From an optimization exercise on the open Yosys and OpenROAD flow, aimed at small area, a short achievable clock period and few clock cycles per item; shortcuts taken in it are not production practice. Where RTL was checked, it was by simulation tests only, not by an equivalence proof against the original. The series may have gaps, and a smaller design here may also do less where the tests do not look. Function not checked in runs 3, 4 and 9 to 17: the RTL went through the layout flow alone.

`flow/flow/run.sh`:
```
#!/bin/bash
set -euo pipefail
export BUFFER_PORTS_ARGS="-buffer_cell sky130_fd_sc_hd__buf_1"
bash standard.sh finish > orfs_make.log 2>&1
```
`flow/standard.sh`:
```
#!/bin/bash
# synth_recipe.tcl (not shown) runs the flow's synth.tcl, then flattens the netlist and writes it again
# the make line also repeats each setting of config.mk as NAME=value (left out here)
make -C /OpenROAD-flow-scripts/flow DESIGN_CONFIG=/design/flow/config.mk WORK_HOME=/design/flow/orfs CLKGATE_MAP_FILE= SYNTH_SCRIPT=/design/flow/synth_recipe.tcl "${@:-finish}"
```
`flow/config.mk`:
```
export PLATFORM = sky130hd
export DESIGN_NAME = wallace_multi
export DESIGN_NICKNAME = wallace_multi
export VERILOG_FILES = /design/flow/design.v
export SDC_FILE = /design/flow/constraint.sdc
export NUM_CORES = 4
export LEC_CHECK = 0
export CAP_MARGIN = 20
export CORE_MARGIN = 2
export CORE_UTILIZATION = 40
export CTS_BUF_LIST = sky130_fd_sc_hd__clkbuf_8
export CTS_CLUSTER_DIAMETER = 80
export CTS_CLUSTER_SIZE = 16
export SETUP_SLACK_MARGIN = 1.8
export SLEW_MARGIN = 20
export SYNTH_HIERARCHICAL = 1
```
`flow/constraint.sdc`:
```
create_clock -name core_clock -period 4.0 [get_ports {clk}]
set_input_delay 0.8000 -clock core_clock [delete_from_list [all_inputs] [get_ports {clk}]]
set_output_delay 0.8000 -clock core_clock [all_outputs]
set_load 0.01 [all_outputs]
```
`flow/design.v`:
```
module wallace_multi (
    input clk,
    input rst,
    input [15:0] a,
    input [15:0] b,
    output reg [31:0] p,
    output reg done
);
    wire c225;
    wire c227;
    wire c229;
    wire c231;
    wire c233;
    wire c235;
    wire c237;
    wire c239;
    wire c241;
    wire c243;
    wire c245;
    wire c249;
    wire c251;
    wire c253;
    wire c255;
    wire c259;
    wire c261;
    wire c263;
    wire c268;
    wire c271;
    wire c273;
    wire c275;
    wire c277;
    wire c282;
    wire c284;
    wire c286;
    wire c288;
    wire c290;
    wire c295;
    wire c297;
    wire c299;
    wire c301;
    wire c303;
    wire c305;
    wire c310;
    wire c312;
    wire c314;
    wire c316;
    wire c318;
    wire c323;
    wire c327;
    wire c329;
    wire c331;
    wire c333;
    wire c335;
    wire c337;
    wire c342;
    wire c345;
    wire c347;
    wire c349;
    wire c351;
    wire c353;
    wire c355;
    wire c360;
    wire c363;
    wire c365;
    wire c367;
    wire c369;
    wire c371;
    wire c373;
    wire c378;
    wire c382;
    wire c384;
    wire c386;
    wire c388;
    wire c390;
    wire c392;
    wire c394;
    wire c399;
    wire c401;
    wire c403;
    wire c405;
    wire c407;
    wire c409;
    wire c411;
    wire c416;
    wire c419;
    wire c421;
    wire c423;
    wire c425;
    wire c427;
    wire c429;
    wire c434;
    wire c437;
    wire c439;
    wire c441;
    wire c443;
    wire c445;
    wire c450;
    wire c453;
    wire c455;
    wire c457;
    wire c459;
    wire c461;
    wire c466;
    wire c469;
    wire c471;
    wire c473;
    wire c475;
    wire c480;
    wire c483;
    wire c485;
    wire c487;
    wire c489;
    wire c494;
    wire c497;
    wire c499;
    wire c501;
    wire c503;
    wire c507;
    wire c509;
    wire c511;
    wire c513;
    wire c518;
    wire c520;
    wire c522;
    wire c527;
    wire c529;
    wire c531;
    wire c536;
    wire c538;
    wire c540;
    wire c542;
    wire c544;
    wire c546;
    wire c548;
    wire n1;
    wire n2;
    wire n3;
    wire n4;
    wire n5;
    wire n6;
    wire n7;
    wire n8;
    wire n9;
    wire n10;
    wire n11;
    wire n12;
    wire n13;
    wire n14;
    wire n15;
    wire n19;
    wire n22;
    wire n24;
    wire n26;
    wire n28;
    wire n30;
    wire n32;
    wire n34;
    wire n36;
    wire n38;
    wire n40;
    wire n42;
    wire n44;
    wire n46;
    wire n48;
    wire n50;
    wire n51;
    wire n52;
    wire n55;
    wire n57;
    wire n58;
    wire n59;
    wire n60;
    wire n61;
    wire n62;
    wire n63;
    wire n64;
    wire n65;
    wire n66;
    wire n67;
    wire n68;
    wire n69;
    wire n70;
    wire n71;
    wire n72;
    wire n73;
    wire n76;
    wire n78;
    wire n79;
    wire n80;
    wire n81;
    wire n82;
    wire n83;
    wire n84;
    wire n85;
    wire n86;
    wire n87;
    wire n88;
    wire n89;
    wire n90;
    wire n91;
    wire n92;
    wire n93;
    wire n94;
    wire n97;
    wire n99;
    wire n100;
    wire n101;
    wire n102;
    wire n103;
    wire n104;
    wire n105;
    wire n106;
    wire n107;
    wire n108;
    wire n109;
    wire n110;
    wire n111;
    wire n112;
    wire n113;
    wire n114;
    wire n115;
    wire n118;
    wire n120;
    wire n121;
    wire n122;
    wire n123;
    wire n124;
    wire n125;
    wire n126;
    wire n127;
    wire n128;
    wire n129;
    wire n130;
    wire n131;
    wire n132;
    wire n133;
    wire n134;
    wire n135;
    wire n136;
    wire n139;
    wire n141;
    wire n142;
    wire n143;
    wire n144;
    wire n145;
    wire n146;
    wire n147;
    wire n148;
    wire n149;
    wire n150;
    wire n151;
    wire n152;
    wire n153;
    wire n154;
    wire n155;
    wire n156;
    wire n157;
    wire n160;
    wire n162;
    wire n163;
    wire n164;
    wire n165;
    wire n166;
    wire n167;
    wire n168;
    wire n169;
    wire n170;
    wire n171;
    wire n172;
    wire n173;
    wire n174;
    wire n175;
    wire n176;
    wire n177;
    wire n178;
    wire n181;
    wire n183;
    wire n184;
    wire n185;
    wire n186;
    wire n187;
    wire n188;
    wire n189;
    wire n190;
    wire n191;
    wire n192;
    wire n193;
    wire n194;
    wire n195;
    wire n196;
    wire n197;
    wire n198;
    wire n199;
    wire n200;
    wire n201;
    wire n202;
    wire n203;
    wire n204;
    wire n205;
    wire n206;
    wire n207;
    wire n208;
    wire n209;
    wire n210;
    wire n211;
    wire n212;
    wire n213;
    wire n214;
    wire n215;
    wire n216;
    wire n217;
    wire n218;
    wire n219;
    wire n220;
    wire n221;
    wire n222;
    wire n223;
    wire n549;
    wire n550;
    wire n551;
    wire n552;
    wire n553;
    wire n554;
    wire n555;
    wire n556;
    wire n559;
    wire n560;
    wire n562;
    wire n563;
    wire n564;
    wire n565;
    wire n566;
    wire n567;
    wire n568;
    wire n569;
    wire n570;
    wire n571;
    wire n572;
    wire n573;
    wire n574;
    wire n575;
    wire n576;
    wire n577;
    wire n578;
    wire n579;
    wire n580;
    wire n581;
    wire n582;
    wire n583;
    wire n584;
    wire n585;
    wire n586;
    wire n587;
    wire n588;
    wire n589;
    wire n590;
    wire n591;
    wire n592;
    wire n593;
    wire n594;
    wire n595;
    wire n596;
    wire n597;
    wire n598;
    wire n599;
    wire n601;
    wire n602;
    wire n603;
    wire n604;
    wire n605;
    wire n606;
    wire n607;
    wire n608;
    wire n609;
    wire n610;
    wire n611;
    wire n612;
    wire n615;
    wire n617;
    wire n618;
    wire n619;
    wire n620;
    wire n621;
    wire n622;
    wire n623;
    wire n624;
    wire n625;
    wire n626;
    wire n627;
    wire n628;
    wire n629;
    wire n630;
    wire n631;
    wire n632;
    wire n633;
    wire n634;
    wire n635;
    wire n636;
    wire n637;
    wire n640;
    wire n641;
    wire n645;
    wire n647;
    wire n648;
    wire n649;
    wire n650;
    wire n651;
    wire n652;
    wire n653;
    wire n657;
    wire n659;
    wire n663;
    wire n665;
    wire n666;
    wire n667;
    wire n668;
    wire n669;
    wire n670;
    wire n671;
    wire n673;
    wire n675;
    wire n677;
    wire n679;
    wire n682;
    wire n683;
    wire n684;
    wire n685;
    wire n687;
    wire n689;
    wire n692;
    wire n693;
    wire n694;
    wire n695;
    wire n696;
    wire n697;
    wire n698;
    wire n699;
    wire n700;
    wire n701;
    wire n704;
    wire n705;
    wire n706;
    wire n707;
    wire n708;
    wire n709;
    wire n711;
    wire n713;
    wire n714;
    wire n715;
    wire n718;
    wire n719;
    wire n722;
    wire n723;
    wire n726;
    wire n727;
    wire n728;
    wire n729;
    wire n730;
    wire n731;
    wire n732;
    wire n733;
    wire n734;
    wire n735;
    wire n736;
    wire n737;
    wire n740;
    wire n741;
    wire n743;
    wire n744;
    wire n747;
    wire n748;
    wire n751;
    wire n752;
    wire n755;
    wire n756;
    wire n759;
    wire n760;
    wire n763;
    wire n764;
    wire n767;
    wire n768;
    wire n771;
    wire n772;
    wire n775;
    wire n776;
    wire n777;
    wire n778;
    wire n779;
    wire n780;
    wire n781;
    wire n782;
    wire n783;
    wire n784;
    wire n785;
    wire n786;
    wire n787;
    wire n788;
    wire n790;
    wire n791;
    wire n793;
    wire n794;
    wire n796;
    wire n797;
    wire n799;
    wire n800;
    wire n802;
    wire n803;
    wire n805;
    wire n806;
    wire n808;
    wire n809;
    wire n811;
    wire n812;
    wire n814;
    wire n815;
    wire n817;
    reg r16;
    reg r17;
    reg r18;
    reg r20;
    reg r21;
    reg r23;
    reg r25;
    reg r27;
    reg r29;
    reg r31;
    reg r33;
    reg r35;
    reg r37;
    reg r39;
    reg r41;
    reg r43;
    reg r45;
    reg r47;
    reg r49;
    reg r53;
    reg r54;
    reg r56;
    reg r74;
    reg r75;
    reg r77;
    reg r95;
    reg r96;
    reg r98;
    reg r116;
    reg r117;
    reg r119;
    reg r137;
    reg r138;
    reg r140;
    reg r158;
    reg r159;
    reg r161;
    reg r179;
    reg r180;
    reg r182;
    reg r246;
    reg r247;
    reg r256;
    reg r257;
    reg r264;
    reg r265;
    reg r266;
    reg r269;
    reg r278;
    reg r279;
    reg r280;
    reg r291;
    reg r292;
    reg r293;
    reg r306;
    reg r307;
    reg r308;
    reg r319;
    reg r320;
    reg r321;
    reg r324;
    reg r325;
    reg r338;
    reg r339;
    reg r340;
    reg r343;
    reg r356;
    reg r357;
    reg r358;
    reg r361;
    reg r374;
    reg r375;
    reg r376;
    reg r379;
    reg r380;
    reg r395;
    reg r396;
    reg r397;
    reg r412;
    reg r413;
    reg r414;
    reg r417;
    reg r430;
    reg r431;
    reg r432;
    reg r435;
    reg r446;
    reg r447;
    reg r448;
    reg r451;
    reg r462;
    reg r463;
    reg r464;
    reg r467;
    reg r476;
    reg r477;
    reg r478;
    reg r481;
    reg r490;
    reg r491;
    reg r492;
    reg r495;
    reg r504;
    reg r505;
    reg r514;
    reg r515;
    reg r516;
    reg r523;
    reg r524;
    reg r525;
    reg r532;
    reg r533;
    reg r534;
    reg r557;
    reg r558;
    reg r561;
    reg r600;
    reg r613;
    reg r614;
    reg r616;
    reg r638;
    reg r639;
    reg r642;
    reg r643;
    reg r644;
    reg r646;
    reg r654;
    reg r655;
    reg r656;
    reg r658;
    reg r660;
    reg r661;
    reg r662;
    reg r664;
    reg r672;
    reg r674;
    reg r676;
    reg r678;
    reg r680;
    reg r681;
    reg r686;
    reg r688;
    reg r690;
    reg r691;
    reg r702;
    reg r703;
    reg r710;
    reg r712;
    reg r716;
    reg r717;
    reg r720;
    reg r721;
    reg r724;
    reg r725;
    reg r738;
    reg r739;
    reg r742;
    reg r745;
    reg r746;
    reg r749;
    reg r750;
    reg r753;
    reg r754;
    reg r757;
    reg r758;
    reg r761;
    reg r762;
    reg r765;
    reg r766;
    reg r769;
    reg r770;
    reg r773;
    reg r774;
    reg r789;
    reg r792;
    reg r795;
    reg r798;
    reg r801;
    reg r804;
    reg r807;
    reg r810;
    reg r813;
    reg r816;
    reg r818;
    reg r819;
    reg r820;
    reg r821;
    reg r822;
    reg r823;
    reg r824;
    reg r825;
    reg r826;
    reg r827;
    reg r828;
    reg r829;
    reg r830;
    reg r831;
    reg r832;
    reg r833;
    wire s224;
    wire s226;
    wire s228;
    wire s230;
    wire s232;
    wire s234;
    wire s236;
    wire s238;
    wire s240;
    wire s242;
    wire s244;
    wire s248;
    wire s250;
    wire s252;
    wire s254;
    wire s258;
    wire s260;
    wire s262;
    wire s267;
    wire s270;
    wire s272;
    wire s274;
    wire s276;
    wire s281;
    wire s283;
    wire s285;
    wire s287;
    wire s289;
    wire s294;
    wire s296;
    wire s298;
    wire s300;
    wire s302;
    wire s304;
    wire s309;
    wire s311;
    wire s313;
    wire s315;
    wire s317;
    wire s322;
    wire s326;
    wire s328;
    wire s330;
    wire s332;
    wire s334;
    wire s336;
    wire s341;
    wire s344;
    wire s346;
    wire s348;
    wire s350;
    wire s352;
    wire s354;
    wire s359;
    wire s362;
    wire s364;
    wire s366;
    wire s368;
    wire s370;
    wire s372;
    wire s377;
    wire s381;
    wire s383;
    wire s385;
    wire s387;
    wire s389;
    wire s391;
    wire s393;
    wire s398;
    wire s400;
    wire s402;
    wire s404;
    wire s406;
    wire s408;
    wire s410;
    wire s415;
    wire s418;
    wire s420;
    wire s422;
    wire s424;
    wire s426;
    wire s428;
    wire s433;
    wire s436;
    wire s438;
    wire s440;
    wire s442;
    wire s444;
    wire s449;
    wire s452;
    wire s454;
    wire s456;
    wire s458;
    wire s460;
    wire s465;
    wire s468;
    wire s470;
    wire s472;
    wire s474;
    wire s479;
    wire s482;
    wire s484;
    wire s486;
    wire s488;
    wire s493;
    wire s496;
    wire s498;
    wire s500;
    wire s502;
    wire s506;
    wire s508;
    wire s510;
    wire s512;
    wire s517;
    wire s519;
    wire s521;
    wire s526;
    wire s528;
    wire s530;
    wire s535;
    wire s537;
    wire s539;
    wire s541;
    wire s543;
    wire s545;
    wire s547;
    assign n1 = b[1] & ~b[0];
    assign n2 = b[2] ^ b[1];
    assign n3 = (b[3] & ~b[2] & ~b[1]) | (~b[3] & b[2] & b[1]);
    assign n4 = b[4] ^ b[3];
    assign n5 = (b[5] & ~b[4] & ~b[3]) | (~b[5] & b[4] & b[3]);
    assign n6 = b[6] ^ b[5];
    assign n7 = (b[7] & ~b[6] & ~b[5]) | (~b[7] & b[6] & b[5]);
    assign n8 = b[8] ^ b[7];
    assign n9 = (b[9] & ~b[8] & ~b[7]) | (~b[9] & b[8] & b[7]);
    assign n10 = b[10] ^ b[9];
    assign n11 = (b[11] & ~b[10] & ~b[9]) | (~b[11] & b[10] & b[9]);
    assign n12 = b[12] ^ b[11];
    assign n13 = (b[13] & ~b[12] & ~b[11]) | (~b[13] & b[12] & b[11]);
    assign n14 = b[14] ^ b[13];
    assign n15 = (b[15] & ~b[14] & ~b[13]) | (~b[15] & b[14] & b[13]);
    always @(posedge clk) begin
        r16 <= b[0];
        r17 <= a[0];
        r18 <= b[1];
        r20 <= a[1];
        r21 <= n1;
        r23 <= a[2];
        r25 <= a[3];
        r27 <= a[4];
        r29 <= a[5];
        r31 <= a[6];
        r33 <= a[7];
        r35 <= a[8];
        r37 <= a[9];
        r39 <= a[10];
        r41 <= a[11];
        r43 <= a[12];
        r45 <= a[13];
        r47 <= a[14];
        r49 <= a[15];
        r53 <= n2;
        r54 <= b[3];
        r56 <= n3;
        r74 <= n4;
        r75 <= b[5];
        r77 <= n5;
        r95 <= n6;
        r96 <= b[7];
        r98 <= n7;
        r116 <= n8;
        r117 <= b[9];
        r119 <= n9;
        r137 <= n10;
        r138 <= b[11];
        r140 <= n11;
        r158 <= n12;
        r159 <= b[13];
        r161 <= n13;
        r179 <= n14;
        r180 <= b[15];
        r182 <= n15;
    end
    assign n19 = (r16 & r17) ^ r18;
    mbs un22 (.one(r16), .a1(r20), .two(r21), .a0(r17), .neg(r18), .x(n22));
    mbs un24 (.one(r16), .a1(r23), .two(r21), .a0(r20), .neg(r18), .x(n24));
    mbs un26 (.one(r16), .a1(r25), .two(r21), .a0(r23), .neg(r18), .x(n26));
    mbs un28 (.one(r16), .a1(r27), .two(r21), .a0(r25), .neg(r18), .x(n28));
    mbs un30 (.one(r16), .a1(r29), .two(r21), .a0(r27), .neg(r18), .x(n30));
    mbs un32 (.one(r16), .a1(r31), .two(r21), .a0(r29), .neg(r18), .x(n32));
    mbs un34 (.one(r16), .a1(r33), .two(r21), .a0(r31), .neg(r18), .x(n34));
    mbs un36 (.one(r16), .a1(r35), .two(r21), .a0(r33), .neg(r18), .x(n36));
    mbs un38 (.one(r16), .a1(r37), .two(r21), .a0(r35), .neg(r18), .x(n38));
    mbs un40 (.one(r16), .a1(r39), .two(r21), .a0(r37), .neg(r18), .x(n40));
    mbs un42 (.one(r16), .a1(r41), .two(r21), .a0(r39), .neg(r18), .x(n42));
    mbs un44 (.one(r16), .a1(r43), .two(r21), .a0(r41), .neg(r18), .x(n44));
    mbs un46 (.one(r16), .a1(r45), .two(r21), .a0(r43), .neg(r18), .x(n46));
    mbs un48 (.one(r16), .a1(r47), .two(r21), .a0(r45), .neg(r18), .x(n48));
    mbs un50 (.one(r16), .a1(r49), .two(r21), .a0(r47), .neg(r18), .x(n50));
    assign n51 = (r21 & r49) ^ r18;
    assign n52 = ~r18;
    assign n55 = (r53 & r17) ^ r54;
    mbs un57 (.one(r53), .a1(r20), .two(r56), .a0(r17), .neg(r54), .x(n57));
    mbs un58 (.one(r53), .a1(r23), .two(r56), .a0(r20), .neg(r54), .x(n58));
    mbs un59 (.one(r53), .a1(r25), .two(r56), .a0(r23), .neg(r54), .x(n59));
    mbs un60 (.one(r53), .a1(r27), .two(r56), .a0(r25), .neg(r54), .x(n60));
    mbs un61 (.one(r53), .a1(r29), .two(r56), .a0(r27), .neg(r54), .x(n61));
    mbs un62 (.one(r53), .a1(r31), .two(r56), .a0(r29), .neg(r54), .x(n62));
    mbs un63 (.one(r53), .a1(r33), .two(r56), .a0(r31), .neg(r54), .x(n63));
    mbs un64 (.one(r53), .a1(r35), .two(r56), .a0(r33), .neg(r54), .x(n64));
    mbs un65 (.one(r53), .a1(r37), .two(r56), .a0(r35), .neg(r54), .x(n65));
    mbs un66 (.one(r53), .a1(r39), .two(r56), .a0(r37), .neg(r54), .x(n66));
    mbs un67 (.one(r53), .a1(r41), .two(r56), .a0(r39), .neg(r54), .x(n67));
    mbs un68 (.one(r53), .a1(r43), .two(r56), .a0(r41), .neg(r54), .x(n68));
    mbs un69 (.one(r53), .a1(r45), .two(r56), .a0(r43), .neg(r54), .x(n69));
    mbs un70 (.one(r53), .a1(r47), .two(r56), .a0(r45), .neg(r54), .x(n70));
    mbs un71 (.one(r53), .a1(r49), .two(r56), .a0(r47), .neg(r54), .x(n71));
    assign n72 = (r56 & r49) ^ r54;
    assign n73 = ~r54;
    assign n76 = (r74 & r17) ^ r75;
    mbs un78 (.one(r74), .a1(r20), .two(r77), .a0(r17), .neg(r75), .x(n78));
    mbs un79 (.one(r74), .a1(r23), .two(r77), .a0(r20), .neg(r75), .x(n79));
    mbs un80 (.one(r74), .a1(r25), .two(r77), .a0(r23), .neg(r75), .x(n80));
    mbs un81 (.one(r74), .a1(r27), .two(r77), .a0(r25), .neg(r75), .x(n81));
    mbs un82 (.one(r74), .a1(r29), .two(r77), .a0(r27), .neg(r75), .x(n82));
    mbs un83 (.one(r74), .a1(r31), .two(r77), .a0(r29), .neg(r75), .x(n83));
    mbs un84 (.one(r74), .a1(r33), .two(r77), .a0(r31), .neg(r75), .x(n84));
    mbs un85 (.one(r74), .a1(r35), .two(r77), .a0(r33), .neg(r75), .x(n85));
    mbs un86 (.one(r74), .a1(r37), .two(r77), .a0(r35), .neg(r75), .x(n86));
    mbs un87 (.one(r74), .a1(r39), .two(r77), .a0(r37), .neg(r75), .x(n87));
    mbs un88 (.one(r74), .a1(r41), .two(r77), .a0(r39), .neg(r75), .x(n88));
    mbs un89 (.one(r74), .a1(r43), .two(r77), .a0(r41), .neg(r75), .x(n89));
    mbs un90 (.one(r74), .a1(r45), .two(r77), .a0(r43), .neg(r75), .x(n90));
    mbs un91 (.one(r74), .a1(r47), .two(r77), .a0(r45), .neg(r75), .x(n91));
    mbs un92 (.one(r74), .a1(r49), .two(r77), .a0(r47), .neg(r75), .x(n92));
    assign n93 = (r77 & r49) ^ r75;
    assign n94 = ~r75;
    assign n97 = (r95 & r17) ^ r96;
    mbs un99 (.one(r95), .a1(r20), .two(r98), .a0(r17), .neg(r96), .x(n99));
    mbs un100 (.one(r95), .a1(r23), .two(r98), .a0(r20), .neg(r96), .x(n100));
    mbs un101 (.one(r95), .a1(r25), .two(r98), .a0(r23), .neg(r96), .x(n101));
    mbs un102 (.one(r95), .a1(r27), .two(r98), .a0(r25), .neg(r96), .x(n102));
    mbs un103 (.one(r95), .a1(r29), .two(r98), .a0(r27), .neg(r96), .x(n103));
    mbs un104 (.one(r95), .a1(r31), .two(r98), .a0(r29), .neg(r96), .x(n104));
    mbs un105 (.one(r95), .a1(r33), .two(r98), .a0(r31), .neg(r96), .x(n105));
    mbs un106 (.one(r95), .a1(r35), .two(r98), .a0(r33), .neg(r96), .x(n106));
    mbs un107 (.one(r95), .a1(r37), .two(r98), .a0(r35), .neg(r96), .x(n107));
    mbs un108 (.one(r95), .a1(r39), .two(r98), .a0(r37), .neg(r96), .x(n108));
    mbs un109 (.one(r95), .a1(r41), .two(r98), .a0(r39), .neg(r96), .x(n109));
    mbs un110 (.one(r95), .a1(r43), .two(r98), .a0(r41), .neg(r96), .x(n110));
    mbs un111 (.one(r95), .a1(r45), .two(r98), .a0(r43), .neg(r96), .x(n111));
    mbs un112 (.one(r95), .a1(r47), .two(r98), .a0(r45), .neg(r96), .x(n112));
    mbs un113 (.one(r95), .a1(r49), .two(r98), .a0(r47), .neg(r96), .x(n113));
    assign n114 = (r98 & r49) ^ r96;
    assign n115 = ~r96;
    assign n118 = (r116 & r17) ^ r117;
    mbs un120 (.one(r116), .a1(r20), .two(r119), .a0(r17), .neg(r117), .x(n120));
    mbs un121 (.one(r116), .a1(r23), .two(r119), .a0(r20), .neg(r117), .x(n121));
    mbs un122 (.one(r116), .a1(r25), .two(r119), .a0(r23), .neg(r117), .x(n122));
    mbs un123 (.one(r116), .a1(r27), .two(r119), .a0(r25), .neg(r117), .x(n123));
    mbs un124 (.one(r116), .a1(r29), .two(r119), .a0(r27), .neg(r117), .x(n124));
    mbs un125 (.one(r116), .a1(r31), .two(r119), .a0(r29), .neg(r117), .x(n125));
    mbs un126 (.one(r116), .a1(r33), .two(r119), .a0(r31), .neg(r117), .x(n126));
    mbs un127 (.one(r116), .a1(r35), .two(r119), .a0(r33), .neg(r117), .x(n127));
    mbs un128 (.one(r116), .a1(r37), .two(r119), .a0(r35), .neg(r117), .x(n128));
    mbs un129 (.one(r116), .a1(r39), .two(r119), .a0(r37), .neg(r117), .x(n129));
    mbs un130 (.one(r116), .a1(r41), .two(r119), .a0(r39), .neg(r117), .x(n130));
    mbs un131 (.one(r116), .a1(r43), .two(r119), .a0(r41), .neg(r117), .x(n131));
    mbs un132 (.one(r116), .a1(r45), .two(r119), .a0(r43), .neg(r117), .x(n132));
    mbs un133 (.one(r116), .a1(r47), .two(r119), .a0(r45), .neg(r117), .x(n133));
    mbs un134 (.one(r116), .a1(r49), .two(r119), .a0(r47), .neg(r117), .x(n134));
    assign n135 = (r119 & r49) ^ r117;
    assign n136 = ~r117;
    assign n139 = (r137 & r17) ^ r138;
    mbs un141 (.one(r137), .a1(r20), .two(r140), .a0(r17), .neg(r138), .x(n141));
    mbs un142 (.one(r137), .a1(r23), .two(r140), .a0(r20), .neg(r138), .x(n142));
    mbs un143 (.one(r137), .a1(r25), .two(r140), .a0(r23), .neg(r138), .x(n143));
    mbs un144 (.one(r137), .a1(r27), .two(r140), .a0(r25), .neg(r138), .x(n144));
    mbs un145 (.one(r137), .a1(r29), .two(r140), .a0(r27), .neg(r138), .x(n145));
    mbs un146 (.one(r137), .a1(r31), .two(r140), .a0(r29), .neg(r138), .x(n146));
    mbs un147 (.one(r137), .a1(r33), .two(r140), .a0(r31), .neg(r138), .x(n147));
    mbs un148 (.one(r137), .a1(r35), .two(r140), .a0(r33), .neg(r138), .x(n148));
    mbs un149 (.one(r137), .a1(r37), .two(r140), .a0(r35), .neg(r138), .x(n149));
    mbs un150 (.one(r137), .a1(r39), .two(r140), .a0(r37), .neg(r138), .x(n150));
    mbs un151 (.one(r137), .a1(r41), .two(r140), .a0(r39), .neg(r138), .x(n151));
    mbs un152 (.one(r137), .a1(r43), .two(r140), .a0(r41), .neg(r138), .x(n152));
    mbs un153 (.one(r137), .a1(r45), .two(r140), .a0(r43), .neg(r138), .x(n153));
    mbs un154 (.one(r137), .a1(r47), .two(r140), .a0(r45), .neg(r138), .x(n154));
    mbs un155 (.one(r137), .a1(r49), .two(r140), .a0(r47), .neg(r138), .x(n155));
    assign n156 = (r140 & r49) ^ r138;
    assign n157 = ~r138;
    assign n160 = (r158 & r17) ^ r159;
    mbs un162 (.one(r158), .a1(r20), .two(r161), .a0(r17), .neg(r159), .x(n162));
    mbs un163 (.one(r158), .a1(r23), .two(r161), .a0(r20), .neg(r159), .x(n163));
    mbs un164 (.one(r158), .a1(r25), .two(r161), .a0(r23), .neg(r159), .x(n164));
    mbs un165 (.one(r158), .a1(r27), .two(r161), .a0(r25), .neg(r159), .x(n165));
    mbs un166 (.one(r158), .a1(r29), .two(r161), .a0(r27), .neg(r159), .x(n166));
    mbs un167 (.one(r158), .a1(r31), .two(r161), .a0(r29), .neg(r159), .x(n167));
    mbs un168 (.one(r158), .a1(r33), .two(r161), .a0(r31), .neg(r159), .x(n168));
    mbs un169 (.one(r158), .a1(r35), .two(r161), .a0(r33), .neg(r159), .x(n169));
    mbs un170 (.one(r158), .a1(r37), .two(r161), .a0(r35), .neg(r159), .x(n170));
    mbs un171 (.one(r158), .a1(r39), .two(r161), .a0(r37), .neg(r159), .x(n171));
    mbs un172 (.one(r158), .a1(r41), .two(r161), .a0(r39), .neg(r159), .x(n172));
    mbs un173 (.one(r158), .a1(r43), .two(r161), .a0(r41), .neg(r159), .x(n173));
    mbs un174 (.one(r158), .a1(r45), .two(r161), .a0(r43), .neg(r159), .x(n174));
    mbs un175 (.one(r158), .a1(r47), .two(r161), .a0(r45), .neg(r159), .x(n175));
    mbs un176 (.one(r158), .a1(r49), .two(r161), .a0(r47), .neg(r159), .x(n176));
    assign n177 = (r161 & r49) ^ r159;
    assign n178 = ~r159;
    assign n181 = (r179 & r17) ^ r180;
    mbs un183 (.one(r179), .a1(r20), .two(r182), .a0(r17), .neg(r180), .x(n183));
    mbs un184 (.one(r179), .a1(r23), .two(r182), .a0(r20), .neg(r180), .x(n184));
    mbs un185 (.one(r179), .a1(r25), .two(r182), .a0(r23), .neg(r180), .x(n185));
    mbs un186 (.one(r179), .a1(r27), .two(r182), .a0(r25), .neg(r180), .x(n186));
    mbs un187 (.one(r179), .a1(r29), .two(r182), .a0(r27), .neg(r180), .x(n187));
    mbs un188 (.one(r179), .a1(r31), .two(r182), .a0(r29), .neg(r180), .x(n188));
    mbs un189 (.one(r179), .a1(r33), .two(r182), .a0(r31), .neg(r180), .x(n189));
    mbs un190 (.one(r179), .a1(r35), .two(r182), .a0(r33), .neg(r180), .x(n190));
    mbs un191 (.one(r179), .a1(r37), .two(r182), .a0(r35), .neg(r180), .x(n191));
    mbs un192 (.one(r179), .a1(r39), .two(r182), .a0(r37), .neg(r180), .x(n192));
    mbs un193 (.one(r179), .a1(r41), .two(r182), .a0(r39), .neg(r180), .x(n193));
    mbs un194 (.one(r179), .a1(r43), .two(r182), .a0(r41), .neg(r180), .x(n194));
    mbs un195 (.one(r179), .a1(r45), .two(r182), .a0(r43), .neg(r180), .x(n195));
    mbs un196 (.one(r179), .a1(r47), .two(r182), .a0(r45), .neg(r180), .x(n196));
    mbs un197 (.one(r179), .a1(r49), .two(r182), .a0(r47), .neg(r180), .x(n197));
    assign n198 = (r182 & r49) ^ r180;
    assign n199 = ~r180;
    assign n200 = r180 & r17;
    assign n201 = r180 & r20;
    assign n202 = r180 & r23;
    assign n203 = r180 & r25;
    assign n204 = r180 & r27;
    assign n205 = r180 & r29;
    assign n206 = r180 & r31;
    assign n207 = r180 & r33;
    assign n208 = r180 & r35;
    assign n209 = r180 & r37;
    assign n210 = r180 & r39;
    assign n211 = r180 & r41;
    assign n212 = r180 & r43;
    assign n213 = r180 & r45;
    assign n214 = r180 & r47;
    assign n215 = r180 & r49;
    assign n216 = ~n201;
    assign n217 = ~n201;
    assign n218 = ~n204;
    assign n219 = ~n206;
    assign n220 = ~n208;
    assign n221 = ~n210;
    assign n222 = ~n212;
    assign n223 = ~n214;
    mha us224 (.a(r54), .b(n24), .s(s224), .co(c225));
    mha us226 (.a(n26), .b(n57), .s(s226), .co(c227));
    mfa us228 (.a(r75), .b(n28), .c(n58), .s(s228), .co(c229));
    mha us230 (.a(n76), .b(c227), .s(s230), .co(c231));
    mfa us232 (.a(n30), .b(n59), .c(n78), .s(s232), .co(c233));
    mfa us234 (.a(c229), .b(s232), .c(c231), .s(s234), .co(c235));
    mfa us236 (.a(r96), .b(n32), .c(n60), .s(s236), .co(c237));
    mfa us238 (.a(n79), .b(n97), .c(c233), .s(s238), .co(c239));
    mha us240 (.a(s236), .b(s238), .s(s240), .co(c241));
    mfa us242 (.a(n34), .b(n61), .c(n80), .s(s242), .co(c243));
    mfa us244 (.a(n99), .b(c237), .c(s242), .s(s244), .co(c245));
    mfa us250 (.a(r117), .b(n36), .c(n62), .s(s250), .co(c251));
    mfa us252 (.a(n81), .b(n100), .c(n118), .s(s252), .co(c253));
    mfa us254 (.a(c243), .b(s250), .c(s252), .s(s254), .co(c255));
    mfa us260 (.a(n38), .b(n63), .c(n82), .s(s260), .co(c261));
    mfa us262 (.a(n101), .b(n120), .c(c251), .s(s262), .co(c263));
    mfa us272 (.a(r138), .b(n40), .c(n64), .s(s272), .co(c273));
    mfa us274 (.a(n83), .b(n102), .c(n121), .s(s274), .co(c275));
    mfa us276 (.a(n139), .b(c261), .c(s272), .s(s276), .co(c277));
    mfa us285 (.a(n42), .b(n65), .c(n84), .s(s285), .co(c286));
    mfa us287 (.a(n103), .b(n122), .c(n141), .s(s287), .co(c288));
    mfa us289 (.a(c273), .b(c275), .c(s285), .s(s289), .co(c290));
    mfa us298 (.a(r159), .b(n44), .c(n66), .s(s298), .co(c299));
    mfa us300 (.a(n85), .b(n104), .c(n123), .s(s300), .co(c301));
    mfa us302 (.a(n142), .b(n160), .c(c286), .s(s302), .co(c303));
    mfa us304 (.a(c288), .b(s298), .c(s300), .s(s304), .co(c305));
    mfa us313 (.a(n46), .b(n67), .c(n86), .s(s313), .co(c314));
    mfa us315 (.a(n105), .b(n124), .c(n143), .s(s315), .co(c316));
    mfa us317 (.a(n162), .b(c299), .c(c301), .s(s317), .co(c318));
    mfa us330 (.a(r180), .b(n48), .c(n68), .s(s330), .co(c331));
    mfa us332 (.a(n87), .b(n106), .c(n125), .s(s332), .co(c333));
    mfa us334 (.a(n144), .b(n163), .c(n181), .s(s334), .co(c335));
    mfa us336 (.a(c314), .b(c316), .c(s330), .s(s336), .co(c337));
    mfa us348 (.a(n50), .b(n69), .c(n88), .s(s348), .co(c349));
    mfa us350 (.a(n107), .b(n126), .c(n145), .s(s350), .co(c351));
    mfa us352 (.a(n164), .b(n183), .c(c331), .s(s352), .co(c353));
    mfa us354 (.a(c333), .b(c335), .c(s348), .s(s354), .co(c355));
    mfa us366 (.a(n200), .b(n51), .c(n70), .s(s366), .co(c367));
    mfa us368 (.a(n89), .b(n108), .c(n127), .s(s368), .co(c369));
    mfa us370 (.a(n146), .b(n165), .c(n184), .s(s370), .co(c371));
    mfa us372 (.a(c349), .b(c351), .c(s366), .s(s372), .co(c373));
    mfa us385 (.a(n52), .b(n216), .c(n71), .s(s385), .co(c386));
    mfa us387 (.a(n90), .b(n109), .c(n128), .s(s387), .co(c388));
    mfa us389 (.a(n147), .b(n166), .c(n185), .s(s389), .co(c390));
    mfa us391 (.a(c367), .b(c369), .c(c371), .s(s391), .co(c392));
    mfa us393 (.a(s385), .b(s387), .c(s389), .s(s393), .co(c394));
    mfa us402 (.a(n202), .b(n217), .c(n72), .s(s402), .co(c403));
    mfa us404 (.a(n91), .b(n110), .c(n129), .s(s404), .co(c405));
    mfa us406 (.a(n148), .b(n167), .c(n186), .s(s406), .co(c407));
    mfa us408 (.a(c386), .b(c388), .c(c390), .s(s408), .co(c409));
    mfa us410 (.a(s402), .b(s404), .c(s406), .s(s410), .co(c411));
    mfa us420 (.a(n73), .b(n203), .c(n201), .s(s420), .co(c421));
    mfa us422 (.a(s420), .b(n92), .c(n111), .s(s422), .co(c423));
    mfa us424 (.a(n130), .b(n149), .c(n168), .s(s424), .co(c425));
    mfa us426 (.a(n187), .b(c403), .c(c405), .s(s426), .co(c427));
    mfa us428 (.a(c407), .b(s422), .c(s424), .s(s428), .co(c429));
    mfa us438 (.a(n218), .b(c421), .c(n93), .s(s438), .co(c439));
    mfa us440 (.a(n112), .b(n131), .c(n150), .s(s440), .co(c441));
    mfa us442 (.a(n169), .b(n188), .c(c423), .s(s442), .co(c443));
    mfa us444 (.a(c425), .b(s438), .c(s440), .s(s444), .co(c445));
    mfa us454 (.a(n94), .b(n205), .c(n204), .s(s454), .co(c455));
    mfa us456 (.a(s454), .b(n113), .c(n132), .s(s456), .co(c457));
    mfa us458 (.a(n151), .b(n170), .c(n189), .s(s458), .co(c459));
    mfa us460 (.a(c439), .b(c441), .c(s456), .s(s460), .co(c461));
    mfa us470 (.a(n219), .b(c455), .c(n114), .s(s470), .co(c471));
    mfa us472 (.a(n133), .b(n152), .c(n171), .s(s472), .co(c473));
    mfa us474 (.a(n190), .b(c457), .c(c459), .s(s474), .co(c475));
    mfa us484 (.a(n115), .b(n207), .c(n206), .s(s484), .co(c485));
    mfa us486 (.a(s484), .b(n134), .c(n153), .s(s486), .co(c487));
    mfa us488 (.a(n172), .b(n191), .c(c471), .s(s488), .co(c489));
    mfa us498 (.a(n220), .b(c485), .c(n135), .s(s498), .co(c499));
    mfa us500 (.a(n154), .b(n173), .c(n192), .s(s500), .co(c501));
    mfa us502 (.a(c487), .b(s498), .c(s500), .s(s502), .co(c503));
    mfa us508 (.a(n136), .b(n209), .c(n208), .s(s508), .co(c509));
    mfa us510 (.a(s508), .b(n155), .c(n174), .s(s510), .co(c511));
    mfa us512 (.a(n193), .b(c499), .c(c501), .s(s512), .co(c513));
    mfa us519 (.a(n221), .b(c509), .c(n156), .s(s519), .co(c520));
    mfa us521 (.a(n175), .b(n194), .c(c511), .s(s521), .co(c522));
    mfa us528 (.a(n157), .b(n211), .c(n210), .s(s528), .co(c529));
    mfa us530 (.a(s528), .b(n176), .c(n195), .s(s530), .co(c531));
    mfa us537 (.a(n222), .b(c529), .c(n177), .s(s537), .co(c538));
    mfa us539 (.a(n196), .b(c531), .c(s537), .s(s539), .co(c540));
    mfa us541 (.a(n178), .b(n213), .c(n212), .s(s541), .co(c542));
    mfa us543 (.a(s541), .b(n197), .c(c538), .s(s543), .co(c544));
    mfa us545 (.a(n223), .b(c542), .c(n198), .s(s545), .co(c546));
    mfa us547 (.a(n199), .b(n215), .c(n214), .s(s547), .co(c548));
    assign n549 = n19 & r18;
    assign n550 = n19 ^ r18;
    assign n551 = n55 & s224;
    assign n552 = n55 ^ s224;
    assign n553 = c225 & s226;
    assign n554 = c225 ^ s226;
    assign n555 = s228 & s230;
    assign n556 = s228 ^ s230;
    assign n603 = c540 & s543;
    assign n604 = c540 ^ s543;
    assign n605 = c544 & s545;
    assign n606 = c544 ^ s545;
    assign n607 = c546 & s547;
    assign n608 = c546 ^ s547;
    assign n609 = n22 & n549;
    assign n610 = n22 & n550;
    assign n611 = n553 | (n554 & n551);
    assign n612 = n554 & n552;
    assign n648 = n611 | (n612 & n609);
    assign n649 = n612 & n610;
    assign n728 = n551 | (n552 & n609);
    assign n729 = n552 & n610;
    assign n777 = n22 ^ n549;
    assign n778 = n552 ^ n609;
    assign n779 = n554 ^ n728;
    always @(posedge clk) begin
        r246 <= c239;
        r247 <= s244;
        r256 <= c245;
        r257 <= s254;
        r264 <= c253;
        r265 <= s260;
        r266 <= c255;
        r269 <= s262;
        r278 <= s274;
        r279 <= c263;
        r280 <= s276;
        r291 <= s287;
        r292 <= c277;
        r293 <= s289;
        r306 <= c290;
        r307 <= s302;
        r308 <= s304;
        r319 <= s313;
        r320 <= s315;
        r321 <= c303;
        r324 <= c305;
        r325 <= s317;
        r338 <= s332;
        r339 <= s334;
        r340 <= c318;
        r343 <= s336;
        r356 <= s350;
        r357 <= c337;
        r358 <= s352;
        r361 <= s354;
        r374 <= s368;
        r375 <= s370;
        r376 <= c353;
        r379 <= c355;
        r380 <= s372;
        r395 <= c373;
        r396 <= s391;
        r397 <= s393;
        r412 <= c392;
        r413 <= c394;
        r414 <= s408;
        r417 <= s410;
        r430 <= c409;
        r431 <= c411;
        r432 <= s426;
        r435 <= s428;
        r446 <= c427;
        r447 <= c429;
        r448 <= s442;
        r451 <= s444;
        r462 <= s458;
        r463 <= c443;
        r464 <= c445;
        r467 <= s460;
        r476 <= s470;
        r477 <= s472;
        r478 <= c461;
        r481 <= s474;
        r490 <= c473;
        r491 <= s486;
        r492 <= c475;
        r495 <= s488;
        r504 <= c489;
        r505 <= s502;
        r514 <= s510;
        r515 <= c503;
        r516 <= s512;
        r523 <= s519;
        r524 <= c513;
        r525 <= s521;
        r532 <= c520;
        r533 <= s530;
        r534 <= c522;
        r557 <= c235;
        r558 <= s240;
        r561 <= c241;
        r600 <= s539;
        r613 <= s234;
        r614 <= n555;
        r616 <= n556;
        r638 <= n603;
        r639 <= n604;
        r642 <= n607;
        r643 <= n608;
        r644 <= n605;
        r646 <= n606;
        r672 <= n648;
        r674 <= n649;
        r818 <= n550;
        r820 <= n777;
        r822 <= n778;
        r824 <= n779;
    end
    mha us248 (.a(r246), .b(r247), .s(s248), .co(c249));
    mha us258 (.a(r256), .b(r257), .s(s258), .co(c259));
    mfa us267 (.a(r264), .b(r265), .c(r266), .s(s267), .co(c268));
    mha us270 (.a(r269), .b(c259), .s(s270), .co(c271));
    mfa us281 (.a(r278), .b(r279), .c(r280), .s(s281), .co(c282));
    mfa us283 (.a(c268), .b(s281), .c(c271), .s(s283), .co(c284));
    mfa us294 (.a(r291), .b(r292), .c(r293), .s(s294), .co(c295));
    mha us296 (.a(c282), .b(s294), .s(s296), .co(c297));
    mfa us309 (.a(r306), .b(r307), .c(r308), .s(s309), .co(c310));
    mha us311 (.a(c295), .b(s309), .s(s311), .co(c312));
    mfa us322 (.a(r319), .b(r320), .c(r321), .s(s322), .co(c323));
    mfa us326 (.a(r324), .b(r325), .c(c310), .s(s326), .co(c327));
    mha us328 (.a(s322), .b(c312), .s(s328), .co(c329));
    mfa us341 (.a(r338), .b(r339), .c(r340), .s(s341), .co(c342));
    mfa us344 (.a(r343), .b(c323), .c(s341), .s(s344), .co(c345));
    mfa us346 (.a(c327), .b(s344), .c(c329), .s(s346), .co(c347));
    mfa us359 (.a(r356), .b(r357), .c(r358), .s(s359), .co(c360));
    mfa us362 (.a(r361), .b(c342), .c(s359), .s(s362), .co(c363));
    mha us364 (.a(c345), .b(s362), .s(s364), .co(c365));
    mfa us377 (.a(r374), .b(r375), .c(r376), .s(s377), .co(c378));
    mfa us381 (.a(r379), .b(r380), .c(c360), .s(s381), .co(c382));
    mfa us383 (.a(s377), .b(c363), .c(s381), .s(s383), .co(c384));
    mfa us398 (.a(r395), .b(r396), .c(r397), .s(s398), .co(c399));
    mfa us400 (.a(c378), .b(s398), .c(c382), .s(s400), .co(c401));
    mfa us415 (.a(r412), .b(r413), .c(r414), .s(s415), .co(c416));
    mfa us418 (.a(r417), .b(c399), .c(s415), .s(s418), .co(c419));
    mfa us433 (.a(r430), .b(r431), .c(r432), .s(s433), .co(c434));
    mfa us436 (.a(r435), .b(c416), .c(s433), .s(s436), .co(c437));
    mfa us449 (.a(r446), .b(r447), .c(r448), .s(s449), .co(c450));
    mfa us452 (.a(r451), .b(c434), .c(s449), .s(s452), .co(c453));
    mfa us465 (.a(r462), .b(r463), .c(r464), .s(s465), .co(c466));
    mfa us468 (.a(r467), .b(c450), .c(s465), .s(s468), .co(c469));
    mfa us479 (.a(r476), .b(r477), .c(r478), .s(s479), .co(c480));
    mfa us482 (.a(r481), .b(c466), .c(s479), .s(s482), .co(c483));
    mfa us493 (.a(r490), .b(r491), .c(r492), .s(s493), .co(c494));
    mfa us496 (.a(r495), .b(c480), .c(s493), .s(s496), .co(c497));
    mfa us506 (.a(r504), .b(r505), .c(c494), .s(s506), .co(c507));
    mfa us517 (.a(r514), .b(r515), .c(r516), .s(s517), .co(c518));
    mfa us526 (.a(r523), .b(r524), .c(r525), .s(s526), .co(c527));
    mfa us535 (.a(r532), .b(r533), .c(r534), .s(s535), .co(c536));
    assign n559 = r557 & r558;
    assign n560 = r557 ^ r558;
    assign n562 = r561 & s248;
    assign n563 = r561 ^ s248;
    assign n564 = c249 & s258;
    assign n565 = c249 ^ s258;
    assign n566 = s267 & s270;
    assign n567 = s267 ^ s270;
    assign n568 = c284 & s296;
    assign n569 = c284 ^ s296;
    assign n570 = c297 & s311;
    assign n571 = c297 ^ s311;
    assign n572 = s326 & s328;
    assign n573 = s326 ^ s328;
    assign n574 = c347 & s364;
    assign n575 = c347 ^ s364;
    assign n576 = c365 & s383;
    assign n577 = c365 ^ s383;
    assign n578 = c384 & s400;
    assign n579 = c384 ^ s400;
    assign n580 = c401 & s418;
    assign n581 = c401 ^ s418;
    assign n582 = c419 & s436;
    assign n583 = c419 ^ s436;
    assign n584 = c437 & s452;
    assign n585 = c437 ^ s452;
    assign n586 = c453 & s468;
    assign n587 = c453 ^ s468;
    assign n588 = c469 & s482;
    assign n589 = c469 ^ s482;
    assign n590 = c483 & s496;
    assign n591 = c483 ^ s496;
    assign n592 = c497 & s506;
    assign n593 = c497 ^ s506;
    assign n594 = c507 & s517;
    assign n595 = c507 ^ s517;
    assign n596 = c518 & s526;
    assign n597 = c518 ^ s526;
    assign n598 = c527 & s535;
    assign n599 = c527 ^ s535;
    assign n601 = c536 & r600;
    assign n602 = c536 ^ r600;
    assign n615 = r613 & r614;
    assign n617 = r613 & r616;
    assign n618 = n562 | (n563 & n559);
    assign n619 = n563 & n560;
    assign n620 = n566 | (n567 & n564);
    assign n621 = n567 & n565;
    assign n622 = n569 & s283;
    assign n623 = n572 | (n573 & n570);
    assign n624 = n573 & n571;
    assign n625 = n575 & s346;
    assign n626 = n578 | (n579 & n576);
    assign n627 = n579 & n577;
    assign n628 = n582 | (n583 & n580);
    assign n629 = n583 & n581;
    assign n630 = n586 | (n587 & n584);
    assign n631 = n587 & n585;
    assign n632 = n590 | (n591 & n588);
    assign n633 = n591 & n589;
    assign n634 = n594 | (n595 & n592);
    assign n635 = n595 & n593;
    assign n636 = n598 | (n599 & n596);
    assign n637 = n599 & n597;
    assign n640 = r638 | (r639 & n601);
    assign n641 = r639 & n602;
    assign n645 = r642 | (r643 & r644);
    assign n647 = r643 & r646;
    assign n650 = n618 | (n619 & n615);
    assign n651 = n619 & n617;
    assign n652 = n568 | (n622 & n620);
    assign n653 = n622 & n621;
    assign n666 = n632 | (n633 & n630);
    assign n667 = n633 & n631;
    assign n668 = n636 | (n637 & n634);
    assign n669 = n637 & n635;
    assign n670 = n645 | (n647 & n640);
    assign n671 = n647 & n641;
    assign n673 = n650 | (n651 & r672);
    assign n675 = n651 & r674;
    assign n684 = n670 | (n671 & n668);
    assign n685 = n671 & n669;
    assign n698 = n652 | (n653 & n673);
    assign n699 = n653 & n675;
    assign n706 = n615 | (n617 & r672);
    assign n707 = n617 & r674;
    assign n708 = n620 | (n621 & n673);
    assign n709 = n621 & n675;
    assign n730 = r614 | (r616 & r672);
    assign n731 = r616 & r674;
    assign n732 = n559 | (n560 & n706);
    assign n733 = n560 & n707;
    assign n734 = n564 | (n565 & n673);
    assign n735 = n565 & n675;
    assign n736 = s283 & n708;
    assign n737 = s283 & n709;
    assign n780 = r616 ^ r672;
    assign n781 = r613 ^ n730;
    assign n782 = n560 ^ n706;
    assign n783 = n563 ^ n732;
    assign n784 = n565 ^ n673;
    assign n785 = n567 ^ n734;
    assign n786 = s283 ^ n708;
    assign n787 = n569 ^ n736;
    always @(posedge clk) begin
        r654 <= n574;
        r655 <= n625;
        r656 <= n623;
        r658 <= n624;
        r660 <= n628;
        r661 <= n629;
        r662 <= n626;
        r664 <= n627;
        r676 <= n652;
        r678 <= n653;
        r680 <= n666;
        r681 <= n667;
        r686 <= n673;
        r688 <= n675;
        r690 <= n684;
        r691 <= n685;
        r702 <= n668;
        r703 <= n669;
        r710 <= n698;
        r712 <= n699;
        r716 <= n630;
        r717 <= n631;
        r720 <= n634;
        r721 <= n635;
        r724 <= n640;
        r725 <= n641;
        r738 <= n570;
        r739 <= n571;
        r742 <= s346;
        r745 <= n576;
        r746 <= n577;
        r749 <= n580;
        r750 <= n581;
        r753 <= n584;
        r754 <= n585;
        r757 <= n588;
        r758 <= n589;
        r761 <= n592;
        r762 <= n593;
        r765 <= n596;
        r766 <= n597;
        r769 <= n601;
        r770 <= n602;
        r773 <= r644;
        r774 <= r646;
        r789 <= n573;
        r792 <= n575;
        r795 <= n579;
        r798 <= n583;
        r801 <= n587;
        r804 <= n591;
        r807 <= n595;
        r810 <= n599;
        r813 <= r639;
        r816 <= r643;
        r819 <= r818;
        r821 <= r820;
        r823 <= r822;
        r825 <= r824;
        r826 <= n780;
        r827 <= n781;
        r828 <= n782;
        r829 <= n783;
        r830 <= n784;
        r831 <= n785;
        r832 <= n786;
        r833 <= n787;
    end
    assign n657 = r654 | (r655 & r656);
    assign n659 = r655 & r658;
    assign n663 = r660 | (r661 & r662);
    assign n665 = r661 & r664;
    assign n677 = n657 | (n659 & r676);
    assign n679 = n659 & r678;
    assign n682 = r680 | (r681 & n663);
    assign n683 = r681 & n665;
    assign n687 = n677 | (n679 & r686);
    assign n689 = n679 & r688;
    assign n692 = r690 | (r691 & n682);
    assign n693 = r691 & n683;
    assign n694 = n692 | (n693 & n687);
    assign n695 = n693 & n689;
    assign n696 = n682 | (n683 & n687);
    assign n697 = n683 & n689;
    assign n700 = n663 | (n665 & n687);
    assign n701 = n665 & n689;
    assign n704 = r702 | (r703 & n696);
    assign n705 = r703 & n697;
    assign n711 = r656 | (r658 & r710);
    assign n713 = r658 & r712;
    assign n714 = r662 | (r664 & n687);
    assign n715 = r664 & n689;
    assign n718 = r716 | (r717 & n700);
    assign n719 = r717 & n701;
    assign n722 = r720 | (r721 & n696);
    assign n723 = r721 & n697;
    assign n726 = r724 | (r725 & n704);
    assign n727 = r725 & n705;
    assign n740 = r738 | (r739 & r710);
    assign n741 = r739 & r712;
    assign n743 = r742 & n711;
    assign n744 = r742 & n713;
    assign n747 = r745 | (r746 & n687);
    assign n748 = r746 & n689;
    assign n751 = r749 | (r750 & n714);
    assign n752 = r750 & n715;
    assign n755 = r753 | (r754 & n700);
    assign n756 = r754 & n701;
    assign n759 = r757 | (r758 & n718);
    assign n760 = r758 & n719;
    assign n763 = r761 | (r762 & n696);
    assign n764 = r762 & n697;
    assign n767 = r765 | (r766 & n722);
    assign n768 = r766 & n723;
    assign n771 = r769 | (r770 & n704);
    assign n772 = r770 & n705;
    assign n775 = r773 | (r774 & n726);
    assign n776 = r774 & n727;
    assign n788 = r739 ^ r710;
    assign n790 = r789 ^ n740;
    assign n791 = r742 ^ n711;
    assign n793 = r792 ^ n743;
    assign n794 = r746 ^ n687;
    assign n796 = r795 ^ n747;
    assign n797 = r750 ^ n714;
    assign n799 = r798 ^ n751;
    assign n800 = r754 ^ n700;
    assign n802 = r801 ^ n755;
    assign n803 = r758 ^ n718;
    assign n805 = r804 ^ n759;
    assign n806 = r762 ^ n696;
    assign n808 = r807 ^ n763;
    assign n809 = r766 ^ n722;
    assign n811 = r810 ^ n767;
    assign n812 = r770 ^ n704;
    assign n814 = r813 ^ n771;
    assign n815 = r774 ^ n726;
    assign n817 = r816 ^ n775;
    always @(posedge clk) p <= {n817, n815, n814, n812, n811, n809, n808, n806, n805, n803, n802, n800, n799, n797, n796, n794, n793, n791, n790, n788, r833, r832, r831, r830, r829, r828, r827, r826, r825, r823, r821, r819};
    reg [2:0] v;
    always @(posedge clk or negedge rst) begin
        if (!rst) begin
            v <= 3'b0;
            done <= 1'b0;
        end else begin
            v <= {v[1:0], 1'b1};
            done <= v[2];
        end
    end
endmodule
module mfa (input a, input b, input c, output s, output co);
    assign s = a ^ b ^ c;
    assign co = (a & b) | (a & c) | (b & c);
endmodule
module mha (input a, input b, output s, output co);
    assign s = a ^ b;
    assign co = a & b;
endmodule
module mbs (input one, input a1, input two, input a0, input neg, output x);
    wire m;
    ma22o u0 (.a(one), .b(a1), .c(two), .d(a0), .y(m));
    mxor u1 (.a(m), .b(neg), .y(x));
endmodule
module ma22o (input a, input b, input c, input d, output y);
    assign y = (a & b) | (c & d);
endmodule
module mxor (input a, input b, output y);
    assign y = a ^ b;
endmodule
```
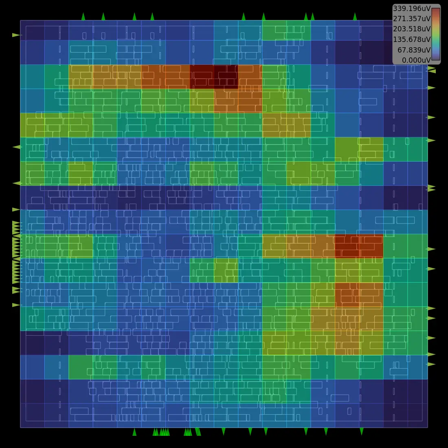
Figure 1: run 1, IR drop over the die.

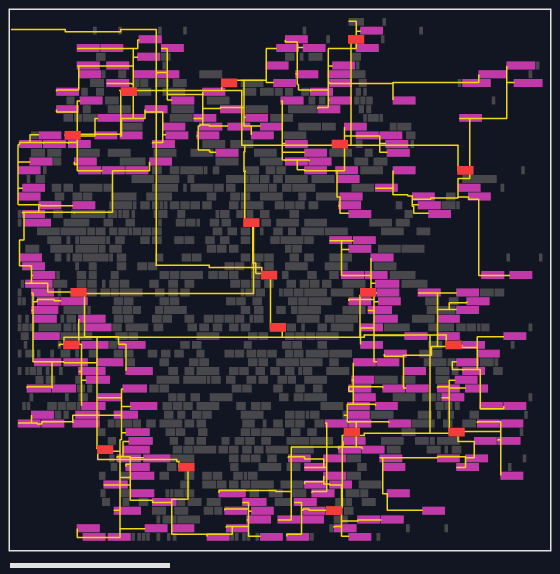
Figure 2: run 1, routed clock nets over the placement.
Bar = 50 µm.
Yellow stands for clock wires, length 2730 µm. Red stands for cells driving clock nets, count 18. Magenta stands for flip-flops, count 229.
There are 19 routed clock nets.

==> impl_metrics.tcl, run 1 <==
set metrics [dict create \
    outcome "no timing/DRC/antenna violations" \
    crit_top_cell "fa_1" \
    arrival_ns 2.59 \
    numCtsBuffers 18 \
    multi_input_comb_cells 566 \
    wl_mm 22.9 \
    gr-total-overflow 0 \
    portBuffers 66 \
    grtUsageMet2_pct 26.7 \
    synth_edf_count 0 \
    postLayoutCellArea_um2 12300 \
    synth_compound_area_share_pct 12.2 \
    seq_area_um2 4700 \
    fin_crit_ns 2.19 \
    grt_max_degree 20 \
    r2r-start "r25$_DFF_P_" \
    met1_length_mm 10.6 \
    critPathLaunch "r25$_DFF_P_" \
    synth_warnings 7 \
    postCtsSetupBuffers 7 \
    die-area_um2 28300 \
    grtUsageMet3_pct 2.77 \
    clk_latency_ns 0.52 \
    highest_layer "met4" \
    root_buffer "clkbuf_8" \
    drtPass1Iterations 5 \
    reg2regPathDepth 5 \
    r2r-end "r435$_DFF_P_" \
    r2r_slack_ns 1.81 \
    place_area_um2 11500 \
    fin_util_pct 45.9 \
    via_per_inst 5.02 \
    holdWs_ns 0.0844 \
    crit_fanout 13 \
    synth_simple_gate_area_share_pct 3.67 \
    setup-violations-final 0 \
]
Testbench counts for the RTL of run 1, summed over its fixed seeds: cycles 16,024, items 16,000.
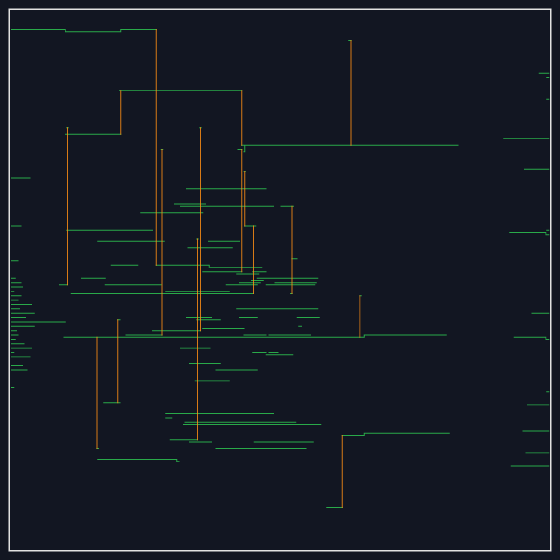
Figure 3: run 1, metal layers overlaid.
Two of the layers only.
Orange stands for met4, wire length 569 µm. Green stands for met3, wire length 1300 µm.

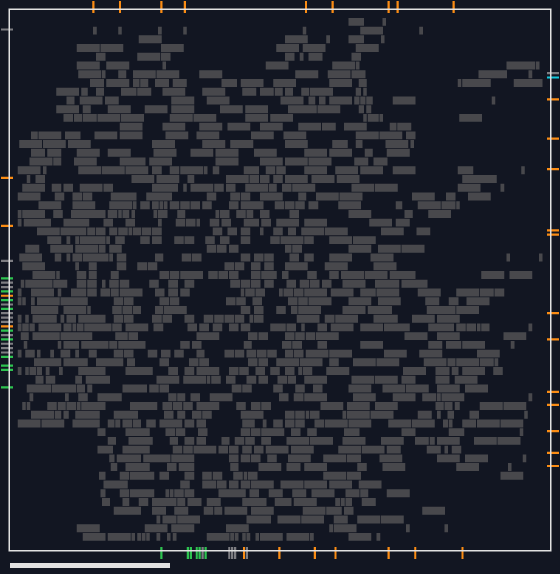
Figure 4: run 1, I/O pins on the die edge.
Bar = 50 µm. Pins as bars across the die edge, other pins in grey.
Green stands for b, pins 16, direction input, edge 10 west, 6 south. Cyan stands for rst, pins 1, direction input, edge east. Orange stands for p, pins 32, direction output, edge 12 east, 9 north, 7 south, 4 west.

## run 1: cell usage after synthesis, types with 2 or more instances
cell | instances | area, µm²
o21ai_0 | 8 | 40.0
fa_1 | 118 | 2360
a22o_1 | 120 | 1050
dfxtp_1 | 225 | 4500
o21bai_1 | 2 | 15.0
dfrtp_1 | 4 | 100
xor2_1 | 133 | 1160
nand2_1 | 28 | 105
a21oi_1 | 6 | 30.0
nor2b_1 | 2 | 12.5
buf_2 | 2 | 10.0
nor2_1 | 11 | 41.3
inv_1 | 17 | 63.8
and3_1 | 2 | 12.5
a21o_1 | 17 | 128
xnor2_1 | 26 | 228
nand2b_1 | 8 | 50.1
nand3b_1 | 7 | 52.6
ha_1 | 51 | 638
and2_1 | 16 | 100
clkbuf_1 | 2 | 7.51
## run 1: worst reg2reg max path, cell delays in order, from the launching register on
cell	delay (ns)
dfxtp_1	0.33
buf_8	0.15
and2_1	0.18
fa_1	0.52
fa_1	0.44
fa_1	0.45
## Run 2: what changed since run 1
--- a/flow/config.mk
+++ b/flow/config.mk
@@ -9,8 +9,8 @@
 export CORE_MARGIN = 2
 export CORE_UTILIZATION = 40
 export CTS_BUF_LIST = sky130_fd_sc_hd__clkbuf_8
-export CTS_CLUSTER_DIAMETER = 80
-export CTS_CLUSTER_SIZE = 16
+export CTS_CLUSTER_DIAMETER = 100
+export CTS_CLUSTER_SIZE = 20
 export SETUP_SLACK_MARGIN = 1.8
 export SLEW_MARGIN = 20
 export SYNTH_HIERARCHICAL = 1
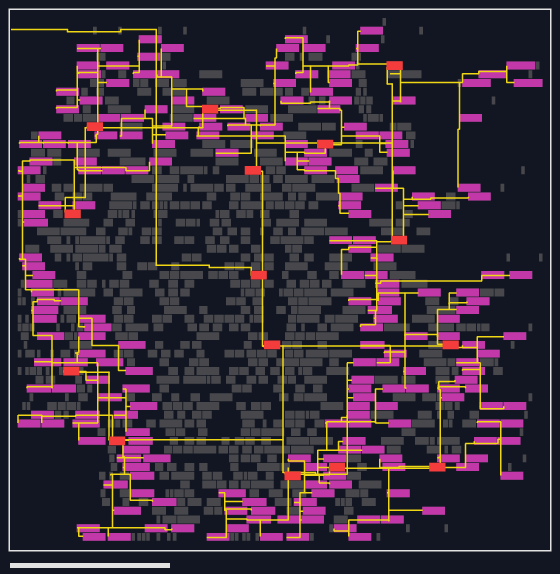
Figure 5: run 2, routed clock nets over the placement.
Bar = 50 µm.
Red stands for cells driving clock nets, count 15. Yellow stands for clock wires, length 2610 µm. Magenta stands for flip-flops, count 229.
There are 16 routed clock nets.
Clk Latency, worst-skew pair: 0.52 ns
Setup Skew: 0.0239 ns

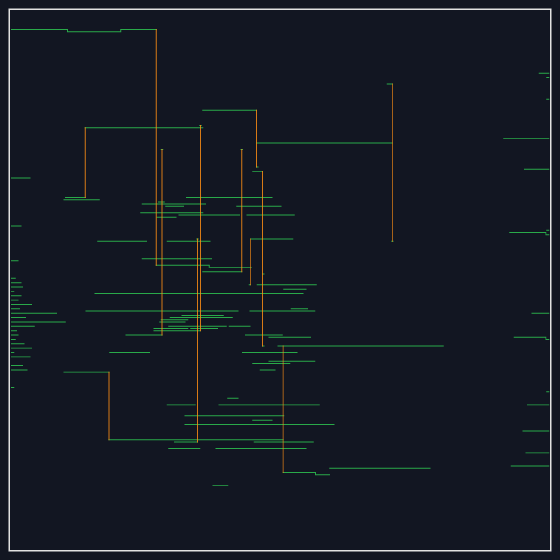
Figure 6: run 2, metal layers overlaid.
Two of the layers only.
Orange stands for met4, wire length 514 µm. Green stands for met3, wire length 1320 µm.

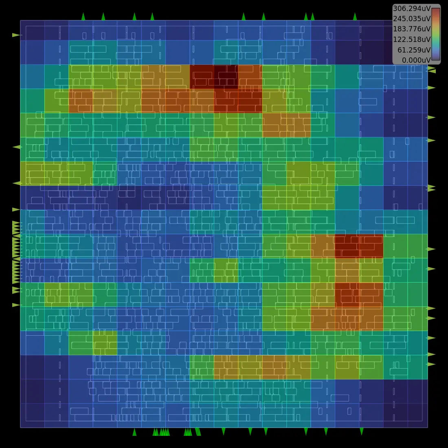
Figure 7: run 2, IR drop over the die.

==> run 2 against run 1 <==
Effect of this change: flip-flop and latch count stayed put; utilization is 0.40 points lower; worst setup slack worse by 0.021 ns; die area stayed put; worst hold slack better by 0.019 ns; clock skew is 0.010 ns higher; via count is 0.64% lower; critical path depth is 1 higher; largest cell class unchanged.
==> impl_metrics.tcl, run 2 <==
set metrics [dict create \
    via_per_inst 5.02 \
    yosys.area_share.xor_xnor_pct 12.9 \
    highest_layer "met4" \
    synth_warnings 7 \
    drive_gt1_share_pct 12.7 \
    drtPass1Iterations 5 \
    die-area_um2 28300 \
    arrival_ns 2.60 \
    synthFlopType "dfxtp_1" \
    ant_nets 0 \
    met1_length_mm 10.5 \
    synth_edf_count 0 \
    yosys-top-cells-area "dfxtp_1, fa_1, xor2_1" \
    crit_fanout 10 \
    top_register "p" \
    cts-resized-gates 52 \
    largest_cell_class "multi-input gates" \
    fin_crit_ns 2.21 \
    numCtsBuffers 15 \
    period_share_pct 55.2 \
    syn-cell-area_um2 10800 \
    wl_met2_mm 10.5 \
    critPathLaunchType "flip-flop" \
    seq_cell_count 229 \
    postCtsSetupBuffers 11 \
    ys_types 32 \
    gr-total-overflow 0 \
    taps 341 \
    synth_compound_area_share_pct 12.2 \
    grt_max_degree 22 \
    grtUsageMet2_pct 26.7 \
    synth_top_area_share_pct 41.7 \
    synthAdderAreaFrac_pct 27.8 \
    multi_input_comb_cells 566 \
    wl_mm 22.8 \
    crit_top_cell "fa_1" \
    synth_simple_gate_area_share_pct 3.67 \
    post-synth-top-count-cell "dfxtp_1" \
    route.met3.wl_mm 1.32 \
    synth_common_cells "dfxtp_1, xor2_1, a22o_1, fa_1, ha_1" \
    outcome "no timing/DRC/antenna violations" \
    root_buffer "clkbuf_8" \
    grtUsageMet3_pct 2.42 \
    seq_area_um2 4710 \
    portBuffers 66 \
    holdWs_ns 0.104 \
    setup-violations-final 0 \
    track_usage_pct 16.7 \
    synth_top_area_cell "dfxtp_1" \
]
-- run 2: changes by cell type in the layout (fill, tap and decap cells not counted), sizes merged --
| cell | delta |
|---|---|
| buf | -4 |
| bufinv | -1 |
| clkinv | +1 |
| clkbuf | -5 |
-- run 2: stage by stage --
stage | utilization (%) | instances | instance area (µm²)
finish | 45.5 | 1268 | 12200
global route | 45.5 | 1268 | 12200
CTS | 44.9 | 1254 | 12000
detailed placement | 43.2 | 1224 | 11500
global placement | 43.2 | 1224 | 11500
floorplan | - | 816 | 10900
-- run 2: path summary, 6_finish.rpt --
kind / startpoint / end / slack (ns) / cells after the start
worst max register to register: r20$_DFF_P_ / r435$_DFF_P_ / 1.79 / 6
worst max-delay path: r20$_DFF_P_ / r435$_DFF_P_ / 1.79 / 6
worst min register to register: r823$_DFF_P_ / p[2]$_DFF_P_ / 0.34 / 0
min in group core_clock: r823$_DFF_P_ / p[2]$_DFF_P_ / 0.34 / 0
max in group asynchronous: rst / v[0]$_DFF_PN0_ / 3.72 / 1
worst min-delay path: rst / v[2]$_DFF_PN0_ / 0.10 / 1
## Run 3: what changed since run 2
--- a/flow/design.v
+++ b/flow/design.v
@@ -1574,12 +1574,12 @@
 endmodule
 module mbs (input one, input a1, input two, input a0, input neg, output x);
     wire m;
-    ma22o u0 (.a(one), .b(a1), .c(two), .d(a0), .y(m));
-    mxor u1 (.a(m), .b(neg), .y(x));
+    ma22oi u0 (.a(one), .b(a1), .c(two), .d(a0), .y(m));
+    mxnor u1 (.a(m), .b(neg), .y(x));
 endmodule
-module ma22o (input a, input b, input c, input d, output y);
-    assign y = (a & b) | (c & d);
+module ma22oi (input a, input b, input c, input d, output y);
+    assign y = ~((a & b) | (c & d));
 endmodule
-module mxor (input a, input b, output y);
-    assign y = a ^ b;
+module mxnor (input a, input b, output y);
+    assign y = ~(a ^ b);
 endmodule
==> flow/flow/run.sh (replaced) <==
#!/bin/bash
set -euo pipefail
export BUFFER_PORTS_ARGS="-buffer_cell sky130_fd_sc_hd__buf_1"
bash standard.sh ABC_LOAD_IN_FF=1 finish > orfs_make.log 2>&1
--- a/flow/config.mk
+++ b/flow/config.mk
@@ -9,8 +9,8 @@
 export CORE_MARGIN = 2
 export CORE_UTILIZATION = 40
 export CTS_BUF_LIST = sky130_fd_sc_hd__clkbuf_8
-export CTS_CLUSTER_DIAMETER = 100
-export CTS_CLUSTER_SIZE = 20
+export CTS_CLUSTER_DIAMETER = 80
+export CTS_CLUSTER_SIZE = 16
 export SETUP_SLACK_MARGIN = 1.8
 export SLEW_MARGIN = 20
 export SYNTH_HIERARCHICAL = 1
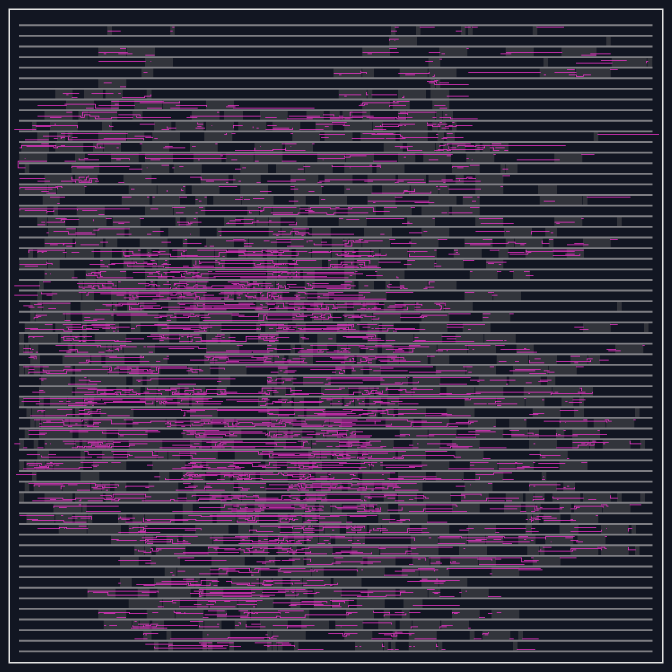
Figure 8: run 3, metal 1.
Supply wires on this layer in grey.
The wires run mostly horizontal. The layer carries 10400 µm of wire. The layer holds 45% of the routed length.
routed wire length: 23.1 mm
via count: 6494
M1 GR Usage: 24.5%

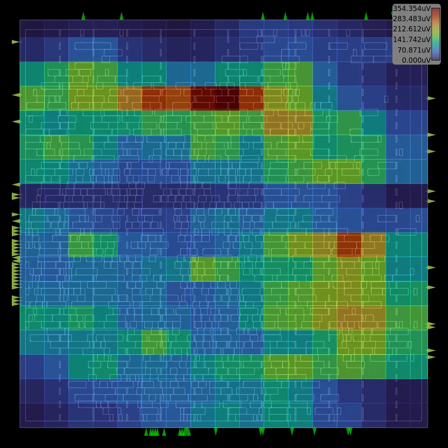
Figure 9: run 3, IR drop over the die.

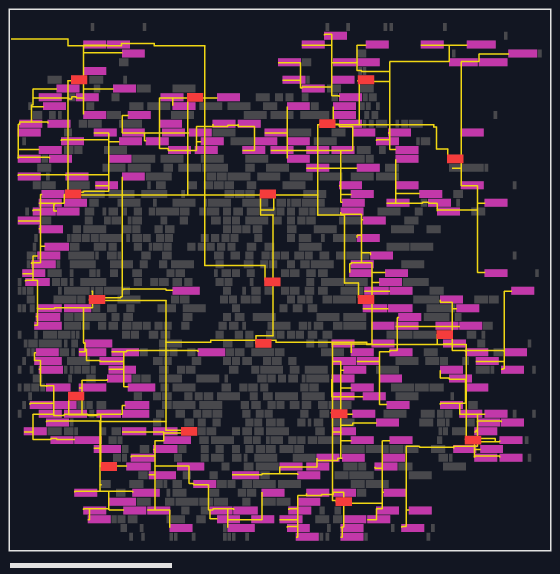
Figure 10: run 3, routed clock nets over the placement.
Bar = 50 µm.
Yellow stands for clock wires, length 2730 µm. Magenta stands for flip-flops, count 229. Red stands for cells driving clock nets, count 18.
Position of the flops: all over the die.

==> run 3 against run 2 <==
Effect of this change: critical path type unchanged; routed wire length is 1.2% higher; still clean; flip-flop and latch count stayed put; worst hold slack worse by 0.025 ns; largest cell class unchanged.
==> impl_metrics.tcl, run 3 <==
set metrics [dict create \
    postLayoutCellArea_um2 12100 \
    clk_latency_ns 0.54 \
    crit_top_cell "fa_1" \
    yosys-top-cells-area "dfxtp_1, fa_1, xnor2_1" \
    outcome "no timing/DRC/antenna violations" \
    r2r-start "r180$_DFF_P_" \
    crit_fanout 6 \
    synth_edf_count 0 \
    post-synth-top-count-cell "dfxtp_1" \
    critPathLaunch "r180$_DFF_P_" \
    grt_max_degree 20 \
    syn-cell-area_um2 10600 \
    synth_warnings 7 \
    crit_path_end "r467$_DFF_P_" \
    synth_compound_area_share_pct 11.0 \
    drive_gt1_share_pct 13.9 \
    arrival_ns 2.66 \
    reg2regPathDepth 6 \
    cp.depth 6 \
    r2r-end "r467$_DFF_P_" \
    ys_types 33 \
    via_per_inst 5.10 \
    fin_crit_ns 2.25 \
    synth_top_area_cell "dfxtp_1" \
    die-area_um2 27900 \
    dp.cells 1216 \
    drtPass1Iterations 9 \
    period_share_pct 56.3 \
    portBuffers 66 \
    gr-total-overflow 0 \
    track_usage_pct 16.9 \
    synthAdderAreaFrac_pct 28.2 \
    synth_simple_gate_area_share_pct 3.73 \
    r2r_slack_ns 1.75 \
    ant_nets 0 \
    yosys.area_share.xor_xnor_pct 13.1 \
    seq_area_um2 4710 \
]
==> run 3: Yosys stat by module, one instance, submodules excluded, a selection <==
module | copies in the design | cells inside | flops+latches
wallace_multi | 1 | 449 | 229
mxnor | 120 | 1 | 0
mha | 11 | 1 | 0
ma22oi | 120 | 1 | 0
mfa | 115 | 1 | 0
==> run 3: layout make-up <==
cell class	instances	area share (%)
clock inverters	4	0.381
multi-input cells	566	49.9
clock buffers	19	2.15
inverters	17	0.525
flip-flops and latches	229	38.8
repair buffers	103	4.78
well taps	335	3.45
==> run 3: metal layers <==
| metal | part of all wire, % | vias to the layer above | GRT usage, % |
|---|---|---|---|
| li1 | - | 3020 | - |
| met1 | 45 | 3197 | 24.5 |
| met2 | 45 | 234 | 26.1 |
| met3 | 7.0 | 43 | 2.77 |
| met4 | 2.8 | 0 | 5.32 |
| met5 | 0 | - | 0 |
==> run 3: repair_timing <==
| item | in CTS | in global routing |
|---|---|---|
| resized for setup | 52 | 24 |
| setup endpoints to repair | 67 | 21 |
| pin swaps | 4 | 5 |
| hold buffers | 0 | 0 |
| setup buffers | 17 | 17 |
| cloned | 0 | 0 |
## Run 4: what changed since run 3
--- a/flow/design.v
+++ b/flow/design.v
@@ -365,21 +365,17 @@
     wire n599;
     wire n601;
     wire n602;
-    wire n603;
-    wire n604;
     wire n605;
     wire n606;
-    wire n607;
-    wire n608;
     wire n609;
     wire n610;
     wire n611;
     wire n612;
+    wire n613;
+    wire n614;
     wire n615;
-    wire n617;
-    wire n618;
+    wire n616;
     wire n619;
-    wire n620;
     wire n621;
     wire n622;
     wire n623;
@@ -389,72 +385,72 @@
     wire n627;
     wire n628;
     wire n629;
-    wire n630;
-    wire n631;
-    wire n632;
     wire n633;
     wire n634;
     wire n635;
     wire n636;
     wire n637;
+    wire n638;
+    wire n639;
     wire n640;
     wire n641;
+    wire n642;
+    wire n643;
+    wire n644;
     wire n645;
-    wire n647;
-    wire n648;
+    wire n646;
     wire n649;
-    wire n650;
     wire n651;
     wire n652;
     wire n653;
+    wire n654;
+    wire n655;
+    wire n656;
     wire n657;
-    wire n659;
+    wire n661;
     wire n663;
-    wire n665;
     wire n666;
-    wire n667;
     wire n668;
     wire n669;
     wire n670;
     wire n671;
+    wire n672;
     wire n673;
-    wire n675;
-    wire n677;
-    wire n679;
+    wire n674;
+    wire n676;
+    wire n678;
+    wire n680;
     wire n682;
-    wire n683;
-    wire n684;
     wire n685;
-    wire n687;
-    wire n689;
-    wire n692;
+    wire n686;
+    wire n690;
+    wire n691;
     wire n693;
-    wire n694;
     wire n695;
-    wire n696;
     wire n697;
     wire n698;
     wire n699;
     wire n700;
     wire n701;
+    wire n702;
+    wire n703;
     wire n704;
     wire n705;
     wire n706;
-    wire n707;
     wire n708;
     wire n709;
+    wire n710;
     wire n711;
+    wire n712;
     wire n713;
-    wire n714;
     wire n715;
+    wire n717;
     wire n718;
     wire n719;
     wire n722;
     wire n723;
     wire n726;
     wire n727;
-    wire n728;
-    wire n729;
     wire n730;
     wire n731;
     wire n732;
@@ -463,27 +459,28 @@
     wire n735;
     wire n736;
     wire n737;
+    wire n738;
+    wire n739;
     wire n740;
     wire n741;
-    wire n743;
     wire n744;
+    wire n745;
     wire n747;
     wire n748;
+    wire n750;
     wire n751;
-    wire n752;
+    wire n754;
     wire n755;
-    wire n756;
+    wire n758;
     wire n759;
-    wire n760;
+    wire n762;
     wire n763;
-    wire n764;
+    wire n766;
     wire n767;
-    wire n768;
+    wire n770;
     wire n771;
-    wire n772;
+    wire n774;
     wire n775;
-    wire n776;
-    wire n777;
     wire n778;
     wire n779;
     wire n780;
@@ -495,25 +492,28 @@
     wire n786;
     wire n787;
     wire n788;
-    wire n790;
-    wire n791;
+    wire n789;
+    wire n792;
     wire n793;
-    wire n794;
+    wire n795;
     wire n796;
-    wire n797;
+    wire n798;
     wire n799;
     wire n800;
-    wire n802;
+    wire n801;
     wire n803;
-    wire n805;
+    wire n804;
     wire n806;
-    wire n808;
+    wire n807;
     wire n809;
-    wire n811;
+    wire n810;
     wire n812;
-    wire n814;
+    wire n813;
     wire n815;
-    wire n817;
+    wire n816;
+    wire n818;
+    wire n819;
+    wire n821;
     reg r16;
     reg r17;
     reg r18;
@@ -631,76 +631,76 @@
     reg r558;
     reg r561;
     reg r600;
-    reg r613;
-    reg r614;
-    reg r616;
-    reg r638;
-    reg r639;
-    reg r642;
-    reg r643;
-    reg r644;
-    reg r646;
-    reg r654;
-    reg r655;
-    reg r656;
+    reg r603;
+    reg r604;
+    reg r607;
+    reg r608;
+    reg r617;
+    reg r618;
+    reg r620;
+    reg r630;
+    reg r631;
+    reg r632;
+    reg r647;
+    reg r648;
+    reg r650;
     reg r658;
+    reg r659;
     reg r660;
-    reg r661;
     reg r662;
     reg r664;
-    reg r672;
-    reg r674;
-    reg r676;
-    reg r678;
-    reg r680;
+    reg r665;
+    reg r667;
+    reg r675;
+    reg r677;
+    reg r679;
     reg r681;
-    reg r686;
+    reg r683;
+    reg r684;
+    reg r687;
     reg r688;
-    reg r690;
-    reg r691;
-    reg r702;
-    reg r703;
-    reg r710;
-    reg r712;
+    reg r689;
+    reg r692;
+    reg r694;
+    reg r696;
+    reg r707;
+    reg r714;
     reg r716;
-    reg r717;
     reg r720;
     reg r721;
     reg r724;
     reg r725;
-    reg r738;
-    reg r739;
+    reg r728;
+    reg r729;
     reg r742;
-    reg r745;
+    reg r743;
     reg r746;
     reg r749;
-    reg r750;
+    reg r752;
     reg r753;
-    reg r754;
+    reg r756;
     reg r757;
-    reg r758;
+    reg r760;
     reg r761;
-    reg r762;
+    reg r764;
     reg r765;
-    reg r766;
+    reg r768;
     reg r769;
-    reg r770;
+    reg r772;
     reg r773;
-    reg r774;
-    reg r789;
-    reg r792;
-    reg r795;
-    reg r798;
-    reg r801;
-    reg r804;
-    reg r807;
-    reg r810;
-    reg r813;
-    reg r816;
-    reg r818;
-    reg r819;
+    reg r776;
+    reg r777;
+    reg r790;
+    reg r791;
+    reg r794;
+    reg r797;
+    reg r802;
+    reg r805;
+    reg r808;
+    reg r811;
+    reg r814;
+    reg r817;
     reg r820;
-    reg r821;
     reg r822;
     reg r823;
     reg r824;
@@ -713,6 +713,9 @@
     reg r831;
     reg r832;
     reg r833;
+    reg r834;
+    reg r835;
+    reg r836;
     wire s224;
     wire s226;
     wire s228;
@@ -1116,39 +1119,39 @@
     mfa us408 (.a(c386), .b(c388), .c(c390), .s(s408), .co(c409));
     mfa us410 (.a(s402), .b(s404), .c(s406), .s(s410), .co(c411));
     mfa us420 (.a(n73), .b(n203), .c(n201), .s(s420), .co(c421));
-    mfa us422 (.a(s420), .b(n92), .c(n111), .s(s422), .co(c423));
-    mfa us424 (.a(n130), .b(n149), .c(n168), .s(s424), .co(c425));
-    mfa us426 (.a(n187), .b(c403), .c(c405), .s(s426), .co(c427));
+    mfa us422 (.a(n92), .b(n111), .c(n130), .s(s422), .co(c423));
+    mfa us424 (.a(n149), .b(n168), .c(n187), .s(s424), .co(c425));
+    mfa us426 (.a(s420), .b(c403), .c(c405), .s(s426), .co(c427));
     mfa us428 (.a(c407), .b(s422), .c(s424), .s(s428), .co(c429));
-    mfa us438 (.a(n218), .b(c421), .c(n93), .s(s438), .co(c439));
-    mfa us440 (.a(n112), .b(n131), .c(n150), .s(s440), .co(c441));
-    mfa us442 (.a(n169), .b(n188), .c(c423), .s(s442), .co(c443));
+    mfa us438 (.a(n218), .b(n93), .c(n112), .s(s438), .co(c439));
+    mfa us440 (.a(n131), .b(n150), .c(n169), .s(s440), .co(c441));
+    mfa us442 (.a(n188), .b(c421), .c(c423), .s(s442), .co(c443));
     mfa us444 (.a(c425), .b(s438), .c(s440), .s(s444), .co(c445));
     mfa us454 (.a(n94), .b(n205), .c(n204), .s(s454), .co(c455));
-    mfa us456 (.a(s454), .b(n113), .c(n132), .s(s456), .co(c457));
-    mfa us458 (.a(n151), .b(n170), .c(n189), .s(s458), .co(c459));
+    mfa us456 (.a(n113), .b(n132), .c(n151), .s(s456), .co(c457));
+    mfa us458 (.a(n170), .b(n189), .c(s454), .s(s458), .co(c459));
     mfa us460 (.a(c439), .b(c441), .c(s456), .s(s460), .co(c461));
-    mfa us470 (.a(n219), .b(c455), .c(n114), .s(s470), .co(c471));
-    mfa us472 (.a(n133), .b(n152), .c(n171), .s(s472), .co(c473));
-    mfa us474 (.a(n190), .b(c457), .c(c459), .s(s474), .co(c475));
+    mfa us470 (.a(n219), .b(n114), .c(n133), .s(s470), .co(c471));
+    mfa us472 (.a(n152), .b(n171), .c(n190), .s(s472), .co(c473));
+    mfa us474 (.a(c455), .b(c457), .c(s470), .s(s474), .co(c475));
     mfa us484 (.a(n115), .b(n207), .c(n206), .s(s484), .co(c485));
-    mfa us486 (.a(s484), .b(n134), .c(n153), .s(s486), .co(c487));
-    mfa us488 (.a(n172), .b(n191), .c(c471), .s(s488), .co(c489));
-    mfa us498 (.a(n220), .b(c485), .c(n135), .s(s498), .co(c499));
-    mfa us500 (.a(n154), .b(n173), .c(n192), .s(s500), .co(c501));
+    mfa us486 (.a(n134), .b(n153), .c(n172), .s(s486), .co(c487));
+    mfa us488 (.a(n191), .b(s484), .c(c471), .s(s488), .co(c489));
+    mfa us498 (.a(n220), .b(n135), .c(n154), .s(s498), .co(c499));
+    mfa us500 (.a(n173), .b(n192), .c(c485), .s(s500), .co(c501));
     mfa us502 (.a(c487), .b(s498), .c(s500), .s(s502), .co(c503));
     mfa us508 (.a(n136), .b(n209), .c(n208), .s(s508), .co(c509));
-    mfa us510 (.a(s508), .b(n155), .c(n174), .s(s510), .co(c511));
-    mfa us512 (.a(n193), .b(c499), .c(c501), .s(s512), .co(c513));
-    mfa us519 (.a(n221), .b(c509), .c(n156), .s(s519), .co(c520));
-    mfa us521 (.a(n175), .b(n194), .c(c511), .s(s521), .co(c522));
+    mfa us510 (.a(n155), .b(n174), .c(n193), .s(s510), .co(c511));
+    mfa us512 (.a(s508), .b(c499), .c(s510), .s(s512), .co(c513));
+    mfa us519 (.a(n221), .b(n156), .c(n175), .s(s519), .co(c520));
+    mfa us521 (.a(n194), .b(c509), .c(c511), .s(s521), .co(c522));
     mfa us528 (.a(n157), .b(n211), .c(n210), .s(s528), .co(c529));
-    mfa us530 (.a(s528), .b(n176), .c(n195), .s(s530), .co(c531));
-    mfa us537 (.a(n222), .b(c529), .c(n177), .s(s537), .co(c538));
-    mfa us539 (.a(n196), .b(c531), .c(s537), .s(s539), .co(c540));
+    mfa us530 (.a(n176), .b(n195), .c(s528), .s(s530), .co(c531));
+    mfa us537 (.a(n222), .b(n177), .c(n196), .s(s537), .co(c538));
+    mfa us539 (.a(c529), .b(s537), .c(c531), .s(s539), .co(c540));
     mfa us541 (.a(n178), .b(n213), .c(n212), .s(s541), .co(c542));
-    mfa us543 (.a(s541), .b(n197), .c(c538), .s(s543), .co(c544));
-    mfa us545 (.a(n223), .b(c542), .c(n198), .s(s545), .co(c546));
+    mfa us543 (.a(n197), .b(s541), .c(c538), .s(s543), .co(c544));
+    mfa us545 (.a(n223), .b(n198), .c(c542), .s(s545), .co(c546));
     mfa us547 (.a(n199), .b(n215), .c(n214), .s(s547), .co(c548));
     assign n549 = n19 & r18;
     assign n550 = n19 ^ r18;
@@ -1158,23 +1161,20 @@
     assign n554 = c225 ^ s226;
     assign n555 = s228 & s230;
     assign n556 = s228 ^ s230;
-    assign n603 = c540 & s543;
-    assign n604 = c540 ^ s543;
-    assign n605 = c544 & s545;
-    assign n606 = c544 ^ s545;
-    assign n607 = c546 & s547;
-    assign n608 = c546 ^ s547;
-    assign n609 = n22 & n549;
-    assign n610 = n22 & n550;
-    assign n611 = n553 | (n554 & n551);
-    assign n612 = n554 & n552;
-    assign n648 = n611 | (n612 & n609);
-    assign n649 = n612 & n610;
-    assign n728 = n551 | (n552 & n609);
-    assign n729 = n552 & n610;
-    assign n777 = n22 ^ n549;
-    assign n778 = n552 ^ n609;
-    assign n779 = n554 ^ n728;
+    assign n610 = c544 ^ s545;
+    assign n611 = c546 & s547;
+    assign n612 = c546 ^ s547;
+    assign n613 = n22 & n549;
+    assign n614 = n22 & n550;
+    assign n615 = n553 | (n554 & n551);
+    assign n616 = n554 & n552;
+    assign n652 = n615 | (n616 & n613);
+    assign n653 = n616 & n614;
+    assign n732 = n551 | (n552 & n613);
+    assign n733 = n552 & n614;
+    assign n780 = n22 ^ n549;
+    assign n781 = n552 ^ n613;
+    assign n782 = n554 ^ n732;
     always @(posedge clk) begin
         r246 <= c239;
         r247 <= s244;
@@ -1230,8 +1230,8 @@
         r463 <= c443;
         r464 <= c445;
         r467 <= s460;
-        r476 <= s470;
-        r477 <= s472;
+        r476 <= s472;
+        r477 <= c459;
         r478 <= c461;
         r481 <= s474;
         r490 <= c473;
@@ -1240,9 +1240,9 @@
         r495 <= s488;
         r504 <= c489;
         r505 <= s502;
-        r514 <= s510;
-        r515 <= c503;
-        r516 <= s512;
+        r514 <= c501;
+        r515 <= s512;
+        r516 <= c503;
         r523 <= s519;
         r524 <= c513;
         r525 <= s521;
@@ -1253,21 +1253,22 @@
         r558 <= s240;
         r561 <= c241;
         r600 <= s539;
-        r613 <= s234;
-        r614 <= n555;
-        r616 <= n556;
-        r638 <= n603;
-        r639 <= n604;
-        r642 <= n607;
-        r643 <= n608;
-        r644 <= n605;
-        r646 <= n606;
-        r672 <= n648;
-        r674 <= n649;
-        r818 <= n550;
-        r820 <= n777;
-        r822 <= n778;
-        r824 <= n779;
+        r603 <= c540;
+        r604 <= s543;
+        r607 <= c544;
+        r608 <= s545;
+        r617 <= s234;
+        r618 <= n555;
+        r620 <= n556;
+        r647 <= n611;
+        r648 <= n612;
+        r650 <= n610;
+        r675 <= n652;
+        r677 <= n653;
+        r822 <= n550;
+        r824 <= n780;
+        r826 <= n781;
+        r828 <= n782;
     end
     mha us248 (.a(r246), .b(r247), .s(s248), .co(c249));
     mha us258 (.a(r256), .b(r257), .s(s258), .co(c259));
@@ -1351,208 +1352,213 @@
     assign n599 = c527 ^ s535;
     assign n601 = c536 & r600;
     assign n602 = c536 ^ r600;
-    assign n615 = r613 & r614;
-    assign n617 = r613 & r616;
-    assign n618 = n562 | (n563 & n559);
-    assign n619 = n563 & n560;
-    assign n620 = n566 | (n567 & n564);
-    assign n621 = n567 & n565;
-    assign n622 = n569 & s283;
-    assign n623 = n572 | (n573 & n570);
-    assign n624 = n573 & n571;
-    assign n625 = n575 & s346;
-    assign n626 = n578 | (n579 & n576);
-    assign n627 = n579 & n577;
-    assign n628 = n582 | (n583 & n580);
-    assign n629 = n583 & n581;
-    assign n630 = n586 | (n587 & n584);
-    assign n631 = n587 & n585;
-    assign n632 = n590 | (n591 & n588);
-    assign n633 = n591 & n589;
-    assign n634 = n594 | (n595 & n592);
-    assign n635 = n595 & n593;
-    assign n636 = n598 | (n599 & n596);
-    assign n637 = n599 & n597;
-    assign n640 = r638 | (r639 & n601);
-    assign n641 = r639 & n602;
-    assign n645 = r642 | (r643 & r644);
-    assign n647 = r643 & r646;
-    assign n650 = n618 | (n619 & n615);
-    assign n651 = n619 & n617;
-    assign n652 = n568 | (n622 & n620);
-    assign n653 = n622 & n621;
-    assign n666 = n632 | (n633 & n630);
-    assign n667 = n633 & n631;
-    assign n668 = n636 | (n637 & n634);
-    assign n669 = n637 & n635;
-    assign n670 = n645 | (n647 & n640);
-    assign n671 = n647 & n641;
-    assign n673 = n650 | (n651 & r672);
-    assign n675 = n651 & r674;
-    assign n684 = n670 | (n671 & n668);
-    assign n685 = n671 & n669;
-    assign n698 = n652 | (n653 & n673);
-    assign n699 = n653 & n675;
-    assign n706 = n615 | (n617 & r672);
-    assign n707 = n617 & r674;
-    assign n708 = n620 | (n621 & n673);
-    assign n709 = n621 & n675;
-    assign n730 = r614 | (r616 & r672);
-    assign n731 = r616 & r674;
-    assign n732 = n559 | (n560 & n706);
-    assign n733 = n560 & n707;
-    assign n734 = n564 | (n565 & n673);
-    assign n735 = n565 & n675;
-    assign n736 = s283 & n708;
-    assign n737 = s283 & n709;
-    assign n780 = r616 ^ r672;
-    assign n781 = r613 ^ n730;
-    assign n782 = n560 ^ n706;
-    assign n783 = n563 ^ n732;
-    assign n784 = n565 ^ n673;
-    assign n785 = n567 ^ n734;
-    assign n786 = s283 ^ n708;
-    assign n787 = n569 ^ n736;
+    assign n605 = r603 & r604;
+    assign n606 = r603 ^ r604;
+    assign n609 = r607 & r608;
+    assign n619 = r617 & r618;
+    assign n621 = r617 & r620;
+    assign n622 = n562 | (n563 & n559);
+    assign n623 = n563 & n560;
+    assign n624 = n566 | (n567 & n564);
+    assign n625 = n567 & n565;
+    assign n626 = n569 & s283;
+    assign n627 = n572 | (n573 & n570);
+    assign n628 = n573 & n571;
+    assign n629 = n575 & s346;
+    assign n634 = n579 & n577;
+    assign n635 = n582 | (n583 & n580);
+    assign n636 = n583 & n581;
+    assign n637 = n586 | (n587 & n584);
+    assign n638 = n587 & n585;
+    assign n639 = n590 | (n591 & n588);
+    assign n640 = n591 & n589;
+    assign n641 = n594 | (n595 & n592);
+    assign n642 = n595 & n593;
+    assign n643 = n598 | (n599 & n596);
+    assign n644 = n599 & n597;
+    assign n645 = n605 | (n606 & n601);
+    assign n646 = n606 & n602;
+    assign n649 = r647 | (r648 & n609);
+    assign n651 = r648 & r650;
+    assign n654 = n622 | (n623 & n619);
+    assign n655 = n623 & n621;
+    assign n656 = n568 | (n626 & n624);
+    assign n657 = n626 & n625;
+    assign n669 = n639 | (n640 & n637);
+    assign n670 = n640 & n638;
+    assign n671 = n643 | (n644 & n641);
+    assign n672 = n644 & n642;
+    assign n673 = n649 | (n651 & n645);
+    assign n674 = n651 & n646;
+    assign n676 = n654 | (n655 & r675);
+    assign n678 = n655 & r677;
+    assign n691 = n674 & n672;
+    assign n703 = n656 | (n657 & n676);
+    assign n704 = n657 & n678;
+    assign n710 = n619 | (n621 & r675);
+    assign n711 = n621 & r677;
+    assign n712 = n624 | (n625 & n676);
+    assign n713 = n625 & n678;
+    assign n734 = r618 | (r620 & r675);
+    assign n735 = r620 & r677;
+    assign n736 = n559 | (n560 & n710);
+    assign n737 = n560 & n711;
+    assign n738 = n564 | (n565 & n676);
+    assign n739 = n565 & n678;
+    assign n740 = s283 & n712;
+    assign n741 = s283 & n713;
+    assign n783 = r620 ^ r675;
+    assign n784 = r617 ^ n734;
+    assign n785 = n560 ^ n710;
+    assign n786 = n563 ^ n736;
+    assign n787 = n565 ^ n676;
+    assign n788 = n567 ^ n738;
+    assign n789 = s283 ^ n712;
     always @(posedge clk) begin
-        r654 <= n574;
-        r655 <= n625;
-        r656 <= n623;
-        r658 <= n624;
-        r660 <= n628;
-        r661 <= n629;
-        r662 <= n626;
-        r664 <= n627;
-        r676 <= n652;
-        r678 <= n653;
-        r680 <= n666;
-        r681 <= n667;
-        r686 <= n673;
-        r688 <= n675;
-        r690 <= n684;
-        r691 <= n685;
-        r702 <= n668;
-        r703 <= n669;
-        r710 <= n698;
-        r712 <= n699;
-        r716 <= n630;
-        r717 <= n631;
-        r720 <= n634;
-        r721 <= n635;
-        r724 <= n640;
-        r725 <= n641;
-        r738 <= n570;
-        r739 <= n571;
-        r742 <= s346;
-        r745 <= n576;
-        r746 <= n577;
-        r749 <= n580;
-        r750 <= n581;
-        r753 <= n584;
-        r754 <= n585;
-        r757 <= n588;
-        r758 <= n589;
-        r761 <= n592;
-        r762 <= n593;
-        r765 <= n596;
-        r766 <= n597;
-        r769 <= n601;
-        r770 <= n602;
-        r773 <= r644;
-        r774 <= r646;
-        r789 <= n573;
-        r792 <= n575;
-        r795 <= n579;
-        r798 <= n583;
-        r801 <= n587;
-        r804 <= n591;
-        r807 <= n595;
-        r810 <= n599;
-        r813 <= r639;
-        r816 <= r643;
-        r819 <= r818;
-        r821 <= r820;
+        r630 <= n578;
+        r631 <= n579;
+        r632 <= n576;
+        r658 <= n574;
+        r659 <= n629;
+        r660 <= n627;
+        r662 <= n628;
+        r664 <= n635;
+        r665 <= n636;
+        r667 <= n634;
+        r679 <= n656;
+        r681 <= n657;
+        r683 <= n669;
+        r684 <= n670;
+        r687 <= n673;
+        r688 <= n674;
+        r689 <= n671;
+        r692 <= n676;
+        r694 <= n678;
+        r696 <= n691;
+        r707 <= n672;
+        r714 <= n703;
+        r716 <= n704;
+        r720 <= n637;
+        r721 <= n638;
+        r724 <= n641;
+        r725 <= n642;
+        r728 <= n645;
+        r729 <= n646;
+        r742 <= n570;
+        r743 <= n571;
+        r746 <= s346;
+        r749 <= n577;
+        r752 <= n580;
+        r753 <= n581;
+        r756 <= n584;
+        r757 <= n585;
+        r760 <= n588;
+        r761 <= n589;
+        r764 <= n592;
+        r765 <= n593;
+        r768 <= n596;
+        r769 <= n597;
+        r772 <= n601;
+        r773 <= n602;
+        r776 <= n609;
+        r777 <= r650;
+        r790 <= n569;
+        r791 <= n740;
+        r794 <= n573;
+        r797 <= n575;
+        r802 <= n583;
+        r805 <= n587;
+        r808 <= n591;
+        r811 <= n595;
+        r814 <= n599;
+        r817 <= n606;
+        r820 <= r648;
         r823 <= r822;
         r825 <= r824;
-        r826 <= n780;
-        r827 <= n781;
-        r828 <= n782;
-        r829 <= n783;
-        r830 <= n784;
-        r831 <= n785;
-        r832 <= n786;
-        r833 <= n787;
+        r827 <= r826;
+        r829 <= r828;
+        r830 <= n783;
+        r831 <= n784;
+        r832 <= n785;
+        r833 <= n786;
+        r834 <= n787;
+        r835 <= n788;
+        r836 <= n789;
     end
-    assign n657 = r654 | (r655 & r656);
-    assign n659 = r655 & r658;
-    assign n663 = r660 | (r661 & r662);
-    assign n665 = r661 & r664;
-    assign n677 = n657 | (n659 & r676);
-    assign n679 = n659 & r678;
-    assign n682 = r680 | (r681 & n663);
-    assign n683 = r681 & n665;
-    assign n687 = n677 | (n679 & r686);
-    assign n689 = n679 & r688;
-    assign n692 = r690 | (r691 & n682);
-    assign n693 = r691 & n683;
-    assign n694 = n692 | (n693 & n687);
-    assign n695 = n693 & n689;
-    assign n696 = n682 | (n683 & n687);
-    assign n697 = n683 & n689;
-    assign n700 = n663 | (n665 & n687);
-    assign n701 = n665 & n689;
-    assign n704 = r702 | (r703 & n696);
-    assign n705 = r703 & n697;
-    assign n711 = r656 | (r658 & r710);
-    assign n713 = r658 & r712;
-    assign n714 = r662 | (r664 & n687);
-    assign n715 = r664 & n689;
-    assign n718 = r716 | (r717 & n700);
-    assign n719 = r717 & n701;
-    assign n722 = r720 | (r721 & n696);
-    assign n723 = r721 & n697;
-    assign n726 = r724 | (r725 & n704);
-    assign n727 = r725 & n705;
-    assign n740 = r738 | (r739 & r710);
-    assign n741 = r739 & r712;
-    assign n743 = r742 & n711;
-    assign n744 = r742 & n713;
-    assign n747 = r745 | (r746 & n687);
-    assign n748 = r746 & n689;
-    assign n751 = r749 | (r750 & n714);
-    assign n752 = r750 & n715;
-    assign n755 = r753 | (r754 & n700);
-    assign n756 = r754 & n701;
-    assign n759 = r757 | (r758 & n718);
-    assign n760 = r758 & n719;
-    assign n763 = r761 | (r762 & n696);
-    assign n764 = r762 & n697;
-    assign n767 = r765 | (r766 & n722);
-    assign n768 = r766 & n723;
-    assign n771 = r769 | (r770 & n704);
-    assign n772 = r770 & n705;
-    assign n775 = r773 | (r774 & n726);
-    assign n776 = r774 & n727;
-    assign n788 = r739 ^ r710;
-    assign n790 = r789 ^ n740;
-    assign n791 = r742 ^ n711;
-    assign n793 = r792 ^ n743;
-    assign n794 = r746 ^ n687;
-    assign n796 = r795 ^ n747;
-    assign n797 = r750 ^ n714;
-    assign n799 = r798 ^ n751;
-    assign n800 = r754 ^ n700;
-    assign n802 = r801 ^ n755;
-    assign n803 = r758 ^ n718;
-    assign n805 = r804 ^ n759;
-    assign n806 = r762 ^ n696;
-    assign n808 = r807 ^ n763;
-    assign n809 = r766 ^ n722;
-    assign n811 = r810 ^ n767;
-    assign n812 = r770 ^ n704;
-    assign n814 = r813 ^ n771;
-    assign n815 = r774 ^ n726;
-    assign n817 = r816 ^ n775;
-    always @(posedge clk) p <= {n817, n815, n814, n812, n811, n809, n808, n806, n805, n803, n802, n800, n799, n797, n796, n794, n793, n791, n790, n788, r833, r832, r831, r830, r829, r828, r827, r826, r825, r823, r821, r819};
+    assign n633 = r630 | (r631 & r632);
+    assign n661 = r658 | (r659 & r660);
+    assign n663 = r659 & r662;
+    assign n666 = r664 | (r665 & n633);
+    assign n668 = r665 & r667;
+    assign n680 = n661 | (n663 & r679);
+    assign n682 = n663 & r681;
+    assign n685 = r683 | (r684 & n666);
+    assign n686 = r684 & n668;
+    assign n690 = r687 | (r688 & r689);
+    assign n693 = n680 | (n682 & r692);
+    assign n695 = n682 & r694;
+    assign n697 = n690 | (r696 & n685);
+    assign n698 = r696 & n686;
+    assign n699 = n697 | (n698 & n693);
+    assign n700 = n698 & n695;
+    assign n701 = n685 | (n686 & n693);
+    assign n702 = n686 & n695;
+    assign n705 = n666 | (n668 & n693);
+    assign n706 = n668 & n695;
+    assign n708 = r689 | (r707 & n701);
+    assign n709 = r707 & n702;
+    assign n715 = r660 | (r662 & r714);
+    assign n717 = r662 & r716;
+    assign n718 = n633 | (r667 & n693);
+    assign n719 = r667 & n695;
+    assign n722 = r720 | (r721 & n705);
+    assign n723 = r721 & n706;
+    assign n726 = r724 | (r725 & n701);
+    assign n727 = r725 & n702;
+    assign n730 = r728 | (r729 & n708);
+    assign n731 = r729 & n709;
+    assign n744 = r742 | (r743 & r714);
+    assign n745 = r743 & r716;
+    assign n747 = r746 & n715;
+    assign n748 = r746 & n717;
+    assign n750 = r632 | (r749 & n693);
+    assign n751 = r749 & n695;
+    assign n754 = r752 | (r753 & n718);
+    assign n755 = r753 & n719;
+    assign n758 = r756 | (r757 & n705);
+    assign n759 = r757 & n706;
+    assign n762 = r760 | (r761 & n722);
+    assign n763 = r761 & n723;
+    assign n766 = r764 | (r765 & n701);
+    assign n767 = r765 & n702;
+    assign n770 = r768 | (r769 & n726);
+    assign n771 = r769 & n727;
+    assign n774 = r772 | (r773 & n708);
+    assign n775 = r773 & n709;
+    assign n778 = r776 | (r777 & n730);
+    assign n779 = r777 & n731;
+    assign n792 = r790 ^ r791;
+    assign n793 = r743 ^ r714;
+    assign n795 = r794 ^ n744;
+    assign n796 = r746 ^ n715;
+    assign n798 = r797 ^ n747;
+    assign n799 = r749 ^ n693;
+    assign n800 = r631 ^ n750;
+    assign n801 = r753 ^ n718;
+    assign n803 = r802 ^ n754;
+    assign n804 = r757 ^ n705;
+    assign n806 = r805 ^ n758;
+    assign n807 = r761 ^ n722;
+    assign n809 = r808 ^ n762;
+    assign n810 = r765 ^ n701;
+    assign n812 = r811 ^ n766;
+    assign n813 = r769 ^ n726;
+    assign n815 = r814 ^ n770;
+    assign n816 = r773 ^ n708;
+    assign n818 = r817 ^ n774;
+    assign n819 = r777 ^ n730;
+    assign n821 = r820 ^ n778;
+    always @(posedge clk) p <= {n821, n819, n818, n816, n815, n813, n812, n810, n809, n807, n806, n804, n803, n801, n800, n799, n798, n796, n795, n793, n792, r836, r835, r834, r833, r832, r831, r830, r829, r827, r825, r823};
     reg [2:0] v;
     always @(posedge clk or negedge rst) begin
         if (!rst) begin
@@ -1574,12 +1580,12 @@
 endmodule
 module mbs (input one, input a1, input two, input a0, input neg, output x);
     wire m;
-    ma22oi u0 (.a(one), .b(a1), .c(two), .d(a0), .y(m));
-    mxnor u1 (.a(m), .b(neg), .y(x));
+    ma22o u0 (.a(one), .b(a1), .c(two), .d(a0), .y(m));
+    mxor u1 (.a(m), .b(neg), .y(x));
 endmodule
-module ma22oi (input a, input b, input c, input d, output y);
-    assign y = ~((a & b) | (c & d));
+module ma22o (input a, input b, input c, input d, output y);
+    assign y = (a & b) | (c & d);
 endmodule
-module mxnor (input a, input b, output y);
-    assign y = ~(a ^ b);
+module mxor (input a, input b, output y);
+    assign y = a ^ b;
 endmodule
==> flow/flow/run.sh (replaced) <==
#!/bin/bash
set -euo pipefail
export BUFFER_PORTS_ARGS="-buffer_cell sky130_fd_sc_hd__buf_1"
bash standard.sh finish > orfs_make.log 2>&1
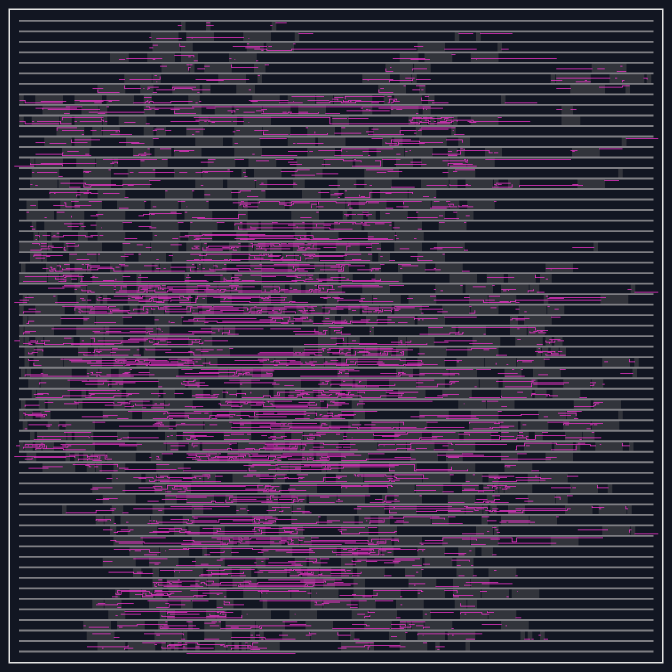
Figure 11: run 4, metal 1.
Supply wires on this layer in grey.
The layer carries 10200 µm of wire. 1010 nets have wire on it. The longest straight run is 61.6 µm. The layer holds 45% of the routed length. The wires run mostly horizontal.
via count: 6398
M1 GR Usage: 22.6%
routed wire length: 22.5 mm

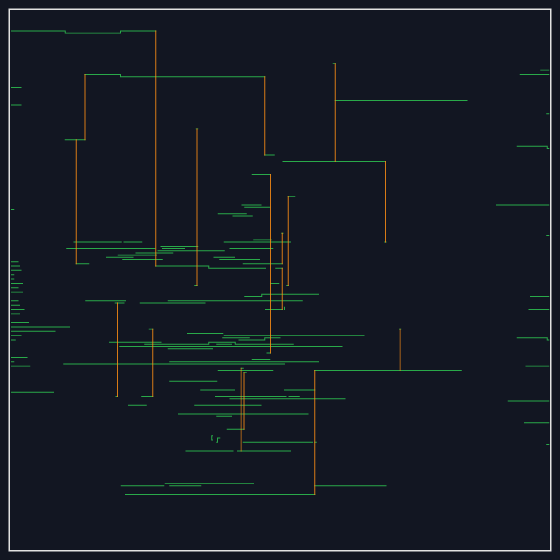
Figure 12: run 4, metal layers overlaid.
Two of the layers only.
Orange stands for met4, wire length 513 µm. Green stands for met3, wire length 1550 µm.

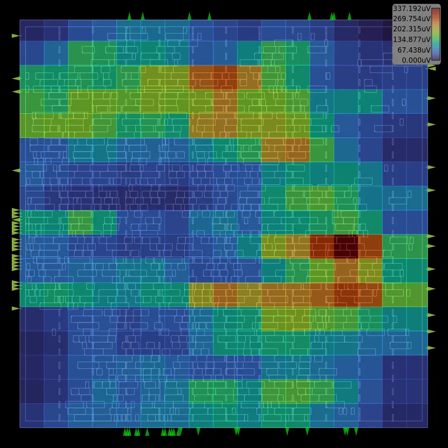
Figure 13: run 4, IR drop over the die.

==> run 4 against run 3 <==
Effect of this change: still clean; critical path depth did not move; routed wire length down 2.4%; fmax is 2.1% higher; design area shrank 0.76%; first-iteration DRC count down 26%; synthesized cell count increased by 0.98%; final cell count is 1.1% lower; register-to-register slack better by 0.05 ns; flip-flop and latch count rose by 2; non-clock buffer count shrank 26; critical endpoint is now r558$_DFF_P_; largest cell class unchanged.
==> impl_metrics.tcl, run 4 <==
set metrics [dict create \
    outcome "no timing/DRC/antenna violations" \
    dp.cells 1230 \
    r2r_slack_ns 1.79 \
    post-synth-top-count-cell "dfxtp_1" \
    synth_compound_area_share_pct 12.1 \
    crit_fanout 10 \
    clk_latency_ns 0.54 \
    synth_edf_count 0 \
    postLayoutCellArea_um2 12100 \
    yosys-top-cells-area "dfxtp_1, fa_1, xor2_1" \
    syn-cell-area_um2 10900 \
    grt_max_degree 20 \
    portBuffers 66 \
    arrival_ns 2.64 \
    postCtsHoldBufs 0 \
    ys_types 29 \
    crit_top_cell "fa_1" \
    gr-total-overflow 0 \
    drive_gt1_share_pct 10.1 \
    die-area_um2 28500 \
    period_share_pct 55.2 \
    crit_path_end "r558$_DFF_P_" \
    synthAdderAreaFrac_pct 27.5 \
    drtPass1Iterations 5 \
    critPathLaunch "r17$_DFF_P_" \
]
run 4: changes by cell type in the layout (fill, tap and decap cells not counted), moves of 11 or more:
cell,previous run,this run
a22oi_1,120,0
xor2_1,13,134
buf_4,30,9
and2_0,11,0
and2_1,4,16
a22o_1,0,120
dfxtp_2,21,36
xnor2_1,146,26
dfxtp_4,21,8
run 4: what timing repair did:
| item | in CTS | in global routing |
|---|---|---|
| resized for setup | 39 | 13 |
| pin swaps | 3 | 6 |
| endpoints found under the setup margin | 55 | 15 |
| buffers inserted | 1 | 6 |
run 4: layout make-up:
cell class	count	area (µm²)
fill	2439	14700
clock buffer	19	262
multi-input combinational	569	6190
timing repair buffer	77	363
clock inverter	3	16.3
inverter	19	71.3
tap	341	427
sequential	231	4720
run 4: critical path: cells and delay by family (launching register included):
kind            cells  cell delay (ns)
compound gates      1             0.19
fa+ha+maj           3             1.13
flops               1             0.41
buf+inv             1             0.21
xor+xnor            1             0.15
run 4: metal layers:
layer	wire length, µm	vias to the layer above	GRT usage, %
li1	-	2986	-
met1	10200	3177	22.6
met2	10300	196	27.0
met3	1550	39	3.27
met4	513	0	4.72
met5	0	-	0
## Run 5: files that changed since run 4, shown whole
==> flow/design.v <==
module wallace_multi (
    input clk,
    input rst,
    input [15:0] a,
    input [15:0] b,
    output reg [31:0] p,
    output reg done
);
    wire c225;
    wire c227;
    wire c229;
    wire c231;
    wire c233;
    wire c238;
    wire c240;
    wire c245;
    wire c248;
    wire c250;
    wire c255;
    wire c257;
    wire c259;
    wire c261;
    wire c266;
    wire c268;
    wire c270;
    wire c275;
    wire c279;
    wire c281;
    wire c283;
    wire c285;
    wire c290;
    wire c293;
    wire c295;
    wire c297;
    wire c299;
    wire c304;
    wire c307;
    wire c309;
    wire c311;
    wire c313;
    wire c318;
    wire c323;
    wire c325;
    wire c327;
    wire c329;
    wire c331;
    wire c336;
    wire c340;
    wire c342;
    wire c344;
    wire c346;
    wire c348;
    wire c350;
    wire c355;
    wire c359;
    wire c361;
    wire c366;
    wire c368;
    wire c370;
    wire c375;
    wire c380;
    wire c383;
    wire c385;
    wire c389;
    wire c391;
    wire c393;
    wire c395;
    wire c400;
    wire c404;
    wire c406;
    wire c411;
    wire c413;
    wire c415;
    wire c417;
    wire c422;
    wire c427;
    wire c429;
    wire c434;
    wire c436;
    wire c438;
    wire c440;
    wire c445;
    wire c450;
    wire c452;
    wire c454;
    wire c456;
    wire c458;
    wire c460;
    wire c465;
    wire c470;
    wire c472;
    wire c474;
    wire c476;
    wire c478;
    wire c483;
    wire c488;
    wire c490;
    wire c492;
    wire c494;
    wire c496;
    wire c498;
    wire c503;
    wire c506;
    wire c508;
    wire c510;
    wire c512;
    wire c517;
    wire c521;
    wire c523;
    wire c525;
    wire c527;
    wire c532;
    wire c536;
    wire c538;
    wire c540;
    wire c542;
    wire c547;
    wire c549;
    wire c551;
    wire c553;
    wire c558;
    wire c561;
    wire c563;
    wire c568;
    wire c571;
    wire c573;
    wire c575;
    wire c579;
    wire c581;
    wire c586;
    wire c588;
    wire c593;
    wire c595;
    wire c597;
    wire n1;
    wire n2;
    wire n3;
    wire n4;
    wire n5;
    wire n6;
    wire n7;
    wire n8;
    wire n9;
    wire n10;
    wire n11;
    wire n12;
    wire n13;
    wire n14;
    wire n15;
    wire n19;
    wire n22;
    wire n24;
    wire n26;
    wire n28;
    wire n30;
    wire n32;
    wire n34;
    wire n36;
    wire n38;
    wire n40;
    wire n42;
    wire n44;
    wire n46;
    wire n48;
    wire n50;
    wire n51;
    wire n52;
    wire n55;
    wire n57;
    wire n58;
    wire n59;
    wire n60;
    wire n61;
    wire n62;
    wire n63;
    wire n64;
    wire n65;
    wire n66;
    wire n67;
    wire n68;
    wire n69;
    wire n70;
    wire n71;
    wire n72;
    wire n73;
    wire n76;
    wire n78;
    wire n79;
    wire n80;
    wire n81;
    wire n82;
    wire n83;
    wire n84;
    wire n85;
    wire n86;
    wire n87;
    wire n88;
    wire n89;
    wire n90;
    wire n91;
    wire n92;
    wire n93;
    wire n94;
    wire n97;
    wire n99;
    wire n100;
    wire n101;
    wire n102;
    wire n103;
    wire n104;
    wire n105;
    wire n106;
    wire n107;
    wire n108;
    wire n109;
    wire n110;
    wire n111;
    wire n112;
    wire n113;
    wire n114;
    wire n115;
    wire n118;
    wire n120;
    wire n121;
    wire n122;
    wire n123;
    wire n124;
    wire n125;
    wire n126;
    wire n127;
    wire n128;
    wire n129;
    wire n130;
    wire n131;
    wire n132;
    wire n133;
    wire n134;
    wire n135;
    wire n136;
    wire n139;
    wire n141;
    wire n142;
    wire n143;
    wire n144;
    wire n145;
    wire n146;
    wire n147;
    wire n148;
    wire n149;
    wire n150;
    wire n151;
    wire n152;
    wire n153;
    wire n154;
    wire n155;
    wire n156;
    wire n157;
    wire n160;
    wire n162;
    wire n163;
    wire n164;
    wire n165;
    wire n166;
    wire n167;
    wire n168;
    wire n169;
    wire n170;
    wire n171;
    wire n172;
    wire n173;
    wire n174;
    wire n175;
    wire n176;
    wire n177;
    wire n178;
    wire n181;
    wire n183;
    wire n184;
    wire n185;
    wire n186;
    wire n187;
    wire n188;
    wire n189;
    wire n190;
    wire n191;
    wire n192;
    wire n193;
    wire n194;
    wire n195;
    wire n196;
    wire n197;
    wire n198;
    wire n199;
    wire n200;
    wire n201;
    wire n202;
    wire n203;
    wire n204;
    wire n205;
    wire n206;
    wire n207;
    wire n208;
    wire n209;
    wire n210;
    wire n211;
    wire n212;
    wire n213;
    wire n214;
    wire n215;
    wire n216;
    wire n217;
    wire n218;
    wire n219;
    wire n220;
    wire n221;
    wire n222;
    wire n223;
    wire n598;
    wire n599;
    wire n600;
    wire n601;
    wire n602;
    wire n603;
    wire n604;
    wire n607;
    wire n608;
    wire n609;
    wire n610;
    wire n611;
    wire n612;
    wire n613;
    wire n616;
    wire n617;
    wire n618;
    wire n619;
    wire n622;
    wire n623;
    wire n624;
    wire n625;
    wire n626;
    wire n627;
    wire n628;
    wire n629;
    wire n631;
    wire n632;
    wire n635;
    wire n636;
    wire n639;
    wire n640;
    wire n643;
    wire n644;
    wire n647;
    wire n648;
    wire n651;
    wire n652;
    wire n653;
    wire n656;
    wire n657;
    wire n658;
    wire n659;
    wire n660;
    wire n661;
    wire n662;
    wire n663;
    wire n664;
    wire n665;
    wire n666;
    wire n668;
    wire n669;
    wire n670;
    wire n671;
    wire n672;
    wire n673;
    wire n674;
    wire n675;
    wire n677;
    wire n678;
    wire n679;
    wire n680;
    wire n684;
    wire n686;
    wire n688;
    wire n690;
    wire n692;
    wire n693;
    wire n694;
    wire n695;
    wire n696;
    wire n697;
    wire n698;
    wire n699;
    wire n700;
    wire n701;
    wire n705;
    wire n706;
    wire n707;
    wire n708;
    wire n709;
    wire n710;
    wire n713;
    wire n714;
    wire n718;
    wire n720;
    wire n724;
    wire n726;
    wire n727;
    wire n728;
    wire n729;
    wire n730;
    wire n731;
    wire n732;
    wire n733;
    wire n734;
    wire n737;
    wire n738;
    wire n739;
    wire n742;
    wire n744;
    wire n746;
    wire n747;
    wire n748;
    wire n749;
    wire n750;
    wire n752;
    wire n753;
    wire n757;
    wire n759;
    wire n763;
    wire n765;
    wire n766;
    wire n767;
    wire n768;
    wire n769;
    wire n770;
    wire n771;
    wire n774;
    wire n775;
    wire n778;
    wire n779;
    wire n780;
    wire n781;
    wire n782;
    wire n783;
    wire n784;
    wire n785;
    wire n788;
    wire n789;
    wire n792;
    wire n793;
    wire n796;
    wire n797;
    wire n801;
    wire n802;
    wire n803;
    wire n804;
    wire n805;
    wire n806;
    wire n807;
    wire n808;
    wire n809;
    wire n810;
    wire n811;
    wire n812;
    wire n813;
    wire n814;
    wire n815;
    wire n816;
    wire n819;
    wire n820;
    wire n823;
    wire n824;
    wire n827;
    wire n828;
    wire n831;
    wire n832;
    wire n835;
    wire n836;
    wire n841;
    wire n842;
    wire n847;
    wire n848;
    wire n853;
    wire n854;
    wire n855;
    wire n856;
    wire n859;
    wire n860;
    wire n861;
    wire n862;
    wire n863;
    wire n864;
    wire n865;
    wire n866;
    wire n867;
    wire n868;
    wire n869;
    wire n870;
    wire n873;
    wire n874;
    wire n876;
    wire n877;
    wire n879;
    wire n880;
    wire n882;
    wire n883;
    wire n885;
    wire n886;
    wire n888;
    wire n889;
    wire n892;
    wire n893;
    wire n896;
    wire n897;
    wire n900;
    reg r16;
    reg r17;
    reg r18;
    reg r20;
    reg r21;
    reg r23;
    reg r25;
    reg r27;
    reg r29;
    reg r31;
    reg r33;
    reg r35;
    reg r37;
    reg r39;
    reg r41;
    reg r43;
    reg r45;
    reg r47;
    reg r49;
    reg r53;
    reg r54;
    reg r56;
    reg r74;
    reg r75;
    reg r77;
    reg r95;
    reg r96;
    reg r98;
    reg r116;
    reg r117;
    reg r119;
    reg r137;
    reg r138;
    reg r140;
    reg r158;
    reg r159;
    reg r161;
    reg r179;
    reg r180;
    reg r182;
    reg r234;
    reg r235;
    reg r236;
    reg r241;
    reg r242;
    reg r243;
    reg r246;
    reg r251;
    reg r252;
    reg r253;
    reg r262;
    reg r263;
    reg r264;
    reg r271;
    reg r272;
    reg r273;
    reg r276;
    reg r277;
    reg r286;
    reg r287;
    reg r288;
    reg r291;
    reg r300;
    reg r301;
    reg r302;
    reg r305;
    reg r314;
    reg r315;
    reg r316;
    reg r319;
    reg r320;
    reg r321;
    reg r332;
    reg r333;
    reg r334;
    reg r337;
    reg r338;
    reg r351;
    reg r352;
    reg r353;
    reg r356;
    reg r357;
    reg r362;
    reg r363;
    reg r364;
    reg r371;
    reg r372;
    reg r373;
    reg r376;
    reg r377;
    reg r378;
    reg r381;
    reg r386;
    reg r387;
    reg r396;
    reg r397;
    reg r398;
    reg r401;
    reg r402;
    reg r407;
    reg r408;
    reg r409;
    reg r418;
    reg r419;
    reg r420;
    reg r423;
    reg r424;
    reg r425;
    reg r430;
    reg r431;
    reg r432;
    reg r441;
    reg r442;
    reg r443;
    reg r446;
    reg r447;
    reg r448;
    reg r461;
    reg r462;
    reg r463;
    reg r466;
    reg r467;
    reg r468;
    reg r479;
    reg r480;
    reg r481;
    reg r484;
    reg r485;
    reg r486;
    reg r499;
    reg r500;
    reg r501;
    reg r504;
    reg r513;
    reg r514;
    reg r515;
    reg r518;
    reg r519;
    reg r528;
    reg r529;
    reg r530;
    reg r533;
    reg r534;
    reg r543;
    reg r544;
    reg r545;
    reg r554;
    reg r555;
    reg r556;
    reg r559;
    reg r564;
    reg r565;
    reg r566;
    reg r569;
    reg r576;
    reg r577;
    reg r582;
    reg r583;
    reg r584;
    reg r589;
    reg r590;
    reg r591;
    reg r605;
    reg r606;
    reg r614;
    reg r615;
    reg r620;
    reg r621;
    reg r630;
    reg r633;
    reg r634;
    reg r637;
    reg r638;
    reg r641;
    reg r642;
    reg r645;
    reg r646;
    reg r649;
    reg r650;
    reg r654;
    reg r655;
    reg r667;
    reg r676;
    reg r681;
    reg r682;
    reg r683;
    reg r685;
    reg r687;
    reg r689;
    reg r691;
    reg r702;
    reg r703;
    reg r704;
    reg r711;
    reg r712;
    reg r715;
    reg r716;
    reg r717;
    reg r719;
    reg r721;
    reg r722;
    reg r723;
    reg r725;
    reg r735;
    reg r736;
    reg r740;
    reg r741;
    reg r743;
    reg r745;
    reg r751;
    reg r754;
    reg r755;
    reg r756;
    reg r758;
    reg r760;
    reg r761;
    reg r762;
    reg r764;
    reg r772;
    reg r773;
    reg r776;
    reg r777;
    reg r786;
    reg r787;
    reg r790;
    reg r791;
    reg r794;
    reg r795;
    reg r798;
    reg r799;
    reg r800;
    reg r817;
    reg r818;
    reg r821;
    reg r822;
    reg r825;
    reg r826;
    reg r829;
    reg r830;
    reg r833;
    reg r834;
    reg r837;
    reg r838;
    reg r839;
    reg r840;
    reg r843;
    reg r844;
    reg r845;
    reg r846;
    reg r849;
    reg r850;
    reg r851;
    reg r852;
    reg r857;
    reg r858;
    reg r871;
    reg r872;
    reg r875;
    reg r878;
    reg r881;
    reg r884;
    reg r887;
    reg r890;
    reg r891;
    reg r894;
    reg r895;
    reg r898;
    reg r899;
    reg r901;
    reg r902;
    reg r903;
    reg r904;
    reg r905;
    reg r906;
    reg r907;
    reg r908;
    reg r909;
    reg r910;
    reg r911;
    reg r912;
    reg r913;
    reg r914;
    reg r915;
    reg r916;
    reg r917;
    reg r918;
    reg r919;
    reg r920;
    reg r921;
    reg r922;
    reg r923;
    reg r924;
    reg r925;
    reg r926;
    wire s224;
    wire s226;
    wire s228;
    wire s230;
    wire s232;
    wire s237;
    wire s239;
    wire s244;
    wire s247;
    wire s249;
    wire s254;
    wire s256;
    wire s258;
    wire s260;
    wire s265;
    wire s267;
    wire s269;
    wire s274;
    wire s278;
    wire s280;
    wire s282;
    wire s284;
    wire s289;
    wire s292;
    wire s294;
    wire s296;
    wire s298;
    wire s303;
    wire s306;
    wire s308;
    wire s310;
    wire s312;
    wire s317;
    wire s322;
    wire s324;
    wire s326;
    wire s328;
    wire s330;
    wire s335;
    wire s339;
    wire s341;
    wire s343;
    wire s345;
    wire s347;
    wire s349;
    wire s354;
    wire s358;
    wire s360;
    wire s365;
    wire s367;
    wire s369;
    wire s374;
    wire s379;
    wire s382;
    wire s384;
    wire s388;
    wire s390;
    wire s392;
    wire s394;
    wire s399;
    wire s403;
    wire s405;
    wire s410;
    wire s412;
    wire s414;
    wire s416;
    wire s421;
    wire s426;
    wire s428;
    wire s433;
    wire s435;
    wire s437;
    wire s439;
    wire s444;
    wire s449;
    wire s451;
    wire s453;
    wire s455;
    wire s457;
    wire s459;
    wire s464;
    wire s469;
    wire s471;
    wire s473;
    wire s475;
    wire s477;
    wire s482;
    wire s487;
    wire s489;
    wire s491;
    wire s493;
    wire s495;
    wire s497;
    wire s502;
    wire s505;
    wire s507;
    wire s509;
    wire s511;
    wire s516;
    wire s520;
    wire s522;
    wire s524;
    wire s526;
    wire s531;
    wire s535;
    wire s537;
    wire s539;
    wire s541;
    wire s546;
    wire s548;
    wire s550;
    wire s552;
    wire s557;
    wire s560;
    wire s562;
    wire s567;
    wire s570;
    wire s572;
    wire s574;
    wire s578;
    wire s580;
    wire s585;
    wire s587;
    wire s592;
    wire s594;
    wire s596;
    assign n1 = b[1] & ~b[0];
    assign n2 = b[2] ^ b[1];
    assign n3 = (b[3] & ~b[2] & ~b[1]) | (~b[3] & b[2] & b[1]);
    assign n4 = b[4] ^ b[3];
    assign n5 = (b[5] & ~b[4] & ~b[3]) | (~b[5] & b[4] & b[3]);
    assign n6 = b[6] ^ b[5];
    assign n7 = (b[7] & ~b[6] & ~b[5]) | (~b[7] & b[6] & b[5]);
    assign n8 = b[8] ^ b[7];
    assign n9 = (b[9] & ~b[8] & ~b[7]) | (~b[9] & b[8] & b[7]);
    assign n10 = b[10] ^ b[9];
    assign n11 = (b[11] & ~b[10] & ~b[9]) | (~b[11] & b[10] & b[9]);
    assign n12 = b[12] ^ b[11];
    assign n13 = (b[13] & ~b[12] & ~b[11]) | (~b[13] & b[12] & b[11]);
    assign n14 = b[14] ^ b[13];
    assign n15 = (b[15] & ~b[14] & ~b[13]) | (~b[15] & b[14] & b[13]);
    always @(posedge clk) begin
        r16 <= b[0];
        r17 <= a[0];
        r18 <= b[1];
        r20 <= a[1];
        r21 <= n1;
        r23 <= a[2];
        r25 <= a[3];
        r27 <= a[4];
        r29 <= a[5];
        r31 <= a[6];
        r33 <= a[7];
        r35 <= a[8];
        r37 <= a[9];
        r39 <= a[10];
        r41 <= a[11];
        r43 <= a[12];
        r45 <= a[13];
        r47 <= a[14];
        r49 <= a[15];
        r53 <= n2;
        r54 <= b[3];
        r56 <= n3;
        r74 <= n4;
        r75 <= b[5];
        r77 <= n5;
        r95 <= n6;
        r96 <= b[7];
        r98 <= n7;
        r116 <= n8;
        r117 <= b[9];
        r119 <= n9;
        r137 <= n10;
        r138 <= b[11];
        r140 <= n11;
        r158 <= n12;
        r159 <= b[13];
        r161 <= n13;
        r179 <= n14;
        r180 <= b[15];
        r182 <= n15;
    end
    assign n19 = (r16 & r17) ^ r18;
    mbs un22 (.one(r16), .a1(r20), .two(r21), .a0(r17), .neg(r18), .x(n22));
    mbs un24 (.one(r16), .a1(r23), .two(r21), .a0(r20), .neg(r18), .x(n24));
    mbs un26 (.one(r16), .a1(r25), .two(r21), .a0(r23), .neg(r18), .x(n26));
    mbs un28 (.one(r16), .a1(r27), .two(r21), .a0(r25), .neg(r18), .x(n28));
    mbs un30 (.one(r16), .a1(r29), .two(r21), .a0(r27), .neg(r18), .x(n30));
    mbs un32 (.one(r16), .a1(r31), .two(r21), .a0(r29), .neg(r18), .x(n32));
    mbs un34 (.one(r16), .a1(r33), .two(r21), .a0(r31), .neg(r18), .x(n34));
    mbs un36 (.one(r16), .a1(r35), .two(r21), .a0(r33), .neg(r18), .x(n36));
    mbs un38 (.one(r16), .a1(r37), .two(r21), .a0(r35), .neg(r18), .x(n38));
    mbs un40 (.one(r16), .a1(r39), .two(r21), .a0(r37), .neg(r18), .x(n40));
    mbs un42 (.one(r16), .a1(r41), .two(r21), .a0(r39), .neg(r18), .x(n42));
    mbs un44 (.one(r16), .a1(r43), .two(r21), .a0(r41), .neg(r18), .x(n44));
    mbs un46 (.one(r16), .a1(r45), .two(r21), .a0(r43), .neg(r18), .x(n46));
    mbs un48 (.one(r16), .a1(r47), .two(r21), .a0(r45), .neg(r18), .x(n48));
    mbs un50 (.one(r16), .a1(r49), .two(r21), .a0(r47), .neg(r18), .x(n50));
    assign n51 = (r21 & r49) ^ r18;
    assign n52 = ~r18;
    assign n55 = (r53 & r17) ^ r54;
    mbs un57 (.one(r53), .a1(r20), .two(r56), .a0(r17), .neg(r54), .x(n57));
    mbs un58 (.one(r53), .a1(r23), .two(r56), .a0(r20), .neg(r54), .x(n58));
    mbs un59 (.one(r53), .a1(r25), .two(r56), .a0(r23), .neg(r54), .x(n59));
    mbs un60 (.one(r53), .a1(r27), .two(r56), .a0(r25), .neg(r54), .x(n60));
    mbs un61 (.one(r53), .a1(r29), .two(r56), .a0(r27), .neg(r54), .x(n61));
    mbs un62 (.one(r53), .a1(r31), .two(r56), .a0(r29), .neg(r54), .x(n62));
    mbs un63 (.one(r53), .a1(r33), .two(r56), .a0(r31), .neg(r54), .x(n63));
    mbs un64 (.one(r53), .a1(r35), .two(r56), .a0(r33), .neg(r54), .x(n64));
    mbs un65 (.one(r53), .a1(r37), .two(r56), .a0(r35), .neg(r54), .x(n65));
    mbs un66 (.one(r53), .a1(r39), .two(r56), .a0(r37), .neg(r54), .x(n66));
    mbs un67 (.one(r53), .a1(r41), .two(r56), .a0(r39), .neg(r54), .x(n67));
    mbs un68 (.one(r53), .a1(r43), .two(r56), .a0(r41), .neg(r54), .x(n68));
    mbs un69 (.one(r53), .a1(r45), .two(r56), .a0(r43), .neg(r54), .x(n69));
    mbs un70 (.one(r53), .a1(r47), .two(r56), .a0(r45), .neg(r54), .x(n70));
    mbs un71 (.one(r53), .a1(r49), .two(r56), .a0(r47), .neg(r54), .x(n71));
    assign n72 = (r56 & r49) ^ r54;
    assign n73 = ~r54;
    assign n76 = (r74 & r17) ^ r75;
    mbs un78 (.one(r74), .a1(r20), .two(r77), .a0(r17), .neg(r75), .x(n78));
    mbs un79 (.one(r74), .a1(r23), .two(r77), .a0(r20), .neg(r75), .x(n79));
    mbs un80 (.one(r74), .a1(r25), .two(r77), .a0(r23), .neg(r75), .x(n80));
    mbs un81 (.one(r74), .a1(r27), .two(r77), .a0(r25), .neg(r75), .x(n81));
    mbs un82 (.one(r74), .a1(r29), .two(r77), .a0(r27), .neg(r75), .x(n82));
    mbs un83 (.one(r74), .a1(r31), .two(r77), .a0(r29), .neg(r75), .x(n83));
    mbs un84 (.one(r74), .a1(r33), .two(r77), .a0(r31), .neg(r75), .x(n84));
    mbs un85 (.one(r74), .a1(r35), .two(r77), .a0(r33), .neg(r75), .x(n85));
    mbs un86 (.one(r74), .a1(r37), .two(r77), .a0(r35), .neg(r75), .x(n86));
    mbs un87 (.one(r74), .a1(r39), .two(r77), .a0(r37), .neg(r75), .x(n87));
    mbs un88 (.one(r74), .a1(r41), .two(r77), .a0(r39), .neg(r75), .x(n88));
    mbs un89 (.one(r74), .a1(r43), .two(r77), .a0(r41), .neg(r75), .x(n89));
    mbs un90 (.one(r74), .a1(r45), .two(r77), .a0(r43), .neg(r75), .x(n90));
    mbs un91 (.one(r74), .a1(r47), .two(r77), .a0(r45), .neg(r75), .x(n91));
    mbs un92 (.one(r74), .a1(r49), .two(r77), .a0(r47), .neg(r75), .x(n92));
    assign n93 = (r77 & r49) ^ r75;
    assign n94 = ~r75;
    assign n97 = (r95 & r17) ^ r96;
    mbs un99 (.one(r95), .a1(r20), .two(r98), .a0(r17), .neg(r96), .x(n99));
    mbs un100 (.one(r95), .a1(r23), .two(r98), .a0(r20), .neg(r96), .x(n100));
    mbs un101 (.one(r95), .a1(r25), .two(r98), .a0(r23), .neg(r96), .x(n101));
    mbs un102 (.one(r95), .a1(r27), .two(r98), .a0(r25), .neg(r96), .x(n102));
    mbs un103 (.one(r95), .a1(r29), .two(r98), .a0(r27), .neg(r96), .x(n103));
    mbs un104 (.one(r95), .a1(r31), .two(r98), .a0(r29), .neg(r96), .x(n104));
    mbs un105 (.one(r95), .a1(r33), .two(r98), .a0(r31), .neg(r96), .x(n105));
    mbs un106 (.one(r95), .a1(r35), .two(r98), .a0(r33), .neg(r96), .x(n106));
    mbs un107 (.one(r95), .a1(r37), .two(r98), .a0(r35), .neg(r96), .x(n107));
    mbs un108 (.one(r95), .a1(r39), .two(r98), .a0(r37), .neg(r96), .x(n108));
    mbs un109 (.one(r95), .a1(r41), .two(r98), .a0(r39), .neg(r96), .x(n109));
    mbs un110 (.one(r95), .a1(r43), .two(r98), .a0(r41), .neg(r96), .x(n110));
    mbs un111 (.one(r95), .a1(r45), .two(r98), .a0(r43), .neg(r96), .x(n111));
    mbs un112 (.one(r95), .a1(r47), .two(r98), .a0(r45), .neg(r96), .x(n112));
    mbs un113 (.one(r95), .a1(r49), .two(r98), .a0(r47), .neg(r96), .x(n113));
    assign n114 = (r98 & r49) ^ r96;
    assign n115 = ~r96;
    assign n118 = (r116 & r17) ^ r117;
    mbs un120 (.one(r116), .a1(r20), .two(r119), .a0(r17), .neg(r117), .x(n120));
    mbs un121 (.one(r116), .a1(r23), .two(r119), .a0(r20), .neg(r117), .x(n121));
    mbs un122 (.one(r116), .a1(r25), .two(r119), .a0(r23), .neg(r117), .x(n122));
    mbs un123 (.one(r116), .a1(r27), .two(r119), .a0(r25), .neg(r117), .x(n123));
    mbs un124 (.one(r116), .a1(r29), .two(r119), .a0(r27), .neg(r117), .x(n124));
    mbs un125 (.one(r116), .a1(r31), .two(r119), .a0(r29), .neg(r117), .x(n125));
    mbs un126 (.one(r116), .a1(r33), .two(r119), .a0(r31), .neg(r117), .x(n126));
    mbs un127 (.one(r116), .a1(r35), .two(r119), .a0(r33), .neg(r117), .x(n127));
    mbs un128 (.one(r116), .a1(r37), .two(r119), .a0(r35), .neg(r117), .x(n128));
    mbs un129 (.one(r116), .a1(r39), .two(r119), .a0(r37), .neg(r117), .x(n129));
    mbs un130 (.one(r116), .a1(r41), .two(r119), .a0(r39), .neg(r117), .x(n130));
    mbs un131 (.one(r116), .a1(r43), .two(r119), .a0(r41), .neg(r117), .x(n131));
    mbs un132 (.one(r116), .a1(r45), .two(r119), .a0(r43), .neg(r117), .x(n132));
    mbs un133 (.one(r116), .a1(r47), .two(r119), .a0(r45), .neg(r117), .x(n133));
    mbs un134 (.one(r116), .a1(r49), .two(r119), .a0(r47), .neg(r117), .x(n134));
    assign n135 = (r119 & r49) ^ r117;
    assign n136 = ~r117;
    assign n139 = (r137 & r17) ^ r138;
    mbs un141 (.one(r137), .a1(r20), .two(r140), .a0(r17), .neg(r138), .x(n141));
    mbs un142 (.one(r137), .a1(r23), .two(r140), .a0(r20), .neg(r138), .x(n142));
    mbs un143 (.one(r137), .a1(r25), .two(r140), .a0(r23), .neg(r138), .x(n143));
    mbs un144 (.one(r137), .a1(r27), .two(r140), .a0(r25), .neg(r138), .x(n144));
    mbs un145 (.one(r137), .a1(r29), .two(r140), .a0(r27), .neg(r138), .x(n145));
    mbs un146 (.one(r137), .a1(r31), .two(r140), .a0(r29), .neg(r138), .x(n146));
    mbs un147 (.one(r137), .a1(r33), .two(r140), .a0(r31), .neg(r138), .x(n147));
    mbs un148 (.one(r137), .a1(r35), .two(r140), .a0(r33), .neg(r138), .x(n148));
    mbs un149 (.one(r137), .a1(r37), .two(r140), .a0(r35), .neg(r138), .x(n149));
    mbs un150 (.one(r137), .a1(r39), .two(r140), .a0(r37), .neg(r138), .x(n150));
    mbs un151 (.one(r137), .a1(r41), .two(r140), .a0(r39), .neg(r138), .x(n151));
    mbs un152 (.one(r137), .a1(r43), .two(r140), .a0(r41), .neg(r138), .x(n152));
    mbs un153 (.one(r137), .a1(r45), .two(r140), .a0(r43), .neg(r138), .x(n153));
    mbs un154 (.one(r137), .a1(r47), .two(r140), .a0(r45), .neg(r138), .x(n154));
    mbs un155 (.one(r137), .a1(r49), .two(r140), .a0(r47), .neg(r138), .x(n155));
    assign n156 = (r140 & r49) ^ r138;
    assign n157 = ~r138;
    assign n160 = (r158 & r17) ^ r159;
    mbs un162 (.one(r158), .a1(r20), .two(r161), .a0(r17), .neg(r159), .x(n162));
    mbs un163 (.one(r158), .a1(r23), .two(r161), .a0(r20), .neg(r159), .x(n163));
    mbs un164 (.one(r158), .a1(r25), .two(r161), .a0(r23), .neg(r159), .x(n164));
    mbs un165 (.one(r158), .a1(r27), .two(r161), .a0(r25), .neg(r159), .x(n165));
    mbs un166 (.one(r158), .a1(r29), .two(r161), .a0(r27), .neg(r159), .x(n166));
    mbs un167 (.one(r158), .a1(r31), .two(r161), .a0(r29), .neg(r159), .x(n167));
    mbs un168 (.one(r158), .a1(r33), .two(r161), .a0(r31), .neg(r159), .x(n168));
    mbs un169 (.one(r158), .a1(r35), .two(r161), .a0(r33), .neg(r159), .x(n169));
    mbs un170 (.one(r158), .a1(r37), .two(r161), .a0(r35), .neg(r159), .x(n170));
    mbs un171 (.one(r158), .a1(r39), .two(r161), .a0(r37), .neg(r159), .x(n171));
    mbs un172 (.one(r158), .a1(r41), .two(r161), .a0(r39), .neg(r159), .x(n172));
    mbs un173 (.one(r158), .a1(r43), .two(r161), .a0(r41), .neg(r159), .x(n173));
    mbs un174 (.one(r158), .a1(r45), .two(r161), .a0(r43), .neg(r159), .x(n174));
    mbs un175 (.one(r158), .a1(r47), .two(r161), .a0(r45), .neg(r159), .x(n175));
    mbs un176 (.one(r158), .a1(r49), .two(r161), .a0(r47), .neg(r159), .x(n176));
    assign n177 = (r161 & r49) ^ r159;
    assign n178 = ~r159;
    assign n181 = (r179 & r17) ^ r180;
    mbs un183 (.one(r179), .a1(r20), .two(r182), .a0(r17), .neg(r180), .x(n183));
    mbs un184 (.one(r179), .a1(r23), .two(r182), .a0(r20), .neg(r180), .x(n184));
    mbs un185 (.one(r179), .a1(r25), .two(r182), .a0(r23), .neg(r180), .x(n185));
    mbs un186 (.one(r179), .a1(r27), .two(r182), .a0(r25), .neg(r180), .x(n186));
    mbs un187 (.one(r179), .a1(r29), .two(r182), .a0(r27), .neg(r180), .x(n187));
    mbs un188 (.one(r179), .a1(r31), .two(r182), .a0(r29), .neg(r180), .x(n188));
    mbs un189 (.one(r179), .a1(r33), .two(r182), .a0(r31), .neg(r180), .x(n189));
    mbs un190 (.one(r179), .a1(r35), .two(r182), .a0(r33), .neg(r180), .x(n190));
    mbs un191 (.one(r179), .a1(r37), .two(r182), .a0(r35), .neg(r180), .x(n191));
    mbs un192 (.one(r179), .a1(r39), .two(r182), .a0(r37), .neg(r180), .x(n192));
    mbs un193 (.one(r179), .a1(r41), .two(r182), .a0(r39), .neg(r180), .x(n193));
    mbs un194 (.one(r179), .a1(r43), .two(r182), .a0(r41), .neg(r180), .x(n194));
    mbs un195 (.one(r179), .a1(r45), .two(r182), .a0(r43), .neg(r180), .x(n195));
    mbs un196 (.one(r179), .a1(r47), .two(r182), .a0(r45), .neg(r180), .x(n196));
    mbs un197 (.one(r179), .a1(r49), .two(r182), .a0(r47), .neg(r180), .x(n197));
    assign n198 = (r182 & r49) ^ r180;
    assign n199 = ~r180;
    assign n200 = r180 & r17;
    assign n201 = r180 & r20;
    assign n202 = r180 & r23;
    assign n203 = r180 & r25;
    assign n204 = r180 & r27;
    assign n205 = r180 & r29;
    assign n206 = r180 & r31;
    assign n207 = r180 & r33;
    assign n208 = r180 & r35;
    assign n209 = r180 & r37;
    assign n210 = r180 & r39;
    assign n211 = r180 & r41;
    assign n212 = r180 & r43;
    assign n213 = r180 & r45;
    assign n214 = r180 & r47;
    assign n215 = r180 & r49;
    assign n216 = ~n201;
    assign n217 = ~n201;
    assign n218 = ~n204;
    assign n219 = ~n206;
    assign n220 = ~n208;
    assign n221 = ~n210;
    assign n222 = ~n212;
    assign n223 = ~n214;
    mha us224 (.a(r54), .b(n24), .s(s224), .co(c225));
    mha us226 (.a(n26), .b(n57), .s(s226), .co(c227));
    mfa us228 (.a(r75), .b(n28), .c(n58), .s(s228), .co(c229));
    mha us230 (.a(n76), .b(c227), .s(s230), .co(c231));
    mfa us232 (.a(n30), .b(n59), .c(n78), .s(s232), .co(c233));
    mfa us239 (.a(r96), .b(n32), .c(n60), .s(s239), .co(c240));
    mfa us249 (.a(n34), .b(n61), .c(n80), .s(s249), .co(c250));
    mfa us258 (.a(r117), .b(n36), .c(n62), .s(s258), .co(c259));
    mfa us260 (.a(n81), .b(n100), .c(n118), .s(s260), .co(c261));
    mfa us269 (.a(n38), .b(n63), .c(n82), .s(s269), .co(c270));
    mfa us282 (.a(r138), .b(n40), .c(n64), .s(s282), .co(c283));
    mfa us284 (.a(n83), .b(n102), .c(n121), .s(s284), .co(c285));
    mfa us296 (.a(n42), .b(n65), .c(n84), .s(s296), .co(c297));
    mfa us298 (.a(n103), .b(n122), .c(n141), .s(s298), .co(c299));
    mfa us310 (.a(r159), .b(n44), .c(n66), .s(s310), .co(c311));
    mfa us312 (.a(n85), .b(n104), .c(n123), .s(s312), .co(c313));
    mfa us328 (.a(n46), .b(n67), .c(n86), .s(s328), .co(c329));
    mfa us330 (.a(n105), .b(n124), .c(n143), .s(s330), .co(c331));
    mfa us345 (.a(r180), .b(n48), .c(n68), .s(s345), .co(c346));
    mfa us347 (.a(n87), .b(n106), .c(n125), .s(s347), .co(c348));
    mfa us349 (.a(n144), .b(n163), .c(n181), .s(s349), .co(c350));
    mfa us367 (.a(n50), .b(n69), .c(n88), .s(s367), .co(c368));
    mfa us369 (.a(n107), .b(n126), .c(n145), .s(s369), .co(c370));
    mfa us390 (.a(n200), .b(n51), .c(n70), .s(s390), .co(c391));
    mfa us392 (.a(n89), .b(n108), .c(n127), .s(s392), .co(c393));
    mfa us394 (.a(n146), .b(n165), .c(n184), .s(s394), .co(c395));
    mfa us412 (.a(n52), .b(n216), .c(n71), .s(s412), .co(c413));
    mfa us414 (.a(n90), .b(n109), .c(n128), .s(s414), .co(c415));
    mfa us416 (.a(n147), .b(n166), .c(n185), .s(s416), .co(c417));
    mfa us435 (.a(n202), .b(n217), .c(n72), .s(s435), .co(c436));
    mfa us437 (.a(n91), .b(n110), .c(n129), .s(s437), .co(c438));
    mfa us439 (.a(n148), .b(n167), .c(n186), .s(s439), .co(c440));
    mfa us455 (.a(n73), .b(n203), .c(n201), .s(s455), .co(c456));
    mfa us457 (.a(s455), .b(n92), .c(n111), .s(s457), .co(c458));
    mfa us459 (.a(n130), .b(n149), .c(n168), .s(s459), .co(c460));
    mfa us475 (.a(n218), .b(c456), .c(n93), .s(s475), .co(c476));
    mfa us477 (.a(n112), .b(n131), .c(n150), .s(s477), .co(c478));
    mfa us493 (.a(n94), .b(n205), .c(n204), .s(s493), .co(c494));
    mfa us495 (.a(s493), .b(n113), .c(n132), .s(s495), .co(c496));
    mfa us497 (.a(n151), .b(n170), .c(n189), .s(s497), .co(c498));
    mfa us509 (.a(n219), .b(c494), .c(n114), .s(s509), .co(c510));
    mfa us511 (.a(n133), .b(n152), .c(n171), .s(s511), .co(c512));
    mfa us524 (.a(n115), .b(n207), .c(n206), .s(s524), .co(c525));
    mfa us526 (.a(s524), .b(n134), .c(n153), .s(s526), .co(c527));
    mfa us539 (.a(n220), .b(c525), .c(n135), .s(s539), .co(c540));
    mfa us541 (.a(n154), .b(n173), .c(n192), .s(s541), .co(c542));
    mfa us550 (.a(n136), .b(n209), .c(n208), .s(s550), .co(c551));
    mfa us552 (.a(s550), .b(n155), .c(n174), .s(s552), .co(c553));
    mfa us562 (.a(n221), .b(c551), .c(n156), .s(s562), .co(c563));
    mfa us572 (.a(n157), .b(n211), .c(n210), .s(s572), .co(c573));
    mfa us574 (.a(s572), .b(n176), .c(n195), .s(s574), .co(c575));
    mfa us580 (.a(n222), .b(c573), .c(n177), .s(s580), .co(c581));
    mfa us587 (.a(n178), .b(n213), .c(n212), .s(s587), .co(c588));
    mfa us594 (.a(n223), .b(c588), .c(n198), .s(s594), .co(c595));
    mfa us596 (.a(n199), .b(n215), .c(n214), .s(s596), .co(c597));
    assign n598 = n19 & r18;
    assign n599 = n19 ^ r18;
    assign n600 = n55 & s224;
    assign n601 = n55 ^ s224;
    assign n602 = c225 & s226;
    assign n603 = c225 ^ s226;
    assign n604 = s228 & s230;
    assign n670 = c595 & s596;
    assign n671 = c595 ^ s596;
    assign n672 = n22 & n598;
    assign n673 = n22 & n599;
    assign n674 = n602 | (n603 & n600);
    assign n675 = n603 & n601;
    assign n803 = n600 | (n601 & n672);
    assign n804 = n601 & n673;
    assign n855 = n22 ^ n598;
    assign n856 = n601 ^ n672;
    always @(posedge clk) begin
        r234 <= c229;
        r235 <= s232;
        r236 <= c231;
        r241 <= n79;
        r242 <= n97;
        r243 <= c233;
        r246 <= s239;
        r251 <= n99;
        r252 <= c240;
        r253 <= s249;
        r262 <= c250;
        r263 <= s258;
        r264 <= s260;
        r271 <= n101;
        r272 <= n120;
        r273 <= c259;
        r276 <= c261;
        r277 <= s269;
        r286 <= n139;
        r287 <= c270;
        r288 <= s282;
        r291 <= s284;
        r300 <= c283;
        r301 <= c285;
        r302 <= s296;
        r305 <= s298;
        r314 <= n142;
        r315 <= n160;
        r316 <= c297;
        r319 <= c299;
        r320 <= s310;
        r321 <= s312;
        r332 <= n162;
        r333 <= c311;
        r334 <= c313;
        r337 <= s328;
        r338 <= s330;
        r351 <= c329;
        r352 <= c331;
        r353 <= s345;
        r356 <= s347;
        r357 <= s349;
        r371 <= n164;
        r372 <= n183;
        r373 <= c346;
        r376 <= c348;
        r377 <= c350;
        r378 <= s367;
        r381 <= s369;
        r396 <= c368;
        r397 <= c370;
        r398 <= s390;
        r401 <= s392;
        r402 <= s394;
        r418 <= c391;
        r419 <= c393;
        r420 <= c395;
        r423 <= s412;
        r424 <= s414;
        r425 <= s416;
        r441 <= c413;
        r442 <= c415;
        r443 <= c417;
        r446 <= s435;
        r447 <= s437;
        r448 <= s439;
        r461 <= n187;
        r462 <= c436;
        r463 <= c438;
        r466 <= c440;
        r467 <= s457;
        r468 <= s459;
        r479 <= n169;
        r480 <= n188;
        r481 <= c458;
        r484 <= c460;
        r485 <= s475;
        r486 <= s477;
        r499 <= c476;
        r500 <= c478;
        r501 <= s495;
        r504 <= s497;
        r513 <= n190;
        r514 <= c496;
        r515 <= c498;
        r518 <= s509;
        r519 <= s511;
        r528 <= n172;
        r529 <= n191;
        r530 <= c510;
        r533 <= c512;
        r534 <= s526;
        r543 <= c527;
        r544 <= s539;
        r545 <= s541;
        r554 <= n193;
        r555 <= c540;
        r556 <= c542;
        r559 <= s552;
        r564 <= n175;
        r565 <= n194;
        r566 <= c553;
        r569 <= s562;
        r576 <= c563;
        r577 <= s574;
        r582 <= n196;
        r583 <= c575;
        r584 <= s580;
        r589 <= s587;
        r590 <= n197;
        r591 <= c581;
        r605 <= s228;
        r606 <= s230;
        r667 <= s594;
        r676 <= n604;
        r711 <= n670;
        r712 <= n671;
        r715 <= n674;
        r716 <= n675;
        r717 <= n672;
        r719 <= n673;
        r857 <= n603;
        r858 <= n803;
        r901 <= n599;
        r904 <= n855;
        r907 <= n856;
    end
    mfa us237 (.a(r234), .b(r235), .c(r236), .s(s237), .co(c238));
    mfa us244 (.a(r241), .b(r242), .c(r243), .s(s244), .co(c245));
    mha us247 (.a(r246), .b(c238), .s(s247), .co(c248));
    mfa us254 (.a(r251), .b(r252), .c(r253), .s(s254), .co(c255));
    mfa us256 (.a(c245), .b(s254), .c(c248), .s(s256), .co(c257));
    mfa us265 (.a(r262), .b(r263), .c(r264), .s(s265), .co(c266));
    mha us267 (.a(c255), .b(s265), .s(s267), .co(c268));
    mfa us274 (.a(r271), .b(r272), .c(r273), .s(s274), .co(c275));
    mfa us278 (.a(r276), .b(r277), .c(c266), .s(s278), .co(c279));
    mha us280 (.a(s274), .b(c268), .s(s280), .co(c281));
    mfa us289 (.a(r286), .b(r287), .c(r288), .s(s289), .co(c290));
    mfa us292 (.a(r291), .b(c275), .c(s289), .s(s292), .co(c293));
    mfa us294 (.a(c279), .b(s292), .c(c281), .s(s294), .co(c295));
    mfa us303 (.a(r300), .b(r301), .c(r302), .s(s303), .co(c304));
    mfa us306 (.a(r305), .b(c290), .c(s303), .s(s306), .co(c307));
    mha us308 (.a(c293), .b(s306), .s(s308), .co(c309));
    mfa us317 (.a(r314), .b(r315), .c(r316), .s(s317), .co(c318));
    mfa us322 (.a(r319), .b(r320), .c(r321), .s(s322), .co(c323));
    mfa us324 (.a(c304), .b(s317), .c(s322), .s(s324), .co(c325));
    mha us326 (.a(c307), .b(s324), .s(s326), .co(c327));
    mfa us335 (.a(r332), .b(r333), .c(r334), .s(s335), .co(c336));
    mfa us339 (.a(r337), .b(r338), .c(c318), .s(s339), .co(c340));
    mfa us341 (.a(c323), .b(s335), .c(c325), .s(s341), .co(c342));
    mha us343 (.a(s339), .b(c327), .s(s343), .co(c344));
    mfa us354 (.a(r351), .b(r352), .c(r353), .s(s354), .co(c355));
    mfa us358 (.a(r356), .b(r357), .c(c336), .s(s358), .co(c359));
    mfa us360 (.a(s354), .b(c340), .c(s358), .s(s360), .co(c361));
    mfa us374 (.a(r371), .b(r372), .c(r373), .s(s374), .co(c375));
    mfa us379 (.a(r376), .b(r377), .c(r378), .s(s379), .co(c380));
    mfa us382 (.a(r381), .b(c355), .c(s374), .s(s382), .co(c383));
    mfa us384 (.a(s379), .b(c359), .c(s382), .s(s384), .co(c385));
    mfa us399 (.a(r396), .b(r397), .c(r398), .s(s399), .co(c400));
    mfa us403 (.a(r401), .b(r402), .c(c375), .s(s403), .co(c404));
    mfa us405 (.a(c380), .b(s399), .c(c383), .s(s405), .co(c406));
    mfa us421 (.a(r418), .b(r419), .c(r420), .s(s421), .co(c422));
    mfa us426 (.a(r423), .b(r424), .c(r425), .s(s426), .co(c427));
    mfa us428 (.a(c400), .b(s421), .c(s426), .s(s428), .co(c429));
    mfa us444 (.a(r441), .b(r442), .c(r443), .s(s444), .co(c445));
    mfa us449 (.a(r446), .b(r447), .c(r448), .s(s449), .co(c450));
    mfa us451 (.a(c422), .b(c427), .c(s444), .s(s451), .co(c452));
    mfa us453 (.a(s449), .b(c429), .c(s451), .s(s453), .co(c454));
    mfa us464 (.a(r461), .b(r462), .c(r463), .s(s464), .co(c465));
    mfa us469 (.a(r466), .b(r467), .c(r468), .s(s469), .co(c470));
    mfa us471 (.a(c445), .b(c450), .c(s464), .s(s471), .co(c472));
    mfa us473 (.a(s469), .b(c452), .c(s471), .s(s473), .co(c474));
    mfa us482 (.a(r479), .b(r480), .c(r481), .s(s482), .co(c483));
    mfa us487 (.a(r484), .b(r485), .c(r486), .s(s487), .co(c488));
    mfa us489 (.a(c465), .b(c470), .c(s482), .s(s489), .co(c490));
    mfa us491 (.a(s487), .b(c472), .c(s489), .s(s491), .co(c492));
    mfa us502 (.a(r499), .b(r500), .c(r501), .s(s502), .co(c503));
    mfa us505 (.a(r504), .b(c483), .c(c488), .s(s505), .co(c506));
    mfa us507 (.a(s502), .b(c490), .c(s505), .s(s507), .co(c508));
    mfa us516 (.a(r513), .b(r514), .c(r515), .s(s516), .co(c517));
    mfa us520 (.a(r518), .b(r519), .c(c503), .s(s520), .co(c521));
    mfa us522 (.a(s516), .b(c506), .c(s520), .s(s522), .co(c523));
    mfa us531 (.a(r528), .b(r529), .c(r530), .s(s531), .co(c532));
    mfa us535 (.a(r533), .b(r534), .c(c517), .s(s535), .co(c536));
    mfa us537 (.a(s531), .b(c521), .c(s535), .s(s537), .co(c538));
    mfa us546 (.a(r543), .b(r544), .c(r545), .s(s546), .co(c547));
    mfa us548 (.a(c532), .b(s546), .c(c536), .s(s548), .co(c549));
    mfa us557 (.a(r554), .b(r555), .c(r556), .s(s557), .co(c558));
    mfa us560 (.a(r559), .b(c547), .c(s557), .s(s560), .co(c561));
    mfa us567 (.a(r564), .b(r565), .c(r566), .s(s567), .co(c568));
    mfa us570 (.a(r569), .b(c558), .c(s567), .s(s570), .co(c571));
    mfa us578 (.a(r576), .b(r577), .c(c568), .s(s578), .co(c579));
    mfa us585 (.a(r582), .b(r583), .c(r584), .s(s585), .co(c586));
    mfa us592 (.a(r589), .b(r590), .c(r591), .s(s592), .co(c593));
    assign n607 = r605 ^ r606;
    assign n608 = s244 & s247;
    assign n609 = s244 ^ s247;
    assign n610 = c257 & s267;
    assign n611 = c257 ^ s267;
    assign n612 = s278 & s280;
    assign n613 = s278 ^ s280;
    assign n618 = c309 & s326;
    assign n619 = c309 ^ s326;
    assign n653 = c538 & s548;
    assign n657 = c549 & s560;
    assign n658 = c549 ^ s560;
    assign n659 = c561 & s570;
    assign n660 = c561 ^ s570;
    assign n661 = c571 & s578;
    assign n662 = c571 ^ s578;
    assign n663 = c579 & s585;
    assign n664 = c579 ^ s585;
    assign n665 = c586 & s592;
    assign n666 = c586 ^ s592;
    assign n668 = c593 & r667;
    assign n669 = c593 ^ r667;
    assign n677 = s237 & r676;
    assign n678 = s237 & n607;
    assign n679 = s256 & n608;
    assign n680 = s256 & n609;
    assign n707 = n661 | (n662 & n659);
    assign n708 = n662 & n660;
    assign n709 = n665 | (n666 & n663);
    assign n710 = n666 & n664;
    assign n713 = r711 | (r712 & n668);
    assign n714 = r712 & n669;
    assign n718 = r715 | (r716 & r717);
    assign n720 = r716 & r719;
    assign n739 = n713 | (n714 & n709);
    assign n780 = n677 | (n678 & n718);
    assign n781 = n678 & n720;
    assign n805 = r676 | (n607 & n718);
    assign n806 = n607 & n720;
    assign n807 = n608 | (n609 & n780);
    assign n808 = n609 & n781;
    assign n859 = r857 ^ r858;
    assign n860 = n607 ^ n718;
    assign n861 = s237 ^ n805;
    assign n862 = n609 ^ n780;
    assign n863 = s256 ^ n807;
    always @(posedge clk) begin
        r362 <= c342;
        r363 <= s360;
        r364 <= c344;
        r386 <= c361;
        r387 <= s384;
        r407 <= s403;
        r408 <= c385;
        r409 <= s405;
        r430 <= c404;
        r431 <= s428;
        r432 <= c406;
        r614 <= c295;
        r615 <= s308;
        r620 <= s341;
        r621 <= s343;
        r630 <= s453;
        r633 <= c454;
        r634 <= s473;
        r637 <= c474;
        r638 <= s491;
        r641 <= c492;
        r642 <= s507;
        r645 <= c508;
        r646 <= s522;
        r649 <= c523;
        r650 <= s537;
        r654 <= c538;
        r655 <= s548;
        r681 <= n612;
        r682 <= n613;
        r683 <= n610;
        r685 <= n611;
        r687 <= s294;
        r689 <= n618;
        r691 <= n619;
        r702 <= n657;
        r703 <= n658;
        r704 <= n653;
        r721 <= n679;
        r722 <= n680;
        r723 <= n677;
        r725 <= n678;
        r735 <= n707;
        r736 <= n708;
        r740 <= n714;
        r741 <= n710;
        r743 <= n718;
        r745 <= n720;
        r751 <= n739;
        r798 <= n709;
        r837 <= n659;
        r839 <= n660;
        r843 <= n663;
        r845 <= n664;
        r849 <= n668;
        r851 <= n669;
        r890 <= n662;
        r894 <= n666;
        r898 <= r712;
        r902 <= r901;
        r905 <= r904;
        r908 <= r907;
        r910 <= n859;
        r912 <= n860;
        r914 <= n861;
        r916 <= n862;
        r918 <= n863;
    end
    mfa us365 (.a(r362), .b(r363), .c(r364), .s(s365), .co(c366));
    mha us388 (.a(r386), .b(r387), .s(s388), .co(c389));
    mfa us410 (.a(r407), .b(r408), .c(r409), .s(s410), .co(c411));
    mfa us433 (.a(r430), .b(r431), .c(r432), .s(s433), .co(c434));
    assign n616 = r614 & r615;
    assign n617 = r614 ^ r615;
    assign n622 = r620 & r621;
    assign n623 = r620 ^ r621;
    assign n624 = c366 & s388;
    assign n625 = c366 ^ s388;
    assign n626 = c389 & s410;
    assign n627 = c389 ^ s410;
    assign n628 = c411 & s433;
    assign n629 = c411 ^ s433;
    assign n631 = c434 & r630;
    assign n632 = c434 ^ r630;
    assign n635 = r633 & r634;
    assign n636 = r633 ^ r634;
    assign n639 = r637 & r638;
    assign n640 = r637 ^ r638;
    assign n643 = r641 & r642;
    assign n644 = r641 ^ r642;
    assign n647 = r645 & r646;
    assign n648 = r645 ^ r646;
    assign n651 = r649 & r650;
    assign n652 = r649 ^ r650;
    assign n656 = r654 ^ r655;
    assign n684 = r681 | (r682 & r683);
    assign n686 = r682 & r685;
    assign n688 = n617 & r687;
    assign n690 = n622 | (n623 & r689);
    assign n692 = n623 & r691;
    assign n693 = n625 & s365;
    assign n694 = n628 | (n629 & n626);
    assign n695 = n629 & n627;
    assign n696 = n635 | (n636 & n631);
    assign n697 = n636 & n632;
    assign n698 = n643 | (n644 & n639);
    assign n699 = n644 & n640;
    assign n700 = n651 | (n652 & n647);
    assign n701 = n652 & n648;
    assign n705 = r702 | (r703 & r704);
    assign n706 = r703 & n656;
    assign n724 = r721 | (r722 & r723);
    assign n726 = r722 & r725;
    assign n727 = n616 | (n688 & n684);
    assign n728 = n688 & n686;
    assign n729 = n624 | (n693 & n690);
    assign n730 = n693 & n692;
    assign n731 = n696 | (n697 & n694);
    assign n732 = n697 & n695;
    assign n733 = n700 | (n701 & n698);
    assign n734 = n701 & n699;
    assign n737 = r735 | (r736 & n705);
    assign n738 = r736 & n706;
    assign n742 = r740 & r741;
    assign n744 = n724 | (n726 & r743);
    assign n746 = n726 & r745;
    assign n747 = n729 | (n730 & n727);
    assign n748 = n730 & n728;
    assign n749 = n733 | (n734 & n731);
    assign n750 = n734 & n732;
    assign n752 = r751 | (n742 & n737);
    assign n753 = n742 & n738;
    assign n770 = n727 | (n728 & n744);
    assign n771 = n728 & n746;
    assign n782 = n684 | (n686 & n744);
    assign n783 = n686 & n746;
    assign n784 = n690 | (n692 & n770);
    assign n785 = n692 & n771;
    assign n809 = r683 | (r685 & n744);
    assign n810 = r685 & n746;
    assign n811 = r687 & n782;
    assign n812 = r687 & n783;
    assign n813 = r689 | (r691 & n770);
    assign n814 = r691 & n771;
    assign n815 = s365 & n784;
    assign n816 = s365 & n785;
    assign n864 = r685 ^ n744;
    assign n865 = r682 ^ n809;
    assign n866 = r687 ^ n782;
    assign n867 = n617 ^ n811;
    assign n868 = r691 ^ n770;
    assign n869 = n623 ^ n813;
    assign n870 = s365 ^ n784;
    always @(posedge clk) begin
        r754 <= n747;
        r755 <= n748;
        r756 <= n744;
        r758 <= n746;
        r760 <= n752;
        r761 <= n753;
        r762 <= n749;
        r764 <= n750;
        r772 <= n731;
        r773 <= n732;
        r776 <= n737;
        r777 <= n738;
        r786 <= n694;
        r787 <= n695;
        r790 <= n698;
        r791 <= n699;
        r794 <= n705;
        r795 <= n706;
        r799 <= r798;
        r800 <= r741;
        r817 <= n626;
        r818 <= n627;
        r821 <= n631;
        r822 <= n632;
        r825 <= n639;
        r826 <= n640;
        r829 <= n647;
        r830 <= n648;
        r833 <= r704;
        r834 <= n656;
        r838 <= r837;
        r840 <= r839;
        r844 <= r843;
        r846 <= r845;
        r850 <= r849;
        r852 <= r851;
        r871 <= n625;
        r872 <= n815;
        r875 <= n629;
        r878 <= n636;
        r881 <= n644;
        r884 <= n652;
        r887 <= r703;
        r891 <= r890;
        r895 <= r894;
        r899 <= r898;
        r903 <= r902;
        r906 <= r905;
        r909 <= r908;
        r911 <= r910;
        r913 <= r912;
        r915 <= r914;
        r917 <= r916;
        r919 <= r918;
        r920 <= n864;
        r921 <= n865;
        r922 <= n866;
        r923 <= n867;
        r924 <= n868;
        r925 <= n869;
        r926 <= n870;
    end
    assign n757 = r754 | (r755 & r756);
    assign n759 = r755 & r758;
    assign n763 = r760 | (r761 & r762);
    assign n765 = r761 & r764;
    assign n766 = n763 | (n765 & n757);
    assign n767 = n765 & n759;
    assign n768 = r762 | (r764 & n757);
    assign n769 = r764 & n759;
    assign n774 = r772 | (r773 & n757);
    assign n775 = r773 & n759;
    assign n778 = r776 | (r777 & n768);
    assign n779 = r777 & n769;
    assign n788 = r786 | (r787 & n757);
    assign n789 = r787 & n759;
    assign n792 = r790 | (r791 & n774);
    assign n793 = r791 & n775;
    assign n796 = r794 | (r795 & n768);
    assign n797 = r795 & n769;
    assign n801 = r799 | (r800 & n778);
    assign n802 = r800 & n779;
    assign n819 = r817 | (r818 & n757);
    assign n820 = r818 & n759;
    assign n823 = r821 | (r822 & n788);
    assign n824 = r822 & n789;
    assign n827 = r825 | (r826 & n774);
    assign n828 = r826 & n775;
    assign n831 = r829 | (r830 & n792);
    assign n832 = r830 & n793;
    assign n835 = r833 | (r834 & n768);
    assign n836 = r834 & n769;
    assign n841 = r838 | (r840 & n796);
    assign n842 = r840 & n797;
    assign n847 = r844 | (r846 & n778);
    assign n848 = r846 & n779;
    assign n853 = r850 | (r852 & n801);
    assign n854 = r852 & n802;
    assign n873 = r871 ^ r872;
    assign n874 = r818 ^ n757;
    assign n876 = r875 ^ n819;
    assign n877 = r822 ^ n788;
    assign n879 = r878 ^ n823;
    assign n880 = r826 ^ n774;
    assign n882 = r881 ^ n827;
    assign n883 = r830 ^ n792;
    assign n885 = r884 ^ n831;
    assign n886 = r834 ^ n768;
    assign n888 = r887 ^ n835;
    assign n889 = r840 ^ n796;
    assign n892 = r891 ^ n841;
    assign n893 = r846 ^ n778;
    assign n896 = r895 ^ n847;
    assign n897 = r852 ^ n801;
    assign n900 = r899 ^ n853;
    always @(posedge clk) p <= {n900, n897, n896, n893, n892, n889, n888, n886, n885, n883, n882, n880, n879, n877, n876, n874, n873, r926, r925, r924, r923, r922, r921, r920, r919, r917, r915, r913, r911, r909, r906, r903};
    reg [3:0] v;
    always @(posedge clk or negedge rst) begin
        if (!rst) begin
            v <= 4'b0;
            done <= 1'b0;
        end else begin
            v <= {v[2:0], 1'b1};
            done <= v[3];
        end
    end
endmodule
module mfa (input a, input b, input c, output s, output co);
    assign s = a ^ b ^ c;
    assign co = (a & b) | (a & c) | (b & c);
endmodule
module mha (input a, input b, output s, output co);
    assign s = a ^ b;
    assign co = a & b;
endmodule
module mbs (input one, input a1, input two, input a0, input neg, output x);
    wire m;
    ma22o u0 (.a(one), .b(a1), .c(two), .d(a0), .y(m));
    mxor u1 (.a(m), .b(neg), .y(x));
endmodule
module ma22o (input a, input b, input c, input d, output y);
    assign y = (a & b) | (c & d);
endmodule
module mxor (input a, input b, output y);
    assign y = a ^ b;
endmodule
==> flow/flow/run.sh <==
#!/bin/bash
set -euo pipefail
export BUFFER_PORTS_ARGS="-buffer_cell sky130_fd_sc_hd__buf_2"
bash standard.sh finish > orfs_make.log 2>&1
==> flow/config.mk <==
export PLATFORM = sky130hd
export DESIGN_NAME = wallace_multi
export DESIGN_NICKNAME = wallace_multi
export VERILOG_FILES = /design/flow/design.v
export SDC_FILE = /design/flow/constraint.sdc
export NUM_CORES = 4
export LEC_CHECK = 0
export CAP_MARGIN = 20
export CORE_MARGIN = 2
export CORE_UTILIZATION = 55
export CTS_BUF_LIST = sky130_fd_sc_hd__clkbuf_8
export CTS_CLUSTER_DIAMETER = 80
export CTS_CLUSTER_SIZE = 16
export SETUP_SLACK_MARGIN = 2.0
export SLEW_MARGIN = 20
export SYNTH_HIERARCHICAL = 1
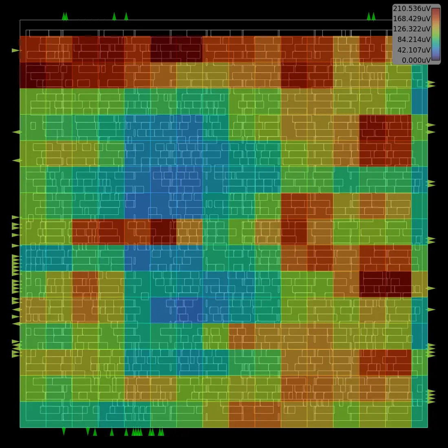
Figure 14: run 5, IR drop over the die.

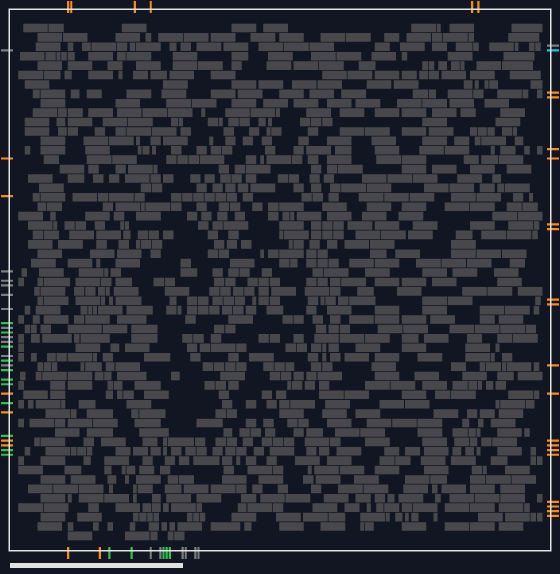
Figure 15: run 5, I/O pins on the die edge.
Bar = 50 µm. Pins as bars across the die edge, other pins in grey.
Cyan stands for rst, pins 1, direction input, edge east. Green stands for b, pins 16, direction input, edge 11 west, 5 south. Orange stands for p, pins 32, direction output, edge 18 east, 6 west, 6 north, 2 south.
All pins by edge: 28 west, 20 east, 13 south, 6 north.

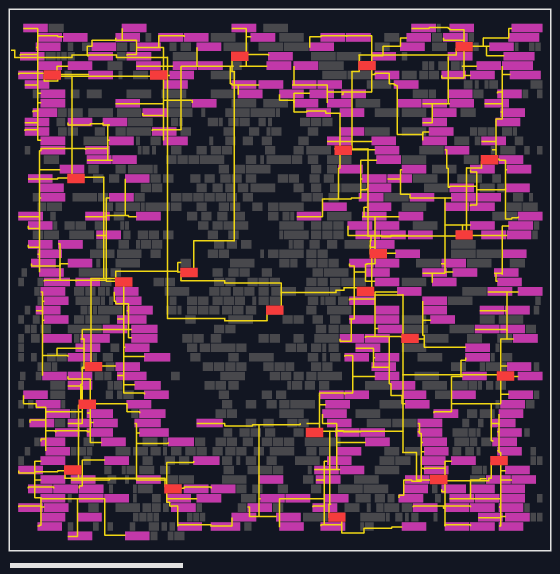
Figure 16: run 5, routed clock nets over the placement.
Bar = 50 µm.
Magenta stands for flip-flops, count 323. Yellow stands for clock wires, length 3240 µm. Red stands for cells driving clock nets, count 24.
Position of the flops: all over the die.

==> run 5 against run 4 <==
Effect of this change: critical path depth down 2; still clean on timing, DRC and antenna; worst hold slack improved by 0.24 ns; count of clock-buffer cells in the layout is 5 higher; largest cell class is now sequential cells; first-iteration DRC count decreased by 9.0%; synthesized cell count is 12% higher; routed wire length is 7.7% higher; fmax is 13% higher; critical path type unchanged.
==> impl_metrics.tcl, run 5 <==
set metrics [dict create \
    synthMuxAreaShare_pct 0 \
    drtPass1Iterations 6 \
    post-synth-top-count-cell "dfxtp_1" \
    ys_types 31 \
    outcome "no timing/DRC/antenna violations" \
    largest_reg_flops 32 \
    postCtsSetupBuffers 1 \
    clk_latency_ns 0.57 \
    synth_compound_area_share_pct 10.3 \
    postCtsHoldBufs 1 \
    via_count 6968 \
    syn_nets 1124 \
    grt_max_degree 20 \
    drive_gt1_share_pct 11.9 \
    initialDrtViolationCount 333 \
    via_per_inst 5.32 \
    rsz0062_at_grt "yes" \
    met1_length_mm 11.4 \
    route.met3.wl_mm 1.22 \
    avgSynthCellArea_um2 13.8 \
    synth_top_area_cell "dfxtp_1" \
    dp.cells 1278 \
    start_util_pct 56.1 \
    cts-resized-gates 11 \
    crit_fanout 1 \
    use_met1_pct 30.0 \
    yosys-top-cells-area "dfxtp_1, fa_1, xor2_1" \
    syn2layout_area_growth_pct 9.20 \
    portBuffers 66 \
    grtUsageMet3_pct 3.39 \
    critPathMaxStageDelay_ns 0.56 \
    arrival_ns 2.42 \
    ant_nets 0 \
    wl_met2_mm 11.2 \
    syn-cell-area_um2 12700 \
    synth_warnings 7 \
    top_usage_layer "met2" \
    synthFlopType "dfxtp_1" \
    wl_mm 24.3 \
    highest_layer "met4" \
    grtUsageMet2_pct 33.8 \
    synth_edf_count 0 \
    postLayoutCellArea_um2 13900 \
    h-tree-depth 1 \
    num-nets-final 1221 \
    maxSlewViolCount 0 \
    die-area_um2 24400 \
    period_share_pct 48.9 \
    gr-total-overflow 0 \
    cts_tree "done" \
    synthAdderAreaFrac_pct 23.3 \
]
Testbench counts for the RTL of run 5, summed over its fixed seeds: cycles 16,032, items 16,000.
[run 5: worst paths after layout]
path                                    from              to  slack [ns]  depth (start not counted)
worst max-delay path            r319$_DFF_P_    r691$_DFF_P_        2.04                          4
worst min-delay path                   a[14]     r47$_DFF_P_        0.32                          1
worst max register to register  r319$_DFF_P_    r691$_DFF_P_        2.04                          4
worst min register to register  r924$_DFF_P_   p[12]$_DFF_P_        0.33                          0
max in group asynchronous                rst  v[1]$_DFF_PN0_        3.31                          2
min in group asynchronous                rst  v[3]$_DFF_PN0_        0.57                          2
[run 5: critical path, delay by kind of cell (launching register included)]
kind,cells,cell delay (ns)
flip-flops,1,0.33
adder cells (fa/ha/maj),4,1.53
[run 5: cell type report]
| class | instances | area (µm²) |
|---|---|---|
| multi-input cells | 571 | 6130 |
| well taps | 285 | 357 |
| repair buffers | 75 | 420 |
| clock inverters | 7 | 41.3 |
| fillers | 1797 | 8800 |
| flip-flops and latches | 323 | 6530 |
| inverters | 26 | 97.6 |
| clock buffers | 24 | 330 |
[run 5: cell families after synthesis]
logic type                 count (synthesis)
buffers and inverters                     30
adders and majority gates                166
AOI/OAI and AO/OA                        158
other                                      1
DFF                                      323
and+or+nand+nor                           85
xor gates and xnor gates                 161
## Run 6: what changed since run 5
--- a/flow/config.mk
+++ b/flow/config.mk
@@ -7,7 +7,7 @@
 export LEC_CHECK = 0
 export CAP_MARGIN = 20
 export CORE_MARGIN = 2
-export CORE_UTILIZATION = 55
+export CORE_UTILIZATION = 40
 export CTS_BUF_LIST = sky130_fd_sc_hd__clkbuf_8
 export CTS_CLUSTER_DIAMETER = 80
 export CTS_CLUSTER_SIZE = 16
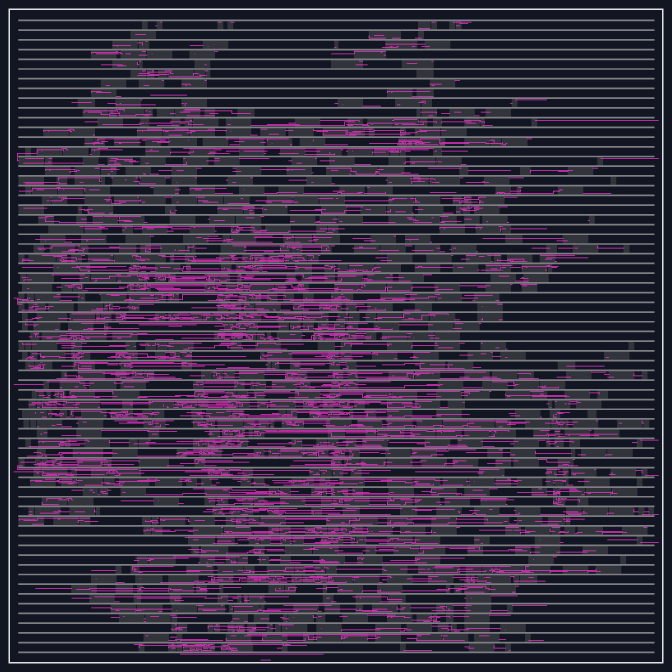
Figure 17: run 6, metal 1.
Supply wires on this layer in grey.
The layer carries 11500 µm of wire. The wires run mostly horizontal. 1110 nets have wire on it.
M1 GR Usage: 21.9%
via count: 6979
routed wire length: 24.6 mm

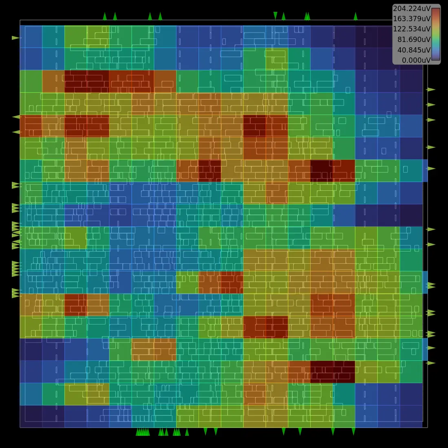
Figure 18: run 6, IR drop over the die.

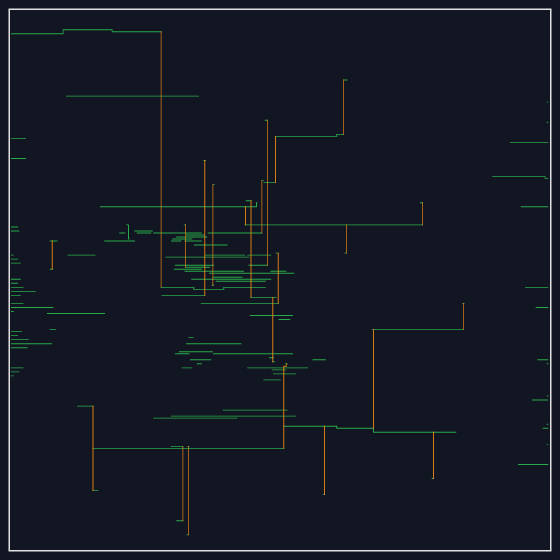
Figure 19: run 6, metal layers overlaid.
Two of the layers only.
Orange stands for met4, wire length 579 µm. Green stands for met3, wire length 1230 µm.
post-DR wirelength/cell: 17.3 µm
overall routing resource usage: 15.6%

==> run 6 against run 5 <==
Effect of this change: still clean on timing, DRC and antenna; die area up 36%; clock skew is 0.0068 ns higher; critical path type unchanged; largest cell class unchanged; highest routed layer unchanged.
==> impl_metrics.tcl, run 6 <==
set metrics [dict create \
    holdPathStages 1 \
    initialDrtViolationCount 386 \
    crit_buf_inv 0 \
    crit_slowest_cell "fa_1" \
    grt_max_degree 20 \
    route.met3.wl_mm 1.23 \
    drive_gt1_share_pct 12.2 \
    grtUsageMet3_pct 2.47 \
    critPathMaxStageDelay_ns 0.56 \
    synth_top_area_cell "dfxtp_1" \
    n_fill_cell 2830 \
    largest_reg_flops 32 \
    met1_length_mm 11.5 \
    root_buffer "clkbuf_8" \
    wl_met2_mm 11.3 \
    h-tree-depth 1 \
    clock_path_buffers 3 \
    ys_types 31 \
    ant_nets 0 \
    critPathLaunch "r319$_DFF_P_" \
    drtPass1Iterations 4 \
    die-area_um2 33300 \
    portBuffers 66 \
    synth_warnings 7 \
    min_to "r45$_DFF_P_" \
    num-nets-final 1218 \
    synth_edf_count 0 \
    start_util_pct 40.5 \
    crit_fanout 1 \
    clk_latency_ns 0.57 \
    top_usage_layer "met2" \
    syn-cell-area_um2 12700 \
    r2r-end "r691$_DFF_P_" \
    post-synth-top-count-cell "dfxtp_1" \
    synthFlopType "dfxtp_1" \
    period_share_pct 49.3 \
    highest_layer "met4" \
    syn_nets 1124 \
    via_per_inst 4.90 \
    syn2layout_area_growth_pct 10.3 \
    arrival_ns 2.43 \
    rsz0062_at_grt "yes" \
    seq_area_um2 6540 \
    maxSlewViolCount 0 \
    min_from "a[13]" \
    reg2regPathDepth 4 \
    grt_pass1_vias 7501 \
    outcome "no timing/DRC/antenna violations" \
    multi_input_area_um2 6130 \
    crit_path_end "r691$_DFF_P_" \
    grtUsageMet2_pct 25.0 \
]
-- run 6: logic make-up (layout without fill, tap and decap cells) --
kind of cell    count (synthesis)  after routing  share of synthesized area (%)
flops                         323            323                           51.0
fa+ha+maj                     166            166                           23.3
xor+xnor                      161            161                           11.1
compound gates                158            158                           10.3
simple gates                   85             85                           3.47
buf+inv                        30            128                          0.914
other cells                     1              1                         0.0294
-- run 6: stage by stage --
step	hold WS, ns	area [µm²]	std cells
floorplan	0.310	12800	924
global placement	0.311	13600	1392
detailed placement	0.312	13600	1392
CTS	0.282	14000	1424
global route	0.276	14000	1424
finish	0.325	14000	1424
-- run 6: repair_timing --
action,4_1_cts,5_1_grt
endpoints found under the setup margin,16,20
pin swaps,0,1
hold endpoints to repair,5,0
hold buffers,1,0
buffers inserted,1,0
resized for setup,12,13
-- run 6: cell type report --
type / count / share of cell area, %
clock inverters: 4 / 0.151
flip-flops and latches: 323 / 46.6
clock buffers: 26 / 2.55
inverters: 26 / 0.695
multi-input cells: 571 / 43.6
repair buffers: 72 / 2.83
well taps: 402 / 3.58
## Run 7: what changed since run 6
--- a/flow/config.mk
+++ b/flow/config.mk
@@ -11,6 +11,6 @@
 export CTS_BUF_LIST = sky130_fd_sc_hd__clkbuf_8
 export CTS_CLUSTER_DIAMETER = 80
 export CTS_CLUSTER_SIZE = 16
-export SETUP_SLACK_MARGIN = 2.0
+export SETUP_SLACK_MARGIN = 2.2
 export SLEW_MARGIN = 20
 export SYNTH_HIERARCHICAL = 1
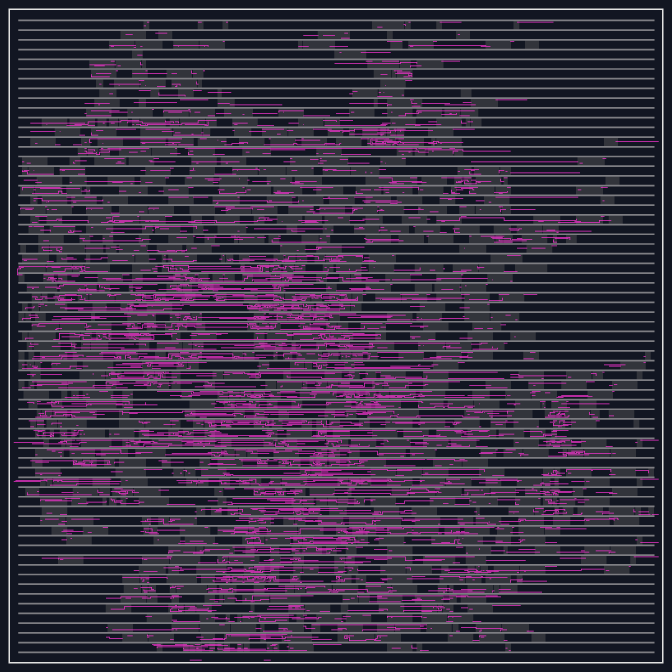
Figure 20: run 7, metal 1.
Supply wires on this layer in grey.
The layer carries 11700 µm of wire. The wires run mostly horizontal.
M1 GR Usage: 21.8%
via count: 7057
routed wire length: 25.5 mm

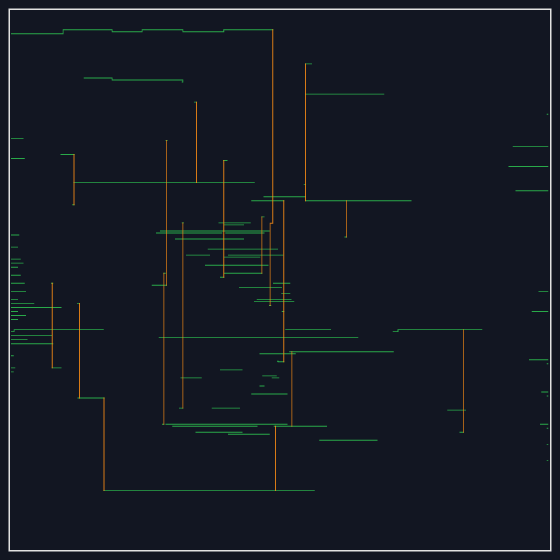
Figure 21: run 7, metal layers overlaid.
Two of the layers only.
Green stands for met3, wire length 1170 µm. Orange stands for met4, wire length 646 µm.

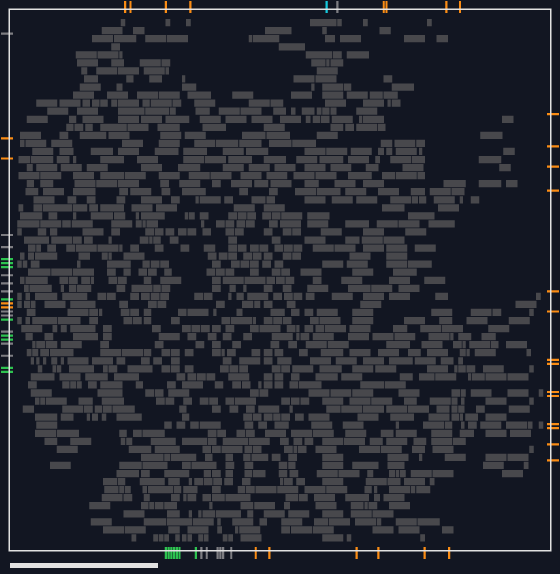
Figure 22: run 7, I/O pins on the die edge.
Bar = 50 µm. Pins as bars across the die edge, other pins in grey.
Orange stands for p, pins 32, direction output, edge 14 east, 8 north, 6 south, 4 west. Cyan stands for rst, pins 1, direction input, edge north. Green stands for b, pins 16, direction input, edge 9 west, 7 south.
Die X: 182 µm
Die H: 182 µm
PortBufs: 66

==> run 7 against run 6 <==
Effect of this change: critical path depth is the same; fmax grew 0.89%; sequential share of layout area shrank 1.2 points; register-to-register slack gained 0.02 ns; utilization grew 1.9 points; highest routed layer unchanged.
==> impl_metrics.tcl, run 7 <==
set metrics [dict create \
    sh_seq_area_pct 45.4 \
    h-tree-depth 1 \
    holdWs_ns 0.306 \
    track_usage_pct 16.0 \
    num-nets-final 1242 \
    syn2layout_area_growth_pct 14.9 \
    largest_reg_flops 32 \
    highest_layer "met4" \
    initialDrtViolationCount 380 \
    num-nonclk-buffers 96 \
    grtUsageMet3_pct 2.47 \
    inv_count 26 \
    root_buffer "clkbuf_8" \
    post-synth-top-count-cell "dfxtp_1" \
    route.met3.wl_mm 1.17 \
    nClkBuffers 26 \
    synth_top_family_by_area "adder cells" \
    min_from "a[13]" \
    ys_types 31 \
    r2r-end "r691$_DFF_P_" \
    dp.cells 1388 \
    reg2regPathDepth 4 \
    crit_fanout 1 \
    arrival_ns 2.42 \
    seq_area_um2 6640 \
    n_fill_cell 2813 \
    grtUsageMet2_pct 26.5 \
    met1_length_mm 11.7 \
    crit_slowest_cell "fa_1" \
    clk_latency_ns 0.58 \
    critPathMaxStageDelay_ns 0.56 \
    drive_gt1_share_pct 23.5 \
    synth_simple_gate_area_share_pct 3.47 \
    grt_max_degree 20 \
    outcome "no timing/DRC/antenna violations" \
    synth_warnings 7 \
    die-area_um2 33300 \
    routedWlPerCell_um 17.6 \
    syn_nets 1124 \
    yosys.area_share.xor_xnor_pct 11.1 \
    synthMuxAreaShare_pct 0 \
    via_per_inst 4.87 \
    min_to "r45$_DFF_P_" \
    buffer_area_share_pct 4.59 \
    largest_cell_class "sequential cells" \
    grt_pass1_vias 7529 \
    multi_input_comb_cells 571 \
]
==> run 7: worst max-delay path by stage <==
| stage | from | to | slack [ns] |
|---|---|---|---|
| after floorplan | r314$_DFF_P_ | r691$_DFF_P_ | 2.09 |
| after global routing | r314$_DFF_P_ | r691$_DFF_P_ | 2.00 |
| after global placement | r23$_DFF_P_ | r907$_DFF_P_ | 1.97 |
| after detailed placement | r138$_DFF_P_ | r577$_DFF_P_ | 1.94 |
| after CTS | r316$_DFF_P_ | r691$_DFF_P_ | 2.04 |
| final | r319$_DFF_P_ | r691$_DFF_P_ | 2.05 |
==> run 7: critical path: cells and delay by family (launching register included) <==
kind | cells | cell delay (ns)
fa+ha+maj | 4 | 1.53
flops | 1 | 0.33
==> run 7: timing repair <==
action,in CTS,in global routing
setup buffers,15,14
hold buffers,1,0
setup endpoints to repair,129,75
hold endpoints to repair,2,0
resized for setup,78,51
pin swaps,8,14
cloned,0,0
## Run 8: what changed since run 7
==> flow/flow/run.sh (replaced) <==
#!/bin/bash
set -euo pipefail
export BUFFER_PORTS_ARGS="-buffer_cell sky130_fd_sc_hd__buf_1"
bash standard.sh finish > orfs_make.log 2>&1
--- a/flow/config.mk
+++ b/flow/config.mk
@@ -11,6 +11,6 @@
 export CTS_BUF_LIST = sky130_fd_sc_hd__clkbuf_8
 export CTS_CLUSTER_DIAMETER = 80
 export CTS_CLUSTER_SIZE = 16
-export SETUP_SLACK_MARGIN = 2.2
+export SETUP_SLACK_MARGIN = 2.0
 export SLEW_MARGIN = 20
 export SYNTH_HIERARCHICAL = 1
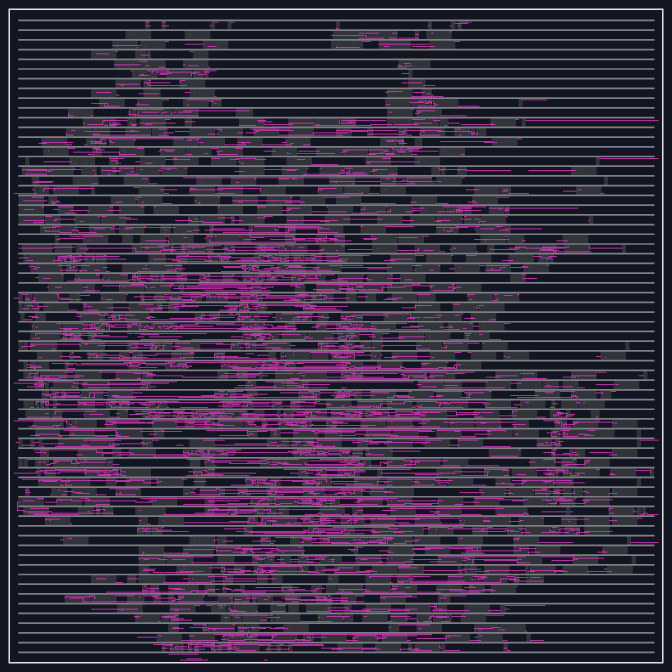
Figure 23: run 8, metal 1.
Supply wires on this layer in grey.
The layer carries 11600 µm of wire. The layer holds 47% of the routed length. 1114 nets have wire on it. The wires run mostly horizontal. The longest straight run is 69.5 µm.
routed wire length: 24.9 mm
M1 GR Usage: 21.6%
via count: 6976

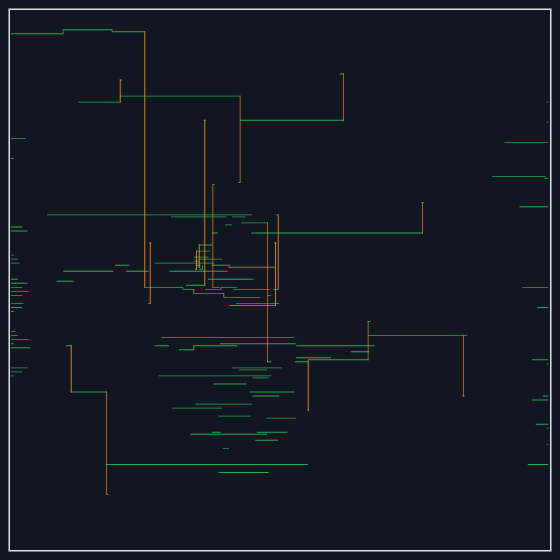
Figure 24: run 8, metal layers overlaid.
Two of the layers only.
Orange stands for met4, wire length 467 µm. Green stands for met3, wire length 1200 µm.

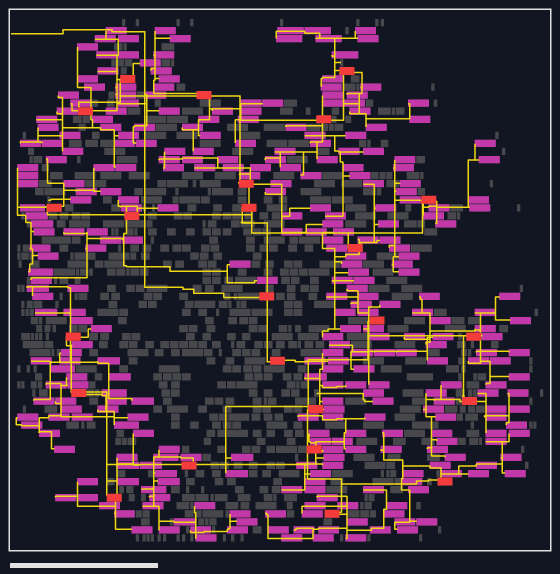
Figure 25: run 8, routed clock nets over the placement.
Bar = 50 µm.
Magenta stands for flip-flops, count 323. Red stands for cells driving clock nets, count 24. Yellow stands for clock wires, length 3350 µm.
There are 25 routed clock nets. Position of the flops: all over the die.

==> run 8 against run 7 <==
Effect of this change: still clean on timing, DRC and antenna; final cell count is 1.8% lower; via count is 1.1% lower; area after synthesis stayed put; die area stayed put; sequential share of layout area is 1.5 points higher; worst hold slack worse by 0.24 ns; global-route usage is 0.50 points lower; worst setup slack worse by 0.018 ns; routed wire length is 2.7% lower; flip-flop and latch count stayed put; count of clock-buffer cells in the layout is 1 lower; critical endpoint unchanged.
==> impl_metrics.tcl, run 8 <==
set metrics [dict create \
    crit_fanout 1 \
    cp.depth 4 \
    portBuffers 66 \
    synthMuxAreaShare_pct 0 \
    syn2layout_area_growth_pct 9.71 \
    critPathLaunch "r319$_DFF_P_" \
    crit_buf_inv 0 \
    root_buffer "clkbuf_8" \
    initialDrtViolationCount 290 \
    dp.cells 1392 \
    arrival_ns 2.43 \
    multi_input_comb_cells 571 \
    grtUsageMet2_pct 25.6 \
    cts-resized-gates 15 \
    routedWlPerCell_um 17.5 \
    grtUsageMet3_pct 2.18 \
    synth_simple_gate_area_share_pct 3.47 \
    seq_area_um2 6540 \
    inv_count 26 \
    crit_path_end "r691$_DFF_P_" \
    crit_slowest_cell "fa_1" \
    ys_types 31 \
    sh_seq_area_pct 46.8 \
    via_per_inst 4.90 \
    track_usage_pct 15.5 \
    outcome "no timing/DRC/antenna violations" \
    grt_max_degree 20 \
    critPathMaxStageDelay_ns 0.57 \
    die_h_um 182 \
    n_fill_cell 2833 \
]
run 8: cell count changes in the layout (fill, tap and decap cells not counted), moves of 5 or more:
cell	before	now
dfxtp_1	248	292
dfxtp_4	24	7
ha_1	41	46
fa_1	89	118
inv_2	6	0
buf_4	27	4
buf_6	13	0
fa_2	29	0
dfxtp_2	46	19
buf_2	53	0
inv_1	23	28
nand2_1	21	27
nand2_4	5	0
buf_1	0	66
run 8: metal layers:
metal	vias up	routed length, µm
met4	0	466
met3	42	1200
met1	3472	11600
met2	172	11600
met5	-	0
li1	3290	-
run 8: cells by family (layout without fill, tap and decap cells):
logic type / after synthesis / count (layout)
AOI/OAI and AO/OA: 158 / 158
adders and majority gates: 166 / 166
and+or+nand+nor: 85 / 85
xor gates and xnor gates: 161 / 161
DFF: 323 / 323
other: 1 / 1
buffers and inverters: 30 / 127
run 8: Yosys stat by module, one instance, submodules excluded, excerpt:
module | area (µm²) | copies in the design
ma22o | 8.76 | 120
mfa | 20.0 | 116
mha | 12.5 | 10
mxor | 8.76 | 120
wallace_multi | 8190 | 1
==> run 9: too many edits to list; what changed since run 8 <==
flow/design.v: 1773 -> 1745 lines; modules unchanged: 5
  wallace_multi: edited, 1754 -> 1726 lines
--- a/flow/config.mk
+++ b/flow/config.mk
@@ -12,5 +12,5 @@
 export CTS_CLUSTER_DIAMETER = 80
 export CTS_CLUSTER_SIZE = 16
-export SETUP_SLACK_MARGIN = 2.0
+export SETUP_SLACK_MARGIN = 2.05
 export SLEW_MARGIN = 20
 export SYNTH_HIERARCHICAL = 1
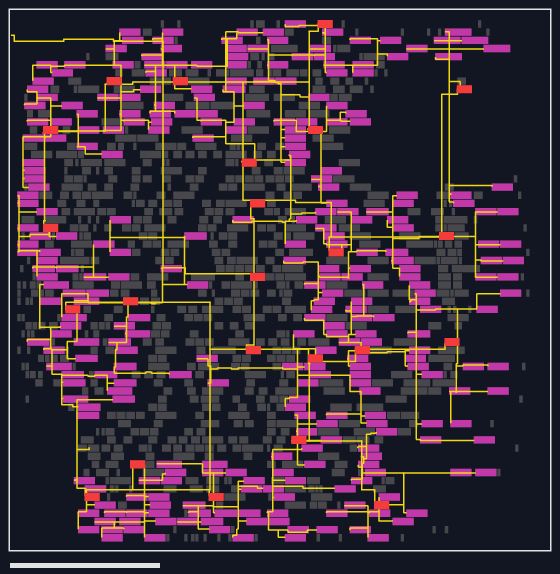
Figure 26: run 9, routed clock nets over the placement.
Bar = 50 µm.
Red stands for cells driving clock nets, count 23. Yellow stands for clock wires, length 3400 µm. Magenta stands for flip-flops, count 304.
There are 24 routed clock nets. Position of the flops: all over the die.
Clk Latency, worst-skew pair: 0.56 ns

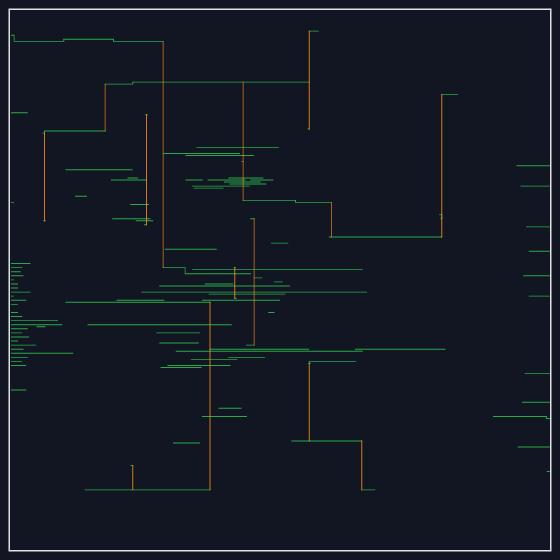
Figure 27: run 9, metal layers overlaid.
Two of the layers only.
Green stands for met3, wire length 1440 µm. Orange stands for met4, wire length 454 µm.
overall routing resource usage: 15.2%
post-DR wirelength/cell: 17.1 µm
routed wire length: 24.1 mm
via count: 6828

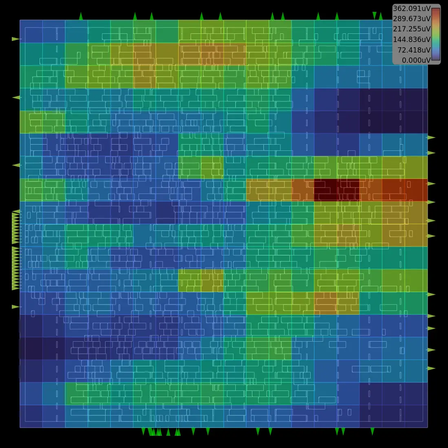
Figure 28: run 9, IR drop over the die.

==> run 9 against run 8 <==
Effect of this change: still clean; first-iteration DRC count up 53%; final cell count shrank 1.1%; fmax shrank 18%; critical path type unchanged; highest routed layer unchanged.
==> impl_metrics.tcl, run 9 <==
set metrics [dict create \
    multi_input_comb_cells 558 \
    via_per_inst 4.85 \
    initialDrtViolationCount 444 \
    inv_count 43 \
    row_count 64 \
    synth_simple_gate_area_share_pct 3.01 \
    synth_common_cells "dfxtp_1, xor2_1, fa_1, a22o_1, ha_1" \
    use_met1_pct 21.5 \
    top_regs "p (32), v (4)" \
    critPathMaxStageDelay_ns 0.51 \
    ys_types 36 \
    dp.cells 1370 \
    arrival_ns 2.87 \
    route.met3.wl_mm 1.44 \
    critPathLaunch "r434$_DFF_P_" \
    synth_edf_count 0 \
    grtUsageMet3_pct 2.93 \
    synthMuxAreaShare_pct 0 \
    cts_tree "done" \
    grt_max_degree 20 \
    outcome "no timing/DRC/antenna violations" \
    crit_fanout 4 \
    seq_area_um2 6190 \
    syn2layout_area_growth_pct 11.7 \
    postLayoutCellArea_um2 13900 \
    multi_input_area_um2 6300 \
    die_h_um 180 \
    grtUsageMet2_pct 23.9 \
    n_fill_cell 2853 \
    wl_met2_mm 10.8 \
    crit_buf_inv 2 \
    met1_length_mm 11.4 \
    rsz0062_at_grt "yes" \
    highest_layer "met4" \
    crit_slowest_cell "fa_1" \
    root_buffer "clkbuf_8" \
]
-- run 9: modules after synthesis, one instance, submodules excluded, excerpt --
module         flip-flops and latches  times used  cell area, µm²
wallace_multi                     304           1            7870
mfa                                 0         114            20.0
mha                                 0          12            12.5
ma22o                               0         120            8.76
mxor                                0         120            8.76
-- run 9: how the worst max path moves through the flow --
| stage | to | slack (ns) | depth (start not counted) |
|---|---|---|---|
| after global placement | r911$_DFF_P_ | 1.51 | 8 |
| after floorplan | r867$_DFF_P_ | 1.74 | 10 |
| after global routing | r911$_DFF_P_ | 1.47 | 8 |
| after detailed placement | r911$_DFF_P_ | 1.46 | 8 |
| final | r911$_DFF_P_ | 1.58 | 8 |
| after CTS | r911$_DFF_P_ | 1.56 | 8 |
-- run 9: timing repair --
action | 4_1_cts | 5_1_grt
setup endpoints to repair | 36 | 46
buffers inserted | 7 | 4
pin swaps | 16 | 15
gates resized for setup | 40 | 38
cloned | 0 | 0
## Run 10: large edit since run 9, in outline
flow/design.v: 1745 -> 1499 lines; modules unchanged: 2
  wallace_multi: edited, 1726 -> 1488 lines
  mbs: edited, 5 -> 3 lines
  removed: ma22o, mxor
==> module mbs as of run 10 <==
module mbs (input one, input a1, input two, input a0, input neg, output x);
    assign x = ((one & a1) | (two & a0)) ^ neg;
endmodule
==> flow/run.sh (new file) <==
#!/bin/bash
# synth_recipe.tcl (not shown) runs the flow's synth.tcl, then flattens the netlist and writes it again
# the make line also repeats each setting of config.mk as NAME=value (left out here)
make -C /OpenROAD-flow-scripts/flow DESIGN_CONFIG=/design/flow/config.mk WORK_HOME=/design/flow/orfs CLKGATE_MAP_FILE= SYNTH_SCRIPT=/design/flow/synth_recipe.tcl finish
--- a/flow/config.mk
+++ b/flow/config.mk
@@ -9,8 +9,4 @@
 export CORE_MARGIN = 2
 export CORE_UTILIZATION = 40
-export CTS_BUF_LIST = sky130_fd_sc_hd__clkbuf_8
-export CTS_CLUSTER_DIAMETER = 80
-export CTS_CLUSTER_SIZE = 16
-export SETUP_SLACK_MARGIN = 2.05
 export SLEW_MARGIN = 20
 export SYNTH_HIERARCHICAL = 1
removed: flow/flow/run.sh
removed: flow/standard.sh
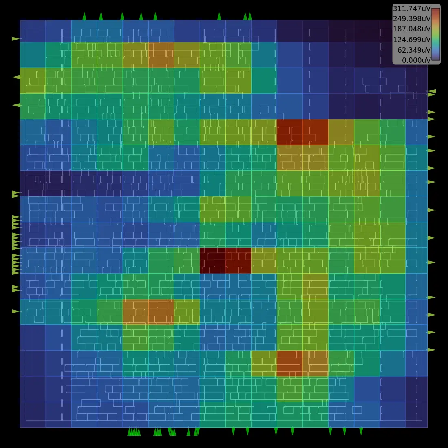
Figure 29: run 10, IR drop over the die.

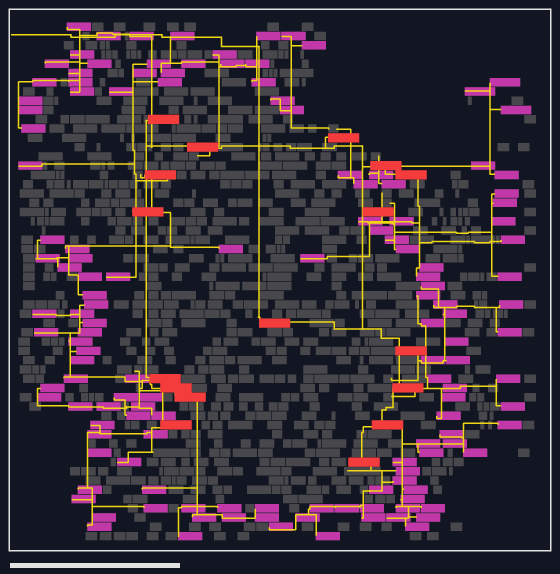
Figure 30: run 10, routed clock nets over the placement.
Bar = 50 µm.
Yellow stands for clock wires, length 2050 µm. Red stands for cells driving clock nets, count 17. Magenta stands for flip-flops, count 139.
There are 18 routed clock nets. Position of the flops: all over the die.
Setup Skew: 0.00966 ns
Clk Latency, worst-skew pair: 0.43 ns

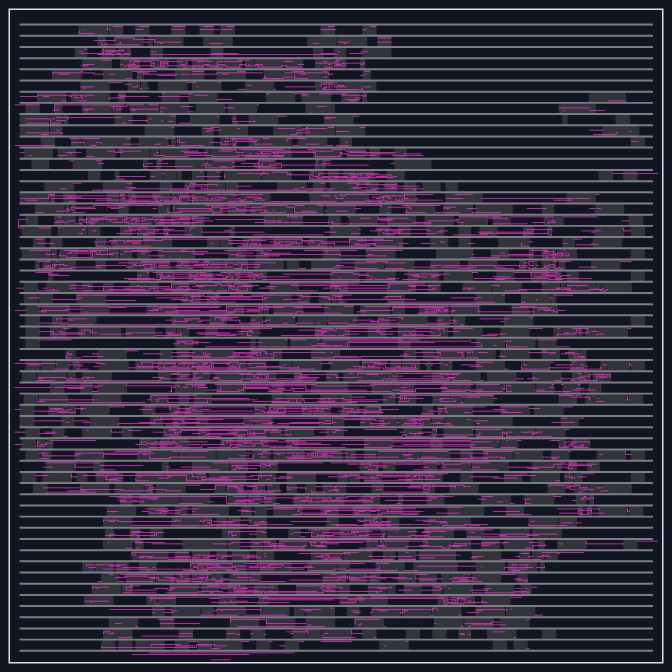
Figure 31: run 10, metal 1.
Supply wires on this layer in grey.
The wires run mostly horizontal. The layer carries 10700 µm of wire.

==> run 10 against run 9 <==
Effect of this change: still clean; flip-flop and latch count is 165 lower; design area down 16%; synthesized cell count shrank 17%; area after synthesis is 23% lower; final cell count shrank 14%; fmax down 26%; count of clock-buffer cells in the layout decreased by 5; worst setup slack worse by 0.86 ns; utilization increased by 4.0 points; critical path type unchanged; highest routed layer unchanged.
==> impl_metrics.tcl, run 10 <==
set metrics [dict create \
    grtUsageMet3_pct 3.84 \
    largest_reg_flops 32 \
    wl_met2_mm 9.39 \
    die_h_um 159 \
    cts_tree "done" \
    worst-setup-path-type "reg2reg" \
    postLayoutCellArea_um2 11600 \
    syn_nets 947 \
    ioPinCount 67 \
    cp_cell_sequence "a22oi_2, xnor2_1, fa_1, fa_1, fa_1, fa_1" \
    met1_length_mm 10.7 \
    ant_nets 0 \
    grtUsageMet2_pct 28.2 \
    top_regs "p (32), v (2)" \
    synth_edf_count 0 \
    rsz0062_at_grt "no" \
    holdPathStages 0 \
    fin_crit_ns 3.28 \
    synthMuxAreaShare_pct 0 \
    outcome "no timing/DRC/antenna violations" \
    root_buffer "clkbuf_16" \
    crit_slowest_cell "dfxtp_1" \
    synth_common_cells "xnor2_1, dfxtp_1, a22oi_2, fa_1, ha_1" \
    via_per_inst 5.02 \
    via_count 6103 \
    wl_mm 21.2 \
    grt_max_degree 27 \
    crit_buf_inv 0 \
    crit_fanout 12 \
    cts-resized-gates 0 \
    use_met1_pct 26.2 \
    row_count 56 \
    dp.cells 1184 \
    ys_types 38 \
    arrival_ns 3.55 \
    syn2layout_area_growth_pct 21.1 \
    highest_layer "met4" \
    routedWlPerCell_um 17.5 \
    route.met3.wl_um 922 \
    synth_simple_gate_area_share_pct 4.79 \
    track_usage_pct 18.4 \
]
==> run 10: layout make-up <==
type                       instances  area, µm²
timing repair buffer             117       1040
multi-input combinational        590       6680
inverter                          19       71.3
clock buffer                      18        429
fill                            2109      11900
tap                              319        399
clock inverter                    14        160
sequential                       139       2800
==> run 10: worst max-delay path by stage <==
stage | cells past startpoint | startpoint | slack [ns] | end
after floorplan | 8 | r180$_DFF_P_ | 0.40 | r537$_DFF_P_
after global placement | 6 | r158$_DFF_P_ | 0.74 | r532$_DFF_P_
after detailed placement | 6 | r158$_DFF_P_ | 0.72 | r532$_DFF_P_
after CTS | 6 | r158$_DFF_P_ | 0.71 | r532$_DFF_P_
after global routing | 6 | r158$_DFF_P_ | 0.58 | r533$_DFF_P_
final | 6 | r158$_DFF_P_ | 0.72 | r532$_DFF_P_
==> run 10: logic make-up (layout without fill, tap and decap cells) <==
| group | Yosys count | after routing |
|---|---|---|
| fa+ha+maj | 161 | 161 |
| compound gates | 172 | 172 |
| other cells | 1 | 1 |
| xor+xnor | 166 | 166 |
| flops | 139 | 139 |
| buf+inv | 23 | 168 |
| simple gates | 90 | 90 |
## Run 11: what changed since run 10
--- a/flow/config.mk
+++ b/flow/config.mk
@@ -8,5 +8,6 @@
 export CAP_MARGIN = 20
 export CORE_MARGIN = 2
 export CORE_UTILIZATION = 40
+export SETUP_SLACK_MARGIN = 0.8
 export SLEW_MARGIN = 20
 export SYNTH_HIERARCHICAL = 1
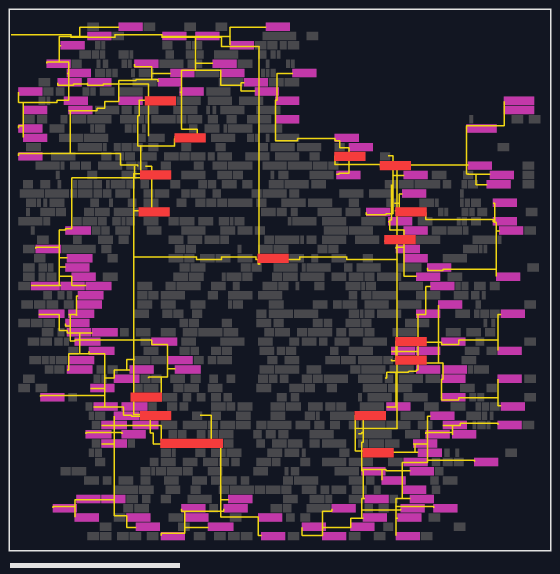
Figure 32: run 11, routed clock nets over the placement.
Bar = 50 µm.
Yellow stands for clock wires, length 1990 µm. Magenta stands for flip-flops, count 139. Red stands for cells driving clock nets, count 17.
Position of the flops: all over the die.
Clk Latency, worst-skew pair: 0.42 ns

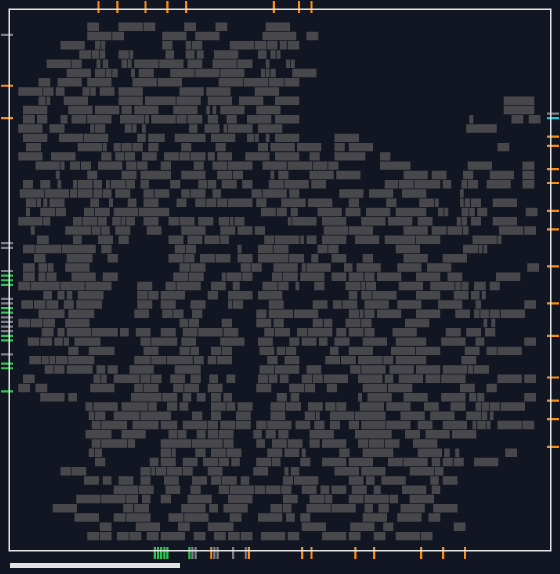
Figure 33: run 11, I/O pins on the die edge.
Bar = 50 µm. Pins as bars across the die edge, other pins in grey.
Orange stands for p, pins 32, direction output, edge 13 east, 9 south, 8 north, 2 west. Green stands for b, pins 16, direction input, edge 10 west, 6 south. Cyan stands for rst, pins 1, direction input, edge east.
All pins by edge: 23 west, 21 south, 15 east, 8 north.
Die X: 159 µm
Die H: 159 µm

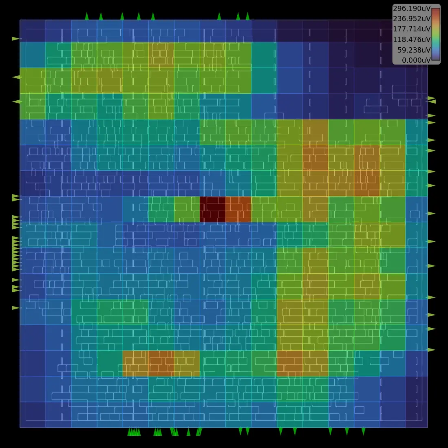
Figure 34: run 11, IR drop over the die.

==> run 11 against run 10 <==
Effect of this change: non-clock buffer count is 8 higher; worst hold slack better by 0.00069 ns; largest cell class unchanged.
==> impl_metrics.tcl, run 11 <==
set metrics [dict create \
    outcome "no timing/DRC/antenna violations" \
    antenna_found_initial 0 \
    cp_cell_sequence "a22oi_2, xnor2_1, fa_1, fa_1, fa_1, fa_1" \
    wl_mm 21.5 \
    ioPinCount 67 \
    dp_hpwl_mm 16.5 \
    seq_area_um2 2830 \
    ys_types 38 \
    n_fill_cell 2102 \
    crit_buf_inv 0 \
    rsz0062_at_grt "yes" \
    cp.depth 6 \
    top_regs "p (32), v (2)" \
    multi_input_area_um2 6680 \
    buffer_area_share_pct 9.61 \
    hold_class "reg2reg" \
    multi_input_area_share_pct 57.1 \
    fin_crit_ns 3.09 \
    crit_slowest_cell "dfxtp_1" \
    worst-setup-path-type "reg2reg" \
    syn_nets 947 \
    track_usage_pct 18.6 \
    sh_seq_area_pct 24.2 \
    largest_reg_flops 32 \
    root_buffer "clkbuf_16" \
    row_count 56 \
    drc 0 \
    num-nonclk-buffers 125 \
    syn-cell-area_um2 9560 \
    syn2layout_area_growth_pct 22.3 \
    taps 319 \
    fin_skew_ns 0.0110 \
    h-tree-depth 4 \
    ant_nets 0 \
    core-area_um2 23500 \
    place_congestion 0.839 \
    dp.cells 1191 \
    path_clk_slew_ns 0.06 \
    grt_max_degree 36 \
    synth_edf_count 0 \
    holdPathStages 0 \
    multi_input_comb_cells 590 \
    via_per_inst 5.03 \
    seq_cell_count 139 \
    arrival_ns 3.38 \
    largest_cell_class "multi-input gates" \
    clock_area_share_pct 5.07 \
    inv_count 19 \
    crit_fanout 11 \
    via_count 6159 \
    synth_common_cells "xnor2_1, dfxtp_1, a22oi_2, fa_1, ha_1" \
    cts-resized-gates 8 \
    nClkBuffers 20 \
]
==> run 11: metal layers <==
layer | GRT usage [%] | part of all wire [%] | vias to the layer above
li1 | - | - | 2905
met1 | 27.5 | 51 | 3110
met2 | 27.9 | 44 | 121
met3 | 3.02 | 3.8 | 23
met4 | 5.53 | 1.4 | 0
met5 | 0 | 0 | -
==> run 11: final timing paths <==
kind,start,endpoint
worst max-delay path,r21$_DFF_P_,r339$_DFF_P_
worst min-delay path,r794$_DFF_P_,p[5]$_DFF_P_
worst max register to register,r21$_DFF_P_,r339$_DFF_P_
worst min register to register,r794$_DFF_P_,p[5]$_DFF_P_
max in group asynchronous,rst,v[0]$_DFF_PN0_
min in group asynchronous,rst,done$_DFF_PN0_
==> run 11: through the flow <==
stage	util (%)	area (µm²)
finish	49.8	11700
global route	49.8	11700
CTS	49.6	11600
detailed placement	47.0	11000
global placement	47.0	11000
floorplan	-	9560
==> run 11: logic make-up after synthesis <==
logic type | after synthesis | synth area share (%)
buffers and inverters | 23 | 0.903
AND/OR/NAND/NOR | 90 | 4.79
AO/OA/AOI/OAI | 172 | 19.7
flip-flops | 139 | 29.3
XOR/XNOR | 166 | 15.2
other | 1 | 0.0392
adder cells (fa/ha/maj) | 161 | 30.1
## Run 12: what changed since run 11
==> flow/flow/run.sh (new file) <==
#!/bin/bash
set -euo pipefail
export BUFFER_PORTS_ARGS="-buffer_cell sky130_fd_sc_hd__buf_2"
bash standard.sh finish > orfs_make.log 2>&1
==> flow/standard.sh (new file) <==
#!/bin/bash
# synth_recipe.tcl (not shown) runs the flow's synth.tcl, then flattens the netlist and writes it again
# the make line also repeats each setting of config.mk as NAME=value (left out here)
make -C /OpenROAD-flow-scripts/flow DESIGN_CONFIG=/design/flow/config.mk WORK_HOME=/design/flow/orfs CLKGATE_MAP_FILE= SYNTH_SCRIPT=/design/flow/synth_recipe.tcl "${@:-finish}"
removed: flow/run.sh
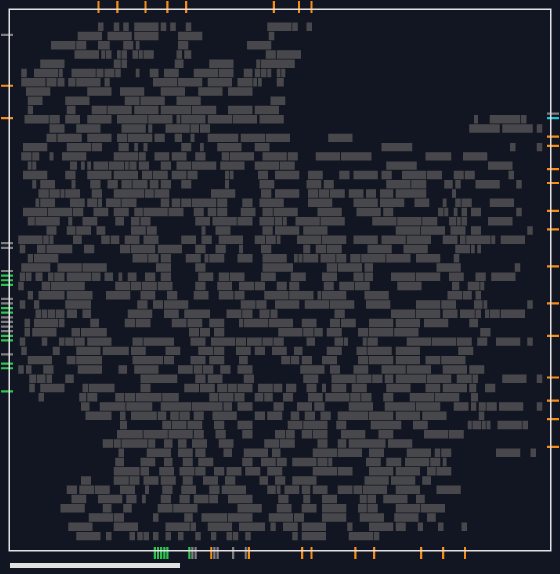
Figure 35: run 12, I/O pins on the die edge.
Bar = 50 µm. Pins as bars across the die edge, other pins in grey.
Cyan stands for rst, pins 1, direction input, edge east. Green stands for b, pins 16, direction input, edge 10 west, 6 south. Orange stands for p, pins 32, direction output, edge 13 east, 9 south, 8 north, 2 west.

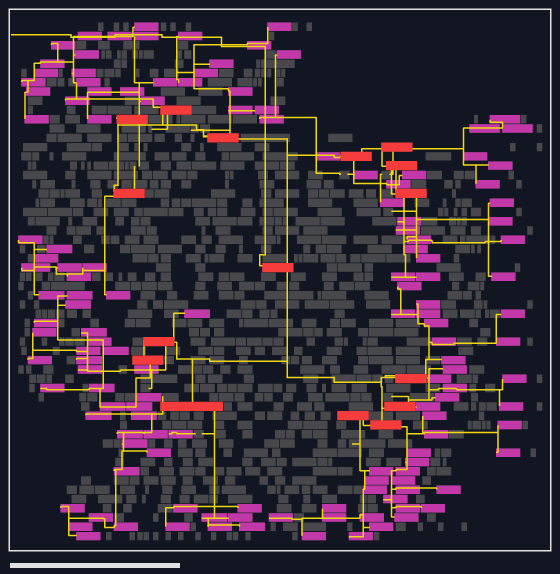
Figure 36: run 12, routed clock nets over the placement.
Bar = 50 µm.
Red stands for cells driving clock nets, count 17. Yellow stands for clock wires, length 1970 µm. Magenta stands for flip-flops, count 139.
There are 18 routed clock nets. Position of the flops: all over the die.

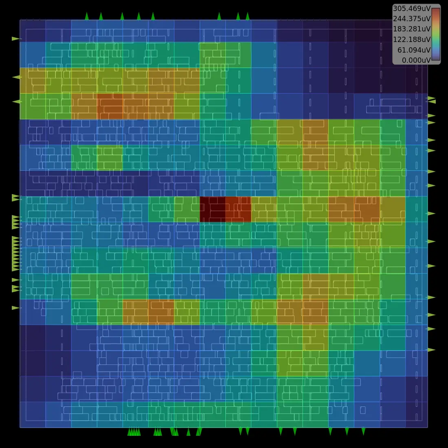
Figure 37: run 12, IR drop over the die.

==> run 12 against run 11 <==
Effect of this change: first-iteration DRC count fell by 8.0%; count of clock-buffer cells in the layout down 1; fmax down 0.23%; critical path depth is the same; worst setup slack got worse by 0.0071 ns; non-clock buffer count down 3; die area did not move; sequential share of layout area grew 0.70 points; critical path type unchanged; critical endpoint is now r537$_DFF_P_.
==> impl_metrics.tcl, run 12 <==
set metrics [dict create \
    outcome "no timing/DRC/antenna violations" \
    r2r-start "r49$_DFF_P_" \
    crit_path_end "r537$_DFF_P_" \
    multi_input_area_um2 6680 \
    num-nonclk-buffers 122 \
    path_clk_slew_ns 0.06 \
    die_h_um 159 \
    place_congestion 0.848 \
    fin_util_pct 48.3 \
    syn2layout_area_growth_pct 18.6 \
    inv_count 19 \
    arrival_ns 3.39 \
    taps 319 \
    clock_area_share_pct 5.26 \
    largest_cell_class "multi-input gates" \
    root_buffer "clkbuf_16" \
    via_per_inst 4.96 \
    grt_max_degree 36 \
    drc 0 \
    track_usage_pct 18.3 \
    nClkBuffers 19 \
    ant_nets 0 \
    synth_common_cells "xnor2_1, dfxtp_1, a22oi_2, fa_1, ha_1" \
    ys_types 38 \
    sh_seq_area_pct 24.9 \
    n_fill_cell 2154 \
    postLayoutCellArea_um2 11300 \
    critPathLaunch "r49$_DFF_P_" \
    crit_slowest_cell "dfxtp_1" \
    multi_input_area_share_pct 58.9 \
    synth_edf_count 0 \
    top_regs "p (32), v (2)" \
    via_count 6052 \
    hold_class "in2async" \
    crit_buf_inv 0 \
    ioPinCount 67 \
    fin_crit_ns 3.09 \
    r2r-end "r537$_DFF_P_" \
]
-- run 12: layer usage --
layer,GRT usage (%),up-vias,share of wire [%]
met5,0,-,0
li1,-,2898,-
met3,3.62,14,3.6
met2,28.6,107,45
met4,4.50,0,1.1
met1,26.0,3033,50
-- run 12: kinds of logic after synthesis --
kind of cell	synth area share, %
simple gates	4.79
compound gates	19.7
fa+ha+maj	30.1
flops	29.3
buf+inv	0.903
xor+xnor	15.2
other cells	0.0392
-- run 12: timing repair --
item,CTS,global route
buffers inserted,0,1
hold buffers,0,0
endpoints found under the setup margin,8,23
pin swaps,0,0
resized for setup,3,16
-- run 12: how the worst min path moves through the flow --
stage	cells after the start	startpoint	to
2_1_floorplan	0	r789$_DFF_P_	p[0]$_DFF_P_
3_3_place_gp	0	r790$_DFF_P_	p[1]$_DFF_P_
3_5_place_dp	0	r790$_DFF_P_	p[1]$_DFF_P_
4_1_cts	1	rst	v[1]$_DFF_PN0_
5_1_grt	1	rst	v[1]$_DFF_PN0_
6_report	1	rst	v[1]$_DFF_PN0_
--- run 13: outline of the changes from run 12 ---
flow/design.v: 1499 -> 1643 lines; modules unchanged: 3
  wallace_multi: edited, 1488 -> 1632 lines
--- a/flow/config.mk
+++ b/flow/config.mk
@@ -9,5 +9,5 @@
 export CORE_MARGIN = 2
 export CORE_UTILIZATION = 40
-export SETUP_SLACK_MARGIN = 0.8
+export SETUP_SLACK_MARGIN = 1.2
 export SLEW_MARGIN = 20
 export SYNTH_HIERARCHICAL = 1
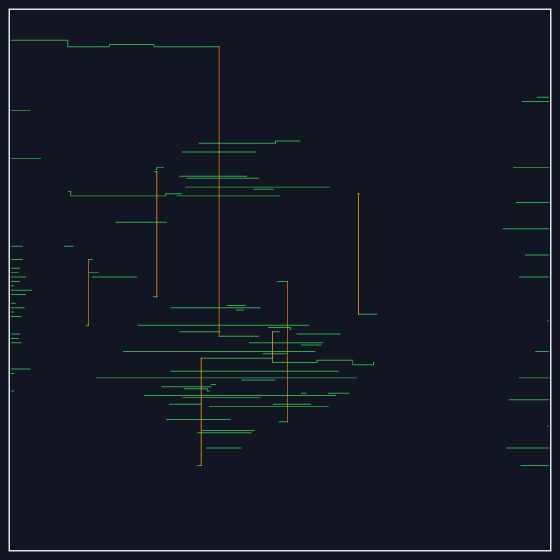
Figure 38: run 13, metal layers overlaid.
Two of the layers only.
Green stands for met3, wire length 1180 µm. Orange stands for met4, wire length 271 µm.
via count: 6448
routed wire length: 23.3 mm
post-DR wirelength/cell: 18.0 µm

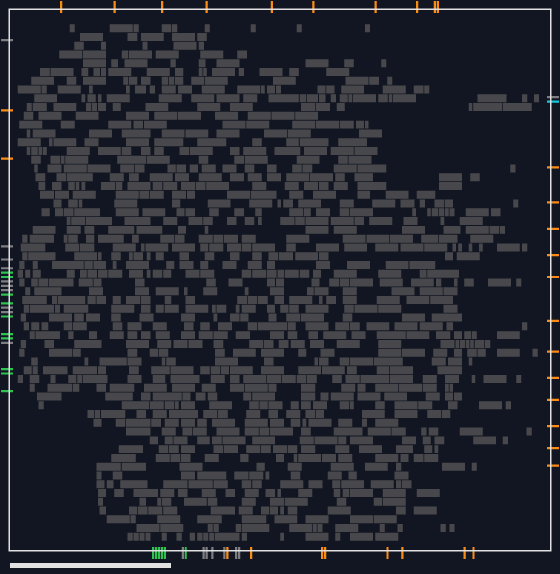
Figure 39: run 13, I/O pins on the die edge.
Bar = 50 µm. Pins as bars across the die edge, other pins in grey.
Orange stands for p, pins 32, direction output, edge 12 east, 10 north, 8 south, 2 west. Cyan stands for rst, pins 1, direction input, edge east. Green stands for b, pins 16, direction input, edge 10 west, 6 south.

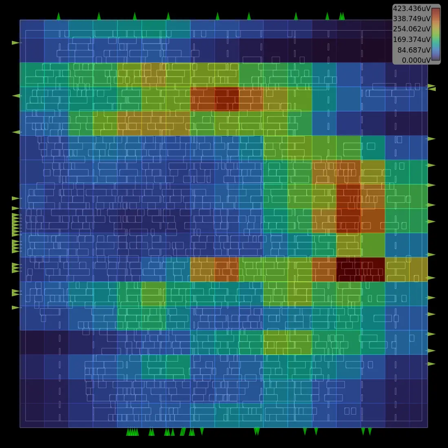
Figure 40: run 13, IR drop over the die.

==> run 13 against run 12 <==
Effect of this change: flip-flop and latch count is 36 higher; critical path type unchanged; largest cell class unchanged; first-iteration DRC count up 6.6%; clock skew grew 0.0063 ns; via count rose by 6.5%; die area rose by 12%; global-route usage decreased by 0.60 points; area after synthesis increased by 12%; still clean.
==> impl_metrics.tcl, run 13 <==
set metrics [dict create \
    syn2layout_area_growth_pct 15.5 \
    h-tree-depth 4 \
    grtUsageMet2_pct 27.2 \
    use_met1_pct 25.5 \
    ant_nets 0 \
    n_fill_cell 2447 \
    ioPinCount 67 \
    postLayoutCellArea_um2 12400 \
    fin_crit_ns 2.71 \
    root_buffer "clkbuf_16" \
    rsz0062_at_grt "yes" \
    multi_input_area_um2 6880 \
    place_congestion 0.819 \
    postCtsSetupBuffers 1 \
    track_usage_pct 17.7 \
    grtUsageMet3_pct 3.57 \
    via_per_inst 4.99 \
    synth_edf_count 0 \
    ys_types 41 \
    arrival_ns 3.02 \
    grt_max_degree 20 \
    cts-resized-gates 25 \
    crit_slowest_cell "dfxtp_2" \
    route.met3.wl_mm 1.18 \
    path_clk_slew_ns 0.07 \
    worst-setup-path-type "reg2reg" \
    clkSinkCount 175 \
    row_count 59 \
    fin_util_pct 47.3 \
    top_usage_layer "met2" \
    highest_layer "met4" \
    die_h_um 167 \
    wl_met2_mm 10.7 \
    met1_length_mm 11.2 \
    outcome "no timing/DRC/antenna violations" \
    cp_top_family "adder cells" \
]
-- run 13: area by class of cell --
class                           count  area share (%)
Multi-Input combinational cell    601            55.7
Tap cell                          335            3.39
Inverter                           29           0.881
Clock inverter                     15            1.23
Timing Repair Buffer              121            6.28
Sequential cell                   175            29.0
Clock buffer                       17            3.44
-- run 13: path summary, 6_finish.rpt --
check,start,end,slack [ns],cells after the start
setup / recovery,r74$_DFF_P_,r601$_DFF_P_,1.29,6
hold / removal,rst,done$_DFF_PN0_,0.15,1
setup reg to reg,r74$_DFF_P_,r601$_DFF_P_,1.29,6
hold reg to reg,r852$_DFF_P_,r853$_DFF_P_,0.32,0
max in group asynchronous,rst,v[0]$_DFF_PN0_,3.75,1
min in group core_clock,r852$_DFF_P_,r853$_DFF_P_,0.32,0
-- run 13: cells by family after synthesis --
kind of cell	count (synthesis)	share of synthesized area, %
other	1	0.0351
AOI/OAI and AO/OA	185	18.8
xor gates and xnor gates	169	13.8
adders and majority gates	160	26.8
buffers and inverters	65	3.41
and+or+nand+nor	86	4.19
DFF	175	32.9
-- run 13: modules after synthesis (local to each module, per instance) --
module,cell area [µm²],flip-flops and latches
wallace_multi,5720,175
mbs,21.3,0
mfa,20.0,0
mha,12.5,0
==> run 14: too many edits to list; what changed since run 13 <==
flow/design.v: 1643 -> 1687 lines; modules unchanged: 2
  wallace_multi: edited, 1632 -> 1668 lines
  mbs: edited, 3 -> 5 lines
  ma22o: new, 3 lines
  mxor: new, 3 lines
==> module mbs as of run 14 <==
module mbs (input one, input a1, input two, input a0, input neg, output x);
    wire m;
    ma22o u0 (.a(one), .b(a1), .c(two), .d(a0), .y(m));
    mxor u1 (.a(m), .b(neg), .y(x));
endmodule
==> module ma22o as of run 14 <==
module ma22o (input a, input b, input c, input d, output y);
    assign y = (a & b) | (c & d);
endmodule
==> module mxor as of run 14 <==
module mxor (input a, input b, output y);
    assign y = a ^ b;
endmodule
--- a/flow/config.mk
+++ b/flow/config.mk
@@ -9,5 +9,8 @@
 export CORE_MARGIN = 2
 export CORE_UTILIZATION = 40
-export SETUP_SLACK_MARGIN = 1.2
+export CTS_BUF_LIST = sky130_fd_sc_hd__clkbuf_8
+export CTS_CLUSTER_DIAMETER = 80
+export CTS_CLUSTER_SIZE = 16
+export SETUP_SLACK_MARGIN = 1.9
 export SLEW_MARGIN = 20
 export SYNTH_HIERARCHICAL = 1
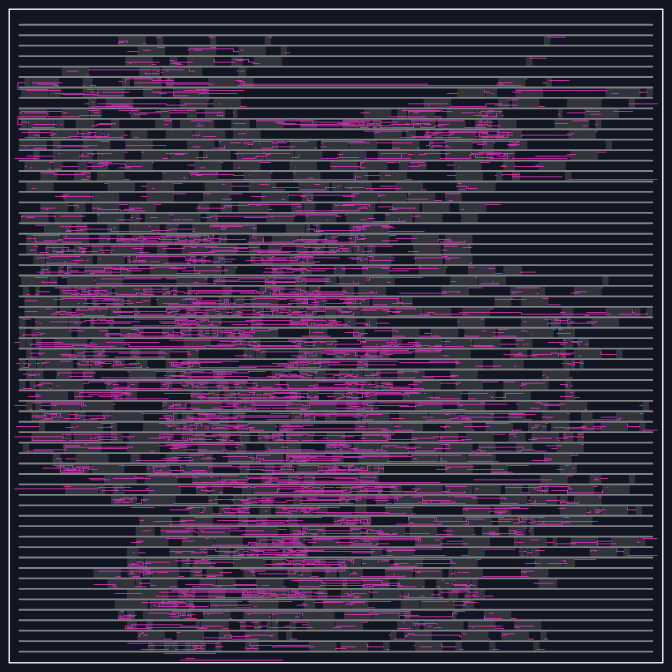
Figure 41: run 14, metal 1.
Supply wires on this layer in grey.
The wires run mostly horizontal. The longest straight run is 74.1 µm. The layer carries 11100 µm of wire. 1048 nets have wire on it. The layer holds 46% of the routed length.
M1 GR Usage: 24.0%
routed wire length: 23.9 mm
via count: 6612

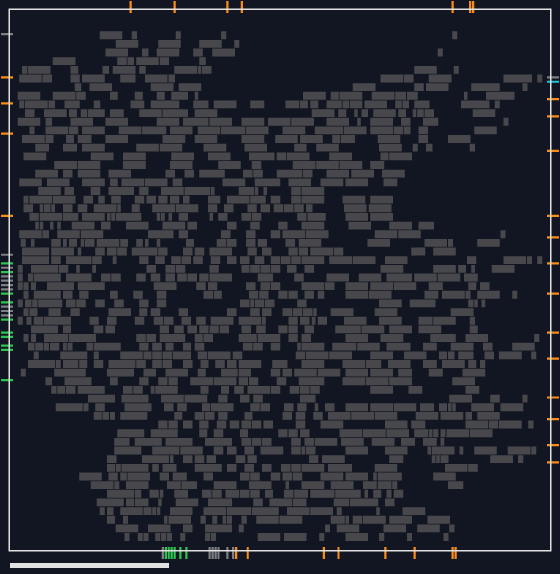
Figure 42: run 14, I/O pins on the die edge.
Bar = 50 µm. Pins as bars across the die edge, other pins in grey.
Orange stands for p, pins 32, direction output, edge 13 east, 8 south, 7 north, 4 west. Cyan stands for rst, pins 1, direction input, edge east. Green stands for b, pins 16, direction input, edge 10 west, 6 south.
All pins by edge: 24 west, 21 south, 15 east, 7 north.

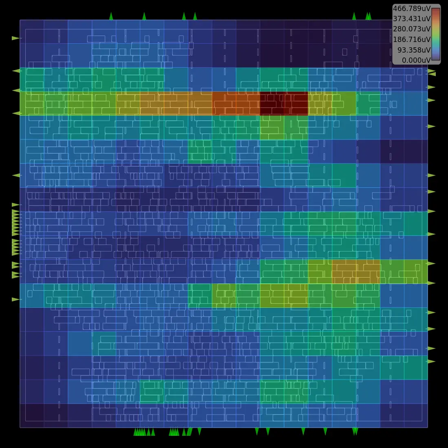
Figure 43: run 14, IR drop over the die.

==> run 14 against run 13 <==
Effect of this change: critical path type unchanged; worst setup slack better by 0.49 ns; worst hold slack worse by 0.095 ns; critical path depth is 1 lower; utilization is 0.20 points lower; flip-flop and latch count is 60 higher; synthesized cell count is 0.12% higher; via count is 2.5% higher; largest cell class unchanged; clock skew is 0.011 ns higher; die area is 2.8% higher; count of clock-buffer cells in the layout is 2 higher.
==> impl_metrics.tcl, run 14 <==
set metrics [dict create \
    outcome "no timing/DRC/antenna violations" \
    r2r-end "r440$_DFF_P_" \
    r2r-start "r180$_DFF_P_" \
    rsz0062_at_grt "yes" \
    h-tree-depth 1 \
    ioPinCount 67 \
    ys_types 33 \
    cp.depth 5 \
    wl_met2_mm 10.9 \
    routedWlPerCell_um 18.3 \
    place_congestion 0.846 \
    grt_max_degree 20 \
    met1_length_mm 11.1 \
    crit_path_end "r440$_DFF_P_" \
    grtUsageMet3_pct 3.06 \
    ant_nets 0 \
    root_buffer "clkbuf_8" \
    reg2regPathDepth 5 \
    top_usage_layer "met2" \
    critPathLaunch "r180$_DFF_P_" \
    postLayoutCellArea_um2 12700 \
    syn2layout_area_growth_pct 15.4 \
    fin_util_pct 47.1 \
    highest_layer "met4" \
    grtUsageMet2_pct 27.3 \
    r2r_slack_ns 1.78 \
    fin_crit_ns 2.22 \
]
==> run 14: cell count changes after synthesis, sizes merged, moves of 6 or more <==
cell,change
o21ai,-6
xor2,+118
o21bai,-8
dfxtp,+59
buf,-31
xnor2,-118
a21oi,-8
a22o,+120
a22oi,-120
==> run 14: timing repair <==
| item | in CTS | in global routing |
|---|---|---|
| hold endpoints to repair | 0 | 0 |
| resized for setup | 63 | 49 |
| endpoints found under the setup margin | 76 | 41 |
| setup buffers | 26 | 9 |
| hold buffers | 0 | 0 |
| pin swaps | 4 | 16 |
==> run 14: logic make-up (layout without fill, tap and decap cells) <==
group	count (synthesis)	after routing	share of synthesized area [%]
buf+inv	31	153	1.07
other cells	1	1	0.0341
flops	235	235	43.0
xor+xnor	169	169	13.5
compound gates	169	169	12.7
simple gates	79	79	3.79
fa+ha+maj	158	158	26.0
==> run 14: area by class of cell <==
class / count / area share (%)
clock buffer: 19 / 2.06
clock inverter: 4 / 0.128
inverter: 26 / 0.769
multi-input combinational: 576 / 49.8
sequential: 235 / 38.4
tap: 341 / 3.36
timing repair buffer: 104 / 5.48
## Run 15: what changed since run 14
--- a/flow/config.mk
+++ b/flow/config.mk
@@ -11,6 +11,6 @@
 export CTS_BUF_LIST = sky130_fd_sc_hd__clkbuf_8
 export CTS_CLUSTER_DIAMETER = 80
 export CTS_CLUSTER_SIZE = 16
-export SETUP_SLACK_MARGIN = 1.9
+export SETUP_SLACK_MARGIN = 1.7
 export SLEW_MARGIN = 20
 export SYNTH_HIERARCHICAL = 1
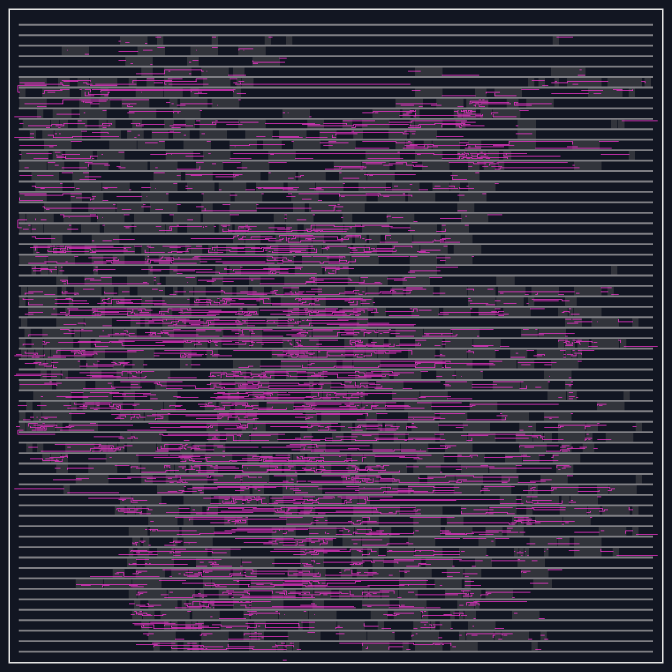
Figure 44: run 15, metal 1.
Supply wires on this layer in grey.
The layer holds 46% of the routed length. 1030 nets have wire on it. The longest straight run is 54.7 µm.
M1 GR Usage: 23.6%
routed wire length: 23.3 mm
via count: 6490

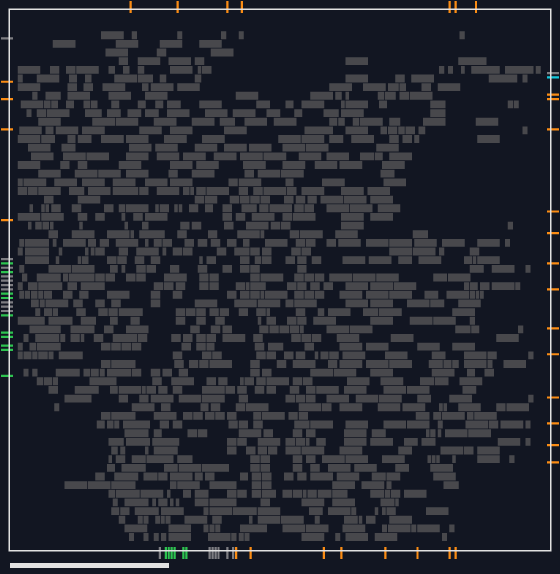
Figure 45: run 15, I/O pins on the die edge.
Bar = 50 µm. Pins as bars across the die edge, other pins in grey.
Orange stands for p, pins 32, direction output, edge 13 east, 8 south, 7 north, 4 west. Green stands for b, pins 16, direction input, edge 10 west, 6 south. Cyan stands for rst, pins 1, direction input, edge east.

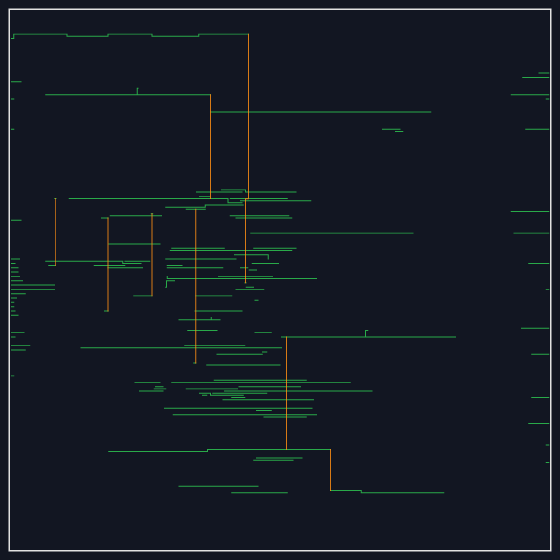
Figure 46: run 15, metal layers overlaid.
Two of the layers only.
Orange stands for met4, wire length 285 µm. Green stands for met3, wire length 1720 µm.
post-DR wirelength/cell: 18.1 µm
overall routing resource usage: 16.8%

==> run 15 against run 14 <==
Effect of this change: largest cell class unchanged; utilization shrank 1.4 points; area after synthesis stayed put; first-iteration DRC count decreased by 16%; still clean; worst hold slack better by 0.0079 ns; critical path depth unchanged.
==> impl_metrics.tcl, run 15 <==
set metrics [dict create \
    r2r-end "r440$_DFF_P_" \
    r2r_slack_ns 1.74 \
    top_usage_layer "met2" \
    place_congestion 0.842 \
    outcome "no timing/DRC/antenna violations" \
    highest_layer "met4" \
    synthAdderAreaFrac_pct 26.0 \
    crit_path_end "r440$_DFF_P_" \
    postCtsHoldBufs 0 \
    synthMuxAreaShare_pct 0 \
    grtUsageMet2_pct 27.3 \
    reg2regPathDepth 5 \
    synth_compound_area_share_pct 12.7 \
    cp.depth 5 \
    h-tree-depth 1 \
    ys_types 33 \
    ioPinCount 67 \
    wl_met2_mm 10.7 \
    rsz0062_at_grt "no" \
    synth_simple_gate_area_share_pct 3.79 \
    grtUsageMet3_pct 3.06 \
]
## run 15: changes by cell type in the layout (fill, tap and decap cells not counted), moves of 4 or more
cell and change:
dfxtp_4 -26, dfxtp_1 +8, buf_6 -4, fa_1 +17
fa_2 -17, buf_4 -13, dfxtp_2 +18
## run 15: what timing repair did
action,4_1_cts,5_1_grt
setup buffers,1,10
gates resized for setup,29,14
endpoints found under the hold margin,0,0
cloned,0,0
endpoints found under the setup margin,44,29
## run 15: metrics by stage
step           cell area, µm²  std cells  util (%)  worst slack, ns
2_1_floorplan           11100        842         -             1.61
3_3_place_gp            11800       1250      43.8             1.51
3_5_place_dp            11800       1250      43.8             1.51
4_1_cts                 12200       1274      45.2             1.70
5_1_grt                 12300       1284      45.6             1.70
6_report                12300       1284      45.6             1.74
## run 15: final cells by class
type,instances,area [µm²],share of cell area [%]
timing repair buffer,83,478,3.89
clock inverter,2,7.51,0.0611
inverter,26,97.6,0.794
multi-input combinational,576,6200,50.4
tap,341,427,3.47
clock buffer,21,289,2.35
sequential,235,4800,39.0
--- run 16: outline of the changes from run 15 ---
flow/design.v: 1687 -> 1589 lines; modules unchanged: 5
  wallace_multi: edited, 1668 -> 1570 lines
==> flow/flow/run.sh (replaced) <==
#!/bin/bash
set -euo pipefail
export BUFFER_PORTS_ARGS="-buffer_cell sky130_fd_sc_hd__buf_1"
bash standard.sh finish > orfs_make.log 2>&1
--- a/flow/config.mk
+++ b/flow/config.mk
@@ -12,5 +12,5 @@
 export CTS_CLUSTER_DIAMETER = 80
 export CTS_CLUSTER_SIZE = 16
-export SETUP_SLACK_MARGIN = 1.7
+export SETUP_SLACK_MARGIN = 1.8
 export SLEW_MARGIN = 20
 export SYNTH_HIERARCHICAL = 1
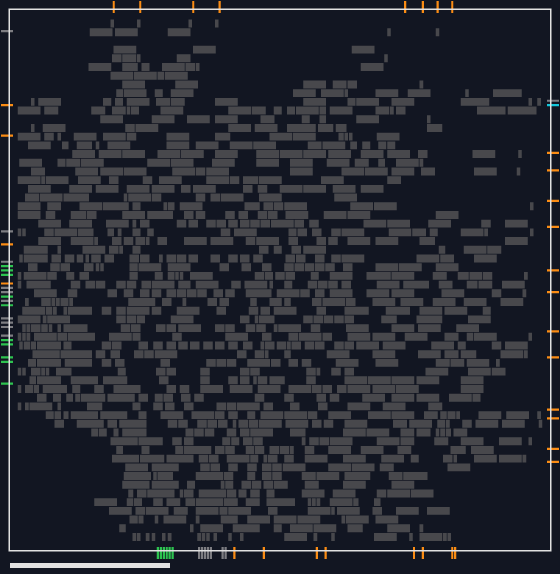
Figure 47: run 16, I/O pins on the die edge.
Bar = 50 µm. Pins as bars across the die edge, other pins in grey.
Cyan stands for rst, pins 1, direction input, edge east. Orange stands for p, pins 32, direction output, edge 12 east, 8 south, 8 north, 4 west. Green stands for b, pins 16, direction input, edge 10 west, 6 south.

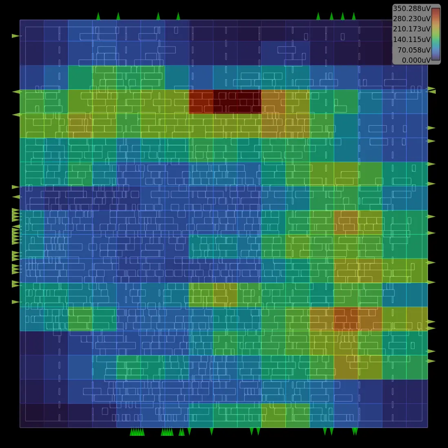
Figure 48: run 16, IR drop over the die.

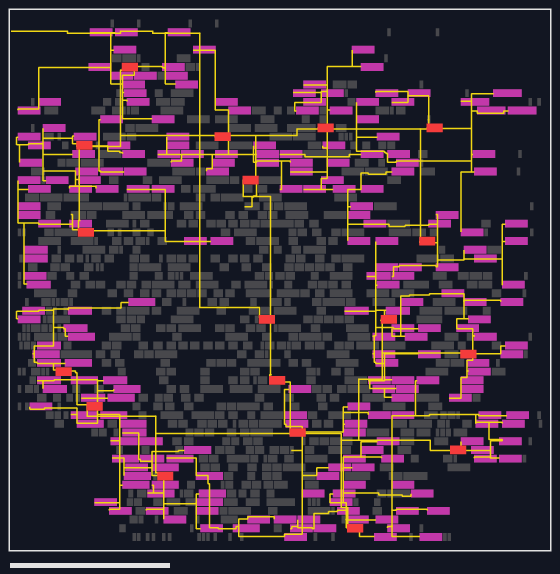
Figure 49: run 16, routed clock nets over the placement.
Bar = 50 µm.
Yellow stands for clock wires, length 2750 µm. Red stands for cells driving clock nets, count 18. Magenta stands for flip-flops, count 231.
There are 19 routed clock nets.

==> run 16 against run 15 <==
Effect of this change: still clean on timing, DRC and antenna; routed wire length up 3.4%; final cell count about the same; sequential share of layout area down 0.48 points; register-to-register slack worse by 0.03 ns; die area down 1.2%; utilization up 0.43 points.
==> impl_metrics.tcl, run 16 <==
set metrics [dict create \
    synth_compound_area_share_pct 12.3 \
    final.setup.worst_slack_ns 1.72 \
    postCtsHoldBufs 0 \
    routedWlPerCell_um 18.7 \
    path_clk_slew_ns 0.10 \
    fin_setup_tns_ns 0 \
    track_usage_pct 17.3 \
    core-area_um2 26800 \
    cts_tree "done" \
    stdcell_count 1285 \
    multi_input_area_um2 6190 \
    place_ws_ns 1.50 \
    synthAdderAreaFrac_pct 27.7 \
    postCtsSetupBuffers 24 \
    sh_seq_area_pct 38.5 \
    seq_area_um2 4760 \
    seq_cell_count 231 \
    place_congestion 0.819 \
    num-nets-final 1143 \
    largest_cell_class "multi-input gates" \
    rsz0062_at_grt "yes" \
    synthMuxAreaShare_pct 0 \
    nClkBuffers 20 \
    synth_simple_gate_area_share_pct 3.47 \
    cts-resized-gates 50 \
    multi_input_area_share_pct 50.2 \
    place_area_um2 11600 \
    ys_types 30 \
    via_count 6556 \
    num_antenna_cells 0 \
    synth_common_cells "dfxtp_1, xor2_1, a22o_1, fa_1, ha_1" \
    multi_input_comb_cells 562 \
    inv_count 23 \
    taps 341 \
    outcome "no timing/DRC/antenna violations" \
    num-nonclk-buffers 104 \
    ioPinCount 67 \
    clock_area_share_pct 2.39 \
]
[run 16: cell count changes after synthesis, moves of 2 or more]
cell / delta
a21o_1: +3
xnor2_1: -6
a21oi_1: -4
dfxtp_1: -4
and3_1: -3
ha_1: +9
and2_1: -4
a211oi_1: -2
a41oi_1: -2
xor2_1: -4
fa_1: +2
inv_1: -3
a31oi_1: -4
[run 16: worst paths after layout]
kind,from,endpoint,slack (ns),cells past startpoint
worst max-delay path,r180$_DFF_P_,r440$_DFF_P_,1.72,6
worst min-delay path,rst,done$_DFF_PN0_,0.08,1
worst max register to register,r180$_DFF_P_,r440$_DFF_P_,1.72,6
worst min register to register,r828$_DFF_P_,p[4]$_DFF_P_,0.33,0
max in group asynchronous,rst,v[0]$_DFF_PN0_,3.75,1
min in group core_clock,r828$_DFF_P_,p[4]$_DFF_P_,0.33,0
[run 16: metal layers]
layer | wire, µm | track usage, % | vias to the layer above
li1 | - | - | 3041
met3 | 1400 | 2.76 | 49
met4 | 679 | 6.15 | 0
met2 | 11000 | 27.7 | 214
met1 | 10900 | 24.0 | 3252
met5 | 0 | 0 | -
==> run 17: too many edits to list; what changed since run 16 <==
flow/design.v: 1589 -> 1627 lines; modules unchanged: 5
  wallace_multi: edited, 1570 -> 1602 lines
  mao21: new, 3 lines
  mxor2: new, 3 lines
==> module mxor2 as of run 17 <==
module mxor2 (input a, input b, output y);
    assign y = a ^ b;
endmodule
==> module mao21 as of run 17 <==
module mao21 (input g, input p, input c, output y);
    assign y = g | (p & c);
endmodule
--- a/flow/config.mk
+++ b/flow/config.mk
@@ -12,5 +12,5 @@
 export CTS_CLUSTER_DIAMETER = 80
 export CTS_CLUSTER_SIZE = 16
-export SETUP_SLACK_MARGIN = 1.8
+export SETUP_SLACK_MARGIN = 1.9
 export SLEW_MARGIN = 20
 export SYNTH_HIERARCHICAL = 1
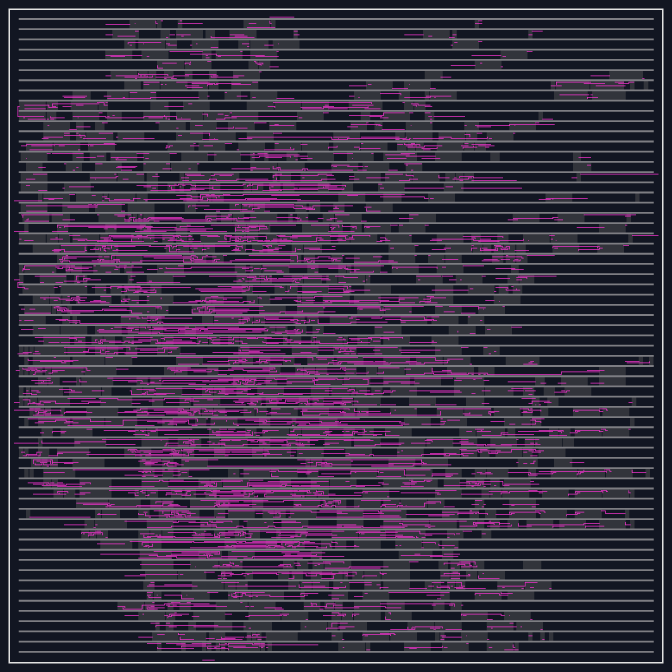
Figure 50: run 17, metal 1.
Supply wires on this layer in grey.
1038 nets have wire on it. The longest straight run is 51.1 µm. The wires run mostly horizontal.
M1 GR Usage: 22.7%
via count: 6602

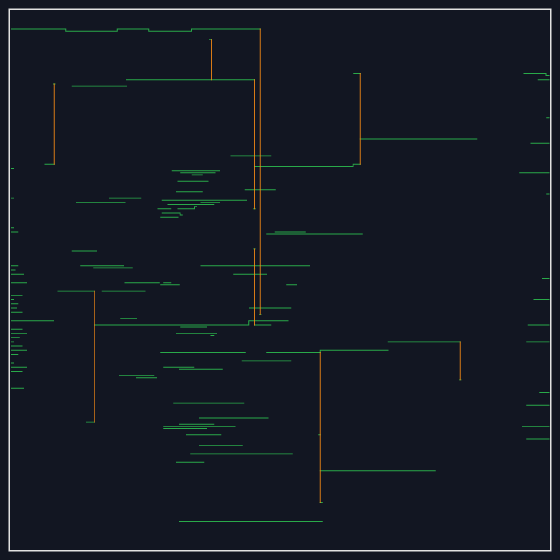
Figure 51: run 17, metal layers overlaid.
Two of the layers only.
Green stands for met3, wire length 1210 µm. Orange stands for met4, wire length 328 µm.

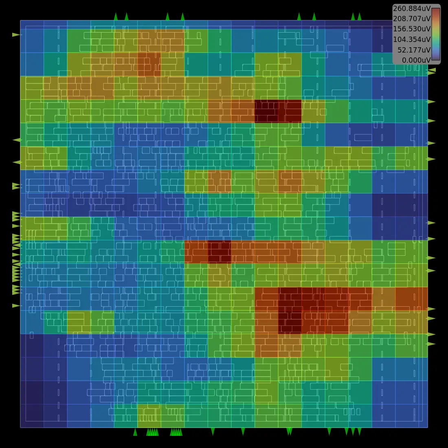
Figure 52: run 17, IR drop over the die.

==> run 17 against run 16 <==
Effect of this change: count of clock-buffer cells in the layout rose by 2; clock skew fell by 0.016 ns; register-to-register slack improved by 0.14 ns; via count rose by 0.70%; final cell count rose by 4.3%; utilization fell by 0.81 points.
==> impl_metrics.tcl, run 17 <==
set metrics [dict create \
    cts_tree "done" \
    route.met3.wl_mm 1.21 \
    sh_seq_area_pct 41.9 \
    critPathLaunch "r580$_DFF_P_" \
    num_antenna_cells 0 \
    antenna_found_initial 0 \
    core-area_um2 28500 \
    multi_input_area_um2 6250 \
    routedWlPerCell_um 17.4 \
    highest_layer "met4" \
    syn_nets 1044 \
    track_usage_pct 15.8 \
    place_congestion 0.820 \
    synthMuxAreaShare_pct 0 \
    synth_common_cells "dfxtp_1, xor2_1, a22o_1, fa_1, a21o_1" \
    multi_input_area_share_pct 48.4 \
    drc 0 \
    reg2regPathDepth 9 \
    inv_count 15 \
    ys_types 21 \
    row_count 62 \
    largest_cell_class "multi-input gates" \
    multi_input_comb_cells 575 \
    drive_gt1_share_pct 9.94 \
    final.setup.worst_slack_ns 1.86 \
    fin_setup_tns_ns 0 \
    outcome "no timing/DRC/antenna violations" \
    synth_compound_area_share_pct 12.4 \
    r2r_slack_ns 1.86 \
    r2r-start "r580$_DFF_P_" \
    nClkBuffers 22 \
    grt_max_degree 20 \
    place_area_um2 12200 \
    holdWs_ns 0.0836 \
    synth_top_area_share_pct 44.6 \
    num-nonclk-buffers 79 \
    seq_cell_count 262 \
    r2r-end "r816$_DFF_P_" \
    place_ws_ns 1.60 \
    taps 384 \
    clock_area_share_pct 2.46 \
    seq_area_um2 5420 \
    synth_simple_gate_area_share_pct 3.56 \
    met1_length_mm 11.2 \
    wl_met2_mm 10.6 \
    rsz0062_at_grt "yes" \
    num-nets-final 1141 \
    stdcell_count 1340 \
    ioPinCount 67 \
    path_clk_slew_ns 0.11 \
]
==> run 17: worst max-delay path, delay by kind of cell (launching register included) <==
kind                     cells  cell delay [ns]
AND/OR/NAND/NOR              1             0.13
adder cells (fa/ha/maj)      1             0.24
flip-flops                   1             0.35
AO/OA/AOI/OAI                7             1.30
==> run 17: layer usage <==
| metal | up-vias | GRT usage (%) |
|---|---|---|
| met5 | - | 0 |
| met4 | 0 | 3.64 |
| met3 | 23 | 2.37 |
| met2 | 165 | 25.1 |
| met1 | 3329 | 22.7 |
| li1 | 3085 | - |
==> run 17: how the worst max path moves through the flow <==
| stage | to | slack, ns | depth (start not counted) |
|---|---|---|---|
| 2_1_floorplan | r844$_DFF_P_ | 1.90 | 8 |
| 3_3_place_gp | r437$_DFF_P_ | 1.61 | 4 |
| 3_5_place_dp | r437$_DFF_P_ | 1.60 | 4 |
| 4_1_cts | r816$_DFF_P_ | 1.77 | 9 |
| 5_1_grt | r857$_DFF_P_ | 1.80 | 10 |
| 6_report | r816$_DFF_P_ | 1.86 | 9 |
==> run 17: timing repair <==
action                     4_1_cts  5_1_grt
resized for setup               51       42
setup buffers                    6        7
pin swaps                        8       13
hold endpoints to repair         0        0
setup endpoints to repair       73       35

separate check: timing with driven ports:
No port has a modelled driver above. Below, the same layouts with a new extraction and two added sets of constraints. Step 1 assumes that a clkbuf_16 drives the clock port and a buf_2 every other input. Step 2 times the ports against the registers' clock, not the clock port: input delays grow and output delays shrink by t, the midpoint of the rising clock arrivals with the driver on. a / b / c = ideal ports / drivers / drivers and shift; a / b = the first two.
| run | t, ns | setup WS [ns] | latest minus earliest clock arrival (ns) | cell pins on the clock port's net |
|---|---|---|---|---|
| run 1 | 0.558 | 1.813 / 1.813 / 1.813 | 0.014 / 0.014 | 1 |
| run 2 | 0.548 | 1.792 / 1.792 / 1.792 | 0.025 / 0.025 | 1 |
| run 3 | 0.568 | 1.747 / 1.747 / 1.747 | 0.031 / 0.031 | 1 |
| run 4 | 0.576 | 1.792 / 1.792 / 1.792 | 0.022 / 0.022 | 1 |
| run 5 | 0.609 | 2.043 / 2.043 / 2.043 | 0.017 / 0.017 | 1 |
| run 6 | 0.605 | 2.029 / 2.029 / 2.029 | 0.023 / 0.023 | 1 |
| run 7 | 0.609 | 2.046 / 2.046 / 2.046 | 0.043 / 0.043 | 1 |
| run 8 | 0.607 | 2.028 / 2.028 / 2.028 | 0.018 / 0.018 | 1 |
| run 9 | 0.593 | 1.581 / 1.581 / 1.581 | 0.022 / 0.022 | 1 |
| run 10 | 0.472 | 0.723 / 0.723 / 0.723 | 0.009 / 0.009 | 1 |
| run 11 | 0.465 | 0.914 / 0.914 / 0.914 | 0.011 / 0.011 | 1 |
| run 12 | 0.465 | 0.907 / 0.907 / 0.907 | 0.010 / 0.009 | 1 |
| run 13 | 0.476 | 1.286 / 1.286 / 1.286 | 0.021 / 0.022 | 1 |
| run 14 | 0.574 | 1.779 / 1.779 / 1.779 | 0.027 / 0.027 | 1 |
| run 15 | 0.566 | 1.743 / 1.743 / 1.743 | 0.034 / 0.034 | 1 |
| run 16 | 0.567 | 1.715 / 1.715 / 1.715 | 0.040 / 0.039 | 1 |
| run 17 | 0.577 | 1.860 / 1.860 / 1.860 | 0.030 / 0.030 | 1 |
After both steps setup and hold are still met in every run listed.
